Background: an optimization exercise with open tools, aiming at small area. Do not read the settings as production practice. Where RTL was checked, it was by simulation tests only, not by an equivalence proof against the original. Not every run is shown, and edits may drop behaviour that the tests do not exercise. For runs 2, 3, 5 and 6, only the layout was checked, not whether the RTL still works.

File: flow/run.sh
#!/bin/bash
# synth_recipe.tcl (not shown) runs the flow's synth.tcl, then flattens the netlist and writes it again
# the make line also repeats each setting of config.mk as NAME=value (left out here)
make -C /OpenROAD-flow-scripts/flow DESIGN_CONFIG=/design/flow/config.mk WORK_HOME=/design/flow/orfs CLKGATE_MAP_FILE= SYNTH_SCRIPT=/design/flow/synth_recipe.tcl finish
File: flow/config.mk
export PLATFORM = sky130hd
export DESIGN_NAME = UNPARKING
export DESIGN_NICKNAME = UNPARKING
export VERILOG_FILES = /design/flow/design.v
export SDC_FILE = /design/flow/constraint.sdc
export NUM_CORES = 4
export LEC_CHECK = 0
export CAP_MARGIN = 20
export CORE_MARGIN = 2
export CORE_UTILIZATION = 40
export SLEW_MARGIN = 20
File: flow/constraint.sdc
create_clock -name core_clock -period 10.0 [get_ports {clk}]
set_input_delay 2.0000 -clock core_clock [delete_from_list [all_inputs] [get_ports {clk}]]
set_output_delay 2.0000 -clock core_clock [all_outputs]
set_load 0.01 [all_outputs]
File: flow/design.v
`timescale 1ns / 1ps
module LCD_Controller ( 
                        iDATA,iRS,
                        iStart,oDone,
                        iCLK,iRST_N,
                        LCD_DATA,
                        LCD_RW,
                        LCD_EN,
                        LCD_RS
								);
parameter CLK_Divide = 16;
input [7:0] iDATA;
input       iRS,iStart;
input       iCLK,iRST_N;
output reg  oDone;
output [7:0] LCD_DATA;
output reg   LCD_EN;
output       LCD_RW;
output       LCD_RS;
reg [4:0]    Cont;
reg [1:0]    ST;
reg preStart,mStart;
assign LCD_DATA= iDATA;
assign LCD_RW= 1'b0;
assign LCD_RS= iRS;
always@(posedge iCLK)
begin
    if(!iRST_N)
    begin
        oDone   <= 1'b0;
        LCD_EN  <= 1'b0;
        preStart<= 1'b0;
        mStart  <= 1'b0;
        Cont    <= 0;
        ST      <= 0;
    end
    else
    begin
        preStart <= iStart;
        if({preStart,iStart}==2'b01)   
        begin
            mStart   <=    1'b1;
            oDone    <=    1'b0;
        end
        if(mStart)   
        begin
            case(ST)
            0:    ST <= 1;  
            1:    begin
                    LCD_EN <= 1'b1;
                    ST     <= 2;
                end
            2:    begin                   
                    if(Cont<CLK_Divide)
                    Cont  <= Cont+1;
                    else
                    ST    <= 3;
                end
            3:    begin
                    LCD_EN  <=    1'b0;
                    mStart  <=    1'b0;
                    oDone   <=    1'b1;
                    Cont    <=    0;
                    ST      <=    0;
                end
            endcase
        end
    end
end
endmodule 
`timescale 1ns / 1ps
module    LCD_TEST (  
                    iCLK,iRST_N,
                    LCD_DATA,LCD_RW,LCD_EN,LCD_RS,
					 Mostrar_10,
					 Mostrar_11,
					 Mostrar_12,
					 Mostrar_13,
					 Mostrar_14,
					 Mostrar_15,
					 Mostrar_16,
					 Mostrar_17,
					 Mostrar_18,
					 Mostrar_19,
					 Mostrar_110,
					 Mostrar_111,
					 Mostrar_112,
					 Mostrar_113,
					 Mostrar_114,
					 Mostrar_115,
					 Mostrar_20,
					 Mostrar_21,
					  Mostrar_22,
					  Mostrar_23,
					  Mostrar_24,
					  Mostrar_25,
					  Mostrar_26,
					  Mostrar_27,
					  Mostrar_28,
					  Mostrar_29,
					  Mostrar_210,
					  Mostrar_211,
					  Mostrar_212,
					  Mostrar_213,
					  Mostrar_214,
					  Mostrar_215
						  );
input  iCLK,iRST_N;
input [8:0] Mostrar_10;
input [8:0] Mostrar_11;
input [8:0] Mostrar_12;
input [8:0] Mostrar_13;
input [8:0] Mostrar_14;
input [8:0] Mostrar_15;
input [8:0] Mostrar_16;
input [8:0] Mostrar_17;
input [8:0] Mostrar_18;
input [8:0] Mostrar_19;
input [8:0] Mostrar_110;
input [8:0] Mostrar_111;
input [8:0] Mostrar_112;
input [8:0] Mostrar_113;
input [8:0] Mostrar_114;
input [8:0] Mostrar_115;
input [8:0] Mostrar_20;
input [8:0] Mostrar_21;
input [8:0] Mostrar_22;
input [8:0] Mostrar_23;
input [8:0] Mostrar_24;
input [8:0] Mostrar_25;
input [8:0] Mostrar_26;
input [8:0] Mostrar_27;
input [8:0] Mostrar_28;
input [8:0] Mostrar_29;
input [8:0] Mostrar_210;
input [8:0] Mostrar_211;
input [8:0] Mostrar_212;
input [8:0] Mostrar_213;
input [8:0] Mostrar_214;
input [8:0] Mostrar_215;
output [7:0] LCD_DATA;
output LCD_RW,LCD_EN,LCD_RS;
reg [5:0]  LUT_INDEX;
reg [10:0]  LUT_DATA;
reg [5:0]  mLCD_ST;
reg [4:0]  mDLY;
reg        mLCD_Start;
reg [7:0]  mLCD_DATA;
reg        mLCD_RS;
wire       mLCD_Done;
parameter    LCD_INTIAL  = 0;
parameter    LCD_LINE1   = 5;
parameter    LCD_CH_LINE = LCD_LINE1+16;
parameter    LCD_LINE2   = LCD_LINE1+16+1;
parameter    LUT_SIZE    = LCD_LINE1+32+30;
always@(posedge iCLK)
begin
    if(!iRST_N)
    begin
        LUT_INDEX  <= 0;
        mLCD_ST    <= 0;
        mDLY       <= 0;
        mLCD_Start <= 0;
        mLCD_DATA  <= 0;
        mLCD_RS    <= 0;
    end
    else
    begin
        if(LUT_INDEX<LUT_SIZE)
        begin
            case(mLCD_ST)
            0:    begin
                    mLCD_DATA  <= LUT_DATA[7:0];
                    mLCD_RS    <= LUT_DATA[8];
                    mLCD_Start <= 1;
                    mLCD_ST    <= 1;
                end
            1:    begin
                    if(mLCD_Done)
                    begin
                    mLCD_Start <= 0;
                    mLCD_ST    <= 2;                    
                    end
                end
            2:    begin
                    if(mDLY<5'h11)  
                    mDLY <= mDLY+1;
                    else
                    begin
                       mDLY    <= 0;
                       mLCD_ST <= 3;
                    end
                end
            3:    begin
                    LUT_INDEX  <= LUT_INDEX+1;
                    mLCD_ST    <= 0;
                end
            endcase
        end else if (LUT_INDEX>=LUT_SIZE)begin
			LUT_INDEX<= 0;
		  end
    end
end
always@(*)
begin
    case(LUT_INDEX)
    LCD_INTIAL+0:    LUT_DATA    <=    9'h038;  
    LCD_INTIAL+1:    LUT_DATA    <=    9'h00C;  
    LCD_INTIAL+2:    LUT_DATA    <=    9'h001;  
    LCD_INTIAL+3:    LUT_DATA    <=    9'h006;  
    LCD_INTIAL+4:    LUT_DATA    <=    9'h080;  
    LCD_LINE1+0:     LUT_DATA    <=    Mostrar_10; 
    LCD_LINE1+1:     LUT_DATA    <=    Mostrar_11; 
    LCD_LINE1+2:     LUT_DATA    <=    Mostrar_12; 
    LCD_LINE1+3:     LUT_DATA    <=    Mostrar_13; 
    LCD_LINE1+4:     LUT_DATA    <=    Mostrar_14; 
    LCD_LINE1+5:     LUT_DATA    <=    Mostrar_15;  
    LCD_LINE1+6:     LUT_DATA    <=    Mostrar_16; 
    LCD_LINE1+7:     LUT_DATA    <=    Mostrar_17; 
    LCD_LINE1+8:     LUT_DATA    <=    Mostrar_18; 
    LCD_LINE1+9:     LUT_DATA    <=    Mostrar_19; 
    LCD_LINE1+10:    LUT_DATA    <=    Mostrar_110; 
    LCD_LINE1+11:    LUT_DATA    <=    Mostrar_111; 
    LCD_LINE1+12:    LUT_DATA    <=    Mostrar_112; 
    LCD_LINE1+13:    LUT_DATA    <=    Mostrar_113; 
    LCD_LINE1+14:    LUT_DATA    <=    Mostrar_114; 
    LCD_LINE1+15:    LUT_DATA    <=    Mostrar_115; 
    LCD_CH_LINE:     LUT_DATA    <=    9'h0C0;
    LCD_LINE2+0:     LUT_DATA    <=    Mostrar_20; 
    LCD_LINE2+1:     LUT_DATA    <=    Mostrar_21; 
    LCD_LINE2+2:     LUT_DATA    <=    Mostrar_22; 
    LCD_LINE2+3:     LUT_DATA    <=    Mostrar_23; 
    LCD_LINE2+4:     LUT_DATA    <=    Mostrar_24; 
    LCD_LINE2+5:     LUT_DATA    <=    Mostrar_25; 
    LCD_LINE2+6:     LUT_DATA    <=    Mostrar_26; 
    LCD_LINE2+7:     LUT_DATA    <=    Mostrar_27; 
    LCD_LINE2+8:     LUT_DATA    <=    Mostrar_28; 
    LCD_LINE2+9:     LUT_DATA    <=    Mostrar_29; 
    LCD_LINE2+10:    LUT_DATA    <=    Mostrar_210; 
    LCD_LINE2+11:    LUT_DATA    <=    Mostrar_211; 
    LCD_LINE2+12:    LUT_DATA    <=    Mostrar_212; 
    LCD_LINE2+13:    LUT_DATA    <=    Mostrar_213; 
    LCD_LINE2+14:    LUT_DATA    <=    Mostrar_214;
    LCD_LINE2+15:    LUT_DATA    <=    Mostrar_215;
    LCD_LINE2+16:    LUT_DATA    <=     9'h000; 
    LCD_LINE2+17:    LUT_DATA    <=    9'h000; 
    LCD_LINE2+18:    LUT_DATA    <=     9'h000; 
    LCD_LINE2+19:    LUT_DATA    <=     9'h000;
    LCD_LINE2+20:    LUT_DATA    <=    9'h000;
    LCD_LINE2+21:    LUT_DATA    <=     9'h000; 
    LCD_LINE2+22:    LUT_DATA    <=    9'h000; 
    LCD_LINE2+23:    LUT_DATA    <=     9'h000; 
    LCD_LINE2+24:    LUT_DATA    <=     9'h000;
    LCD_LINE2+25:    LUT_DATA    <=     9'h000; 
    LCD_LINE2+26:    LUT_DATA    <=    9'h000; 
    LCD_LINE2+27:    LUT_DATA    <=     9'h000; 
    LCD_LINE2+28:    LUT_DATA    <=     9'h000;
    LCD_LINE2+29:    LUT_DATA    <=    9'h000;
    LCD_LINE2+30:    LUT_DATA    <=     9'h000; 
    LCD_LINE2+31:    LUT_DATA    <=    9'h000; 
    LCD_LINE2+32:    LUT_DATA    <=     9'h000; 
    LCD_LINE2+33:    LUT_DATA    <=     9'h000;
    LCD_LINE2+34:    LUT_DATA    <=     9'h000; 
    LCD_LINE2+35:    LUT_DATA    <=    9'h000; 
    LCD_LINE2+36:    LUT_DATA    <=     9'h000; 
    LCD_LINE2+37:    LUT_DATA    <=     9'h000;
    LCD_LINE2+38:    LUT_DATA    <=    9'h000;
    LCD_LINE2+39:    LUT_DATA    <=     9'h000; 
    default:         LUT_DATA    <=    9'h000;
    endcase
end
LCD_Controller u0 (  
                   .iDATA(mLCD_DATA),
                   .iRS(mLCD_RS),
                   .iStart(mLCD_Start),
                   .oDone(mLCD_Done),
                   .iCLK(iCLK),
                   .iRST_N(iRST_N),
                   .LCD_DATA(LCD_DATA),
                   .LCD_RW(LCD_RW),
                   .LCD_EN(LCD_EN),
                   .LCD_RS(LCD_RS)
						 );
endmodule 
`timescale 1ns / 1ps
module convertidorah(caracter, tecla);
input [3:0]caracter;
output reg [8:0]tecla;
always@(*)begin
case (caracter)
		 4'b0000: tecla = 9'h15f; 
		 4'b0001: tecla = 9'h131; 
		 4'b0010: tecla = 9'h132; 
		 4'b0011: tecla = 9'h133; 
		 4'b0100: tecla = 9'h134; 
		 4'b0101: tecla = 9'h135; 
		 4'b0110: tecla = 9'h136; 
		 4'b0111: tecla = 9'h137; 
		 4'b1000: tecla = 9'h138; 
		 4'b1001: tecla = 9'h139; 
		 4'b1010: tecla = 9'h141; 
		 4'b1011: tecla = 9'h142; 
		 4'b1100: tecla = 9'h143; 
		 4'b1101: tecla = 9'h144; 
		 4'b1110: tecla = 9'h12A; 
		 4'b1111: tecla = 9'h123; 
   endcase
end
endmodule
`timescale 1ns / 1ps
module convertidorahcero(caracter, tecla);
input [3:0]caracter;
output reg [8:0]tecla;
always@(*)begin
case (caracter)
		 4'b0000: tecla = 9'h130; 
		 4'b0001: tecla = 9'h131; 
		 4'b0010: tecla = 9'h132; 
		 4'b0011: tecla = 9'h133; 
		 4'b0100: tecla = 9'h134; 
		 4'b0101: tecla = 9'h135; 
		 4'b0110: tecla = 9'h136; 
		 4'b0111: tecla = 9'h137; 
		 4'b1000: tecla = 9'h138; 
		 4'b1001: tecla = 9'h139; 
		 4'b1010: tecla = 9'h141; 
		 4'b1011: tecla = 9'h142; 
		 4'b1100: tecla = 9'h143; 
		 4'b1101: tecla = 9'h144; 
		 4'b1110: tecla = 9'h12A; 
		 4'b1111: tecla = 9'h123; 
   endcase
end
endmodule
`timescale 1ns / 1ps
module    Reset_Delay(iCLK,rst,oRESET);
input        iCLK;
input        rst;
output reg    oRESET;
reg    [3:0]     Cont;
always@(posedge iCLK)
begin
    if(rst)
    begin
        Cont    <=    0;
        oRESET  <=    1'b0;
    end
    else if(Cont!=4'hF)    
    begin
        Cont    <=    Cont+1;
        oRESET    <=    1'b0;
    end
    else
    oRESET    <=    1'b1;
end
endmodule 
`timescale 1ns / 1ps
module LCD_Top(
                CLOCK_50,   
                rst,
                 LCD_RW,    
                 LCD_EN,    
                 LCD_RS,    
                 LCD_DATA,  
						m,
						PL1,
						PL2,
						PL3,
						PL4,
						PL5,
						PL6,
						pasignado,
						dmin,
						umin,
						dseg,
						useg
					  );
reg [8:0] Mostrar_10;
reg [8:0] Mostrar_11;
reg [8:0] Mostrar_12;
reg [8:0] Mostrar_13;
reg [8:0] Mostrar_14;
reg [8:0] Mostrar_15;
reg [8:0] Mostrar_16;
reg [8:0] Mostrar_17;
reg [8:0] Mostrar_18;
reg [8:0] Mostrar_19;
reg [8:0] Mostrar_110;
reg [8:0] Mostrar_111;
reg [8:0] Mostrar_112;
reg [8:0] Mostrar_113;
reg [8:0] Mostrar_114;
reg [8:0] Mostrar_115;
reg [8:0] Mostrar_20;
reg [8:0] Mostrar_21;
reg [8:0] Mostrar_22;
reg [8:0] Mostrar_23;
reg [8:0] Mostrar_24;
reg [8:0] Mostrar_25;
reg [8:0] Mostrar_26;
reg [8:0] Mostrar_27;
reg [8:0] Mostrar_28;
reg [8:0] Mostrar_29;
reg [8:0] Mostrar_210;
reg [8:0] Mostrar_211;
reg [8:0] Mostrar_212;
reg [8:0] Mostrar_213;
reg [8:0] Mostrar_214;
reg [8:0] Mostrar_215;               
input CLOCK_50;        
input rst;             
output [7:0] LCD_DATA;  
input [3:0]m;
input [3:0]PL1;
input [3:0]PL2;
input [3:0]PL3;
input [3:0]PL4;
input [3:0]PL5;
input [3:0]PL6;
input [8:0]pasignado;
input [3:0]dmin;
input [3:0]umin;
input [3:0]dseg;
input [3:0]useg;
output LCD_RW;         
output LCD_EN;         
output LCD_RS;         
reg [8:0]paga;
reg [8:0]zn;
wire [8:0]D1;
wire [8:0]D2;
wire [8:0]D3;
wire [8:0]D4;
wire [8:0]D5;
wire [8:0]D6;
wire [8:0]pa;
wire [8:0]DM;
wire [8:0]UM;
wire [8:0]DS;
wire [8:0]US;
wire DLY_RST;
Reset_Delay r0 ( .iCLK(CLOCK_50),.rst(rst),.oRESET(DLY_RST)    );
wire LCD_RST_N = DLY_RST & ~rst;
convertidorah d1(PL1, D1);
convertidorah d2(PL2, D2);
convertidorah d3(PL3, D3);
convertidorah d4(PL4, D4);
convertidorah d5(PL5, D5);
convertidorah d6(PL6, D6);
convertidorah Pasig(pasignado, pa);
convertidorahcero dm(dmin, DM);
convertidorahcero um(umin, UM);
convertidorahcero ds(dseg, DS);
convertidorahcero us(useg, US);
always @(*)begin
zn = 9'h130;
Mostrar_10 = 9'h120; Mostrar_11 = 9'h120; Mostrar_12 = 9'h120; Mostrar_13 = 9'h120;
Mostrar_14 = 9'h120; Mostrar_15 = 9'h120; Mostrar_16 = 9'h120; Mostrar_17 = 9'h120;
Mostrar_18 = 9'h120; Mostrar_19 = 9'h120; Mostrar_110 = 9'h120; Mostrar_111 = 9'h120;
Mostrar_112 = 9'h120; Mostrar_113 = 9'h120; Mostrar_114 = 9'h120; Mostrar_115 = 9'h120;
Mostrar_20 = 9'h120; Mostrar_21 = 9'h120; Mostrar_22 = 9'h120; Mostrar_23 = 9'h120;
Mostrar_24 = 9'h120; Mostrar_25 = 9'h120; Mostrar_26 = 9'h120; Mostrar_27 = 9'h120;
Mostrar_28 = 9'h120; Mostrar_29 = 9'h120; Mostrar_210 = 9'h120; Mostrar_211 = 9'h120;
Mostrar_212 = 9'h120; Mostrar_213 = 9'h120; Mostrar_214 = 9'h120; Mostrar_215 = 9'h120;
case(pasignado)
		4'b0000: zn = 9'h130;
		4'b0001: zn = 9'h131;
		4'b0010: zn = 9'h131;
		4'b0011: zn = 9'h132;
		4'b0100: zn = 9'h132;
		4'b0101: zn = 9'h133;
		4'b0110: zn = 9'h133;
endcase
case(m)
	4'b0000:begin 
		Mostrar_10 =9'h120; 
      Mostrar_11 =9'h120; 
      Mostrar_12 =9'h142; 
      Mostrar_13 =9'h149; 
      Mostrar_14 =9'h145; 
      Mostrar_15 =9'h14E; 
      Mostrar_16 =9'h156; 
      Mostrar_17 =9'h145; 
      Mostrar_18 =9'h14E; 
      Mostrar_19 =9'h149; 
      Mostrar_110=9'h144; 
      Mostrar_111=9'h14F; 
      Mostrar_112=9'h153; 
      Mostrar_113=9'h120; 
      Mostrar_114=9'h120; 
      Mostrar_115=9'h120; 
      Mostrar_20 =9'h120; 
      Mostrar_21 =9'h120; 
      Mostrar_22 =9'h120; 
      Mostrar_23 =9'h155; 
      Mostrar_24 =9'h14E; 
      Mostrar_25 =9'h120; 
      Mostrar_26 =9'h150; 
      Mostrar_27 =9'h141; 
      Mostrar_28 =9'h152; 
      Mostrar_29 =9'h14B; 
      Mostrar_210=9'h149; 
      Mostrar_211=9'h14E; 
      Mostrar_212=9'h147; 
      Mostrar_213=9'h120; 
      Mostrar_214=9'h120; 
      Mostrar_215=9'h120; 
		end
	4'b0010:begin 
		Mostrar_10 =9'h149; 
      Mostrar_11 =9'h14E; 
      Mostrar_12 =9'h147; 
      Mostrar_13 =9'h152; 
      Mostrar_14 =9'h145; 
      Mostrar_15 =9'h153; 
      Mostrar_16 =9'h145; 
      Mostrar_17 =9'h120; 
      Mostrar_18 =9'h153; 
      Mostrar_19 =9'h155; 
      Mostrar_110=9'h120; 
      Mostrar_111=9'h150; 
      Mostrar_112=9'h14C; 
      Mostrar_113=9'h141; 
      Mostrar_114=9'h143; 
      Mostrar_115=9'h141; 
      Mostrar_20 =9'h13d; 
      Mostrar_21 =9'h13d; 
      Mostrar_22 =9'h13d; 
      Mostrar_23 =9'h13d; 
      Mostrar_24 =9'h13e; 
      Mostrar_25 =    D1; 
      Mostrar_26 =    D2; 
      Mostrar_27 =    D3; 
      Mostrar_28 =    D4; 
      Mostrar_29 =    D5; 
      Mostrar_210=    D6; 
      Mostrar_211=9'h13c; 
      Mostrar_212=9'h13d; 
      Mostrar_213=9'h13d; 
      Mostrar_214=9'h13d; 
      Mostrar_215=9'h13d; 
		end
	4'b0011:begin 
		Mostrar_10 =9'h120; 
      Mostrar_11 =9'h145; 
      Mostrar_12 =9'h14C; 
      Mostrar_13 =9'h149; 
      Mostrar_14 =9'h14A; 
      Mostrar_15 =9'h141; 
      Mostrar_16 =9'h120; 
      Mostrar_17 =9'h14C; 
      Mostrar_18 =9'h141; 
      Mostrar_19 =9'h120; 
      Mostrar_110=9'h15A; 
      Mostrar_111=9'h14F; 
      Mostrar_112=9'h14E; 
      Mostrar_113=9'h141; 
      Mostrar_114=9'h120; 
      Mostrar_115=9'h120; 
      Mostrar_20 =9'h120; 
      Mostrar_21 =9'h15a; 
      Mostrar_22 =9'h131; 
      Mostrar_23 =9'h13e; 
      Mostrar_24 =9'h131; 
      Mostrar_25 =9'h120; 
      Mostrar_26 =9'h15a; 
      Mostrar_27 =9'h132; 
      Mostrar_28 =9'h13e; 
      Mostrar_29 =9'h132; 
      Mostrar_210=9'h120; 
      Mostrar_211=9'h15a; 
      Mostrar_212=9'h133; 
      Mostrar_213=9'h13e; 
      Mostrar_214=9'h133; 
      Mostrar_215=9'h120; 
		end
	4'b0100:begin 
		Mostrar_10 =9'h120; 
      Mostrar_11 =9'h153; 
      Mostrar_12 =9'h155; 
      Mostrar_13 =9'h120; 
      Mostrar_14 =9'h150; 
      Mostrar_15 =9'h141; 
      Mostrar_16 =9'h152; 
      Mostrar_17 =9'h151; 
      Mostrar_18 =9'h155; 
      Mostrar_19 =9'h145; 
      Mostrar_110=9'h141; 
      Mostrar_111=9'h144; 
      Mostrar_112=9'h145; 
      Mostrar_113=9'h152; 
      Mostrar_114=9'h14F; 
      Mostrar_115=9'h120; 
      Mostrar_20 =9'h141; 
      Mostrar_21 =9'h153; 
      Mostrar_22 =9'h149; 
      Mostrar_23 =9'h147; 
      Mostrar_24 =9'h14E; 
      Mostrar_25 =9'h141; 
      Mostrar_26 =9'h144; 
      Mostrar_27 =9'h14F; 
      Mostrar_28 =9'h13e; 
      Mostrar_29 =9'h13e; 
      Mostrar_210=9'h13e; 
      Mostrar_211=9'h15a; 
      Mostrar_212=    zn; 
      Mostrar_213=9'h12c; 
      Mostrar_214=9'h150; 
      Mostrar_215=    pa; 
	end
	4'b0111:begin
		Mostrar_10 =9'h120; 
      Mostrar_11 =9'h120; 
      Mostrar_12 =9'h147; 
      Mostrar_13 =9'h152; 
      Mostrar_14 =9'h141; 
      Mostrar_15 =9'h143; 
      Mostrar_16 =9'h149; 
      Mostrar_17 =9'h141; 
      Mostrar_18 =9'h153; 
      Mostrar_19 =9'h120; 
      Mostrar_110=9'h150; 
      Mostrar_111=9'h14F; 
      Mostrar_112=9'h152; 
      Mostrar_113=9'h120; 
      Mostrar_114=9'h120; 
      Mostrar_115=9'h120; 
      Mostrar_20 =9'h120; 
      Mostrar_21 =9'h120; 
      Mostrar_22 =9'h120; 
      Mostrar_23 =9'h153; 
      Mostrar_24 =9'h155; 
      Mostrar_25 =9'h120; 
      Mostrar_26 =9'h156; 
      Mostrar_27 =9'h149; 
      Mostrar_28 =9'h153; 
      Mostrar_29 =9'h149; 
      Mostrar_210=9'h154; 
      Mostrar_211=9'h141; 
      Mostrar_212=9'h121; 
      Mostrar_213=9'h120; 
      Mostrar_214=9'h120; 
      Mostrar_215=9'h120; 
	end
	4'b1100:begin 
		Mostrar_10 =9'h120; 
      Mostrar_11 =9'h120; 
      Mostrar_12 =9'h150; 
      Mostrar_13 =9'h141; 
      Mostrar_14 =9'h152; 
      Mostrar_15 =9'h151; 
      Mostrar_16 =9'h155; 
      Mostrar_17 =9'h145; 
      Mostrar_18 =9'h141; 
      Mostrar_19 =9'h144; 
      Mostrar_110=9'h145; 
      Mostrar_111=9'h152; 
      Mostrar_112=9'h14f; 
      Mostrar_113=9'h120; 
      Mostrar_114=9'h120; 
      Mostrar_115=9'h120; 
      Mostrar_20 =9'h120; 
      Mostrar_21 =9'h120; 
      Mostrar_22 =9'h120; 
      Mostrar_23 =9'h120; 
      Mostrar_24 =9'h14f; 
      Mostrar_25 =9'h143; 
      Mostrar_26 =9'h155; 
      Mostrar_27 =9'h150; 
      Mostrar_28 =9'h141; 
      Mostrar_29 =9'h144; 
      Mostrar_210=9'h14f; 
      Mostrar_211=9'h120; 
      Mostrar_212=9'h120; 
      Mostrar_213=9'h120; 
      Mostrar_214=9'h120; 
      Mostrar_215=9'h120; 
	end
	4'b1110:begin 
		Mostrar_10 =9'h120; 
      Mostrar_11 =9'h120; 
      Mostrar_12 =9'h120; 
      Mostrar_13 =9'h120; 
      Mostrar_14 =9'h143; 
      Mostrar_15 =9'h145; 
      Mostrar_16 =9'h152; 
      Mostrar_17 =9'h152; 
      Mostrar_18 =9'h141; 
      Mostrar_19 =9'h14e; 
      Mostrar_110=9'h144; 
      Mostrar_111=9'h14f; 
      Mostrar_112=9'h120; 
      Mostrar_113=9'h120; 
      Mostrar_114=9'h120; 
      Mostrar_115=9'h120; 
      Mostrar_20 =9'h120; 
      Mostrar_21 =9'h120; 
      Mostrar_22 =9'h150; 
      Mostrar_23 =9'h141; 
      Mostrar_24 =9'h152; 
      Mostrar_25 =9'h151; 
      Mostrar_26 =9'h155; 
      Mostrar_27 =9'h145; 
      Mostrar_28 =9'h141; 
      Mostrar_29 =9'h144; 
      Mostrar_210=9'h145; 
      Mostrar_211=9'h152; 
      Mostrar_212=9'h14f; 
      Mostrar_213=9'h120; 
      Mostrar_214=9'h120; 
      Mostrar_215=9'h120; 
	end
4'b1111:begin 
		Mostrar_10 =9'h154; 
      Mostrar_11 =9'h149; 
      Mostrar_12 =9'h145; 
      Mostrar_13 =9'h14D; 
      Mostrar_14 =9'h150; 
      Mostrar_15 =9'h14F; 
      Mostrar_16 =9'h120; 
      Mostrar_17 =9'h13D; 
      Mostrar_18 =9'h13D; 
      Mostrar_19 =9'h13E; 
      Mostrar_110=9'h120; 
      Mostrar_111=    DM; 
      Mostrar_112=    UM; 
      Mostrar_113=9'h14D; 
      Mostrar_114=9'h149; 
      Mostrar_115=9'h14E; 
		Mostrar_20 =9'h154; 
      Mostrar_21 =9'h14F; 
      Mostrar_22 =9'h154; 
      Mostrar_23 =9'h141; 
      Mostrar_24 =9'h14C; 
      Mostrar_25 =9'h120; 
      Mostrar_26 =9'h120; 
      Mostrar_27 =9'h13D; 
      Mostrar_28 =9'h13D; 
      Mostrar_29 =9'h13E; 
      Mostrar_210=9'h120; 
      Mostrar_211=9'h124; 
      Mostrar_212=    DS; 
      Mostrar_213=    US; 
      Mostrar_214=9'h120; 
      Mostrar_215=9'h120; 
	end
endcase
end
LCD_TEST u5 ( 
         .iCLK(CLOCK_50),
         .iRST_N(LCD_RST_N),
         .LCD_DATA(LCD_DATA),
         .LCD_RW(LCD_RW),
         .LCD_EN(LCD_EN),
         .LCD_RS(LCD_RS),   
         .Mostrar_10(Mostrar_10),
		   .Mostrar_11(Mostrar_11),
			.Mostrar_12(Mostrar_12),
			.Mostrar_13(Mostrar_13),
			.Mostrar_14(Mostrar_14),
			.Mostrar_15(Mostrar_15),
			.Mostrar_16(Mostrar_16),
			.Mostrar_17(Mostrar_17),
			.Mostrar_18(Mostrar_18),
			.Mostrar_19(Mostrar_19),
			.Mostrar_110(Mostrar_110),
			.Mostrar_111(Mostrar_111),
			.Mostrar_112(Mostrar_112),
			.Mostrar_113(Mostrar_113),
			.Mostrar_114(Mostrar_114),
			.Mostrar_115(Mostrar_115),
			.Mostrar_20(Mostrar_20),
			.Mostrar_21(Mostrar_21),
			.Mostrar_22(Mostrar_22),
			.Mostrar_23(Mostrar_23),
			.Mostrar_24(Mostrar_24),
			.Mostrar_25(Mostrar_25),
			.Mostrar_26(Mostrar_26),
			.Mostrar_27(Mostrar_27),
			.Mostrar_28(Mostrar_28),
			.Mostrar_29(Mostrar_29),
			.Mostrar_210(Mostrar_210),
			.Mostrar_211(Mostrar_211),
			.Mostrar_212(Mostrar_212),
			.Mostrar_213(Mostrar_213),
			.Mostrar_214(Mostrar_214),
			.Mostrar_215(Mostrar_215)
             );
endmodule
`timescale 1ns / 1ps
module divfreq(clk, rst, tick);
input clk;
input rst;
output tick;
reg clk1hz;
reg clk1hz_d;
reg [1:0] count;
always @ (posedge clk)begin
	if(rst)begin
		count <= 0;
		clk1hz <= 0;
		clk1hz_d <= 0;
	end
	else begin
		clk1hz_d <= clk1hz;
		if(count < 'd3)begin
			count <= count + 1;
			end
		else begin
			count <= 0;
			clk1hz <= !clk1hz;
			end
	end
end
assign tick = clk1hz & !clk1hz_d;
endmodule
`timescale 1ns / 1ps
module barrido(clk, rst, en, filas);
input clk;
input rst;
input en;
output reg [3:0] filas;
reg [1:0] selector;
reg [3:0] filas_n;
reg [1:0] selector_n;
always@(*)begin
	filas_n = filas;
	selector_n = selector;
	selector_n = selector_n + 1;
	case(selector_n)
			2'b00: filas_n = 4'b1000;
			2'b01: filas_n = 4'b0100;
			2'b10: filas_n = 4'b0010;
			2'b11: filas_n = 4'b0001;
	endcase
end
always@(posedge clk)begin
	if(rst)begin
		filas <= 0;
		selector <= 0;
	end
	else if(en)begin
		filas <= filas_n;
		selector <= selector_n;
	end
end
endmodule
`timescale 1ns / 1ps
module comparador(filas, columnas, num);
input [3:0] filas;
input [3:0] columnas;
output reg [3:0] num;
always@(*)begin
		num = 4'b0000;
		if (filas == 4'b1000)begin
				case(columnas)
						4'b1000: num = 4'd0001; 
						4'b0100: num = 4'b0010; 
						4'b0010: num = 4'b0011; 
						4'b0001: num = 4'b1010; 
				default: num = 4'b0000;
				endcase
			end
		if (filas == 4'b0100)begin
				case(columnas)
						4'b1000: num = 4'b0100; 
						4'b0100: num = 4'b0101; 
						4'b0010: num = 4'b0110; 
						4'b0001: num = 4'b1011; 
				default: num = 4'b0000;
				endcase
			end
		if (filas == 4'b0010)begin
				case(columnas)
						4'b1000: num = 4'b0111; 
						4'b0100: num = 4'b1000; 
						4'b0010: num = 4'b1001; 
						4'b0001: num = 4'b1100; 
				default: num = 4'b0000;
				endcase
			end
		if (filas == 4'b0001)begin
				case(columnas)
						4'b1000: num = 4'b1110; 
						4'b0100: num = 4'b0000; 
						4'b0010: num = 4'b1111; 
						4'b0001: num = 4'b1101; 
				default: num = 4'b0000;
				endcase
			end
end
endmodule
`timescale 1ns / 1ps
module lecturateclado (clk, rst, filas, columnas, numer);
input [3:0]columnas;
input clk;
input rst;
output [3:0]filas;
output [3:0]numer;
wire clke;
divfreq F1(clk, rst, clke); 
barrido R1(clk, rst, clke, filas);
comparador C1(filas, columnas, numer);
endmodule
`timescale 1ns / 1ps
module switch(clk, rst, led, pasignado, count, swws);
input clk;
input rst;
input swws;
input [3:0]pasignado;
input [5:0]count;
output reg led;
reg led_n;
always@(*)begin
led_n = 1;
if(swws)begin
if(count[0] == 1 && pasignado == 4'b0001)
	led_n = 0;
if(count[1] == 1 && pasignado == 4'b0010)
	led_n = 0;
if(count[2] == 1 && pasignado == 4'b0011)
	led_n = 0;
if(count[3] == 1 && pasignado == 4'b0100)
	led_n = 0;
if(count[4] == 1 && pasignado == 4'b0101)
	led_n = 0;
if(count[5] == 1 && pasignado == 4'b0110)
	led_n = 0;
end
end
always@(posedge clk)begin
	if(rst)
		led <= 1;
	else
		led <= led_n;
end
endmodule
`timescale 1ns / 1ps
module ledparqueadero(clk, rst, en, led, pasignado, l);
input clk;
input rst;
input en;
input led;
input [3:0]pasignado;
output reg [5:0]l;
reg [9:0]counter3;
reg [5:0]l_n;
reg [9:0]counter3_n;
always@(*)begin
l_n = l;
counter3_n = counter3;
if(led)begin
	if(counter3_n< 4)begin
		case(pasignado)
				4'b0000: l_n = 6'b000000;
				4'b0001: l_n = 6'b000001;
				4'b0010: l_n = 6'b000010;
				4'b0011: l_n = 6'b000100;
				4'b0100: l_n = 6'b001000;
				4'b0101: l_n = 6'b010000;
				4'b0110: l_n = 6'b100000;
				default: ;
		endcase
		counter3_n = counter3_n +1;
	end
	else begin
			counter3_n = 0;
		l_n = 6'b000000;
	end
end
else
	l_n = 6'b000000;
end
always@(posedge clk)begin
	if(rst)begin
		l <= 0;
		counter3 <= 0;
	end
	else if(en)begin
		l <= l_n;
		counter3 <= counter3_n;
	end
end
endmodule
`timescale 1ns / 1ps
module placausada(clk, rst, en, ingplaca, teclado, placa, placafake);
input clk;
input rst;
input en;
input ingplaca;
input [3:0]teclado;
output reg [23:0]placa;
output reg [23:0]placafake;
reg [3:0]d1;
reg [3:0]d2;
reg [3:0]d3;
reg [3:0]d4;
reg [3:0]d5;
reg [3:0]d6;
reg [23:0]placa_n;
reg [23:0]placafake_n;
reg [3:0]d1_n;
reg [3:0]d2_n;
reg [3:0]d3_n;
reg [3:0]d4_n;
reg [3:0]d5_n;
reg [3:0]d6_n;
always @(*)begin
placa_n = placa;
placafake_n = placafake;
d1_n = d1;
d2_n = d2;
d3_n = d3;
d4_n = d4;
d5_n = d5;
d6_n = d6;
if(ingplaca)begin
	if(teclado != 0)begin
			if(d1_n == 0)begin
				d1_n = teclado;
				placafake_n[23:20] = teclado;
				end
			else if(d2_n == 0)begin
				d2_n = teclado;
				placafake_n[19:16] = teclado;
				end
			else if(d3_n == 0)begin
				d3_n = teclado;
				placafake_n[15:12] = teclado;
				end
			else if(d4_n == 0)begin
				d4_n = teclado;
				placafake_n[11:8] = teclado;
				end
			else if(d5_n == 0)begin
				d5_n = teclado;
				placafake_n[7:4] = teclado;
				end
			else if(d6_n == 0)begin
				d6_n = teclado;
				placafake_n[3:0] = teclado;
				end
	end
	if(d1_n != 0 && d2_n != 0 && d3_n != 0 && d4_n != 0 && d5_n != 0 && d6_n != 0)begin
			placa_n[23:20] = d1_n;
			placa_n[19:16] = d2_n;
			placa_n[15:12] = d3_n;
			placa_n[11:8] = d4_n;
			placa_n[7:4] = d5_n;
			placa_n[3:0] = d6_n;
	end
end
else begin
	d1_n = 0;
	d2_n = 0;
	d3_n = 0;
	d4_n = 0;
	d5_n = 0;
	d6_n = 0;
	placa_n = 24'b000000000000000000000000;
	placafake_n = 24'b000000000000000000000000;
end
end
always @(posedge clk)begin
	if(rst)begin
		placa <= 0;
		placafake <= 0;
		d1 <= 0;
		d2 <= 0;
		d3 <= 0;
		d4 <= 0;
		d5 <= 0;
		d6 <= 0;
	end
	else if(en)begin
		placa <= placa_n;
		placafake <= placafake_n;
		d1 <= d1_n;
		d2 <= d2_n;
		d3 <= d3_n;
		d4 <= d4_n;
		d5 <= d5_n;
		d6 <= d6_n;
	end
end
endmodule
`timescale 1ns / 1ps
module asignar(clk, rst, en, ingzona, cancelo, decidir, teclado, placa, pasignado, estaba, ocupado, counterp, carros);
input clk;
input rst;
input en;
input ingzona;
input cancelo;
input decidir;
input [3:0]teclado;
input [23:0]placa;
output reg [3:0]pasignado;
output reg estaba;
output reg ocupado;
output reg [20:0]counterp;
output reg [2:0]carros;
reg [23:0]p1;
reg [23:0]p2;
reg [23:0]p3;
reg [23:0]p4;
reg [23:0]p5;
reg [23:0]p6;
reg pu1;
reg pu2;
reg pu3;
reg pu4;
reg pu5;
reg pu6;
reg [20:0]countp1;
reg [20:0]countp2;
reg [20:0]countp3;
reg [20:0]countp4;
reg [20:0]countp5;
reg [20:0]countp6;
reg counter;
reg [3:0]pasignado_n;
reg estaba_n;
reg ocupado_n;
reg [20:0]counterp_n;
reg [2:0]carros_n;
reg [23:0]p1_n;
reg [23:0]p2_n;
reg [23:0]p3_n;
reg [23:0]p4_n;
reg [23:0]p5_n;
reg [23:0]p6_n;
reg pu1_n;
reg pu2_n;
reg pu3_n;
reg pu4_n;
reg pu5_n;
reg pu6_n;
reg [20:0]countp1_n;
reg [20:0]countp2_n;
reg [20:0]countp3_n;
reg [20:0]countp4_n;
reg [20:0]countp5_n;
reg [20:0]countp6_n;
reg counter_n;
always@(*)begin
pasignado_n = pasignado;
estaba_n = estaba;
ocupado_n = ocupado;
counterp_n = counterp;
carros_n = carros;
p1_n = p1;
p2_n = p2;
p3_n = p3;
p4_n = p4;
p5_n = p5;
p6_n = p6;
pu1_n = pu1;
pu2_n = pu2;
pu3_n = pu3;
pu4_n = pu4;
pu5_n = pu5;
pu6_n = pu6;
countp1_n = countp1;
countp2_n = countp2;
countp3_n = countp3;
countp4_n = countp4;
countp5_n = countp5;
countp6_n = countp6;
counter_n = counter;
if(decidir)begin
	case(placa)
		p1_n: begin estaba_n = 1; counterp_n = countp1_n; end
		p2_n: begin estaba_n = 1; counterp_n = countp2_n; end
		p3_n: begin estaba_n = 1; counterp_n = countp3_n; end
		p4_n: begin estaba_n = 1; counterp_n = countp4_n; end
		p5_n: begin estaba_n = 1; counterp_n = countp5_n; end
		p6_n: begin estaba_n = 1; counterp_n = countp6_n; end
		default begin
			estaba_n = 0;  counterp_n = 0; end
	endcase
end
if(ingzona == 1 && teclado != 0 && teclado <= 4'b0011)begin
case(teclado)
	4'b0001:begin
				if(p1_n==0) begin
						pasignado_n = 4'b0001;
						p1_n = placa;
				end
				else if(p2_n==0) begin
						pasignado_n = 4'b0010;
						p2_n = placa;
				end
				else if(p3_n==0) begin
						pasignado_n = 4'b0011;
						p3_n = placa;
				end
				else if(p4_n==0) begin
						pasignado_n = 4'b0100;
						p4_n = placa;
				end
				else if(p5_n==0) begin
						pasignado_n = 4'b0101;
						p5_n = placa;
				end
				else if(p6_n==0) begin
						pasignado_n = 4'b0110;
						p6_n = placa;
				end
		end
		4'b0010:begin
				if(p3_n==0) begin
						pasignado_n = 4'b0011;
						p3_n = placa;
				end
				else if(p4_n==0) begin
						pasignado_n = 4'b0100;
						p4_n = placa;
				end
				else if(p5_n==0) begin
						pasignado_n = 4'b0101;
						p5_n = placa;
				end
				else if(p6_n==0) begin
						pasignado_n = 4'b0110;
						p6_n = placa;
				end
				else if(p1_n==0) begin
						pasignado_n = 4'b0001;
						p1_n = placa;
				end
				else if(p2_n==0) begin
						pasignado_n = 4'b0010;
						p2_n = placa;
				end
		end
		4'b0011:begin
				if(p5_n==0) begin
						pasignado_n = 4'b0101;
						p5_n = placa;
				end
				else if(p6_n==0) begin
						pasignado_n = 4'b0110;
						p6_n = placa;
				end
				else if(p1_n==0) begin
						pasignado_n = 4'b0001;
						p1_n = placa;
				end
				else if(p2_n==0) begin
						pasignado_n = 4'b0010;
						p2_n = placa;
				end
				else if(p3_n==0) begin
						pasignado_n = 4'b0011;
						p3_n = placa;
				end
				else if(p4_n==0) begin
						pasignado_n = 4'b0100;
						p4_n = placa;
				end
		end
endcase
end
else if(ingzona == 0 && placa == 0)
	pasignado_n = 0;
if(p1_n != 0 && p2_n != 0 && p3_n != 0 && p4_n != 0 && p5_n != 0 && p6_n != 0 && pasignado_n != 0)begin
	if(counter_n < 1)
		counter_n = counter_n + 1;
	else if(counter_n == 1)begin
		ocupado_n = 1;
		counter_n = 0;
	end
end
else if(p1_n == 0 || p2_n == 0 || p3_n == 0 || p4_n == 0 || p5_n == 0 || p6_n == 0)
	ocupado_n = 0;
if(cancelo)begin
	case(placa)
		p1_n: begin p1_n = 0; countp1_n = 0;end
		p2_n: begin p2_n = 0; countp2_n = 0;end
		p3_n: begin p3_n = 0; countp3_n = 0;end
		p4_n: begin p4_n = 0; countp4_n = 0;end
		p5_n: begin p5_n = 0; countp5_n = 0;end
		p6_n: begin p6_n = 0; countp6_n = 0;end
	endcase
end
if(p1_n != 0 && countp1_n != 21'h1FFFFF)
		countp1_n = countp1_n + 1;
if(p2_n != 0 && countp2_n != 21'h1FFFFF)
		countp2_n = countp2_n + 1;
if(p3_n != 0 && countp3_n != 21'h1FFFFF)
		countp3_n = countp3_n + 1;
if(p4_n != 0 && countp4_n != 21'h1FFFFF)
		countp4_n = countp4_n + 1;
if(p5_n != 0 && countp5_n != 21'h1FFFFF)
		countp5_n = countp5_n + 1;
if(p6_n != 0 && countp6_n != 21'h1FFFFF)
		countp6_n = countp6_n + 1;
if(p1_n != 0)
		pu1_n = 1;
else
		pu1_n = 0;
if(p2_n != 0)
		pu2_n = 1;
else
		pu2_n = 0;
if(p3_n != 0)
		pu3_n = 1;
else
		pu3_n = 0;
if(p4_n != 0)
		pu4_n = 1;
else
		pu4_n = 0;
if(p5_n != 0)
		pu5_n = 1;
else
		pu5_n = 0;
if(p6_n != 0)
		pu6_n = 1;
else
		pu6_n = 0;
carros_n = pu1_n + pu2_n + pu3_n + pu4_n + pu5_n + pu6_n;
end
always@(posedge clk)begin
	if(rst)begin
		pasignado <= 0;
		estaba <= 0;
		ocupado <= 0;
		counterp <= 0;
		carros <= 0;
		p1 <= 0;
		p2 <= 0;
		p3 <= 0;
		p4 <= 0;
		p5 <= 0;
		p6 <= 0;
		pu1 <= 0;
		pu2 <= 0;
		pu3 <= 0;
		pu4 <= 0;
		pu5 <= 0;
		pu6 <= 0;
		countp1 <= 0;
		countp2 <= 0;
		countp3 <= 0;
		countp4 <= 0;
		countp5 <= 0;
		countp6 <= 0;
		counter <= 0;
	end
	else if(en)begin
		pasignado <= pasignado_n;
		estaba <= estaba_n;
		ocupado <= ocupado_n;
		counterp <= counterp_n;
		carros <= carros_n;
		p1 <= p1_n;
		p2 <= p2_n;
		p3 <= p3_n;
		p4 <= p4_n;
		p5 <= p5_n;
		p6 <= p6_n;
		pu1 <= pu1_n;
		pu2 <= pu2_n;
		pu3 <= pu3_n;
		pu4 <= pu4_n;
		pu5 <= pu5_n;
		pu6 <= pu6_n;
		countp1 <= countp1_n;
		countp2 <= countp2_n;
		countp3 <= countp3_n;
		countp4 <= countp4_n;
		countp5 <= countp5_n;
		countp6 <= countp6_n;
		counter <= counter_n;
	end
end
endmodule
`timescale 1ns / 1ps
module factura(clk, rst, counterp, dmin, umin, dseg, useg);
input clk;
input rst;
input [20:0]counterp;
output reg[3:0]dmin;
output reg[3:0]umin;
output reg[3:0]dseg;
output reg[3:0]useg;
always@(posedge clk)begin
if(rst)begin
		dmin <= 'd0;
		umin <= 'd0;
		dseg <= 'd0;
		useg <= 'd0;
	end
else if(counterp >= 'd00 && counterp < 'd600)begin
		dmin <= 'd0;
		umin <= 'd0;
		dseg <= 'd0;
		useg <= 'd0;
	end
else if(counterp >= 'd600 && counterp < 'd1200)begin
		dmin <= 'd0;
		umin <= 'd1;
		dseg <= 'd0;
		useg <= 'd2;
	end
else if(counterp >= 'd1200 && counterp < 'd1800)begin
		dmin <= 'd0;
		umin <= 'd2;
		dseg <= 'd0;
		useg <= 'd4;
	end
else if(counterp >= 'd1800 && counterp < 'd2400)begin
		dmin <= 'd0;
		umin <= 'd3;
		dseg <= 'd0;
		useg <= 'd6;
	end
else if(counterp >= 'd2400 && counterp < 'd3000)begin
		dmin <= 'd0;
		umin <= 'd4;
		dseg <= 'd0;
		useg <= 'd8;
	end
else if(counterp >= 'd3000 && counterp < 'd3600)begin
		dmin <= 'd0;
		umin <= 'd5;
		dseg <= 'd1;
		useg <= 'd0;
	end
else if(counterp >= 'd3600 && counterp < 'd4200)begin
		dmin <= 'd0;
		umin <= 'd6;
		dseg <= 'd1;
		useg <= 'd2;
	end
else if(counterp >= 'd4200 && counterp < 'd4800)begin
		dmin <= 'd0;
		umin <= 'd7;
		dseg <= 'd1;
		useg <= 'd4;
	end
else if(counterp >= 'd4800 && counterp < 'd5400)begin
		dmin <= 'd0;
		umin <= 'd8;
		dseg <= 'd1;
		useg <= 'd6;
	end
else if(counterp >= 'd5400 && counterp < 'd6000)begin
		dmin <= 'd0;
		umin <= 'd9;
		dseg <= 'd1;
		useg <= 'd8;
	end
else if(counterp >= 'd6000 && counterp < 'd6600)begin
		dmin <= 'd1;
		umin <= 'd0;
		dseg <= 'd2;
		useg <= 'd0;
	end
else if(counterp >= 'd6600 && counterp < 'd7200)begin
		dmin <= 'd1;
		umin <= 'd1;
		dseg <= 'd2;
		useg <= 'd2;
	end
else if(counterp >= 'd7200 && counterp < 'd7800)begin
		dmin <= 'd1;
		umin <= 'd2;
		dseg <= 'd2;
		useg <= 'd4;
	end
else begin
		dmin <= 4'b0000;
		umin <= 4'b0000;
		dseg <= 4'b0000;
		useg <= 4'b0000;
	end
end
endmodule
`timescale 1ns / 1ps
module UNPARKING( clk,                                 
						rst,                                 
						LCD_RW, LCD_EN, LCD_RS, LCD_DATA,    
						filas,columnas,                      
						count,                               
						s,                                   
						m,                                   
						l,                                   
						c                                    
						);
input clk;
input rst;
output [7:0] LCD_DATA;  
output LCD_RW;         
output LCD_EN;         
output LCD_RS;         
input [5:0]count;
input s;
output reg [1:0]m;
output [5:0]l;
input c;
output [3:0]filas;
input [3:0]columnas;
reg [3:0]status;
reg [10:0]counter;
reg [3:0]message;
reg reset;
reg ingplaca;
reg ingzona;
reg abrir;
reg cerrar;
reg fin;
reg cancelo;
reg decidir;
reg swws;
reg [3:0]status_n;
reg [10:0]counter_n;
reg [3:0]message_n;
reg reset_n;
reg ingplaca_n;
reg ingzona_n;
reg abrir_n;
reg cerrar_n;
reg fin_n;
reg cancelo_n;
reg decidir_n;
reg swws_n;
reg [1:0]m_n;
wire clock;
wire led;
wire ocupado;
wire estaba;
wire [23:0]placa;
wire [23:0]pl;
wire [3:0]pasignado;
wire [3:0]teclado;
wire [20:0]counterp;
wire [3:0]dmin;
wire [3:0]umin;
wire [3:0]dseg;
wire [3:0]useg;
wire [2:0]carros;
parameter   START  = 4'b0000, 
				PLACA  = 4'b0001, 
				DECIDE = 4'b0010, 
				ZONE   = 4'b0011, 
				CANCEL = 4'b0100, 
				OPEN   = 4'b0101, 
				CLOSE  = 4'b0110, 
				ASIGNAR= 4'b0111, 
				LED    = 4'b1000, 
				PARK   = 4'b1001, 
				END    = 4'b1010; 
divfreq DF0(clk, rst, clock);
LCD_Top L0(clk, rst, LCD_RW, LCD_EN, LCD_RS, LCD_DATA, message, pl[23:20], pl[19:16], pl[15:12], pl[11:8], pl[7:4], pl[3:0], {5'b00000, pasignado}, dmin, umin, dseg, useg);
switch S00(clk, rst, led, pasignado, count, swws);
ledparqueadero LP0(clk, rst, clock, led, pasignado, l);
placausada PU0(clk, rst, clock, ingplaca, teclado, placa, pl);
lecturateclado T0(clk, rst, filas, columnas, teclado);
asignar A0(clk, rst, clock, ingzona, cancelo, decidir, teclado, placa, pasignado, estaba, ocupado, counterp, carros);
factura F0(clk, rst, counterp, dmin, umin, dseg, useg);
always@(*)begin
status_n = status;
counter_n = counter;
message_n = message;
reset_n = reset;
ingplaca_n = ingplaca;
ingzona_n = ingzona;
abrir_n = abrir;
cerrar_n = cerrar;
fin_n = fin;
cancelo_n = cancelo;
decidir_n = decidir;
swws_n = swws;
m_n = m;
case(status_n)
		START:begin
					reset_n = 1;
					if(ocupado)
						message_n = 4'b1100;
					else
						message_n = 4'b0000;
					if(s == 0)
						status_n = PLACA;
				end
		PLACA:begin
					message_n = 4'b0010;
					ingplaca_n = 1;
					reset_n = 0;
					if(placa != 0)
						status_n = DECIDE;
						decidir_n = 1;
				end
		DECIDE:begin
					if(estaba)
						status_n = CANCEL;
					else
						status_n = ZONE;
				 end
		ZONE:begin
					decidir_n = 0;
					if(ocupado == 0)begin
						ingzona_n = 1;
						message_n = 4'b0011;
						if(pasignado != 0)
							status_n = ASIGNAR;
					end
					else if(ocupado) begin
						message_n = 4'b1100;
						status_n = END;
					end
			 end
		CANCEL:begin
					ingzona_n = 0;
					decidir_n = 0;
					if(cancelo_n)begin
						status_n = OPEN;
						message_n = 4'b0111;
						fin_n = 1;
						end
					else
						message_n = 4'b1111;
				end
		ASIGNAR:begin
					message_n = 4'b0100;
					status_n = OPEN;
					ingzona_n = 0;
				end
				OPEN:begin
					abrir_n = 1;
				end
		CLOSE:begin
					abrir_n = 0;
					cerrar_n = 1;
				end
		LED:begin
					cerrar_n = 0;
					message_n = 4'b0000;
					swws_n = 1;
						status_n = PARK;
				end
		PARK:begin
					if(led == 0)begin
					   swws_n = 0;
						status_n = END;
					end
				end
		END:begin
					cerrar_n = 0;
					fin_n = 0;
					status_n = START;
				end
endcase
if(abrir_n)begin
	if(counter_n < 'd3)begin
		m_n[0] = 1;
		m_n[1] = 0;
		counter_n = counter_n + 1;
	end
	if(counter_n == 'd3)begin
		m_n[0] = 0;
		if(s)begin
			counter_n = 0;
			status_n = CLOSE;
		end
	end
end
if(cerrar_n)begin
	message_n = 4'b1110;
	if(counter_n < 'd3)begin
		m_n[0] = 0;
		m_n[1] = 1;
		counter_n = counter_n + 1;
	end
	if(counter_n == 'd3)begin
		m_n[1] = 0;
		if(fin_n)begin
			counter_n = 0;
			status_n = END;
		end
		else
			status_n = LED;
	end
end
if(reset_n)begin
ingplaca_n = 0;
counter_n = 0;
end
if(c == 0)
	cancelo_n = 1;
else
	cancelo_n = 0;
end
always@(posedge clk)begin
	if(rst)begin
		status <= 0;
		counter <= 0;
		message <= 0;
		reset <= 0;
		ingplaca <= 0;
		ingzona <= 0;
		abrir <= 0;
		cerrar <= 0;
		fin <= 0;
		cancelo <= 0;
		decidir <= 0;
		swws <= 0;
		m <= 0;
	end
	else if(clock)begin
		status <= status_n;
		counter <= counter_n;
		message <= message_n;
		reset <= reset_n;
		ingplaca <= ingplaca_n;
		ingzona <= ingzona_n;
		abrir <= abrir_n;
		cerrar <= cerrar_n;
		fin <= fin_n;
		cancelo <= cancelo_n;
		decidir <= decidir_n;
		swws <= swws_n;
		m <= m_n;
	end
end
endmodule
**Run 1: layout detail**

Window x 49 to 99, y 49 to 99 µm. Cells in gray, sequential cells in the stronger gray; small squares are vias.
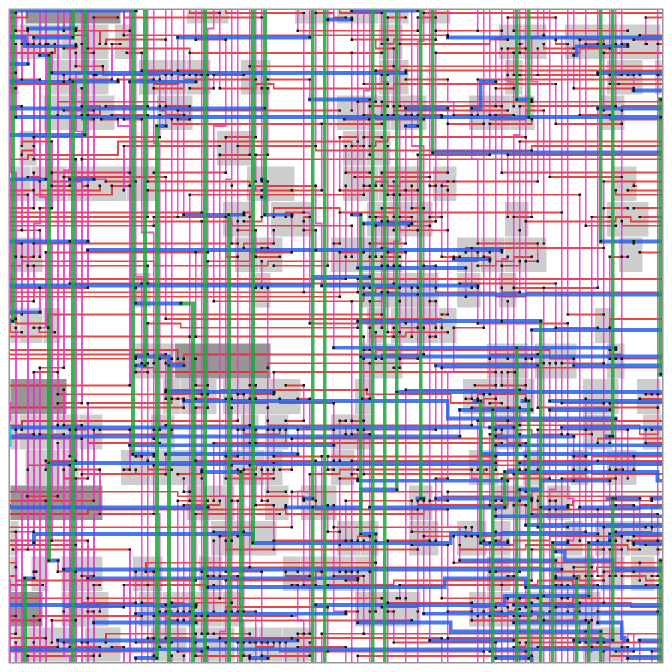
Key: met4 = green; met1 = red; met5 = cyan; met2 = magenta; met3 = blue
Most frequent: nor2_1 (15), nand2_1 (15), a21oi_1 (12). 158 logic cells have their middle in the window. Netlist names of flops here include A0.p6 (3). Sequential cells in the window: 3.

**Run 1: routing view**

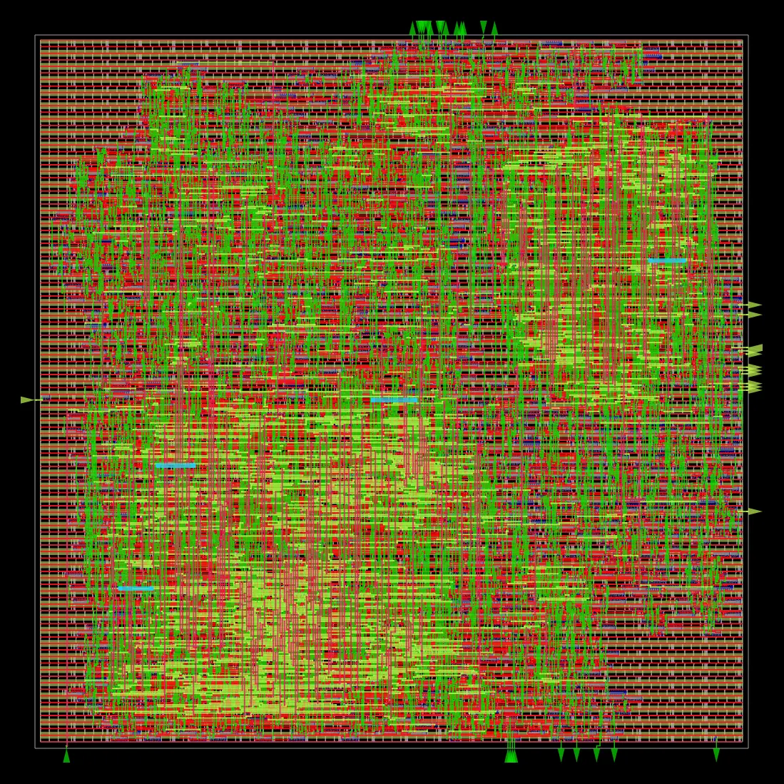
drt total wl: 149600 µm
metal3 WL: 16040 µm
routed via count: 37540
WL met1: 61030 µm
Total GRT Usage: 33.13%

**Run 1: port wiring**

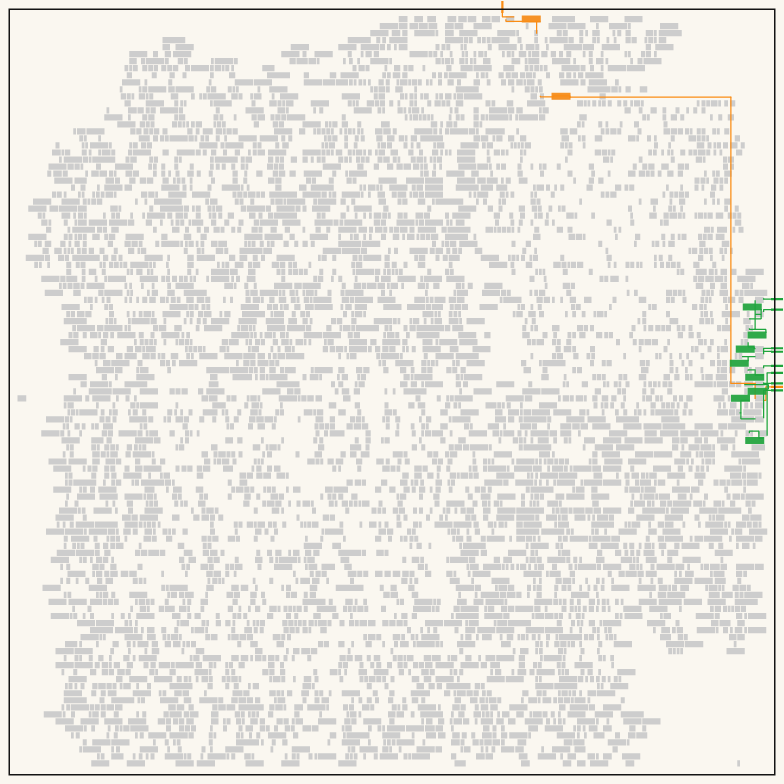
Key: LCD_DATA = green [bits 8, direction output, edge right, end cells 8, buffers 8, wire 155 µm]; m = orange [bits 2, direction output, edge 1 right, 1 top, end cells 2, buffers 2, wire 236 µm]
IO Count: 37
IO Port Bufs: 35

run 1: worst paths after layout:
check	start	end
setup / recovery	columnas[1]	A0.countp2[19]$_SDFFE_PP0P_
hold / removal	DF0.count[0]$_SDFF_PP0_	DF0.count[0]$_SDFF_PP0_
setup reg to reg	T0.R1.filas[0]$_SDFFE_PP0P_	A0.countp2[19]$_SDFFE_PP0P_
hold reg to reg	DF0.count[0]$_SDFF_PP0_	DF0.count[0]$_SDFF_PP0_
run 1: cell families (layout without fill, tap and decap cells):
logic type / after synthesis / in the layout / synth area share [%]
AND/OR/NAND/NOR: 1934 / 1934 / 27.25
multiplexers: 82 / 82 / 2.511
other: 1 / 1 / 0.01100
XOR/XNOR: 82 / 82 / 2.107
buffers and inverters: 506 / 427 / 5.858
flip-flops: 525 / 525 / 30.83
AO/OA/AOI/OAI: 1533 / 1533 / 28.68
adder cells (fa/ha/maj): 75 / 75 / 2.753
run 1: per-layer routing:
| layer | vias up | GRT usage, % | share of wire [%] |
|---|---|---|---|
| met4 | 8 | 18.86 | 6.7 |
| met1 | 17590 | 43.46 | 41 |
| met2 | 2196 | 49.63 | 42 |
| met5 | - | 0 | 0.039 |
| met3 | 604 | 7.914 | 11 |
| li1 | 17150 | - | - |
==> impl_results.md, run 1 <==
- Syn_nets: 4827
- Pre-antenna DRT Iters: 9
- Worst EP required: 10570 ps
- Number of max-cap violations: 0
- Top delay family on crit path: compound AO/OA/AOI/OAI gates
- Starting DRC count in detailed routing: 5065
- Run status: complete, no violations
- Die height: about 300 µm
- Critical-path cell list: clkdlybuf4s50_1 > xor2_1 > a211o_1 > a211o_1 > o21ai_2 > buf_4 > nand3_1 > a21oi_1 > nand4_1 > a2111oi_0 > o211a_1 > nand2_1 > and2_1 > ha_1 > and3_1 > and3_1 > and3_1 > and3_1 > a41o_1 > a211oi_2 > nand4_1 > or2_2 > a21oi_1
- Inverter count: roughly 140
- Dpl hpwl: 103400 µm
- Final GP Congestion: 1.034
- Seq cells: ~530
- Top cell type's share of synthesized area: 30.83%
- Clock buffer count from CTS: 61
- Layout buffer count excluding clock buffers: 175
- Syn avg cell area: 7.194 µm²
- Routed len/inst: 25.78 µm
- Final setup vio count: 0
- Clock Pin Slew Worst Setup and Hold Paths: 60 ps
- Finished Core Util: 44.59%
- TNS Setup: 0 ps
- Clk cell area share: 5.764%
- CP Launch Type: input pin
- Top cells by area, synth: dfxtp_1, nor2_1, a21oi_1
- Hold path depth: 1
- Congestion Overflow GR: 0
- Synth cell types: roughly 110
- Area of the multi-input gates: 0.02172 mm²
- Most numerous cell in the Yosys netlist: nor2_1
- Post-DRT Antenna Nets: 0
- Crit-path slowest cell: clkdlybuf4s50_1
- Most frequent cells in the layout: nor2_1, dfxtp_1, a21oi_1
- First-pass GRT wire length: approximately 220000 µm
- CP max stage delay: 740 ps
- Ys async rst share: 0%
- Tmin final: 8731 ps
- Nets: 4695
- Sequential cell area share: 27.82%
- Core area: 0.08475 mm²
- Synthesized area: ~0.034 mm²
- Most repeated library cell on the critical path: and3_1
- Seq/Total Area, Yosys: between 30% and 40%
- Relative slew slack: 22.59%
- Setup Buffers After CTS: 0
- CTS Root Cell: clkbuf_16
- Crit path max fanout: 21
- Layout clock buffers: 82
- Slew of the pin with the lowest slew margin: between 1000 and 1500 ps
- Area Overhead vs Synth: 10.87%
- Vias in the first global route: 34600
- Fin crit share: 87.31%
- TritonCTS clock tree: yes
- Multi-input logic portion of the cell area: about 57%
- RSZ-0062 raised after global routing: false
- Commonest cells in the netlist: nor2_1, dfxtp_1, a21oi_1
- Syn Inst Count: 4738
- Post-Layout Cell Count: just under 6000
- Initial core utilization: 40.22%
- Clock Skews: around 43 ps
- Multi-input gates: between 3000 and 4000
- Synth warn: 16
- Hold_ws: 421.0 ps
- Leading cell kind: multi-input gates
- Min-Delay Path Class: reg2reg
- Row cnt: 107
- Worst setup margin: roughly 1300 ps
- Worst path bufs/invs: 2
- Seq cells post-synth: 525
- Tap cells: around 1100
- PostCTS Resize Cnt: 0
- Layout fillers: between 8000 and 9000
- Layout cells sized above 1: 7.577%
- Register area: ~0.011 mm²
- Critical Path End Type: flop
- Maximum root-to-sink buffer count: 3
- Most common cell after layout, fill and taps aside: nor2_1
- Arrival @ worst endpoint: 9300 ps
- Reg2Reg Setup Slack: ~2800 ps
- Hold buffer count at cts: 0
- H-tree Lvls: 2
- Clock sink count: roughly 530
- Crit Path Class: in2reg
- Synth Flop Type: dfxtp_1
- Slew Viols, Final: 0
- Largest net degree at the start of global routing: ~170
- Final Instance Area: 0.03779 mm²
- Cell Area, Placed: approximately 0.036 mm²
- Initial antenna violation count: 4
- DRC Markers: 0
- Crit path depth: 23
- Die W: 295.9 µm
- Diodes inserted: 0
- Worst reg-to-reg path cell count: 20
- Fmax: 0.1145 GHz
- Final Hold Fails: 0
- Placed cells: 5687
- Non-clock buffer share of cell area: under 10%
- Die Area: 0.08757 mm²
- Number of enable flip-flop cells after synthesis: 0
- Biggest area consumer among synthesized cells: dfxtp_1
- Worst slack, placed: 773.0 ps
- Clk Latency, worst-skew pair: 680 ps
- Routed vias/inst: 6.469
==> run 2: a larger rewrite; changed files in full <==
==> flow/design.v <==
`timescale 1ns / 1ps
module UNPARKING( clk, rst,
                  LCD_RW, LCD_EN, LCD_RS, LCD_DATA,
                  filas, columnas,
                  count, s, m, l, c );
input clk;
input rst;
output [7:0] LCD_DATA;
output LCD_RW;
output LCD_EN;
output LCD_RS;
input [5:0] count;
input s;
output [1:0] m;
output [5:0] l;
input c;
output [3:0] filas;
input [3:0] columnas;
reg [4:0] u;
always @(posedge clk)
	if (rst) u <= 5'd3;
	else     u <= u + 5'd1;
wire tick = (u[2:0] == 3'd7);
reg [4:0] p;
reg [1:0] ist;
reg [5:0] idx;
reg [7:0] dreg;
reg       rsreg;
wire p_end = (p == 5'd20);
always @(posedge clk)
	if (rst) begin
		p <= 5'd4;
		ist <= 2'd0;
	end else begin
		p <= p_end ? 5'd0 : p + 5'd1;
		if (p_end && ist != 2'd3) ist <= ist + 2'd1;
	end
assign LCD_EN = (p >= 5'd3) & ist[0];
assign LCD_RW = 1'b0;
assign LCD_DATA = dreg;
assign LCD_RS = rsreg;
wire started = ~((ist == 2'd0) & (p <= 5'd8));
reg [3:0] filas_w;
always @(*) begin
	case (u[4:3])
		2'd0: filas_w = 4'b1000;
		2'd1: filas_w = 4'b0100;
		2'd2: filas_w = 4'b0010;
		default: filas_w = 4'b0001;
	endcase
	if (!started) filas_w = 4'b0000;
end
assign filas = filas_w;
reg [3:0] teclado;
always @(*) begin
	teclado = 4'd0;
	case (filas)
		4'b1000: case (columnas)
			4'b1000: teclado = 4'd1;
			4'b0100: teclado = 4'd2;
			4'b0010: teclado = 4'd3;
			4'b0001: teclado = 4'd10;
			default: teclado = 4'd0;
		endcase
		4'b0100: case (columnas)
			4'b1000: teclado = 4'd4;
			4'b0100: teclado = 4'd5;
			4'b0010: teclado = 4'd6;
			4'b0001: teclado = 4'd11;
			default: teclado = 4'd0;
		endcase
		4'b0010: case (columnas)
			4'b1000: teclado = 4'd7;
			4'b0100: teclado = 4'd8;
			4'b0010: teclado = 4'd9;
			4'b0001: teclado = 4'd12;
			default: teclado = 4'd0;
		endcase
		4'b0001: case (columnas)
			4'b1000: teclado = 4'd14;
			4'b0010: teclado = 4'd15;
			4'b0001: teclado = 4'd13;
			default: teclado = 4'd0;
		endcase
		default: teclado = 4'd0;
	endcase
end
localparam START=4'd0, PLACA=4'd1, DECIDE=4'd2, ZONE=4'd3, CANCEL=4'd4,
           OPEN=4'd5, CLOSE=4'd6, ASIGNAR=4'd7, LED=4'd8, PARK=4'd9, END=4'd10;
localparam M_CERR=3'd0, M_PLACA=3'd1, M_ASIG=3'd2, M_ZONA=3'd3,
           M_GRAC=3'd4, M_OCUP=3'd5, M_BIEN=3'd6, M_TIEM=3'd7;
reg [3:0] status;
reg [1:0] cnt;
reg [2:0] msg;
reg ingplaca, decidir, ingzona, cancelo, fin;
reg led;
reg [23:0] pf;
reg pfz;
wire full = ~pfz & (pf[3:0] != 4'd0);
reg [2:0] pasignado;
reg estaba, ocupado, acnt;
reg [3:0] cpb;       
reg [5:0] valid;     
wire [5:0] eq;       
wire [5:0] sat;      
wire [13:0] cval0, cval1, cval2, cval3, cval4, cval5;
wire swws = (status == PARK);
assign m = { (status == CLOSE) & (cnt == 2'd1 || cnt == 2'd2),
             (status == OPEN)  & (cnt == 2'd1 || cnt == 2'd2) };
reg [3:0] status_n;
reg [1:0] cnt_n;
reg [2:0] msg_n;
reg ingplaca_n, decidir_n, ingzona_n, fin_n;
always @(*) begin
	status_n = status;
	cnt_n = 2'd0;
	msg_n = msg;
	ingplaca_n = ingplaca;
	decidir_n = decidir;
	ingzona_n = ingzona;
	fin_n = fin;
	case (status)
		START: begin
			msg_n = ocupado ? M_OCUP : M_BIEN;
			ingplaca_n = 1'b0;
			if (!s) status_n = PLACA;
		end
		PLACA: begin
			msg_n = M_PLACA;
			ingplaca_n = 1'b1;
			decidir_n = 1'b1;
			if (full) status_n = DECIDE;
		end
		DECIDE: status_n = estaba ? CANCEL : ZONE;
		ZONE: begin
			decidir_n = 1'b0;
			if (!ocupado) begin
				ingzona_n = 1'b1;
				msg_n = M_ZONA;
				if (pasignado != 3'd0) status_n = ASIGNAR;
			end else begin
				msg_n = M_OCUP;
				status_n = END;
			end
		end
		CANCEL: begin
			ingzona_n = 1'b0;
			decidir_n = 1'b0;
			if (cancelo) begin
				status_n = OPEN;
				msg_n = M_GRAC;
				fin_n = 1'b1;
			end else
				msg_n = M_TIEM;
		end
		ASIGNAR: begin
			msg_n = M_ASIG;
			status_n = OPEN;
			ingzona_n = 1'b0;
		end
		OPEN: begin
			cnt_n = (cnt == 2'd3) ? 2'd3 : cnt + 2'd1;
			if (cnt_n == 2'd3 && s) begin
				cnt_n = 2'd0;
				status_n = CLOSE;
			end
		end
		CLOSE: begin
			msg_n = M_CERR;
			cnt_n = cnt + 2'd1;
			if (cnt_n == 2'd3) begin
				cnt_n = 2'd0;
				status_n = fin ? END : LED;
			end
		end
		LED: begin
			msg_n = M_BIEN;
			status_n = PARK;
		end
		PARK: if (!led) status_n = END;
		END: begin
			fin_n = 1'b0;
			status_n = START;
		end
		default: ;
	endcase
end
always @(posedge clk)
	if (rst) begin
		status <= START;
		cnt <= 2'd0;
		msg <= M_BIEN;
		ingplaca <= 1'b0;
		decidir <= 1'b0;
		ingzona <= 1'b0;
		cancelo <= 1'b0;
		fin <= 1'b0;
	end else if (tick) begin
		status <= status_n;
		cnt <= cnt_n;
		msg <= msg_n;
		ingplaca <= ingplaca_n;
		decidir <= decidir_n;
		ingzona <= ingzona_n;
		cancelo <= ~c;
		fin <= fin_n;
	end
wire [5:0] dz = {pf[23:20] == 4'd0, pf[19:16] == 4'd0, pf[15:12] == 4'd0,
                 pf[11:8] == 4'd0, pf[7:4] == 4'd0, pf[3:0] == 4'd0} | {6{pfz}};
wire wr = ingplaca & (teclado != 4'd0);
wire [5:0] wsel = {dz[5], dz[4] & ~dz[5], dz[3] & ~dz[4], dz[2] & ~dz[3],
                   dz[1] & ~dz[2], dz[0] & ~dz[1]} & {6{wr}};
wire kz = ~(ingplaca & pfz);
wire [23:0] pf_n = (pf & {24{kz}}) |
                   ({{4{wsel[5]}}, {4{wsel[4]}}, {4{wsel[3]}}, {4{wsel[2]}}, {4{wsel[1]}}, {4{wsel[0]}}} &
                    {6{teclado}});
always @(posedge clk) begin
	if (tick) pf <= {pf_n[20:0], pf_n[23:21]};
	else      pf <= {pf[20:0], pf[23:21]};
	if (rst) pfz <= 1'b1;
	else if (tick) pfz <= ~ingplaca;
end
wire placa_nz = full;
reg loadf;
wire [5:0] eqp = placa_nz ? eq : ~valid;    
wire [5:0] first = eqp & ~{eqp[4:0], 1'b0} & ~{eqp[3:0], 2'b0} & ~{eqp[2:0], 3'b0}
                       & ~{eqp[1:0], 4'b0} & ~{eqp[0], 5'b0};
reg [5:0] asg;      
reg [2:0] asg_num;
wire zone_key = ingzona && teclado != 4'd0 && teclado <= 4'd3;
wire [5:0] fr = ~valid;
always @(*) begin
	asg = 6'd0;
	asg_num = 3'd0;
	if (zone_key) begin
		case (teclado[1:0])
			2'd1: begin
				if      (fr[0]) begin asg = 6'b000001; asg_num = 3'd1; end
				else if (fr[1]) begin asg = 6'b000010; asg_num = 3'd2; end
				else if (fr[2]) begin asg = 6'b000100; asg_num = 3'd3; end
				else if (fr[3]) begin asg = 6'b001000; asg_num = 3'd4; end
				else if (fr[4]) begin asg = 6'b010000; asg_num = 3'd5; end
				else if (fr[5]) begin asg = 6'b100000; asg_num = 3'd6; end
			end
			2'd2: begin
				if      (fr[2]) begin asg = 6'b000100; asg_num = 3'd3; end
				else if (fr[3]) begin asg = 6'b001000; asg_num = 3'd4; end
				else if (fr[4]) begin asg = 6'b010000; asg_num = 3'd5; end
				else if (fr[5]) begin asg = 6'b100000; asg_num = 3'd6; end
				else if (fr[0]) begin asg = 6'b000001; asg_num = 3'd1; end
				else if (fr[1]) begin asg = 6'b000010; asg_num = 3'd2; end
			end
			default: begin
				if      (fr[4]) begin asg = 6'b010000; asg_num = 3'd5; end
				else if (fr[5]) begin asg = 6'b100000; asg_num = 3'd6; end
				else if (fr[0]) begin asg = 6'b000001; asg_num = 3'd1; end
				else if (fr[1]) begin asg = 6'b000010; asg_num = 3'd2; end
				else if (fr[2]) begin asg = 6'b000100; asg_num = 3'd3; end
				else if (fr[3]) begin asg = 6'b001000; asg_num = 3'd4; end
			end
		endcase
	end
end
wire [5:0] load = asg & {6{placa_nz}};        
wire [5:0] v1 = valid | load;                 
wire allfull = &v1;
wire [5:0] cm = (eq | load) & {6{placa_nz & cancelo}};
wire [5:0] clr = cm & ~{cm[4:0], 1'b0} & ~{cm[3:0], 2'b0} & ~{cm[2:0], 3'b0}
                    & ~{cm[1:0], 4'b0} & ~{cm[0], 5'b0};
wire [5:0] valid_n = v1 & ~clr;
reg [2:0] pasignado_n;
reg ocupado_n, acnt_n;
always @(*) begin
	pasignado_n = pasignado;
	if (zone_key) begin
		if (asg != 6'd0) pasignado_n = asg_num;
	end else if (!ingzona && !placa_nz)
		pasignado_n = 3'd0;
	ocupado_n = ocupado;
	acnt_n = acnt;
	if (allfull && pasignado_n != 3'd0) begin
		if (!acnt) acnt_n = 1'b1;
		else begin ocupado_n = 1'b1; acnt_n = 1'b0; end
	end else if (!allfull)
		ocupado_n = 1'b0;
end
wire [13:0] csel = ({14{first[0]}} & cval0) | ({14{first[1]}} & cval1) |
                   ({14{first[2]}} & cval2) | ({14{first[3]}} & cval3) |
                   ({14{first[4]}} & cval4) | ({14{first[5]}} & cval5);
reg [3:0] bstep;
always @(*) begin
	if      (csel < 14'd600)  bstep = 4'd0;
	else if (csel < 14'd1200) bstep = 4'd1;
	else if (csel < 14'd1800) bstep = 4'd2;
	else if (csel < 14'd2400) bstep = 4'd3;
	else if (csel < 14'd3000) bstep = 4'd4;
	else if (csel < 14'd3600) bstep = 4'd5;
	else if (csel < 14'd4200) bstep = 4'd6;
	else if (csel < 14'd4800) bstep = 4'd7;
	else if (csel < 14'd5400) bstep = 4'd8;
	else if (csel < 14'd6000) bstep = 4'd9;
	else if (csel < 14'd6600) bstep = 4'd10;
	else if (csel < 14'd7200) bstep = 4'd11;
	else if (csel < 14'd7800) bstep = 4'd12;
	else                      bstep = 4'd0;
end
wire [3:0] cpb_n = decidir ? ((placa_nz & (eq != 6'd0)) ? bstep : 4'd0) : cpb;
always @(posedge clk)
	if (rst) begin
		pasignado <= 3'd0;
		estaba <= 1'b0;
		ocupado <= 1'b0;
		acnt <= 1'b0;
		cpb <= 4'd0;
		valid <= 6'd0;
		loadf <= 1'b0;
	end else if (tick) begin
		loadf <= (load != 6'd0);
		pasignado <= pasignado_n;
		if (decidir) estaba <= (eqp != 6'd0);
		ocupado <= ocupado_n;
		acnt <= acnt_n;
		cpb <= cpb_n;
		valid <= valid_n;
	end
reg [3:0] dig;
always @(posedge clk)
	if (rst) dig <= 4'd0;
	else dig <= cpb;
genvar gi;
generate for (gi = 0; gi < 6; gi = gi + 1) begin : bay
	reg [23:0] pr;
	reg mm;                
	wire dif = (pr[2:0] != pf[2:0]);
	wire lding = loadf & (pasignado == gi + 1);
	wire sel = tick ? load[gi] : lding;
	assign eq[gi] = valid[gi] & (lding | (~mm & ~dif));
	always @(posedge clk) begin
		pr <= {pr[20:0], sel ? pf[23:21] : pr[23:21]};
		mm <= tick ? 1'b0 : (mm | dif);
	end
	reg [15:0] cr;         
	reg cy;
	wire keep = tick ? valid_n[gi] : valid[gi];
	wire ci = tick ? (valid_n[gi] & ~cr[13]) : cy;
	wire [1:0] g7 = cr[1:0];
	wire [1:0] sum = g7 + {1'b0, ci};
	always @(posedge clk) begin
		cr <= {keep ? sum : 2'b00, cr[15:2]};
		cy <= ci & (g7 == 2'b11);
	end
	wire [15:0] cv = cr;
	assign sat[gi] = cv[13];
end endgenerate
assign cval0 = bay[0].cv[13:0];
assign cval1 = bay[1].cv[13:0];
assign cval2 = bay[2].cv[13:0];
assign cval3 = bay[3].cv[13:0];
assign cval4 = bay[4].cv[13:0];
assign cval5 = bay[5].cv[13:0];
reg [2:0] lp;
reg [2:0] c3;
always @(posedge clk)
	if (rst) led <= 1'b1;
	else led <= ~(swws & (
		(count[0] & pasignado == 3'd1) | (count[1] & pasignado == 3'd2) |
		(count[2] & pasignado == 3'd3) | (count[3] & pasignado == 3'd4) |
		(count[4] & pasignado == 3'd5) | (count[5] & pasignado == 3'd6)));
always @(posedge clk)
	if (rst) begin
		lp <= 3'd0;
		c3 <= 3'd0;
	end else if (tick) begin
		if (led) begin
			if (c3 < 3'd4) begin
				lp <= pasignado;
				c3 <= c3 + 3'd1;
			end else begin
				lp <= 3'd0;
				c3 <= 3'd0;
			end
		end else
			lp <= 3'd0;
	end
assign l = { lp == 3'd6, lp == 3'd5, lp == 3'd4, lp == 3'd3, lp == 3'd2, lp == 3'd1 };
function [7:0] hexch;   
	input [3:0] d;
	case (d)
		4'h0: hexch = 8'h5f;
		4'ha: hexch = 8'h41; 4'hb: hexch = 8'h42; 4'hc: hexch = 8'h43;
		4'hd: hexch = 8'h44; 4'he: hexch = 8'h2a; 4'hf: hexch = 8'h23;
		default: hexch = {4'h3, d};
	endcase
endfunction
wire [3:0] dmin = (dig >= 4'd10) ? 4'd1 : 4'd0;
wire [3:0] umin = (dig >= 4'd10) ? dig - 4'd10 : dig;
wire [4:0] dbl  = {dig, 1'b0};
wire [3:0] dseg = (dbl >= 5'd20) ? 4'd2 : (dbl >= 5'd10) ? 4'd1 : 4'd0;
wire [3:0] useg = (dbl >= 5'd20) ? dbl - 5'd20 : (dbl >= 5'd10) ? dbl - 5'd10 : dbl[3:0];
reg [3:0] pnib;
always @(*) begin
	case (idx)
		6'd27: pnib = {pf[23], pf[22], pf[21], pf[20]};
		6'd28: pnib = {pf[10], pf[9], pf[8], pf[7]};
		6'd29: pnib = {pf[21], pf[20], pf[19], pf[18]};
		6'd30: pnib = {pf[8], pf[7], pf[6], pf[5]};
		6'd31: pnib = {pf[19], pf[18], pf[17], pf[16]};
		6'd32: pnib = {pf[6], pf[5], pf[4], pf[3]};
		default: pnib = 4'd0;
	endcase
end
wire [3:0] nib = (msg == M_PLACA) ? (pnib & {4{~pfz}}) : {1'b0, pasignado};
wire [7:0] hch = hexch(nib);
reg [3:0] ddig;    
always @(*) begin
	case (idx)
		6'd16: ddig = dmin;
		6'd17: ddig = umin;
		6'd35: ddig = useg;
		default: ddig = (msg == M_TIEM) ? dseg :
		                (pasignado == 3'd0) ? 4'd0 : (pasignado <= 3'd2) ? 4'd1 :
		                (pasignado <= 3'd4) ? 4'd2 : 4'd3;
	endcase
end
wire is_hex = ((msg == M_PLACA) & (idx >= 6'd27) & (idx <= 6'd32)) | ((msg == M_ASIG) & (idx == 6'd37));
wire is_dig = ((msg == M_TIEM) & (idx == 6'd16 || idx == 6'd17 || idx == 6'd34 || idx == 6'd35)) |
              ((msg == M_ASIG) & (idx == 6'd34));
reg [7:0] ch;    
wire [4:0] pos = (idx <= 6'd20) ? {1'b0, idx[3:0] - 4'd5} : {1'b1, idx[3:0] - 4'd6};
reg [8*32-1:0] txt;
always @(*) begin
	case (msg)
		M_BIEN:  txt = "  BIENVENIDOS      UN PARKING   ";
		M_PLACA: txt = "INGRESE SU PLACA====>??????<====";
		M_ZONA:  txt = " ELIJA LA ZONA   Z1>1 Z2>2 Z3>3 ";
		M_ASIG:  txt = " SU PARQUEADERO ASIGNADO>>>Z?,P?";
		M_GRAC:  txt = "  GRACIAS POR      SU VISITA!   ";
		M_OCUP:  txt = "  PARQUEADERO       OCUPADO     ";
		M_CERR:  txt = "    CERRANDO      PARQUEADERO   ";
		default: txt = "TIEMPO ==> ??MINTOTAL  ==> $??  ";
	endcase
end
always @(*) begin
	ch = txt[8*(31-pos) +: 8];
	if (is_hex) ch = hch;
	if (is_dig) ch = {4'h3, ddig};
end
reg [8:0] lut;
always @(*) begin
	case (idx)
		6'd0: lut = 9'h038;
		6'd1: lut = 9'h00C;
		6'd2: lut = 9'h001;
		6'd3: lut = 9'h006;
		6'd4: lut = 9'h080;
		6'd21: lut = 9'h0C0;
		default: lut = (idx >= 6'd5 && idx <= 6'd37) ? {1'b1, ch} : 9'h000;
	endcase
end
always @(posedge clk)
	if (rst) begin
		idx <= 6'd0;
		dreg <= 8'd0;
		rsreg <= 1'b0;
	end else if (p_end && ist != 2'd1) begin
		idx <= idx + 6'd1;
		dreg <= lut[7:0];
		rsreg <= lut[8];
	end
endmodule
==> flow/config.mk <==
export PLATFORM = sky130hd
export DESIGN_NAME = UNPARKING
export DESIGN_NICKNAME = UNPARKING
export VERILOG_FILES = /design/flow/design.v
export SDC_FILE = /design/flow/constraint.sdc
export NUM_CORES = 4
export LEC_CHECK = 0
export ABC_AREA = 1
export CAP_MARGIN = 20
export CORE_MARGIN = 2
export CORE_UTILIZATION = 40
export CTS_BUF_LIST = sky130_fd_sc_hd__clkbuf_4
export SLEW_MARGIN = 20
**Run 2: port wiring**

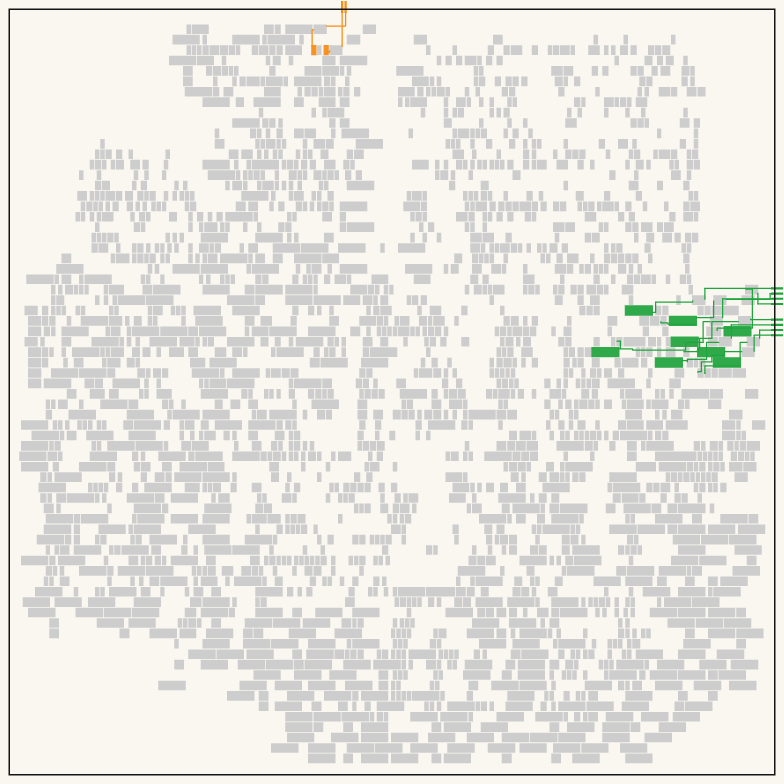
Key: LCD_DATA = green [bits 8, direction output, edge right, end cells 8, buffers 8, wire 255 µm]; m = orange [bits 2, direction output, edge top, end cells 2, buffers 2, wire 24.5 µm]

==> run 2 against run 1 <==
Still clean on timing, DRC and antenna; die area shrank 55%; clock skew grew 29 ps; synthesized cell count shrank 57%.
==> impl_results.md, run 2 <==
- Xor-xnor portion of the synthesized cell area: less than 1%
- Arrival @ worst endpoint: 5980 ps
- Multi-input logic portion of the cell area: a little over 40%
- Sequential cell area share: 40.38%
- CP max stage delay: 550 ps
- Syn avg cell area: 7.521 µm²
- Compound-Gate Fraction of Synth Area: 16.69%
- Syn Inst Count: between 2000 and 2500
- Seq/Total Area, Yosys: 45.30%
- Min-Delay Path Class: reg2reg
- Slew of the pin with the lowest slew margin: roughly 1000 ps
- Vias in the first global route: 13600
- Crit path max fanout: 42
- Clk Latency, worst-skew pair: 780 ps
- Core area: 0.03767 mm²
- Number of max-cap violations: 0
- Layout fillers: 3878
- Synth Flop Type: dfxtp_1
- CTS Root Cell: clkbuf_4
- Hold_ws: 293.0 ps
- Drt total wl: 45550 µm
- Post-Layout Cell Count: 2687
- Dpl hpwl: between 30000 and 40000 µm
- Pre-antenna DRT Iters: 6
- Placed cells: roughly 2500
- Most frequent cells in the layout: nand2_1, dfxtp_1, nor2_1
- Critical Path End Type: flop
- Fin crit share: between 50 and 60%
- Top cells by area, synth: dfxtp_1, nand2_1, nor2_1
- Ys async rst share: 0%
- Die W: between 150 and 200 µm
- IO Port Bufs: 35
- Final GP Congestion: approximately 0.96
- Routed vias/inst: roughly 5.3
- Diodes inserted: 4
- HP Start: bay[4].cr[2]$_DFF_P_
- Slew Viols, Final: 0
- Clock sink count: between 300 and 400
- Worst EP required: 10590 ps
- Layout clock buffers: 130
- Tmin final: around 5400 ps
- Critical-path cell list: inv_1 > ha_1 > nand4_1 > nand2_1 > inv_1 > nand2_1 > nand2_2 > buf_4 > inv_1 > buf_4 > nor2_1 > inv_1 > o22ai_1 > o311ai_1 > nand3_1 > o21ai_0 > o21ai_0 > o21ai_0 > o21ai_0 > a21oi_1
- Finished Core Util: 45.54%
- Setup Buffers After CTS: 0
- TNS Setup: 0 ps
- Cell Area, Placed: 0.01604 mm²
- Hold buffer count at cts: 0
- Reg2Reg Setup Slack: 4610 ps
- Clock Pin Slew Worst Setup and Hold Paths: around 60 ps
- Worst setup margin: 4612 ps
- Layout cells sized above 1: 10.77%
- CP Launch Type: flop
- Number of enable flip-flop cells after synthesis: 0
- Routed via count: between 10000 and 15000
- TritonCTS clock tree: yes
- Largest family of logic cells by synthesized area: simple AND/OR/NAND/NOR gates
- Worst slack, placed: 4083 ps
- DRC Markers: 0
- Nets: 2160
- Leading cell kind: multi-input gates
- Crit Path Class: reg2reg
- Worst reg-to-reg path cell count: 20
- Synthesized area: 0.01529 mm²
- Initial core utilization: 40.59%
- Final Instance Area: between 0.015 and 0.02 mm²
- Register area: just under 0.007 mm²
- Post-synthesis simple-gate area fraction: between 20% and 30%
- Hold Path Sink: bay[4].cr[0]$_DFF_P_
- Crit-path slowest cell: inv_1
- Clock Skews: 71.18 ps
- Hold path depth: 0
- Syn_nets: ~2100
- Die height: 199.5 µm
- Run status: complete, no violations
- Synth cell types: 60
- PostCTS Resize Cnt: 0
- Biggest area consumer among synthesized cells: dfxtp_1
- Seq cells post-synth: 346
- Reg-to-Reg End: dreg[1]$_SDFFE_PP0P_
- Initial antenna violation count: 2
- Area Overhead vs Synth: 12.18%
- Starting DRC count in detailed routing: 1145
- H-tree Lvls: 3
- Top cell type's share of synthesized area: 45.30%
- Inverter count: 262
**Run 2: routing view**

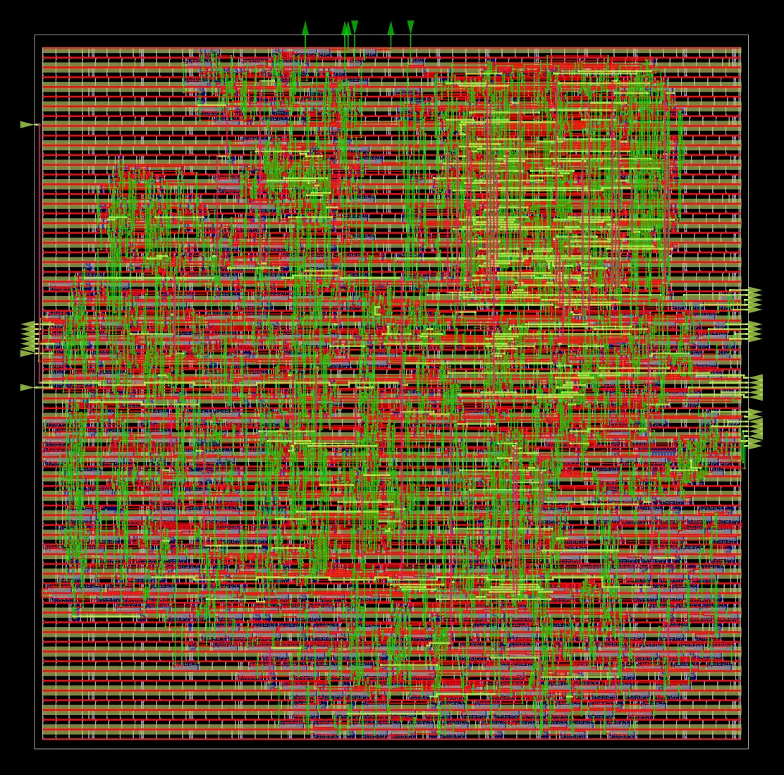
metal3 WL: 3137 µm
WL met1: 20910 µm

[run 2: changes by cell type after synthesis, sizes merged, moves of 63 or more]
cell and delta:
mux2i -63, o21ai -171, inv +130, nor3 -104, nor2 -379, a21oi -373, clkbuf -267, dfxtp -179
a31oi -100, nor4 -82
[run 2: worst max-delay path: cells and delay by family, from the launching register on]
kind,cells,cell delay (ps)
buffers and inverters,6,1980
AO/OA/AOI/OAI,7,1330
AND/OR/NAND/NOR,6,1170
flip-flops,1,430
adder cells (fa/ha/maj),1,300
[run 2: layer usage]
metal / GRT usage (%) / up-vias / wire length [µm]
met5: 0 / - / 0
met4: 10.75 / 0 / 1568
met3: 4.911 / 115 / 3137
met2: 35.78 / 531 / 19930
met1: 30.94 / 6573 / 20910
li1: - / 6994 / -
[run 2: kinds of logic after synthesis]
logic type                 Yosys count
other                                1
adders and majority gates           41
and+or+nand+nor                    892
xor gates and xnor gates             7
AOI/OAI and AO/OA                  423
buffers and inverters              323
DFF                                346
==> run 3, diff against run 2 <==
--- a/flow/config.mk
+++ b/flow/config.mk
@@ -9,5 +9,5 @@
 export CAP_MARGIN = 20
 export CORE_MARGIN = 2
-export CORE_UTILIZATION = 40
-export CTS_BUF_LIST = sky130_fd_sc_hd__clkbuf_4
+export CORE_UTILIZATION = 60
+export CTS_BUF_LIST = sky130_fd_sc_hd__clkbuf_8
 export SLEW_MARGIN = 20
**Run 3: port wiring**

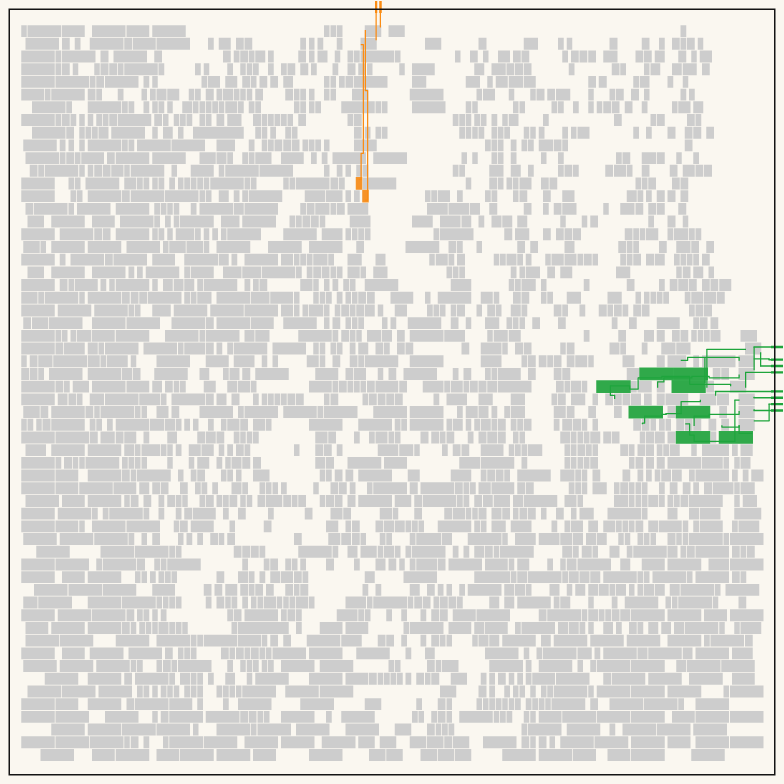
Key: LCD_DATA = green [bits 8, direction output, edge right, end cells 8, buffers 8, wire 211 µm]; m = orange [bits 2, direction output, edge top, end cells 2, buffers 2, wire 77.1 µm]

**Run 3: routing view**

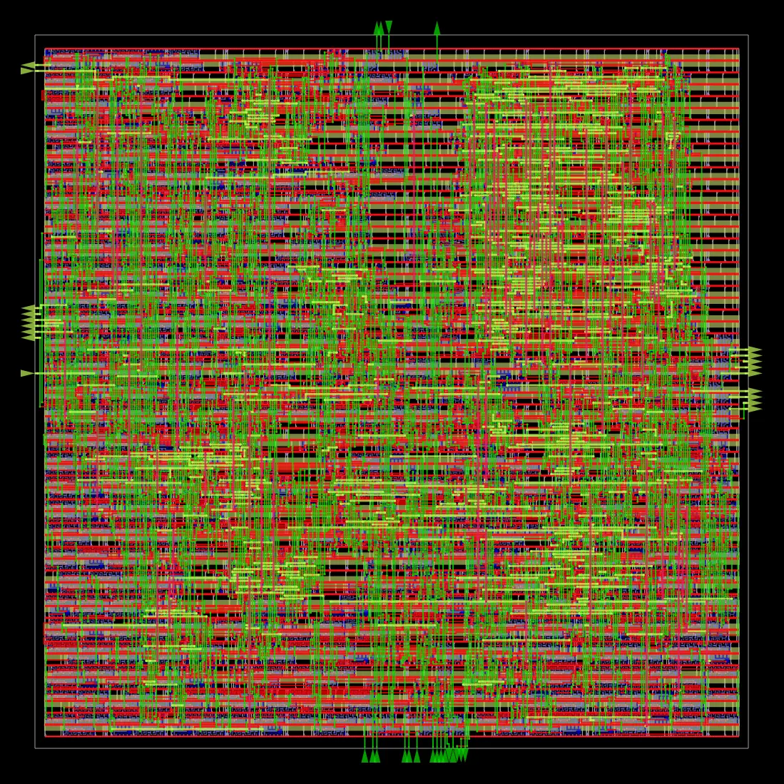
Top Metal Used: met4
Total GRT Usage: 33.72%
routed len/inst: 18.53 µm
drt total wl: 45240 µm

==> run 3 against run 2 <==
Critical path depth up 2; worst hold slack improved by 24 ps; synthesized cell count unchanged; register-to-register slack better by 110 ps; critical path type is now in2reg; clock skew decreased by 41 ps.
==> impl_results.md, run 3 <==
- Run status: complete, no violations
- Worst EP required: 10480 ps
- Most frequent cells in the layout: nand2_1, dfxtp_1, inv_1
- Relative slew slack: 29.09%
- Syn_nets: between 2000 and 2500
- IO Count: 37
- Multi-input gates: 1364
- Final Instance Area: roughly 0.017 mm²
- Initial core utilization: 60.89%
- Layout fillers: 2088
- Critical-path cell list: clkdlybuf4s50_1 > inv_1 > nand2_1 > nor3_1 > nor2_1 > nand2_1 > nand2_1 > o21ai_0 > a21oi_1 > ha_1 > nand2_1 > o21ai_0 > a21oi_1 > nor3_1 > nand2_1 > a21oi_1 > nand3_1 > o211ai_1 > o21ai_1 > ha_1 > xnor2_1 > nor2_1
- Critical Path End Type: flop
- First-pass GRT wire length: 71680 µm
- Most numerous cell in the Yosys netlist: nand2_1
- TNS Setup: 0 ps
- HP Start: bay[1].pr[3]$_DFF_P_
- Seq cells post-synth: 346
- Multi-input logic portion of the cell area: about two fifths
- Sequential cell area share: 41.00%
- Layout cells sized above 1: 8.002%
- Commonest cells in the netlist: nand2_1, dfxtp_1, nor2_1
- Setup Buffers After CTS: 0
- Post-Layout Cell Count: 2442
- Number of enable flip-flop cells after synthesis: 0
- Top delay family on crit path: compound AO/OA/AOI/OAI gates
- Clock Pin Slew Worst Setup and Hold Paths: roughly 70 ps
- Routed via count: ~14000
- Leading cell kind: multi-input gates
- Crit path max fanout: 5
- Tap cells: 330
- Register area: between 0.006 and 0.007 mm²
- Clock Skews: roughly 30 ps
- Non-clock buffer share of cell area: 2.473%
- Maximum root-to-sink buffer count: 3
- Starting DRC count in detailed routing: roughly 1800
- Pre-antenna DRT Iters: 6
- Biggest area consumer among synthesized cells: dfxtp_1
- Clock sink count: 346
- CP Launch Type: input pin
- Slew of the pin with the lowest slew margin: around 1100 ps
- Reg-to-Reg Start: idx[0]$_SDFFE_PP0P_
- Cell Area, Placed: approximately 0.016 mm²
- Hold path depth: 0
- Hold buffer count at cts: 0
- Core area: 0.02511 mm²
- Initial antenna violation count: 0
- Largest net degree at the start of global routing: 43
- PostCTS Resize Cnt: 0
- Die W: around 160 µm
- Synth cell types: 60
- Hold_ws: 316.8 ps
- Die Area: about 0.027 mm²
- Clock buffer count from CTS: between 50 and 60
- Layout clock buffers: 63
- Synthesized area: 0.01529 mm²
- Worst reg-to-reg path cell count: 19
- Nets: 2125
- Seq/Total Area, Yosys: 45.30%
- Fmax: approximately 0.19 GHz
- Clk cell area share: 6.443%
- Fin crit share: 53.11%
- Post-DRT Antenna Nets: 0
- Reg2Reg Setup Slack: 4720 ps
- Layout buffer count excluding clock buffers: 44
- Clk Latency, worst-skew pair: 600 ps
- Worst slack, placed: 4206 ps
- Row cnt: just under 60
- Arrival @ worst endpoint: 5800 ps
- Inverter count: about 260
- Final Hold Fails: 0
- Die height: 163.6 µm
- Synth Flop Type: dfxtp_1
- Final GP Congestion: 0.9896
- Crit Path Class: in2reg
- Worst path bufs/invs: 2
- Placed cells: around 2300
- Finished Core Util: around two thirds
- Hold Path Sink: bay[1].pr[6]$_DFF_P_
- IO Port Bufs: 35
- CP max stage delay: 490 ps
- Syn Inst Count: 2033
- Area of the multi-input gates: 0.007062 mm²
- Worst setup margin: ~4700 ps
- Top cell type's share of synthesized area: 45.30%
- Congestion Overflow GR: 0
- Most repeated library cell on the critical path: nand2_1
- CTS Root Cell: clkbuf_8
- Slew Viols, Final: 0
- Diodes inserted: 0
- TritonCTS clock tree: yes
- Top reg by flops: bay.pr
- Seq cells: 346
- Final setup vio count: 0
- Number of max-cap violations: 0
- Area Overhead vs Synth: 10.51%
==> run 3: kinds of logic after synthesis <==
| family | after synthesis | synth area share, % |
|---|---|---|
| compound gates | 423 | 16.69 |
| xor+xnor | 7 | 0.4501 |
| fa+ha+maj | 41 | 3.502 |
| buf+inv | 323 | 8.552 |
| flops | 346 | 45.30 |
| other cells | 1 | 0.02453 |
| simple gates | 892 | 25.48 |
==> run 3: worst max-delay path by stage <==
stage	start	end	slack, ps	depth (start not counted)
after floorplan	columnas[2]	bay[4].cr[15]$_SDFF_PN0_	5190	20
after global placement	columnas[2]	bay[4].cr[15]$_SDFF_PN0_	4350	22
after detailed placement	columnas[2]	bay[4].cr[15]$_SDFF_PN0_	4210	22
after CTS	columnas[2]	bay[4].cr[15]$_SDFF_PN0_	4830	22
after global routing	columnas[2]	acnt$_SDFFE_PP0P_	4250	23
final	columnas[2]	bay[4].cr[15]$_SDFF_PN0_	4690	22
==> run 3: per-layer routing <==
layer / global-route usage [%] / routed length (µm) / up-vias
met5: 0 / 0 / -
met4: 14.55 / 1921 / 0
met3: 4.774 / 3601 / 156
met2: 57.33 / 21490 / 812
met1: 42.75 / 18230 / 6619
li1: - / - / 6840
**Run 3: routing congestion map**

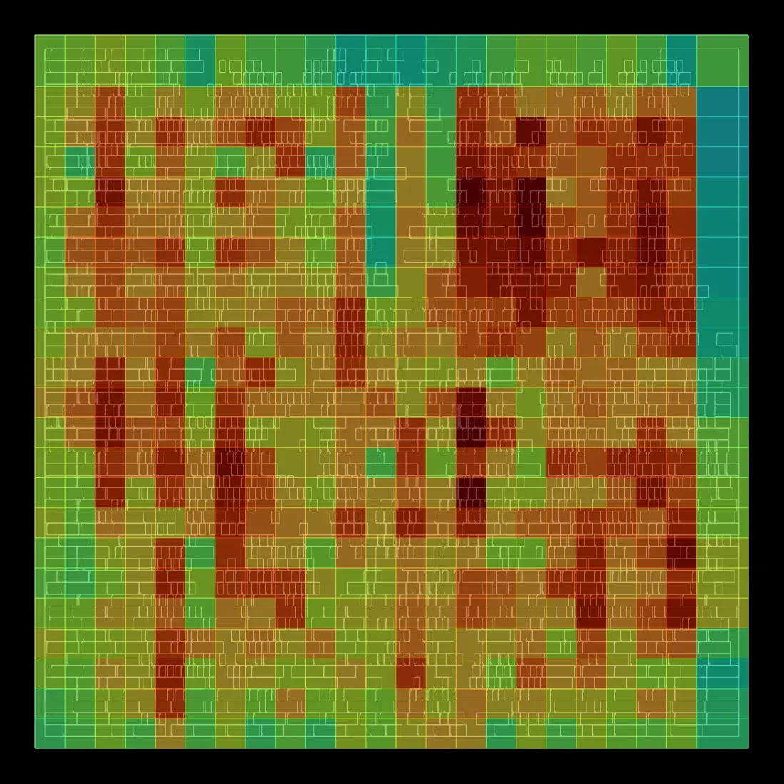

==> run 4, diff against run 3 <==
--- a/flow/design.v
+++ b/flow/design.v
@@ -88,6 +88,6 @@
 localparam START=4'd0, PLACA=4'd1, DECIDE=4'd2, ZONE=4'd3, CANCEL=4'd4,
            OPEN=4'd5, CLOSE=4'd6, ASIGNAR=4'd7, LED=4'd8, PARK=4'd9, END=4'd10;
-localparam M_CERR=3'd0, M_PLACA=3'd1, M_ASIG=3'd2, M_ZONA=3'd3,
-           M_GRAC=3'd4, M_OCUP=3'd5, M_BIEN=3'd6, M_TIEM=3'd7;
+localparam M_BIEN=3'd0, M_PLACA=3'd1, M_ZONA=3'd2, M_ASIG=3'd3,
+           M_GRAC=3'd4, M_OCUP=3'd5, M_CERR=3'd6, M_TIEM=3'd7;
 reg [3:0] status;
 reg [1:0] cnt;
@@ -96,6 +96,6 @@
 reg led;
 reg [23:0] pf;
-reg pfz;
-wire full = ~pfz & (pf[3:0] != 4'd0);
+wire full = (pf[3:0] != 4'd0);
+wire [23:0] placa = full ? pf : 24'd0;
 reg [2:0] pasignado;
 reg estaba, ocupado, acnt;
@@ -130,5 +130,5 @@
 			ingplaca_n = 1'b1;
 			decidir_n = 1'b1;
-			if (full) status_n = DECIDE;
+			if (placa != 24'd0) status_n = DECIDE;
 		end
 		DECIDE: status_n = estaba ? CANCEL : ZONE;
@@ -206,21 +206,23 @@
 		fin <= fin_n;
 	end
-wire [5:0] dz = {pf[23:20] == 4'd0, pf[19:16] == 4'd0, pf[15:12] == 4'd0,
-                 pf[11:8] == 4'd0, pf[7:4] == 4'd0, pf[3:0] == 4'd0} | {6{pfz}};
-wire wr = ingplaca & (teclado != 4'd0);
-wire [5:0] wsel = {dz[5], dz[4] & ~dz[5], dz[3] & ~dz[4], dz[2] & ~dz[3],
-                   dz[1] & ~dz[2], dz[0] & ~dz[1]} & {6{wr}};
-wire kz = ~(ingplaca & pfz);
-wire [23:0] pf_n = (pf & {24{kz}}) |
-                   ({{4{wsel[5]}}, {4{wsel[4]}}, {4{wsel[3]}}, {4{wsel[2]}}, {4{wsel[1]}}, {4{wsel[0]}}} &
-                    {6{teclado}});
-always @(posedge clk) begin
-	if (tick) pf <= {pf_n[20:0], pf_n[23:21]};
-	else      pf <= {pf[20:0], pf[23:21]};
-	if (rst) pfz <= 1'b1;
-	else if (tick) pfz <= ~ingplaca;
+reg [23:0] pf_n;
+always @(*) begin
+	pf_n = pf;
+	if (ingplaca) begin
+		if (teclado != 4'd0) begin
+			if      (pf[23:20] == 4'd0) pf_n[23:20] = teclado;
+			else if (pf[19:16] == 4'd0) pf_n[19:16] = teclado;
+			else if (pf[15:12] == 4'd0) pf_n[15:12] = teclado;
+			else if (pf[11:8]  == 4'd0) pf_n[11:8]  = teclado;
+			else if (pf[7:4]   == 4'd0) pf_n[7:4]   = teclado;
+			else if (pf[3:0]   == 4'd0) pf_n[3:0]   = teclado;
+		end
+	end else
+		pf_n = 24'd0;
 end
+always @(posedge clk)
+	if (rst) pf <= 24'd0;
+	else if (tick) pf <= pf_n;
 wire placa_nz = full;
-reg loadf;
 wire [5:0] eqp = placa_nz ? eq : ~valid;    
 wire [5:0] first = eqp & ~{eqp[4:0], 1'b0} & ~{eqp[3:0], 2'b0} & ~{eqp[2:0], 3'b0}
@@ -314,7 +316,5 @@
 		cpb <= 4'd0;
 		valid <= 6'd0;
-		loadf <= 1'b0;
 	end else if (tick) begin
-		loadf <= (load != 6'd0);
 		pasignado <= pasignado_n;
 		if (decidir) estaba <= (eqp != 6'd0);
@@ -324,4 +324,18 @@
 		valid <= valid_n;
 	end
+wire [2:0] rsl = ~u[2:0];
+reg [2:0] rslice;
+always @(*) begin
+	case (rsl)
+		3'd0: rslice = placa[2:0];
+		3'd1: rslice = placa[5:3];
+		3'd2: rslice = placa[8:6];
+		3'd3: rslice = placa[11:9];
+		3'd4: rslice = placa[14:12];
+		3'd5: rslice = placa[17:15];
+		3'd6: rslice = placa[20:18];
+		default: rslice = placa[23:21];
+	endcase
+end
 reg [3:0] dig;
 always @(posedge clk)
@@ -330,12 +344,11 @@
 genvar gi;
 generate for (gi = 0; gi < 6; gi = gi + 1) begin : bay
-	reg [23:0] pr;
+	reg [23:0] pr;         
 	reg mm;                
-	wire dif = (pr[2:0] != pf[2:0]);
-	wire lding = loadf & (pasignado == gi + 1);
-	wire sel = tick ? load[gi] : lding;
-	assign eq[gi] = valid[gi] & (lding | (~mm & ~dif));
+	wire dif = (pr[2:0] != rslice);
+	assign eq[gi] = valid[gi] & ~mm & ~dif;
 	always @(posedge clk) begin
-		pr <= {pr[20:0], sel ? pf[23:21] : pr[23:21]};
+		if (tick && load[gi]) pr <= {placa[20:0], placa[23:21]};
+		else pr <= {pr[20:0], pr[23:21]};
 		mm <= tick ? 1'b0 : (mm | dif);
 	end
@@ -398,32 +411,12 @@
 wire [3:0] dseg = (dbl >= 5'd20) ? 4'd2 : (dbl >= 5'd10) ? 4'd1 : 4'd0;
 wire [3:0] useg = (dbl >= 5'd20) ? dbl - 5'd20 : (dbl >= 5'd10) ? dbl - 5'd10 : dbl[3:0];
-reg [3:0] pnib;
-always @(*) begin
-	case (idx)
-		6'd27: pnib = {pf[23], pf[22], pf[21], pf[20]};
-		6'd28: pnib = {pf[10], pf[9], pf[8], pf[7]};
-		6'd29: pnib = {pf[21], pf[20], pf[19], pf[18]};
-		6'd30: pnib = {pf[8], pf[7], pf[6], pf[5]};
-		6'd31: pnib = {pf[19], pf[18], pf[17], pf[16]};
-		6'd32: pnib = {pf[6], pf[5], pf[4], pf[3]};
-		default: pnib = 4'd0;
+reg [7:0] zn;
+always @(*)
+	case (pasignado)
+		3'd0: zn = 8'h30;
+		3'd1, 3'd2: zn = 8'h31;
+		3'd3, 3'd4: zn = 8'h32;
+		default: zn = 8'h33;
 	endcase
-end
-wire [3:0] nib = (msg == M_PLACA) ? (pnib & {4{~pfz}}) : {1'b0, pasignado};
-wire [7:0] hch = hexch(nib);
-reg [3:0] ddig;    
-always @(*) begin
-	case (idx)
-		6'd16: ddig = dmin;
-		6'd17: ddig = umin;
-		6'd35: ddig = useg;
-		default: ddig = (msg == M_TIEM) ? dseg :
-		                (pasignado == 3'd0) ? 4'd0 : (pasignado <= 3'd2) ? 4'd1 :
-		                (pasignado <= 3'd4) ? 4'd2 : 4'd3;
-	endcase
-end
-wire is_hex = ((msg == M_PLACA) & (idx >= 6'd27) & (idx <= 6'd32)) | ((msg == M_ASIG) & (idx == 6'd37));
-wire is_dig = ((msg == M_TIEM) & (idx == 6'd16 || idx == 6'd17 || idx == 6'd34 || idx == 6'd35)) |
-              ((msg == M_ASIG) & (idx == 6'd34));
 reg [7:0] ch;    
 wire [4:0] pos = (idx <= 6'd20) ? {1'b0, idx[3:0] - 4'd5} : {1'b1, idx[3:0] - 4'd6};
@@ -442,7 +435,30 @@
 end
 always @(*) begin
+	ch = 8'h20;
 	ch = txt[8*(31-pos) +: 8];
-	if (is_hex) ch = hch;
-	if (is_dig) ch = {4'h3, ddig};
+	case (msg)
+		M_PLACA: case (pos)
+			5'd21: ch = hexch(pf[23:20]);
+			5'd22: ch = hexch(pf[19:16]);
+			5'd23: ch = hexch(pf[15:12]);
+			5'd24: ch = hexch(pf[11:8]);
+			5'd25: ch = hexch(pf[7:4]);
+			5'd26: ch = hexch(pf[3:0]);
+			default: ;
+		endcase
+		M_ASIG: case (pos)
+			5'd28: ch = zn;
+			5'd31: ch = hexch({1'b0, pasignado});
+			default: ;
+		endcase
+		M_TIEM: case (pos)
+			5'd11: ch = {4'h3, dmin};
+			5'd12: ch = {4'h3, umin};
+			5'd28: ch = {4'h3, dseg};
+			5'd29: ch = {4'h3, useg};
+			default: ;
+		endcase
+		default: ;
+	endcase
 end
 reg [8:0] lut;
--- a/flow/config.mk
+++ b/flow/config.mk
@@ -6,8 +6,6 @@
 export NUM_CORES = 4
 export LEC_CHECK = 0
-export ABC_AREA = 1
 export CAP_MARGIN = 20
 export CORE_MARGIN = 2
-export CORE_UTILIZATION = 60
-export CTS_BUF_LIST = sky130_fd_sc_hd__clkbuf_8
+export CORE_UTILIZATION = 40
 export SLEW_MARGIN = 20
**Run 4: routing congestion map**

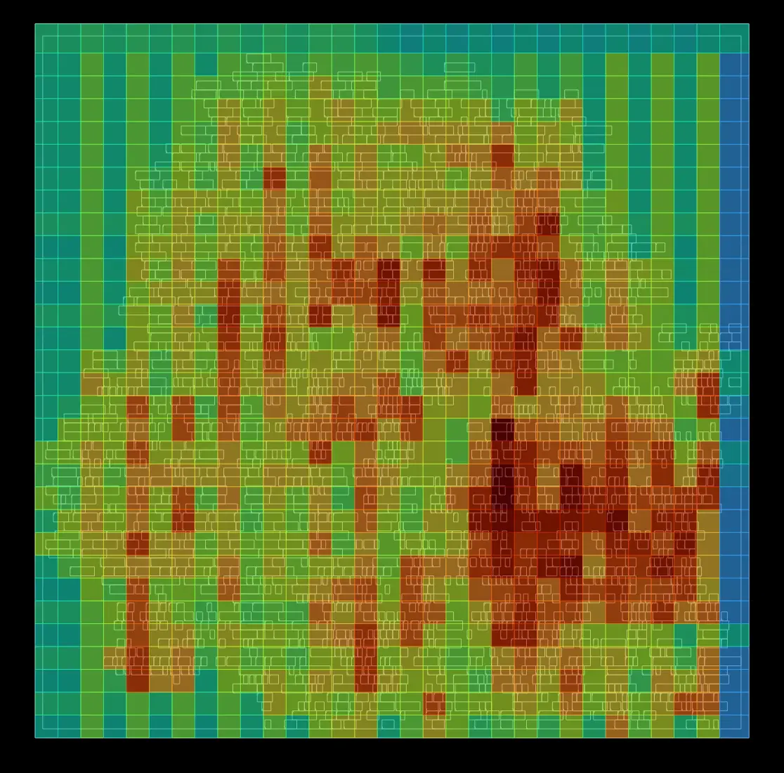
Finished Core Util: 45.26%
GR Util met2: 34.08%
Total GRT Usage: 22.25%
M3 GR Usage: 3.481%

==> run 4 against run 3 <==
Still clean; utilization shrank 22 points; setup slack lost 700 ps; register-to-register slack lost 730 ps; routed wire length grew 17%; first-iteration DRC count grew 0.80%; clock skew shrank 4.0 ps; flip-flop and latch count shrank 2; sequential share of layout area shrank 6.6 points; cell area grew 18%.
==> impl_results.md, run 4 <==
- Crit path launch: u[0]$_SDFF_PP1_
- IO Count: 37
- Dpl hpwl: 35490 µm
- RSZ-0062 raised after global routing: false
- Final setup vio count: 0
- Crit path depth: 16
- Hold path depth: 0
- Clock sink count: approximately 340
- Clk Latency, worst-skew pair: roughly 560 ps
- Setup Buffers After CTS: 0
- TNS Setup: 0 ps
- Worst path bufs/invs: 0
- Drt total wl: 52930 µm
- Compound-Gate Fraction of Synth Area: 23.50%
- Final GP Congestion: 0.9336
- HP Start: bay[5].cr[15]$_SDFF_PN0_
- DRC Markers: 0
- Maximum root-to-sink buffer count: 3
- Hold_ws: 323.0 ps
- TritonCTS clock tree: yes
- Top reg by flops: bay.pr
- Vias in the first global route: 14870
- Diodes inserted: 0
- Area Overhead vs Synth: 11.49%
- Slew Viols, Final: 0
- Hold Path Sink: bay[5].cr[13]$_DFF_P_
- Most numerous cell in the Yosys netlist: dfxtp_1
- Most common cell after layout, fill and taps aside: dfxtp_1
- Synth cell types: 98
- Cell Area, Placed: 0.01872 mm²
- Routed vias/inst: 5.929
- Worst reg-to-reg path cell count: 16
- Die Area: around 0.047 mm²
- Top cell type's share of synthesized area: 38.36%
- Syn_nets: around 2200
- Top delay family on crit path: compound AO/OA/AOI/OAI gates
- Worst EP required: approximately 10000 ps
- Slew of the pin with the lowest slew margin: 1139 ps
- Fmax: ~0.17 GHz
- Largest family of logic cells by synthesized area: compound AO/OA/AOI/OAI gates
- Die height: approximately 220 µm
- Tmin final: 6014 ps
- Clock buffer count from CTS: 36
- CP max stage delay: 710 ps
- Core area: 0.04422 mm²
- Crit Path Class: reg2reg
- H-tree Lvls: 2
- Run status: complete, no violations
- Nets: roughly 2100
- Synthesized area: approximately 0.018 mm²
- Post-synthesis simple-gate area fraction: between 15 and 20%
- Critical path endpoint: cpb[1]$_SDFFE_PP0P_
- Post-Layout Cell Count: 2674
- Min-Delay Path Class: reg2reg
- Initial antenna violation count: 1
- Clock Pin Slew Worst Setup and Hold Paths: 60 ps
- Starting DRC count in detailed routing: 1765
- Relative slew slack: 23.56%
- Row cnt: 77
- Pre-antenna DRT Iters: 8
**Run 4: layout detail**

Window x 29 to 79, y 29 to 79 µm. Cells in gray, sequential cells in the stronger gray; small squares are vias.
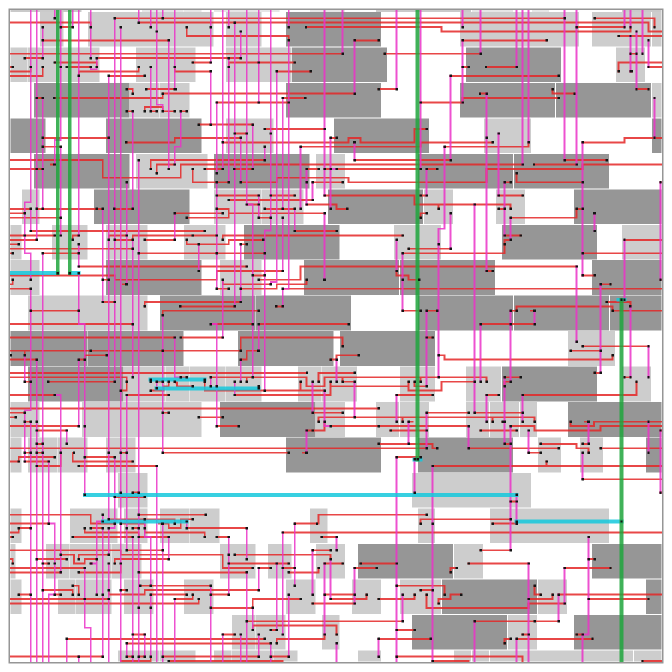
Key: met2 = magenta; met1 = red; met3 = cyan; met4 = green
Sequential cells in the window: 42. 121 logic cells have their middle in the window. Netlist names of flops here include bay.cr (36), cpb (3), dig (2). Most frequent: dfxtp_1 (42), nor2b_1 (13), o2bb2ai_1 (6).

run 4: area by class of cell:
class | instances | area share (%)
clock buffer | 44 | 4.957
inverter | 58 | 1.088
clock inverter | 18 | 1.444
multi-input combinational | 1540 | 51.04
sequential | 344 | 34.43
timing repair buffer | 78 | 3.338
tap | 592 | 3.701
run 4: kinds of logic (layout without fill, tap and decap cells):
| group | count (synthesis) | in the layout |
|---|---|---|
| AO/OA/AOI/OAI | 624 | 624 |
| multiplexers | 168 | 168 |
| XOR/XNOR | 43 | 43 |
| other | 1 | 1 |
| AND/OR/NAND/NOR | 661 | 661 |
| buffers and inverters | 222 | 198 |
| adder cells (fa/ha/maj) | 43 | 43 |
| flip-flops | 344 | 344 |
run 4: per-layer routing:
metal	GRT usage, %	up-vias	share of wire [%]
met3	3.481	123	6.8
li1	-	7550	-
met1	30.82	7542	46
met4	9.931	0	3.8
met2	34.08	639	43
met5	0	-	0
**Run 4: clock wires, drivers and flops**

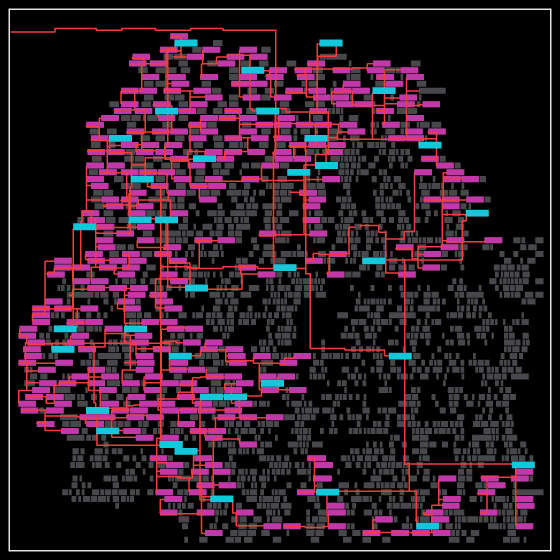

## Run 5: large edit since run 4, in outline
flow/design.v: 486 -> 4653 lines; modules unchanged: 0
  UNPARKING: edited, 485 -> 4652 lines
--- a/flow/config.mk
+++ b/flow/config.mk
@@ -6,6 +6,10 @@
 export NUM_CORES = 4
 export LEC_CHECK = 0
+export ABC_AREA = 1
 export CAP_MARGIN = 20
 export CORE_MARGIN = 2
-export CORE_UTILIZATION = 40
+export CORE_UTILIZATION = 60
+export CTS_BUF_LIST = sky130_fd_sc_hd__clkbuf_16
+export CTS_CLUSTER_DIAMETER = 80
+export CTS_CLUSTER_SIZE = 25
 export SLEW_MARGIN = 20
**Run 5: clock wires, drivers and flops**

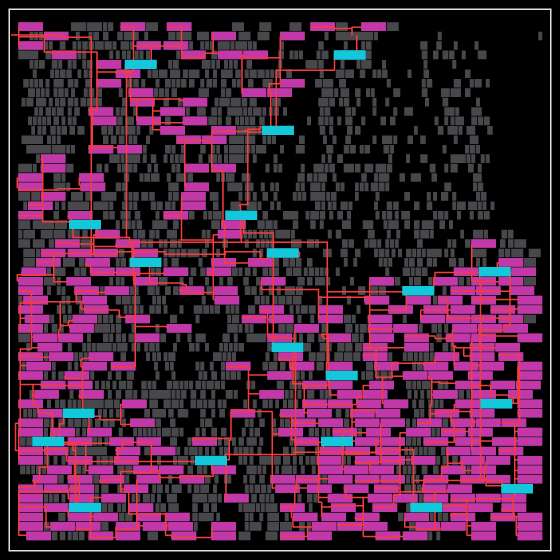
Key: clock wires = red [length 3310 µm]; cells driving clock nets = cyan [count 19]; flip-flops = magenta [count 343]
Position of the flops: all over the die. There are 20 routed clock nets.
Clk Latency, worst-skew pair: 530 ps

**Run 5: routing view**

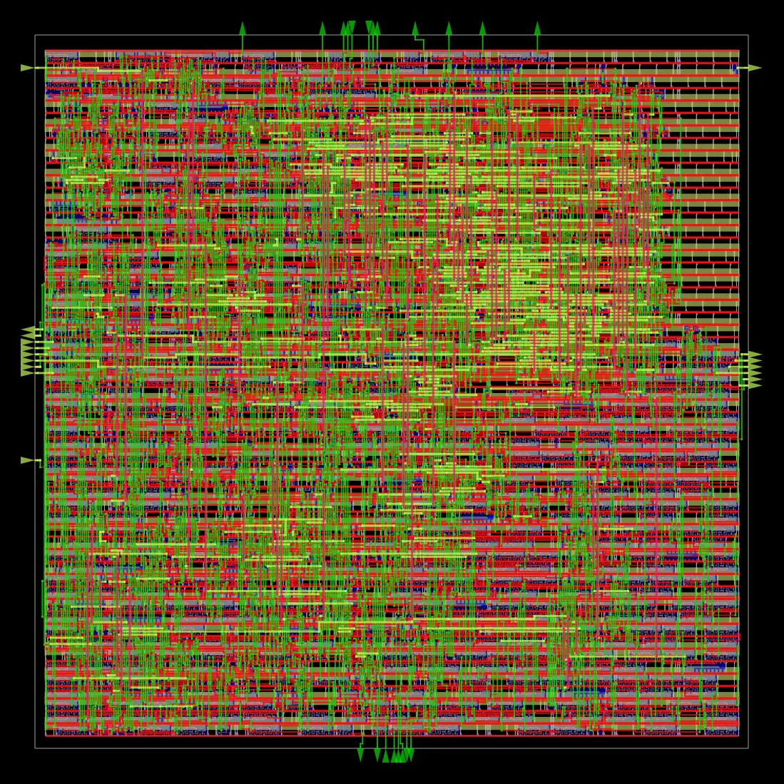
WL met1: 17040 µm
drt total wl: 42340 µm

==> run 5 against run 4 <==
Die area decreased by 48%; setup slack improved by 1500 ps; final cell count fell by 23%; worst hold slack improved by 2.4 ps; non-clock buffer count fell by 38; register-to-register slack better by 1700 ps; synthesized cell count decreased by 16%; routed wire length is 20% lower; synthesized area down 23%; clock skew rose by 1.1 ps.
==> impl_results.md, run 5 <==
- Run status: complete, no violations
- Area Overhead vs Synth: 7.679%
- Hold buffer count at cts: 0
- Top delay family on crit path: compound AO/OA/AOI/OAI gates
- Reg-to-Reg Start: idx_2_$_DFF_P_
- Fmax: 0.2227 GHz
- Clock Pin Slew Worst Setup and Hold Paths: 100 ps
- Synth Flop Type: dfxtp_1
- CP Launch Type: input pin
- Metal3 WL: 3558 µm
- Top Metal Used: met4
- Clock buffer count from CTS: 19
- Top cell type's share of synthesized area: 49.69%
- Total GRT Usage: roughly a third
- Routed vias/inst: 6.110
- Compound-Gate Fraction of Synth Area: 15.67%
- RSZ-0062 raised after global routing: false
- Number of enable flip-flop cells after synthesis: 0
- Most common cell after layout, fill and taps aside: dfxtp_1
- Initial antenna violation count: 1
- Synth cell types: 62
- Post-synthesis simple-gate area fraction: 24.07%
- Seq cells post-synth: 343
- HP Start: bay_0__cr_15_$_DFF_P_
- Seq/Total Area, Yosys: around half
- Reg-to-Reg End: dreg_6_$_DFF_P_
- Dpl hpwl: roughly 31000 µm
- Layout cells sized above 1: 5.248%
- Crit-path slowest cell: o31ai_1
- Register area: 0.006867 mm²
- Row cnt: 55
- IO Port Bufs: 35
- Critical path endpoint: bay_5__pr_0_$_DFF_P_
- Commonest cells in the netlist: dfxtp_1, nand2_1, inv_1
- Routed len/inst: 20.58 µm
- CP max stage delay: 780 ps
- Slew of the pin with the lowest slew margin: 1068 ps
- Ys async rst share: 0%
- Die height: 155.8 µm
- Initial core utilization: between 60 and 70%
- Post-DRT Antenna Nets: 0
- Layout fillers: between 1500 and 2000
- Tmin final: between 4000 and 5000 ps
- Syn Inst Count: 1761
- WL met2: 19410 µm
- Congestion Overflow GR: 0
- Largest family of logic cells by synthesized area: simple AND/OR/NAND/NOR gates
- Area of the multi-input gates: 0.005826 mm²
- DRC Markers: 0
- Arrival @ worst endpoint: 4950 ps
- Syn_nets: 1797
- Starting DRC count in detailed routing: 1355
- Hold path depth: 0
- Final Hold Fails: 0
- Most frequent cells in the layout: dfxtp_1, nand2_1, inv_1
- Crit path launch: columnas[1]
- Diodes inserted: 0
- Pre-antenna DRT Iters: 6
- Vias in the first global route: 12300
- Worst reg-to-reg path cell count: 18
- Crit Path Class: in2reg
- Fin crit share: 44.91%
- Die W: 155.8 µm
- Crit path depth: 16
- Post-synthesis adder-cell area fraction: 1.992%
- Core area: 0.02264 mm²
- Critical Path End Type: flop
[run 5: layer usage]
layer,vias to the layer above,GRT usage [%]
li1,5852,-
met1,5837,42.57
met2,700,57.65
met3,180,5.639
met4,0,18.39
met5,-,0
[run 5: area by class of cell]
cell class | instances | area share, %
clock inverter | 4 | 0.5718
multi-input combinational | 1131 | 39.15
tap | 285 | 2.397
inverter | 235 | 5.928
clock buffer | 19 | 3.195
sequential | 343 | 46.15
timing repair buffer | 40 | 2.607
[run 5: worst reg2reg max path, stage by stage, from the launching register on]
cell,delay (ps)
dfxtp_1,830
inv_1,470
ha_1,380
inv_1,180
nor2_1,80
nor3_1,370
inv_1,170
nor2_1,190
nand2_2,180
inv_2,160
nor2_2,140
nor2_1,200
nand3_1,160
o2111ai_1,220
nand3_1,120
nand3_1,140
nand4_1,120
nand3_1,100
nand2_1,50
[run 5: metrics by stage]
stage	setup slack, ps	utilization [%]	std cells	instance area [µm²]	hold WS, ps
6_report	5509	65.72	2057	14880	325.4
5_1_grt	5117	65.72	2057	14880	329.5
4_1_cts	5554	65.69	2057	14870	325.6
3_5_place_dp	5036	63.22	2034	14310	312.1
3_3_place_gp	5126	63.22	2034	14310	309.6
2_1_floorplan	6058	-	1761	13820	309.6
==> run 6: too many edits to list; what changed since run 5 <==
flow/design.v: 4653 -> 4595 lines; modules unchanged: 0
  UNPARKING: edited, 4652 -> 4594 lines
--- a/flow/config.mk
+++ b/flow/config.mk
@@ -11,5 +11,5 @@
 export CORE_UTILIZATION = 60
 export CTS_BUF_LIST = sky130_fd_sc_hd__clkbuf_16
-export CTS_CLUSTER_DIAMETER = 80
-export CTS_CLUSTER_SIZE = 25
+export CTS_CLUSTER_DIAMETER = 100
+export CTS_CLUSTER_SIZE = 30
 export SLEW_MARGIN = 20
**Run 6: layout detail**

Window x 14 to 64, y 14 to 64 µm. Cells in gray, sequential cells in the stronger gray; small squares are vias.
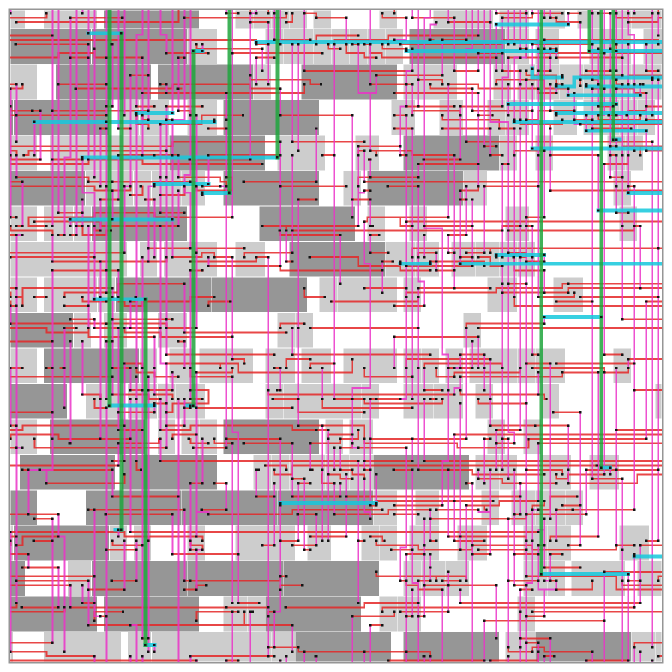
Key: met4 = green; met3 = cyan; met2 = magenta; met1 = red
Sequential cells in the window: 40. 216 logic cells have their middle in the window. Most frequent: nand2_1 (46), dfxtp_1 (40), nand3_1 (21).

==> run 6 against run 5 <==
Die area is 1.3% lower; synthesized area fell by 1.4%; non-clock buffer count rose by 1; sequential share of layout area increased by 0.38 points; critical path depth shrank 2; routed wire length shrank 6.3%; setup slack worse by 220 ps; global-route usage fell by 1.6 points; fmax shrank 4.6%; clock skew decreased by 4.8 ps; highest routed layer unchanged.
==> impl_results.md, run 6 <==
- Syn_nets: roughly 1800
- Top cell type's share of synthesized area: 49.50%
- Relative slew slack: 44.01%
- Layout cells sized above 1: 5.794%
- Layout fillers: 1912
- WL met2: approximately 18000 µm
- Layout clock buffers: 15
- Worst path bufs/invs: 3
- Pre-antenna DRT Iters: 6
- Crit Path Class: reg2reg
- Dpl hpwl: 29040 µm
- Maximum root-to-sink buffer count: 3
- CP Launch Type: flop
- Fmax: 0.2125 GHz
- Post-synthesis adder-cell area fraction: 2.387%
- Most common cell after layout, fill and taps aside: dfxtp_1
- Setup Buffers After CTS: 0
- Starting DRC count in detailed routing: 1288
- Top delay family on crit path: simple AND/OR/NAND/NOR gates
- Slew of the pin with the lowest slew margin: 838.7 ps
- Tap cells: 285
- Row cnt: between 50 and 60
- Ys async rst share: 0%
- Routed via count: 12040
- IO Count: 37
- CTS Root Cell: clkbuf_16
- Biggest area consumer among synthesized cells: dfxtp_1
- Multi-input gates: roughly 1100
- Non-clock buffer share of cell area: 2.727%
- Most numerous cell in the Yosys netlist: dfxtp_1
- RSZ-0062 raised after global routing: false
- Hold buffer count at cts: 0
- Seq cells post-synth: ~340
- Top cells by area, synth: dfxtp_1, nand2_1, inv_1
- Metal3 WL: between 3000 and 4000 µm
- Clk cell area share: under 10%
- Largest net degree at the start of global routing: 34
- Post-synthesis mux area share: 0%
- Nets: 1766
- Layout buffer count excluding clock buffers: 41
- First-pass GRT wire length: 62050 µm
- Synthesized area: 0.01363 mm²
- Seq cells: 337
- Sequential cell area share: 46.53%
- Syn avg cell area: 7.925 µm²
- Xor-xnor portion of the synthesized cell area: 0.06426%
- Total GRT Usage: between 30% and 40%
- Final Hold Fails: 0
- Synth Flop Type: dfxtp_1
- Initial core utilization: 60.57%
- TNS Setup: 0 ps
- Top Metal Used: met4
- IO Port Bufs: 35
- Register area: 0.006746 mm²
- Routed len/inst: 19.72 µm
- Area Overhead vs Synth: 6.370%
- Seq/Total Area, Yosys: 49.50%
- Post-synthesis simple-gate area fraction: 24.95%
- Number of enable flip-flop cells after synthesis: 0
- Most frequent cells in the layout: dfxtp_1, nand2_1, inv_1
- Met1 Use GR: a little over two fifths
- Leading cell kind: sequential cells
- Clock buffer count from CTS: 15
- Syn Inst Count: roughly 1700
- Most repeated library cell on the critical path: nand2_1
- Drt total wl: 39660 µm
- Final GP Congestion: slightly above 1
- M3 GR Usage: under 10%
- Multi-input logic portion of the cell area: about two fifths
- Synth warn: 1
- Commonest cells in the netlist: dfxtp_1, nand2_1, inv_1
- Clock Pin Slew Worst Setup and Hold Paths: 110 ps
- Crit-path slowest cell: dfxtp_1
- GR Util met2: 54.12%
- Critical Path End Type: flop
- Run status: complete, no violations
- H-tree Lvls: 1
- Area of the multi-input gates: 0.005782 mm²
- Die W: roughly 150 µm
- Congestion Overflow GR: 0
- Top Usage Layer GRT: met2
- WL met1: 16770 µm
- Min-Delay Path Class: reg2reg
- Slew Viols, Final: 0
- Critical-path cell list: clkinv_1 > ha_1 > nand2_1 > inv_1 > nor2_1 > nand2_1 > nand2_1 > and2_1 > clkinv_1 > o31ai_1 > nand3_1 > o2111ai_1 > nand2_1 > a22o_1
- Die Area: ~0.024 mm²
- Core area: ~0.023 mm²
- Compound-Gate Fraction of Synth Area: 14.91%
- Clock sink count: 337
- Post-DRT Antenna Nets: 0
- Synth cell types: 64
- Initial antenna violation count: 0
- Number of max-cap violations: 0
- TritonCTS clock tree: yes
- Crit path max fanout: 15
- Die height: about 150 µm
- Arrival @ worst endpoint: 5100 ps
- CP max stage delay: 840 ps
- Routed vias/inst: 5.988
- Fin crit share: 47.07%
- Final setup vio count: 0
- PostCTS Resize Cnt: 0
- Diodes inserted: 0
- Worst EP required: 10400 ps
- DRC Markers: 0
- Largest family of logic cells by synthesized area: simple AND/OR/NAND/NOR gates
- Inverter count: approximately 220
- Tmin final: 4707 ps
- Vias in the first global route: 11560
**Run 6: clock wires, drivers and flops**

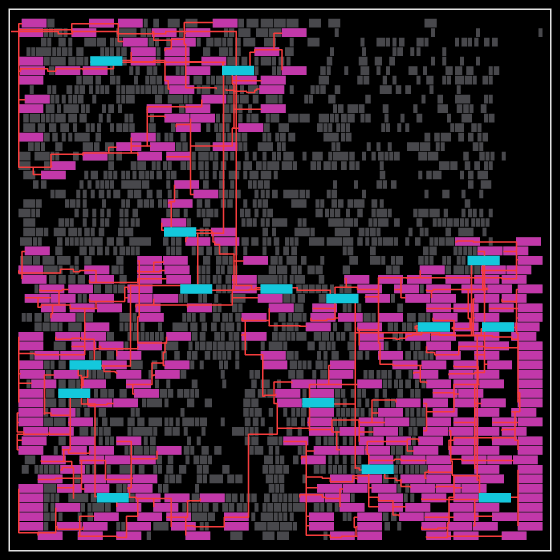
Key: clock wires = red [length 2990 µm]; flip-flops = magenta [count 337]; cells driving clock nets = cyan [count 15]
Position of the flops: all over the die. There are 16 routed clock nets.
Clk Latency, worst-skew pair: 500 ps
Clock Skews: 22.47 ps

## run 6: per-stage QoR
step | hold slack, ps | util (%) | setup slack [ps] | cell area [µm²] | std cells
global route | 328.6 | 64.43 | 4867 | 14500 | 2011
floorplan | 309.6 | - | 5766 | 13630 | 1720
global placement | 309.8 | 62.61 | 4899 | 14090 | 1994
CTS | 324.8 | 64.40 | 5361 | 14490 | 2011
detailed placement | 312.1 | 62.61 | 4849 | 14090 | 1994
finish | 326.2 | 64.43 | 5293 | 14500 | 2011
## run 6: worst paths after layout
| path | startpoint | end | slack, ps | cells past startpoint |
|---|---|---|---|---|
| hold / removal | bay_4__cr_3_$_DFF_P_ | bay_4__cr_1_$_DFF_P_ | 330 | 0 |
| setup reg to reg | idx_2_$_DFF_P_ | dreg_6_$_DFF_P_ | 5290 | 14 |
| setup / recovery | idx_2_$_DFF_P_ | dreg_6_$_DFF_P_ | 5290 | 14 |
| hold reg to reg | bay_4__cr_3_$_DFF_P_ | bay_4__cr_1_$_DFF_P_ | 330 | 0 |
**Run 6: placement by cell class**

The bar under the picture is 50 µm long.
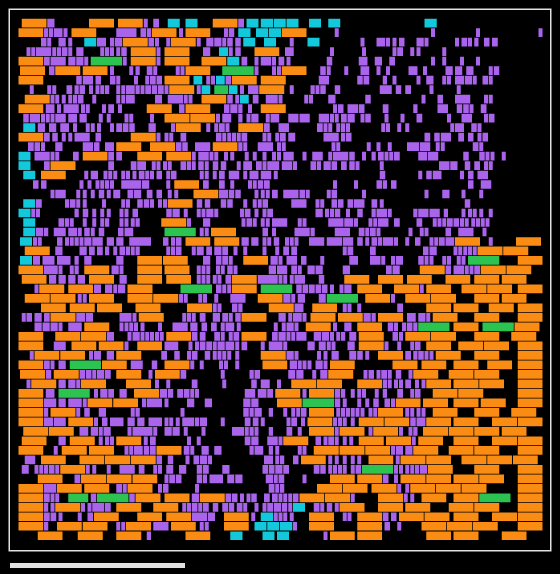

--- run 7: outline of the changes from run 6 ---
flow/design.v: 4595 -> 4445 lines; modules unchanged: 0
  UNPARKING: edited, 4594 -> 4444 lines
--- a/flow/config.mk
+++ b/flow/config.mk
@@ -10,6 +10,6 @@
 export CORE_MARGIN = 2
 export CORE_UTILIZATION = 60
-export CTS_BUF_LIST = sky130_fd_sc_hd__clkbuf_16
-export CTS_CLUSTER_DIAMETER = 100
-export CTS_CLUSTER_SIZE = 30
+export CTS_BUF_LIST = sky130_fd_sc_hd__clkbuf_8
+export CTS_CLUSTER_DIAMETER = 60
+export CTS_CLUSTER_SIZE = 18
 export SLEW_MARGIN = 20
**Run 7: placement by cell class**

The bar under the picture is 50 µm long.
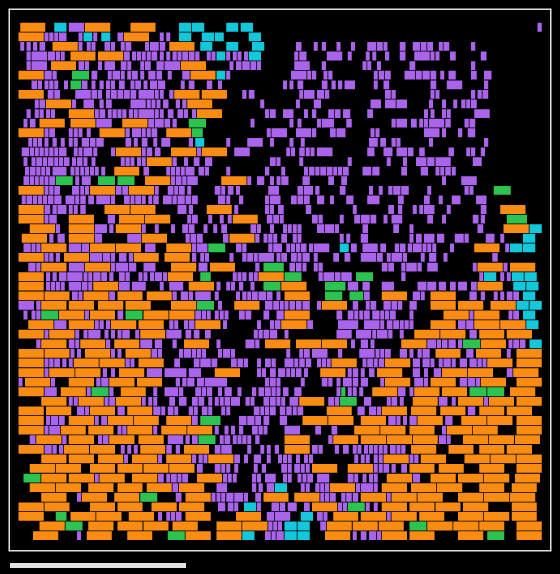
Key: flops = orange [cells 337, share of their area 48%]; other buffers and delay cells = cyan [cells 42, share of their area 2.9%]; clock drivers and dummy loads = green [cells 37, share of their area 3.5%]; all other logic = purple [cells 1291, share of their area 46%]
Final Instance Area: 0.01439 mm²
core area: 0.02182 mm²

==> run 7 against run 6 <==
Still clean on timing, DRC and antenna; synthesized area decreased by 2.1%; register-to-register slack improved by 870 ps; worst hold slack improved by 0.73 ps; critical endpoint is now bay_4__cr_15_$_DFF_P_; largest cell class unchanged.
==> impl_results.md, run 7 <==
- Run status: complete, no violations
- Clock sink count: between 300 and 400
- Layout cells sized above 1: about 7%
- H-tree Lvls: 1
- Relative slew slack: about 36%
- Largest family of logic cells by synthesized area: simple AND/OR/NAND/NOR gates
- IO Count: 37
- Min-Delay Path Class: reg2reg
- Worst path bufs/invs: 1
- Nets: ~1800
- Top delay family on crit path: simple AND/OR/NAND/NOR gates
- First-pass GRT wire length: 65130 µm
- Metal3 WL: 4284 µm
- Most common cell after layout, fill and taps aside: dfxtp_1
- WL met2: 18970 µm
- Top cell type's share of synthesized area: about half
- Critical Path End Type: flop
- Congestion Overflow GR: 0
- Syn_nets: ~1700
- Number of max-cap violations: 0
- Final setup vio count: 0
- Synth cell types: 54
- Ys async rst share: 0%
- Most frequent cells in the layout: dfxtp_1, nand2_1, inv_1
- Crit path launch: columnas[3]
- CP max stage delay: between 800 and 900 ps
- Fmax: between 0.2 and 0.25 GHz
- Worst slack, placed: between 4000 and 5000 ps
- Reg-to-Reg Start: idx_2_$_DFF_P_
- Synthesized area: 0.01334 mm²
- Post-synthesis mux area share: 0%
- Met1 Use GR: ~47%
- M3 GR Usage: 6.153%
- Slew Viols, Final: 0
- Seq/Total Area, Yosys: 50.56%
- Worst setup margin: 5060 ps
- Most numerous cell in the Yosys netlist: dfxtp_1
- Commonest cells in the netlist: dfxtp_1, nand2_1, inv_1
- Placed cells: 1950
- Fin crit share: 49.40%
- CTS Root Cell: clkbuf_8
- Syn Inst Count: about 1700
- Synth warn: 1
- Clock Pin Slew Worst Setup and Hold Paths: ~100 ps
- Crit path depth: 14
- Clock buffer count from CTS: 26
- TritonCTS clock tree: yes
- Largest net degree at the start of global routing: 24
- Post-DRT Antenna Nets: 0
- Routed via count: 12090
- Total GRT Usage: between 30% and 40%
- Post-synthesis adder-cell area fraction: 3.563%
- Biggest area consumer among synthesized cells: dfxtp_1
- Worst EP required: 10490 ps
- RSZ-0062 raised after global routing: false
- Setup Buffers After CTS: 0
- Number of enable flip-flop cells after synthesis: 0
- Slew of the pin with the lowest slew margin: 952.4 ps
- Crit path max fanout: 6
- Crit Path Class: in2reg
- Top Metal Used: met4
- Die height: 153.1 µm
- Top Usage Layer GRT: met2
- Routed vias/inst: 6.085
- Final Hold Fails: 0
- Most repeated library cell on the critical path: nand2_1
- Final GP Congestion: 1.059
- Crit-path slowest cell: nor4_1
- TNS Setup: 0 ps
- Reg-to-Reg End: dreg_6_$_DFF_P_
- Arrival @ worst endpoint: 5430 ps
- Starting DRC count in detailed routing: 1369
- GR Util met2: 56.34%
- Top cells by area, synth: dfxtp_1, nand2_1, inv_1
- Area Overhead vs Synth: 7.801%
- Critical path endpoint: bay_4__cr_15_$_DFF_P_
- Reg2Reg Setup Slack: 6160 ps
- Critical-path cell list: clkdlybuf4s50_1 > or2_2 > ha_1 > or2_2 > nor4_1 > or2_2 > nor2_1 > nand2_1 > nand2_1 > nand2_1 > nand2_1 > a21oi_1 > o21bai_1 > ha_1
- Pre-antenna DRT Iters: 6
- Tmin final: 4940 ps
- Syn avg cell area: ~8 µm²
- Maximum root-to-sink buffer count: 3
- Clock Skews: about 53 ps
**Run 7: layout detail**

Window x 13 to 63, y 13 to 63 µm. Cells in gray, sequential cells in the stronger gray; small squares are vias.
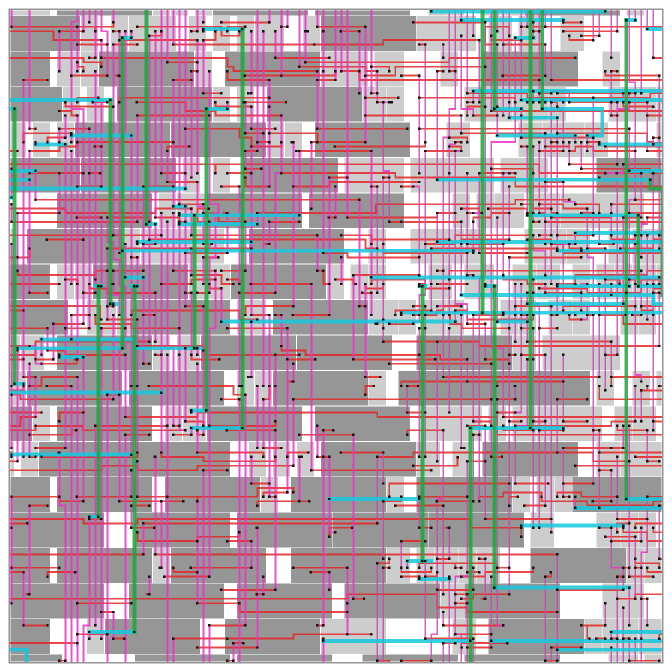
Key: met2 = magenta; met3 = cyan; met4 = green; met1 = red
Sequential cells in the window: 63. Most frequent: dfxtp_1 (63), nand2_1 (36), nor2_1 (25). 208 logic cells have their middle in the window.

## run 7: cell types whose count changed after synthesis, sizes merged, moves of 5 or more
cell,previous run,this run
ha,26,38
nand3,113,85
nor4,12,18
nand2,332,319
buf,26,21
o221ai,8,0
clkbuf,26,19
inv,210,227
a21oi,84,79
nand4,41,27
## run 7: layout make-up
type,count,area (µm²)
Inverter,230,863.3
Fill cell,1787,7438
Clock inverter,10,115.1
Tap cell,280,350.3
Timing Repair Buffer,42,402.9
Clock buffer,27,371.6
Multi-Input combinational cell,1061,5535
Sequential cell,337,6746
## run 7: worst min-delay path by stage
| stage | start | cells after the start | to |
|---|---|---|---|
| finish | bay_1__pr_16_$_DFF_P_ | 0 | bay_1__pr_19_$_DFF_P_ |
| global route | bay_2__pr_19_$_DFF_P_ | 0 | bay_2__pr_22_$_DFF_P_ |
| CTS | bay_2__pr_19_$_DFF_P_ | 0 | bay_2__pr_22_$_DFF_P_ |
| detailed placement | bay_2__pr_19_$_DFF_P_ | 0 | bay_2__pr_22_$_DFF_P_ |
| global placement | bay_1__pr_4_$_DFF_P_ | 0 | bay_1__pr_7_$_DFF_P_ |
| floorplan | bay_0__cr_2_$_DFF_P_ | 0 | bay_0__cr_0_$_DFF_P_ |
==> run 8, diff against run 7 <==
--- a/flow/config.mk
+++ b/flow/config.mk
@@ -10,6 +10,6 @@
 export CORE_MARGIN = 2
 export CORE_UTILIZATION = 60
-export CTS_BUF_LIST = sky130_fd_sc_hd__clkbuf_8
+export CTS_BUF_LIST = sky130_fd_sc_hd__clkbuf_8 sky130_fd_sc_hd__clkbuf_16
 export CTS_CLUSTER_DIAMETER = 60
-export CTS_CLUSTER_SIZE = 18
+export CTS_CLUSTER_SIZE = 22
 export SLEW_MARGIN = 20
**Run 8: routing congestion map**

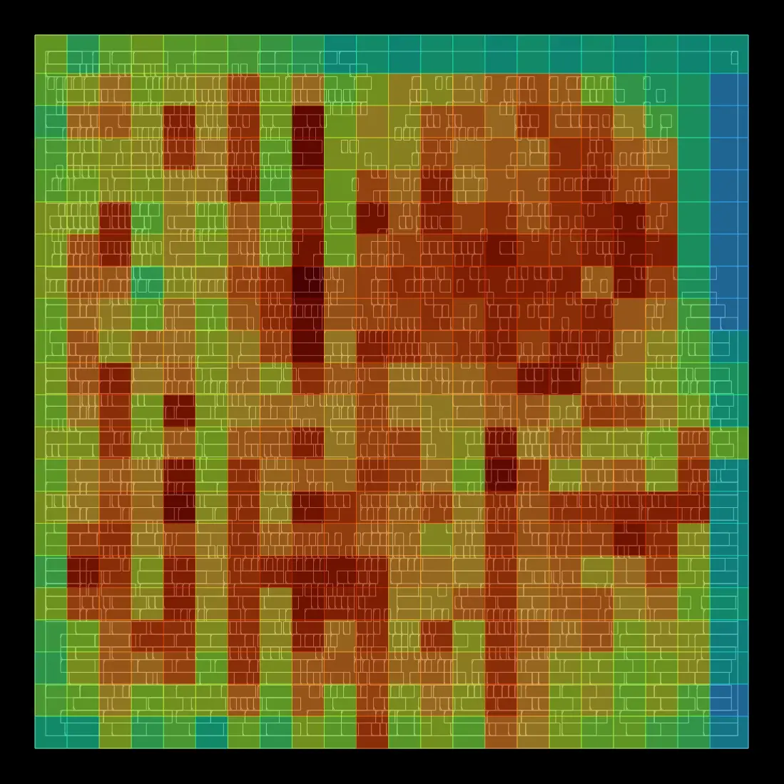
GR Util met2: 59.08%
met1 Use GR: 48.44%
Total GRT Usage: 36.39%

==> run 8 against run 7 <==
Die area unchanged; largest cell class unchanged; cell area increased by 2.1%; count of clock-buffer cells in the layout decreased by 2; critical path type unchanged; fmax decreased by 1.4%; register-to-register slack about the same; utilization increased by 1.4 points; critical path depth decreased by 3; non-clock buffer count unchanged; global-route usage increased by 1.2 points.
==> impl_results.md, run 8 <==
- Run status: complete, no violations
- Clock buffer count from CTS: 24
- Commonest cells in the netlist: dfxtp_1, nand2_1, inv_1
- Largest net degree at the start of global routing: 24
- TritonCTS clock tree: yes
- H-tree Lvls: 1
- Vias in the first global route: 11730
- Tmin final: 5011 ps
- Post-synthesis simple-gate area fraction: between 20% and 30%
- M3 GR Usage: 6.039%
- Initial antenna violation count: 1
- Setup Buffers After CTS: 0
- Reg2Reg Setup Slack: approximately 6200 ps
- Compound-Gate Fraction of Synth Area: 14.12%
- Leading cell kind: sequential cells
- Seq/Total Area, Yosys: 50.56%
- Post-DRT Antenna Nets: 0
- Layout clock buffers: 25
- Xor-xnor portion of the synthesized cell area: 0.06564%
- Layout fillers: ~1700
- Seq cells post-synth: 337
- Post-synthesis mux area share: 0%
- First-pass GRT wire length: about 67000 µm
- Non-clock buffer share of cell area: 2.744%
- Worst setup margin: about 5000 ps
- Critical Path End Type: flop
- PostCTS Resize Cnt: 0
- Clock sink count: 337
- Post-synthesis adder-cell area fraction: 3.563%
- DRC Markers: 0
- Reg-to-Reg End: dreg_6_$_DFF_P_
- Biggest area consumer among synthesized cells: dfxtp_1
- Die height: about 150 µm
- Finished Core Util: between 60 and 70%
- Crit path max fanout: 9
- Most numerous cell in the Yosys netlist: dfxtp_1
- Tap cells: 280
- Area of the multi-input gates: 0.005535 mm²
- Crit Path Class: in2reg
- IO Port Bufs: 35
- Synth cell types: 54
- Arrival @ worst endpoint: 5440 ps
- Hold Path Sink: bay_2__pr_12_$_DFF_P_
- Synth Flop Type: dfxtp_1
- Final setup vio count: 0
- Pre-antenna DRT Iters: 7
- Nets: 1748
- Ys async rst share: 0%
- Dpl hpwl: roughly 32000 µm
- Layout buffer count excluding clock buffers: 42
- Worst slack, placed: 4561 ps
- RSZ-0062 raised after global routing: false
- Area Overhead vs Synth: 10.01%
- Worst EP required: 10430 ps
- Syn Inst Count: 1668
- Top Usage Layer GRT: met2
- Congestion Overflow GR: 0
- Syn avg cell area: 8.000 µm²
- Register area: 0.006746 mm²
- Top cell type's share of synthesized area: 50.56%
- Final GP Congestion: 1.059
- Core area: around 0.022 mm²
- Number of max-cap violations: 0
- Post-Layout Cell Count: 1988
- Synth warn: 1
- Most common cell after layout, fill and taps aside: dfxtp_1
- IO Count: 37
- Initial core utilization: 61.15%
- CTS Root Cell: clkbuf_16
- Fin crit share: 50.11%
- HP Start: bay_2__pr_9_$_DFF_P_
- Most frequent cells in the layout: dfxtp_1, nand2_1, inv_1
- Clk cell area share: 5.327%
- Syn_nets: 1720
- Clock Skews: 35.17 ps
- Relative slew slack: about two fifths
- Hold_ws: 325.9 ps
- Routed vias/inst: just over 6
- Number of enable flip-flop cells after synthesis: 0
- Layout cells sized above 1: 6.909%
- Slew Viols, Final: 0
- Hold path depth: 0
- Clock Pin Slew Worst Setup and Hold Paths: 80 ps
- Clk Latency, worst-skew pair: 550 ps
- Synthesized area: 0.01334 mm²
- Largest family of logic cells by synthesized area: simple AND/OR/NAND/NOR gates
- Placed cells: a little under 2000
- Worst reg-to-reg path cell count: 16
- Final Instance Area: 0.01468 mm²
- Top cells by area, synth: dfxtp_1, nand2_1, inv_1
- Min-Delay Path Class: reg2reg
- Cell Area, Placed: 0.01389 mm²
- Final Hold Fails: 0
- Inverter count: 230
- Reg-to-Reg Start: idx_2_$_DFF_P_
- Die Area: 0.02345 mm²
- Starting DRC count in detailed routing: approximately 1500
- Seq cells: 337
- Fmax: 0.1996 GHz
- TNS Setup: 0 ps
- Hold buffer count at cts: 0
- Multi-input logic portion of the cell area: 37.71%
- Multi-input gates: 1061
- Diodes inserted: 0
- Slew of the pin with the lowest slew margin: 912.0 ps
- Row cnt: 54
- Maximum root-to-sink buffer count: 3
- Die W: 153.1 µm
- CP Launch Type: input pin
- Sequential cell area share: 45.96%
**Run 8: routing view**

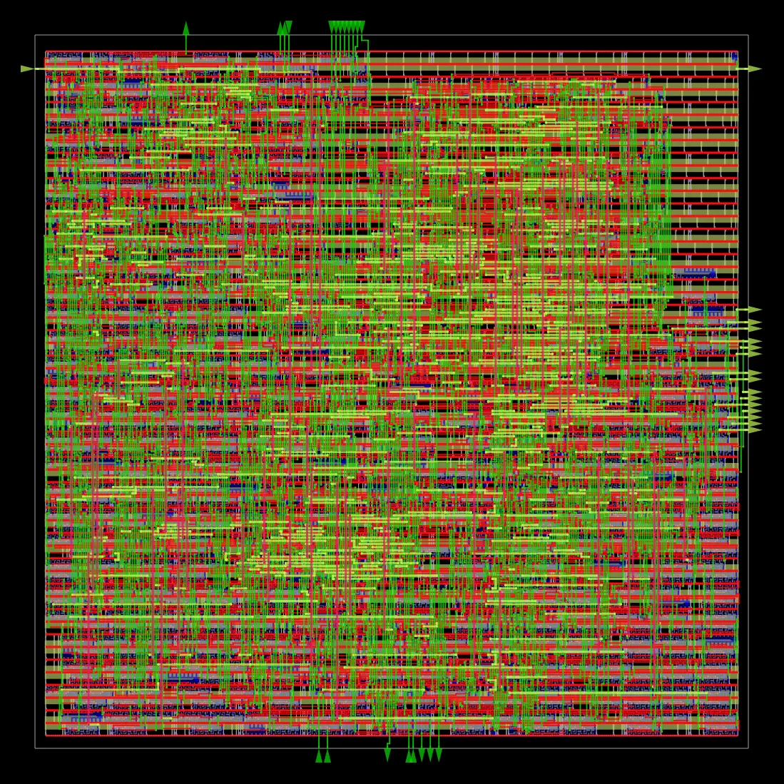
WL met2: 20010 µm
drt total wl: 43420 µm
routed via count: 12280
WL met1: 17210 µm
routed len/inst: 21.84 µm

==> run 8: cell count changes in the layout (fill, tap and decap cells not counted) <==
cell	before	now
clkbuf_8	27	1
inv_16	0	2
clkinv_4	3	2
inv_12	1	2
clkbuf_16	0	24
clkinv_2	0	1
==> run 8: how the worst max path moves through the flow <==
stage | startpoint | cells past startpoint | endpoint
2_1_floorplan | columnas[3] | 13 | bay_4__cr_15_$_DFF_P_
3_3_place_gp | columnas[3] | 14 | bay_4__cr_15_$_DFF_P_
3_5_place_dp | columnas[3] | 11 | bay_2__cr_15_$_DFF_P_
4_1_cts | columnas[3] | 11 | bay_2__cr_15_$_DFF_P_
5_1_grt | columnas[3] | 11 | bay_2__cr_15_$_DFF_P_
6_report | columnas[3] | 11 | bay_2__cr_15_$_DFF_P_
==> run 8: worst max-delay path: stages <==
cell	delay [ps]
clkdlybuf4s50_1	500
or2_2	330
ha_1	280
or2_2	340
nor4_1	810
nand2_1	130
o21ai_1	390
nor3_1	150
nand2_1	90
o21ai_0	110
ha_1	310
==> run 8: routing by layer <==
layer	wire length, µm	part of all wire (%)
met1	17210	40
met4	2006	4.6
met3	4190	9.7
met2	20010	46
met5	0	0
==> run 9, diff against run 8 <==
--- a/flow/config.mk
+++ b/flow/config.mk
@@ -10,6 +10,6 @@
 export CORE_MARGIN = 2
 export CORE_UTILIZATION = 60
-export CTS_BUF_LIST = sky130_fd_sc_hd__clkbuf_8 sky130_fd_sc_hd__clkbuf_16
-export CTS_CLUSTER_DIAMETER = 60
-export CTS_CLUSTER_SIZE = 22
+export CTS_BUF_LIST = sky130_fd_sc_hd__clkbuf_16
+export CTS_CLUSTER_DIAMETER = 100
+export CTS_CLUSTER_SIZE = 30
 export SLEW_MARGIN = 20
**Run 9: routing congestion map**

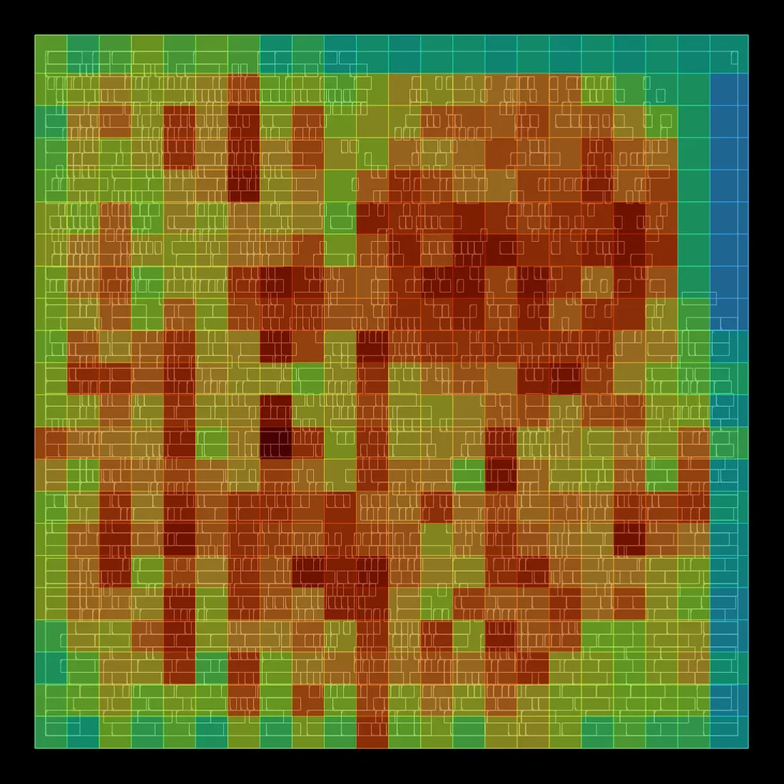
met1 Use GR: 47.93%
Total GRT Usage: 35.55%
routed len/inst: 21.52 µm
M3 GR Usage: 5.557%

==> run 9 against run 8 <==
Count of clock-buffer cells in the layout down 10; highest routed layer unchanged; still clean; worst hold slack better by 5.4 ps; non-clock buffer count unchanged.
==> impl_results.md, run 9 <==
- Row cnt: 54
- Initial antenna violation count: 0
- Syn_nets: 1720
- H-tree Lvls: 1
- Relative slew slack: 35.02%
- DRC Markers: 0
- Die Area: 0.02345 mm²
- Min-Delay Path Class: reg2reg
- Routed vias/inst: 6.139
- Worst reg-to-reg path cell count: 16
- IO Count: 37
- Area Overhead vs Synth: 7.220%
- Clock sink count: 337
- Congestion Overflow GR: 0
- Worst path bufs/invs: 1
- Syn avg cell area: 8.000 µm²
- Fmax: 0.1971 GHz
- Seq/Total Area, Yosys: between 50 and 60%
- Top cells by area, synth: dfxtp_1, nand2_1, inv_1
- Synth Flop Type: dfxtp_1
- Seq cells post-synth: 337
- Hold path depth: 0
- Most numerous cell in the Yosys netlist: dfxtp_1
- Critical-path cell list: clkdlybuf4s50_1 > or2_2 > ha_1 > or2_2 > nor4_1 > nand2_1 > o21ai_1 > nor3_1 > nand2_1 > o21ai_0 > ha_1
- Pre-antenna DRT Iters: 5
- Die height: 153.1 µm
- Most common cell after layout, fill and taps aside: dfxtp_1
- Synth warn: 1
- Slew Viols, Final: 0
- Largest net degree at the start of global routing: 31
- Number of max-cap violations: 0
- HP Start: bay_1__pr_17_$_DFF_P_
- Die W: 153.1 µm
- Starting DRC count in detailed routing: 1467
- Tmin final: 5075 ps
- Maximum root-to-sink buffer count: 3
- Number of enable flip-flop cells after synthesis: 0
- Final Hold Fails: 0
- Setup Buffers After CTS: 0
- Synthesized area: 0.01334 mm²
- Vias in the first global route: between 10000 and 15000
- Final GP Congestion: 1.059
- Clock Skews: between 30 and 40 ps
- Arrival @ worst endpoint: 5480 ps
- Non-clock buffer share of cell area: under 10%
- Layout buffer count excluding clock buffers: 42
- Layout fillers: 1789
- RSZ-0062 raised after global routing: false
- CP max stage delay: 850 ps
- Commonest cells in the netlist: dfxtp_1, nand2_1, inv_1
- Multi-input gates: 1061
- Critical Path End Type: flop
- Layout clock buffers: 15
- TritonCTS clock tree: yes
- Clk cell area share: 2.860%
- Clk Latency, worst-skew pair: between 500 and 600 ps
- First-pass GRT wire length: around 66000 µm
- Final Instance Area: 0.01431 mm²
- Worst EP required: between 10000 and 15000 ps
- Sequential cell area share: between 40% and 50%
- Slew of the pin with the lowest slew margin: 965.8 ps
- Ys async rst share: 0%
- CP Launch Type: input pin
- Leading cell kind: sequential cells
- Nets: about 1700
- Run status: complete, no violations
- Hold Path Sink: bay_1__pr_20_$_DFF_P_
- Initial core utilization: 61.15%
- Crit-path slowest cell: nor4_1
**Run 9: routing view**

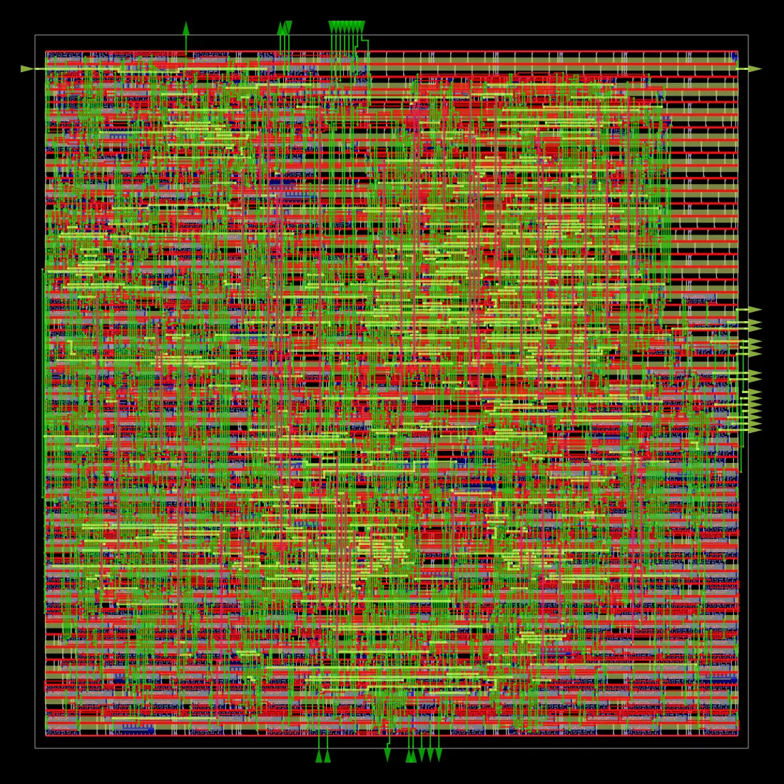
metal3 WL: 3909 µm
WL met1: 17300 µm
WL met2: 19440 µm
drt total wl: 42350 µm
routed via count: 12080

## run 9: worst register-to-register path, stage by stage, from the launching register on
cell,delay (ps)
dfxtp_1,770
inv_1,400
ha_1,490
nand2_1,320
o21ai_0,150
nor4_1,410
nand2_1,90
o2111ai_1,160
inv_1,110
a21oi_1,150
o41ai_1,90
nand2_1,90
nand3_1,80
o21ai_0,100
nand2_1,70
nand2_1,140
nand3_1,100
## run 9: metal layers
metal	vias to the layer above	track usage (%)	wire length, µm
met5	-	0	0
met4	0	12.83	1696
met3	118	5.557	3909
met2	735	58.21	19440
met1	5690	47.93	17300
li1	5539	-	-
## run 9: kinds of logic (layout without fill, tap and decap cells)
| group | count (synthesis) | in the layout | share of synthesized area, % |
|---|---|---|---|
| flip-flops | 337 | 337 | 50.56 |
| XOR/XNOR | 1 | 1 | 0.06565 |
| AO/OA/AOI/OAI | 317 | 317 | 14.12 |
| AND/OR/NAND/NOR | 704 | 704 | 23.62 |
| adder cells (fa/ha/maj) | 38 | 38 | 3.563 |
| buffers and inverters | 270 | 290 | 8.045 |
| other | 1 | 1 | 0.02810 |
**Run 9: clock wires, drivers and flops**

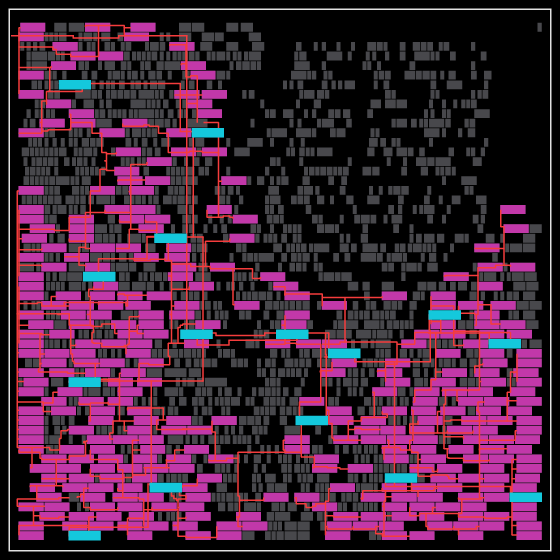

--- run 10: outline of the changes from run 9 ---
flow/design.v: 4445 -> 4389 lines; modules unchanged: 0
  UNPARKING: edited, 4444 -> 4388 lines
--- a/flow/config.mk
+++ b/flow/config.mk
@@ -12,4 +12,4 @@
 export CTS_BUF_LIST = sky130_fd_sc_hd__clkbuf_16
 export CTS_CLUSTER_DIAMETER = 100
-export CTS_CLUSTER_SIZE = 30
+export CTS_CLUSTER_SIZE = 34
 export SLEW_MARGIN = 20
**Run 10: clock wires, drivers and flops**

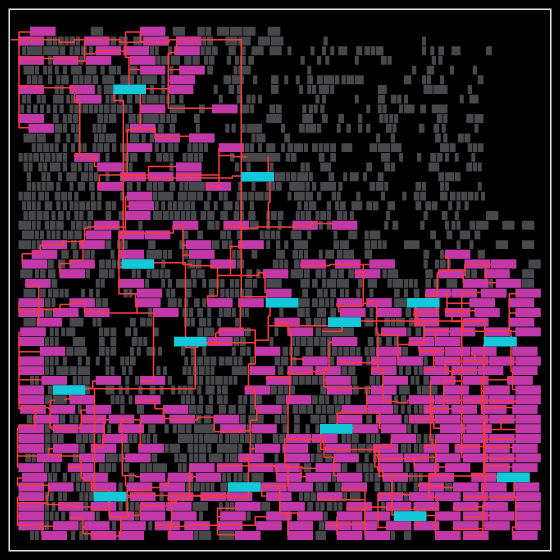
Key: flip-flops = magenta [count 337]; cells driving clock nets = cyan [count 14]; clock wires = red [length 2930 µm]
Position of the flops: all over the die. There are 15 routed clock nets.
Clk Latency, worst-skew pair: 520 ps
Clock Skews: 33.62 ps

**Run 10: placement by cell class**

The bar under the picture is 50 µm long.
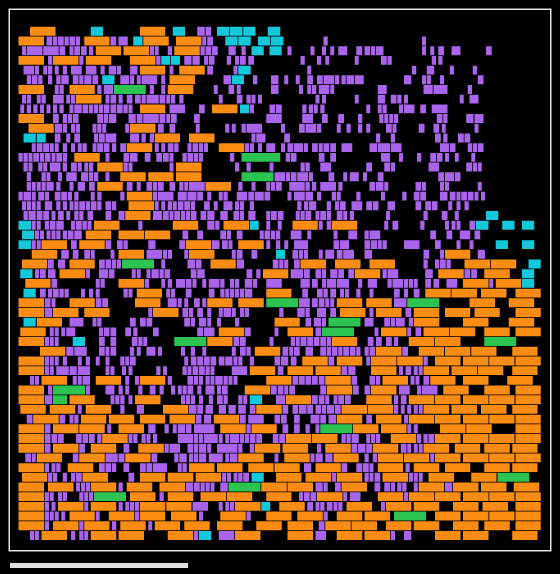
Key: all other logic = purple [cells 1261, share of their area 44%]; clock drivers and dummy loads = green [cells 17, share of their area 3.1%]; flops = orange [cells 337, share of their area 49%]; other buffers and delay cells = cyan [cells 43, share of their area 3.0%]
Final Instance Area: 0.01398 mm²
core area: 0.02115 mm²
row cnt: 53

==> run 10 against run 9 <==
Register-to-register slack worse by 110 ps; setup slack improved by 700 ps; critical path type unchanged; synthesized area decreased by 2.2%; die area down 2.1%; final cell count down 1.8%; critical path depth increased by 3; utilization increased by 0.51 points; still clean.
==> impl_results.md, run 10 <==
- Die height: 151.5 µm
- Crit-path slowest cell: o22ai_1
- Biggest area consumer among synthesized cells: dfxtp_1
- Diodes inserted: 0
- Cell Area, Placed: around 0.014 mm²
- Reg-to-Reg End: dreg_6_$_DFF_P_
- Pre-antenna DRT Iters: 6
- Area Overhead vs Synth: 7.084%
- First-pass GRT wire length: 60820 µm
- Crit path max fanout: 9
- Syn Inst Count: between 1500 and 2000
- Synth Flop Type: dfxtp_1
- Reg2Reg Setup Slack: 6040 ps
- Compound-Gate Fraction of Synth Area: between 10% and 20%
- Ys async rst share: 0%
- Clock buffer count from CTS: 14
- Dpl hpwl: roughly 30000 µm
- Most frequent cells in the layout: dfxtp_1, nand2_1, inv_1
- Clock Pin Slew Worst Setup and Hold Paths: 120 ps
- Synth cell types: 60
- Seq cells post-synth: 337
- CP max stage delay: slightly above 600 ps
- Top cell type's share of synthesized area: 51.69%
- RSZ-0062 raised after global routing: false
- Final setup vio count: 0
- Number of max-cap violations: 0
- TritonCTS clock tree: yes
- H-tree Lvls: 1
- Most common cell after layout, fill and taps aside: dfxtp_1
- Worst EP required: 10410 ps
- Most numerous cell in the Yosys netlist: dfxtp_1
- Worst setup margin: 5630 ps
- Synthesized area: 0.01305 mm²
- Critical-path cell list: clkdlybuf4s50_1 > nor2_1 > nand2_1 > nor2_1 > nand2_1 > nand2_1 > nand3_1 > inv_1 > nand3_1 > o22ai_1 > nor3_1 > nand2_1 > o21ai_0 > ha_1
- Hold_ws: 327.8 ps
- IO Count: 37
- Post-synthesis mux area share: 0%
- Crit path depth: 14
- Total GRT Usage: 34.64%
- Crit path launch: columnas[3]
- Most repeated library cell on the critical path: nand2_1
- Commonest cells in the netlist: dfxtp_1, nand2_1, inv_1
- Slew of the pin with the lowest slew margin: 926.8 ps
- Relative slew slack: 38.06%
- Xor-xnor portion of the synthesized cell area: 0.1342%
- Routed vias/inst: 6.054
- Hold Path Sink: bay_3__pr_6_$_DFF_P_
- Nets: 1691
- Run status: complete, no violations
- Critical Path End Type: flop
- Setup Buffers After CTS: 0
- Post-synthesis adder-cell area fraction: 1.917%
- Finished Core Util: 66.07%
- Die Area: 0.02295 mm²
- Post-DRT Antenna Nets: 0
- PostCTS Resize Cnt: 0
- Fin crit share: 43.70%
- Placed cells: 1916
- Critical path endpoint: bay_4__cr_15_$_DFF_P_
- Final Hold Fails: 0
- Layout cells sized above 1: 4.704%
- Syn_nets: ~1700
- Post-Layout Cell Count: 1933
- Clock sink count: 337
- Routed via count: 11700
- CTS Root Cell: clkbuf_16
- HP Start: bay_3__pr_3_$_DFF_P_
- IO Port Bufs: 35
- Crit Path Class: in2reg
- Number of enable flip-flop cells after synthesis: 0
- Tmin final: about 4400 ps
- Top cells by area, synth: dfxtp_1, nand2_1, inv_1
- Syn avg cell area: 7.949 µm²
- Worst slack, placed: around 5200 ps
- Worst path bufs/invs: 2
- Worst reg-to-reg path cell count: 15
- Die W: around 150 µm
- Synth warn: 1
- Min-Delay Path Class: reg2reg
- Congestion Overflow GR: 0
- CP Launch Type: input pin
- Hold path depth: 0
- DRC Markers: 0
- Maximum root-to-sink buffer count: 3
- Routed len/inst: 20.47 µm
- Seq/Total Area, Yosys: approximately half
- Vias in the first global route: roughly 11000
- Largest net degree at the start of global routing: 35
- Arrival @ worst endpoint: 4780 ps
- Hold buffer count at cts: 0
- TNS Setup: 0 ps
- Initial antenna violation count: 0
- Slew Viols, Final: 0
- Starting DRC count in detailed routing: approximately 1400
- Drt total wl: 39560 µm
- Initial core utilization: 61.70%
- Reg-to-Reg Start: msg_2_$_DFF_P_
- Fmax: 0.2288 GHz
- Post-synthesis simple-gate area fraction: 23.27%
- Final GP Congestion: 0.9941
- Largest family of logic cells by synthesized area: simple AND/OR/NAND/NOR gates
- Top delay family on crit path: simple AND/OR/NAND/NOR gates
-- run 10: cell count changes in the layout (fill, tap and decap cells not counted), moves of 18 or more --
| cell | before | now |
|---|---|---|
| nand2_1 | 303 | 324 |
| inv_1 | 207 | 184 |
| o21ai_0 | 103 | 121 |
| nand3_1 | 73 | 108 |
| ha_1 | 38 | 20 |
| nor2_1 | 196 | 171 |
| o22ai_1 | 45 | 24 |
-- run 10: per-layer routing --
layer	global-route usage (%)	part of all wire, %	vias to the layer above
met5	0	0	-
met4	12.36	3.8	0
met3	6.467	9.6	127
met2	55.25	45	709
li1	-	-	5454
met1	47.37	42	5413
-- run 10: layout make-up --
| type | count | area, µm² |
|---|---|---|
| multi-input combinational | 1061 | 5306 |
| inverter | 200 | 753.2 |
| fill | 1759 | 7177 |
| tap | 275 | 344.1 |
| sequential | 337 | 6746 |
| timing repair buffer | 43 | 410.4 |
| clock inverter | 2 | 41.29 |
| clock buffer | 15 | 375.4 |
==> run 11, diff against run 10 <==
--- a/flow/config.mk
+++ b/flow/config.mk
@@ -12,4 +12,4 @@
 export CTS_BUF_LIST = sky130_fd_sc_hd__clkbuf_16
 export CTS_CLUSTER_DIAMETER = 100
-export CTS_CLUSTER_SIZE = 34
+export CTS_CLUSTER_SIZE = 30
 export SLEW_MARGIN = 20
**Run 11: routing congestion map**

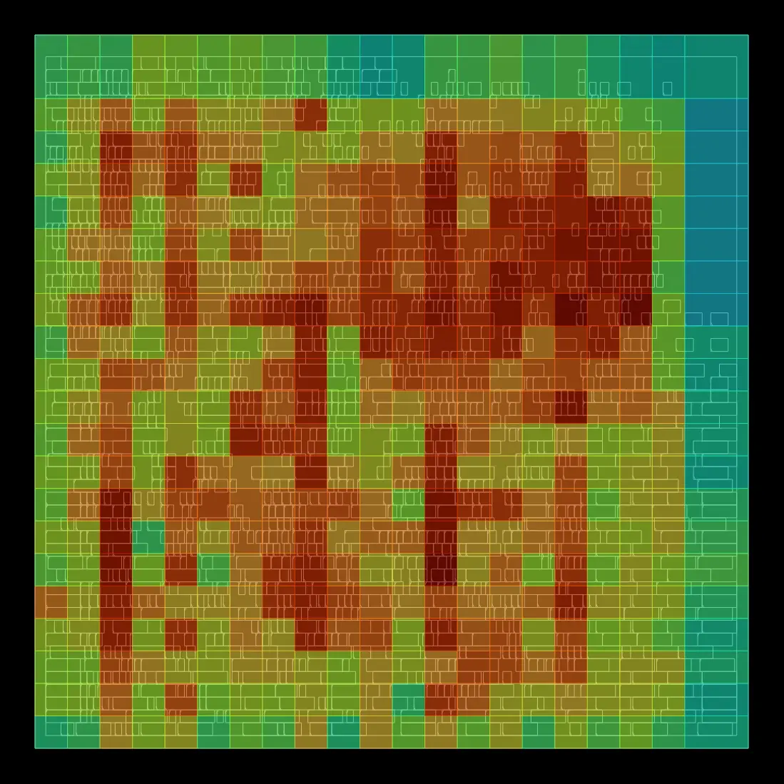
Total GRT Usage: 34.72%
M3 GR Usage: 6.257%
Top Usage Layer GRT: met2
GR Util met2: 56.11%

==> run 11 against run 10 <==
Setup slack got worse by 9.4 ps; synthesized area did not move; routed wire length rose by 0.30%; global-route usage rose by 0.079 points; non-clock buffer count did not move; critical endpoint unchanged.
==> impl_results.md, run 11 <==
- Run status: complete, no violations
- Fmax: 0.2283 GHz
- Reg-to-Reg End: dreg_6_$_DFF_P_
- Post-Layout Cell Count: around 1900
- Post-synthesis simple-gate area fraction: 23.27%
- Top cell type's share of synthesized area: 51.69%
- Cell Area, Placed: about 0.014 mm²
- Top cells by area, synth: dfxtp_1, nand2_1, inv_1
- Most numerous cell in the Yosys netlist: dfxtp_1
- TNS Setup: 0 ps
- Register area: 0.006746 mm²
- Worst EP required: 10400 ps
- Initial antenna violation count: 0
- Number of max-cap violations: 0
- Clock sink count: 337
- Congestion Overflow GR: 0
- Drt total wl: 39680 µm
- First-pass GRT wire length: 60970 µm
- Synth warn: 1
- Starting DRC count in detailed routing: 1303
- Syn avg cell area: 7.949 µm²
- Maximum root-to-sink buffer count: 3
- Hold buffer count at cts: 0
- Initial core utilization: approximately three fifths
- WL met2: 17980 µm
- Routed len/inst: 20.53 µm
- Die height: 151.5 µm
- Number of enable flip-flop cells after synthesis: 0
- Crit path depth: 14
- Placed cells: 1916
- Critical Path End Type: flop
- CTS Root Cell: clkbuf_16
- Syn_nets: 1676
- Synth cell types: 60
- Row cnt: 53
- Routed via count: between 10000 and 15000
- Layout cells sized above 1: 4.704%
- IO Port Bufs: 35
- Crit path max fanout: 9
- Final Hold Fails: 0
- Clock buffer count from CTS: 15
- Final GP Congestion: 0.9941
- Critical-path cell list: clkdlybuf4s50_1 > nor2_1 > nand2_1 > nor2_1 > nand2_1 > nand2_1 > nand3_1 > inv_1 > nand3_1 > o22ai_1 > nor3_1 > nand2_1 > o21ai_0 > ha_1
- Setup Buffers After CTS: 0
- Xor-xnor portion of the synthesized cell area: 0.1342%
- CP max stage delay: a little over 600 ps
- Most frequent cells in the layout: dfxtp_1, nand2_1, inv_1
- Finished Core Util: 66.00%
- Final setup vio count: 0
- Relative slew slack: 39.61%
- Worst setup margin: roughly 5600 ps
- Hold_ws: 327.6 ps
- Routed vias/inst: 6.097
- Reg-to-Reg Start: msg_2_$_DFF_P_
- Most repeated library cell on the critical path: nand2_1
- Core area: 0.02115 mm²
- TritonCTS clock tree: yes
- Reg2Reg Setup Slack: 6010 ps
- Clock Skews: approximately 32 ps
- HP Start: bay_3__pr_3_$_DFF_P_
- Area of the multi-input gates: 0.005306 mm²
- Synthesized area: 0.01305 mm²
- Nets: 1692
- RSZ-0062 raised after global routing: false
- Post-synthesis adder-cell area fraction: 1.917%
- Clk Latency, worst-skew pair: 510 ps
- Commonest cells in the netlist: dfxtp_1, nand2_1, inv_1
- IO Count: 37
- Layout fillers: 1769
- CP Launch Type: input pin
- Slew Viols, Final: 0
- Worst slack, placed: 5171 ps
- Metal3 WL: around 4000 µm
- Syn Inst Count: 1642
- Fin crit share: 43.80%
- Seq cells post-synth: 337
- Worst path bufs/invs: 2
- Arrival @ worst endpoint: 4780 ps
- Top Metal Used: met4
- H-tree Lvls: 1
- Seq/Total Area, Yosys: 51.69%
- Slew of the pin with the lowest slew margin: 903.5 ps
- Most common cell after layout, fill and taps aside: dfxtp_1
- Hold path depth: 0
- Diodes inserted: 0
- Largest family of logic cells by synthesized area: simple AND/OR/NAND/NOR gates
- Die Area: 0.02295 mm²
- Vias in the first global route: 11170
- Largest net degree at the start of global routing: 31
- Clock Pin Slew Worst Setup and Hold Paths: 120 ps
- Hold Path Sink: bay_3__pr_6_$_DFF_P_
- Pre-antenna DRT Iters: 9
- Biggest area consumer among synthesized cells: dfxtp_1
- Worst reg-to-reg path cell count: 15
- Post-DRT Antenna Nets: 0
- Tmin final: 4380 ps
- Met1 Use GR: between 40% and 50%
- Synth Flop Type: dfxtp_1
- Compound-Gate Fraction of Synth Area: 15.29%
- Dpl hpwl: a little under 30000 µm
- Final Instance Area: 0.01396 mm²
- DRC Markers: 0
- Post-synthesis mux area share: 0%
- Ys async rst share: 0%
- Crit Path Class: in2reg
- Top delay family on crit path: simple AND/OR/NAND/NOR gates
- Area Overhead vs Synth: 6.959%
- Die W: around 150 µm
- Crit-path slowest cell: o22ai_1
- PostCTS Resize Cnt: 0
- WL met1: 16050 µm
- Min-Delay Path Class: reg2reg
**Run 11: layout detail**

Window x 13 to 63, y 13 to 63 µm. Cells in gray, sequential cells in the stronger gray; small squares are vias.
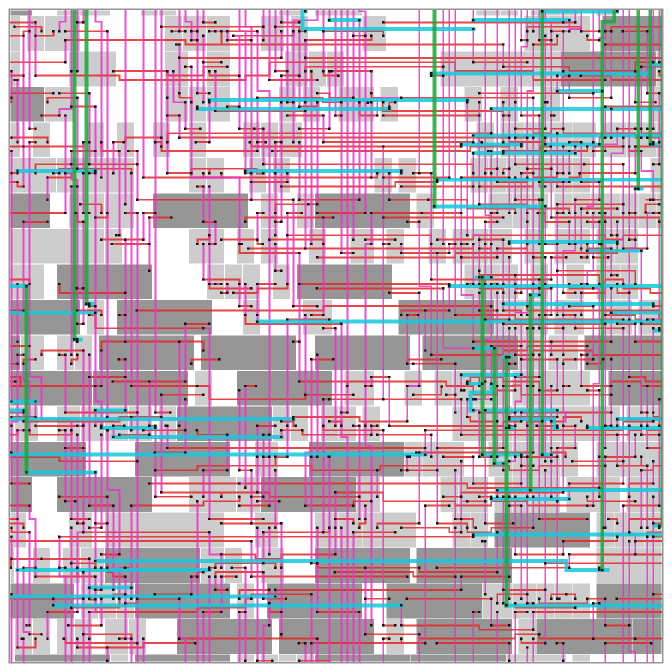
Key: met4 = green; met2 = magenta; met3 = cyan; met1 = red
Most frequent: nand2_1 (56), dfxtp_1 (37), inv_1 (32). 233 logic cells have their middle in the window. Sequential cells in the window: 37.

[run 11: cell counts after synthesis]
No cell type changed its count.
[run 11: area by class of cell]
type	count	share of cell area [%]
flip-flops and latches	337	48.32
multi-input cells	1061	38.01
inverters	200	5.395
repair buffers	43	2.940
clock buffers	15	2.689
well taps	275	2.465
clock inverters	2	0.1792
[run 11: worst max-delay path by stage]
stage,start,end,slack [ps]
2_1_floorplan,columnas[3],bay_4__cr_15_$_DFF_P_,6230
3_3_place_gp,columnas[3],bay_4__cr_15_$_DFF_P_,5300
3_5_place_dp,columnas[3],bay_4__cr_15_$_DFF_P_,5170
4_1_cts,p_0_$_DFF_P_,filas[3],5660
5_1_grt,columnas[3],bay_4__cr_15_$_DFF_P_,5320
6_report,columnas[3],bay_4__cr_15_$_DFF_P_,5620
[run 11: logic make-up (layout without fill, tap and decap cells)]
kind of cell	count (synthesis)	after routing
fa+ha+maj	20	20
compound gates	332	332
simple gates	706	706
buf+inv	244	260
flops	337	337
other cells	1	1
xor+xnor	2	2
==> run 12, diff against run 11 <==
--- a/flow/config.mk
+++ b/flow/config.mk
@@ -9,5 +9,5 @@
 export CAP_MARGIN = 20
 export CORE_MARGIN = 2
-export CORE_UTILIZATION = 60
+export CORE_UTILIZATION = 68
 export CTS_BUF_LIST = sky130_fd_sc_hd__clkbuf_16
 export CTS_CLUSTER_DIAMETER = 100
**Run 12: routing view**

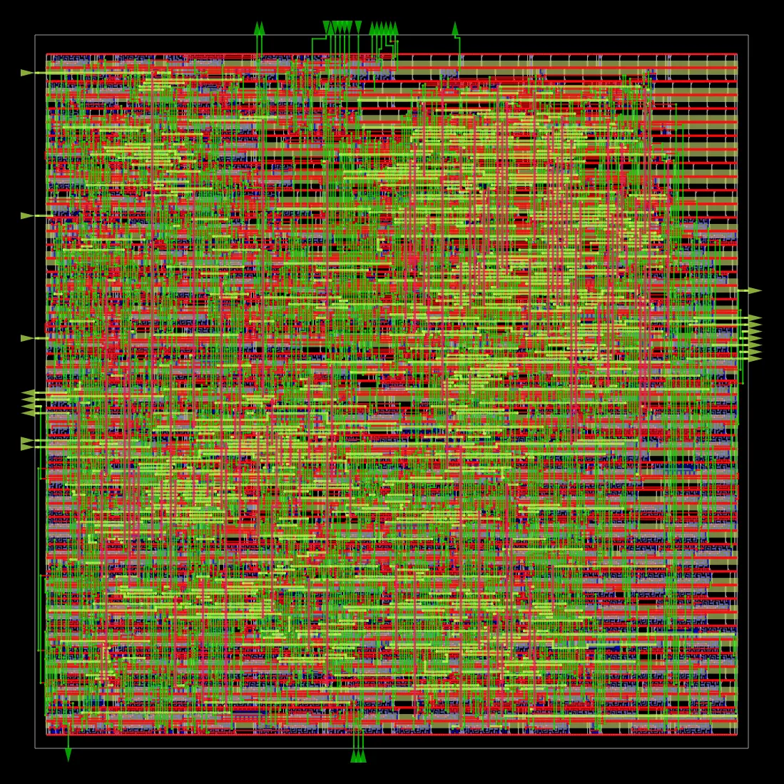
WL met1: 15380 µm
drt total wl: 41270 µm
metal3 WL: 4919 µm
routed via count: 12240

==> run 12 against run 11 <==
First-iteration DRC count grew 26%; fmax up 0.39%; still clean; setup slack better by 17 ps; synthesized area stayed put; final cell count down 2.0%; cell area fell by 0.24%; critical path type unchanged.
==> impl_results.md, run 12 <==
- Top Metal Used: met4
- Routed vias/inst: ~6.5
- Routed len/inst: 21.79 µm
- DRC Markers: 0
- Post-synthesis mux area share: 0%
- Cell Area, Placed: approximately 0.014 mm²
- Final Hold Fails: 0
- Worst reg-to-reg path cell count: 22
- Leading cell kind: sequential cells
- Post-Layout Cell Count: 1894
- Synth Flop Type: dfxtp_1
- Most frequent cells in the layout: dfxtp_1, nand2_1, inv_1
- Largest family of logic cells by synthesized area: simple AND/OR/NAND/NOR gates
- Crit path max fanout: 7
- RSZ-0062 raised after global routing: false
- Ys async rst share: 0%
- Top cells by area, synth: dfxtp_1, nand2_1, inv_1
- Crit Path Class: in2reg
- Biggest area consumer among synthesized cells: dfxtp_1
- Syn Inst Count: 1642
- Seq cells post-synth: 337
- Clock Skews: 14.44 ps
- Hold Path Sink: bay_3__pr_12_$_DFF_P_
- Die height: ~140 µm
- Pre-antenna DRT Iters: 11
- Xor-xnor portion of the synthesized cell area: 0.1342%
- Min-Delay Path Class: reg2reg
- Row cnt: 50
- Syn_nets: approximately 1700
- Post-DRT Antenna Nets: 0
- Total GRT Usage: 40.07%
- Final GP Congestion: 1.056
- Register area: 0.006746 mm²
- TNS Setup: 0 ps
- Critical Path End Type: flop
- Post-synthesis adder-cell area fraction: under 10%
- Clk Latency, worst-skew pair: 510 ps
- Run status: complete, no violations
- Worst setup margin: 5638 ps
- Layout fillers: 1291
- Placed cells: 1876
- CP max stage delay: 660 ps
- Clock buffer count from CTS: 15
- Sequential cell area share: 48.44%
- Core area: 0.01877 mm²
- Synth cell types: 60
- Worst EP required: 10400 ps
- Arrival @ worst endpoint: ~4800 ps
- Die W: ~140 µm
- Hold_ws: 333.5 ps
- Multi-input gates: 1061
- Starting DRC count in detailed routing: roughly 1600
- WL met2: 18700 µm
- Largest net degree at the start of global routing: 31
**Run 12: port wiring**

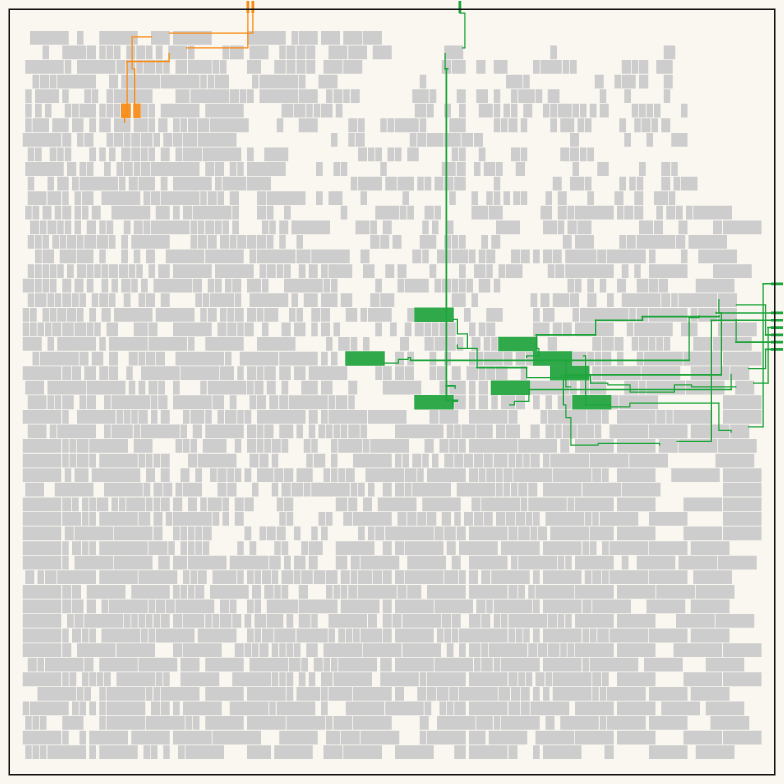
Key: LCD_DATA = green [bits 8, direction output, edge 7 right, 1 top, end cells 8, buffers 8, wire 568 µm]; m = orange [bits 2, direction output, edge top, end cells 2, buffers 2, wire 77.6 µm]

## run 12: cell count changes in the layout (fill, tap and decap cells not counted)
cell,delta
a2111oi_0,+1
a2111oi_1,-1
buf_4,+1
clkinv_2,-1
inv_12,+1
inv_16,-1
inv_6,+1
inv_8,+1
## run 12: critical path: cells and delay by family
kind                     cells  cell delay [ps]
AO/OA/AOI/OAI                1              660
adder cells (fa/ha/maj)      1              310
buffers and inverters        2              590
AND/OR/NAND/NOR             10             1200
## run 12: worst max-delay path by stage
stage / start / to / slack (ps) / depth (start not counted)
floorplan: columnas[3] / bay_4__cr_15_$_DFF_P_ / 6230 / 13
global placement: columnas[3] / bay_4__cr_15_$_DFF_P_ / 5400 / 14
detailed placement: columnas[3] / bay_1__cr_15_$_DFF_P_ / 5230 / 14
CTS: columnas[3] / bay_1__cr_15_$_DFF_P_ / 5750 / 14
global route: columnas[3] / bay_1__cr_15_$_DFF_P_ / 5400 / 14
finish: columnas[3] / bay_1__cr_15_$_DFF_P_ / 5640 / 14
## run 12: per-layer routing
metal	vias to the layer above	GRT usage, %
met5	-	0
met4	0	19.23
met3	212	8.647
met2	953	64.85
met1	5621	51.18
li1	5454	-
## Run 13: large edit since run 12, in outline
flow/design.v: 4389 -> 4263 lines; modules unchanged: 0
  UNPARKING: edited, 4388 -> 4262 lines
--- a/flow/config.mk
+++ b/flow/config.mk
@@ -9,5 +9,5 @@
 export CAP_MARGIN = 20
 export CORE_MARGIN = 2
-export CORE_UTILIZATION = 68
+export CORE_UTILIZATION = 60
 export CTS_BUF_LIST = sky130_fd_sc_hd__clkbuf_16
 export CTS_CLUSTER_DIAMETER = 100
**Run 13: routing congestion map**

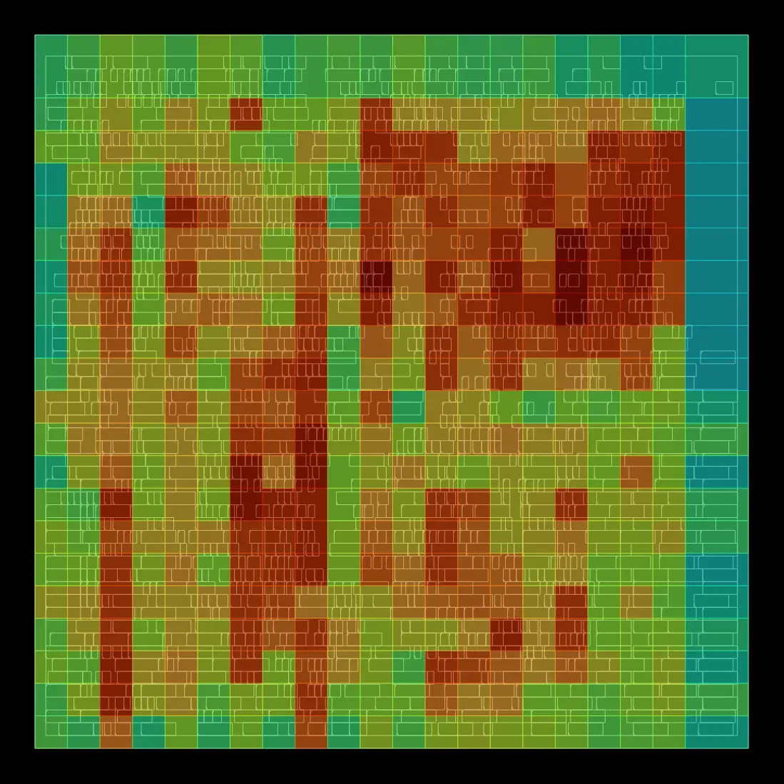
routed len/inst: 18.57 µm
met1 Use GR: 41.74%

**Run 13: placement by cell class**

The bar under the picture is 50 µm long.
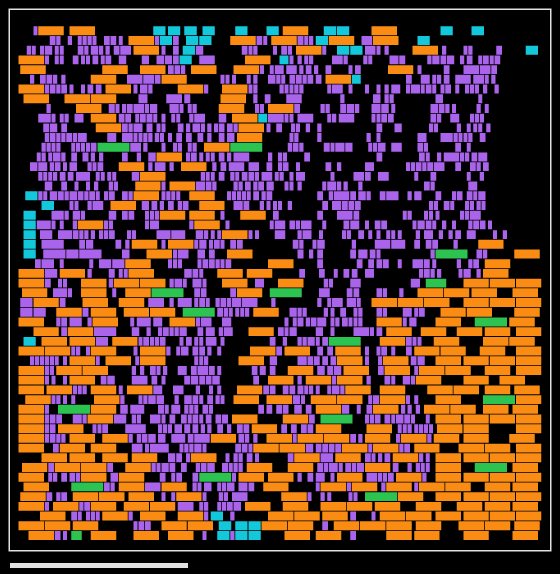
Key: all other logic = purple [cells 1225, share of their area 45%]; flops = orange [cells 337, share of their area 50%]; other buffers and delay cells = cyan [cells 38, share of their area 2.7%]; clock drivers and dummy loads = green [cells 17, share of their area 2.9%]
sequential cell area share: 48.44%
Final Instance Area: 0.01393 mm²
Finished Core Util: 65.84%

==> run 13 against run 12 <==
Critical endpoint is now filas[2]; still clean; utilization shrank 8.4 points; die area grew 13%; synthesized cell count shrank 2.3%; first-iteration DRC count shrank 35%; sequential share of layout area is the same.
==> impl_results.md, run 13 <==
- IO Count: 37
- CP Launch Type: flop
- CTS Root Cell: clkbuf_16
- Die W: 151.4 µm
- H-tree Lvls: 1
- Initial core utilization: about three fifths
- Routed vias/inst: 5.834
- Synth cell types: 64
- Clock sink count: 337
- Number of enable flip-flop cells after synthesis: 0
- Setup Buffers After CTS: 0
- Final Hold Fails: 0
- Slew Viols, Final: 0
- Inverter count: a little under 200
- Seq cells post-synth: between 300 and 400
- Crit Path Class: reg2out
- Leading cell kind: sequential cells
- Layout clock buffers: 15
- Total GRT Usage: 30.86%
- Layout cells sized above 1: 6.308%
- Placed cells: around 1900
- DRC Markers: 0
- Number of max-cap violations: 0
- Multi-input logic portion of the cell area: 38.18%
- Clk cell area share: around 2.9%
- Critical Path End Type: output pin
- Pre-antenna DRT Iters: 8
- Initial antenna violation count: 0
- Top delay family on crit path: simple AND/OR/NAND/NOR gates
- Area Overhead vs Synth: 6.905%
- Vias in the first global route: 10500
- Layout buffer count excluding clock buffers: 38
- Crit path max fanout: 8
- Most common cell after layout, fill and taps aside: dfxtp_1
- Commonest cells in the netlist: dfxtp_1, nand2_1, nor2_1
- Multi-input gates: approximately 1000
- Syn avg cell area: 8.122 µm²
- PostCTS Resize Cnt: 0
- Congestion Overflow GR: 0
- Worst path bufs/invs: 2
- Die height: 151.4 µm
- Run status: complete, no violations
- Maximum root-to-sink buffer count: 3
- Die Area: between 0.02 and 0.025 mm²
- IO Port Bufs: 35
- Clock buffer count from CTS: 15
- Relative slew slack: 38.14%
- Reg2Reg Setup Slack: just under 6000 ps
- Diodes inserted: 0
- Worst EP required: 8000 ps
- Synth warn: 1
- Hold buffer count at cts: 0
- Row cnt: 53
- Post-DRT Antenna Nets: 0
- Tmin final: 4633 ps
- TritonCTS clock tree: yes
- Area of the multi-input gates: 0.005318 mm²
- Worst setup margin: between 5000 and 6000 ps
- Syn Inst Count: 1604
- Min-Delay Path Class: reg2reg
- Nets: 1654
- Top cell type's share of synthesized area: 51.79%
- Dpl hpwl: 25970 µm
- Clk Latency, worst-skew pair: 500 ps
- Most frequent cells in the layout: dfxtp_1, nand2_1, nor2_1
- TNS Setup: 0 ps
- Hold_ws: ~320 ps
- Syn_nets: 1641
- Routed via count: 11040
- Non-clock buffer share of cell area: under 10%
- Arrival @ worst endpoint: 2630 ps
- Final setup vio count: 0
- Core area: about 0.021 mm²
- Final GP Congestion: 0.9892
- RSZ-0062 raised after global routing: false
- Critical-path cell list: or2_1 > o21ai_1 > nand2_2 > inv_1 > nor3_1 > clkdlybuf4s50_1
- Cell Area, Placed: 0.01353 mm²
- Register area: just under 0.007 mm²
- Synthesized area: 0.01303 mm²
- Tap cells: approximately 280
- Most numerous cell in the Yosys netlist: dfxtp_1
- CP max stage delay: 660 ps
- Seq cells: 337
- First-pass GRT wire length: 55000 µm
- Clock Skews: 23.68 ps
- Post-Layout Cell Count: 1892
-- run 13: cell types whose count changed in the layout (fill, tap and decap cells not counted), moves of 10 or more --
cell | previous run | this run
a21oi_1 | 81 | 64
inv_1 | 184 | 172
nand2_1 | 324 | 266
nand3_1 | 108 | 86
nand3_2 | 4 | 14
nor2_1 | 171 | 206
-- run 13: kinds of logic after synthesis --
kind of cell             share of synthesized area, %
buffers and inverters                           7.405
other                                         0.02879
flip-flops                                      51.79
XOR/XNOR                                      0.06724
AO/OA/AOI/OAI                                   14.81
adder cells (fa/ha/maj)                         2.209
AND/OR/NAND/NOR                                 23.69
-- run 13: final timing paths --
kind                        startpoint              endpoint  depth (start not counted)
hold reg to reg   bay_0__cr_3_$_DFF_P_  bay_0__cr_1_$_DFF_P_                          0
hold / removal    bay_0__cr_3_$_DFF_P_  bay_0__cr_1_$_DFF_P_                          0
setup reg to reg        idx_2_$_DFF_P_       dreg_1_$_DFF_P_                         20
setup / recovery          p_0_$_DFF_P_              filas[2]                          6
-- run 13: metal layers --
layer  vias up  GRT usage [%]  wire length, µm
met5         -              0                0
met2       507          50.90            15980
met1      5101          41.74            15240
li1       5319              -                -
met4         0          11.21             1368
met3       110          3.825             2540

## afterwards: timing with drivers on the ports
In the flow no input, the clock included, has a driving cell. The finished layouts below were timed again as built, in two steps. Step 1 sets driving cells, clkbuf_16 on the clock port and buf_2 on the other inputs (assumed; they add their load-dependent delay and slew). Step 2 moves the port delays by t, midway between the first and last clock arrival at a register: inputs arrive t later, outputs are due t later. That takes back most of the time a late clock gives input paths. a / b / c = ideal / step 1 / step 2; a / b = the first two.
| run | shift t [ns] | setup WS [ns] | worst hold slack (ns) | worst data-port slew with drivers (ns) |
|---|---|---|---|---|
| run 1 | 0.732 | 1.269 / 1.313 / 0.582 | 0.421 / 0.421 / 0.421 | 0.07 |
| run 2 | 0.788 | 4.612 / 4.612 / 4.000 | 0.293 / 0.293 / 0.293 | 0.04 |
| run 3 | 0.631 | 4.689 / 4.703 / 4.071 | 0.317 / 0.317 / 0.317 | 0.04 |
| run 4 | 0.599 | 3.987 / 3.987 / 3.576 | 0.323 / 0.323 / 0.323 | 0.04 |
| run 5 | 0.567 | 5.509 / 5.533 / 4.967 | 0.325 / 0.325 / 0.325 | 0.06 |
| run 6 | 0.538 | 5.293 / 5.293 / 4.813 | 0.326 / 0.326 / 0.326 | 0.04 |
| run 7 | 0.617 | 5.060 / 5.084 / 4.467 | 0.327 / 0.327 / 0.327 | 0.04 |
| run 8 | 0.579 | 4.989 / 5.017 / 4.438 | 0.326 / 0.326 / 0.326 | 0.04 |
| run 9 | 0.556 | 4.925 / 4.958 / 4.402 | 0.331 / 0.331 / 0.331 | 0.04 |
| run 10 | 0.552 | 5.630 / 5.605 / 5.108 | 0.328 / 0.328 / 0.328 | 0.05 |
| run 11 | 0.546 | 5.620 / 5.598 / 5.103 | 0.328 / 0.328 / 0.328 | 0.06 |
| run 12 | 0.550 | 5.638 / 5.653 / 5.103 | 0.333 / 0.333 / 0.333 | 0.05 |
| run 13 | 0.540 | 5.367 / 5.317 / 4.951 | 0.319 / 0.319 / 0.319 | 0.04 |
After both steps every run listed still meets setup and hold. The setup slack of run 1, which loses most, moves by +0.044 ns with the drivers and by -0.687 ns with both steps.
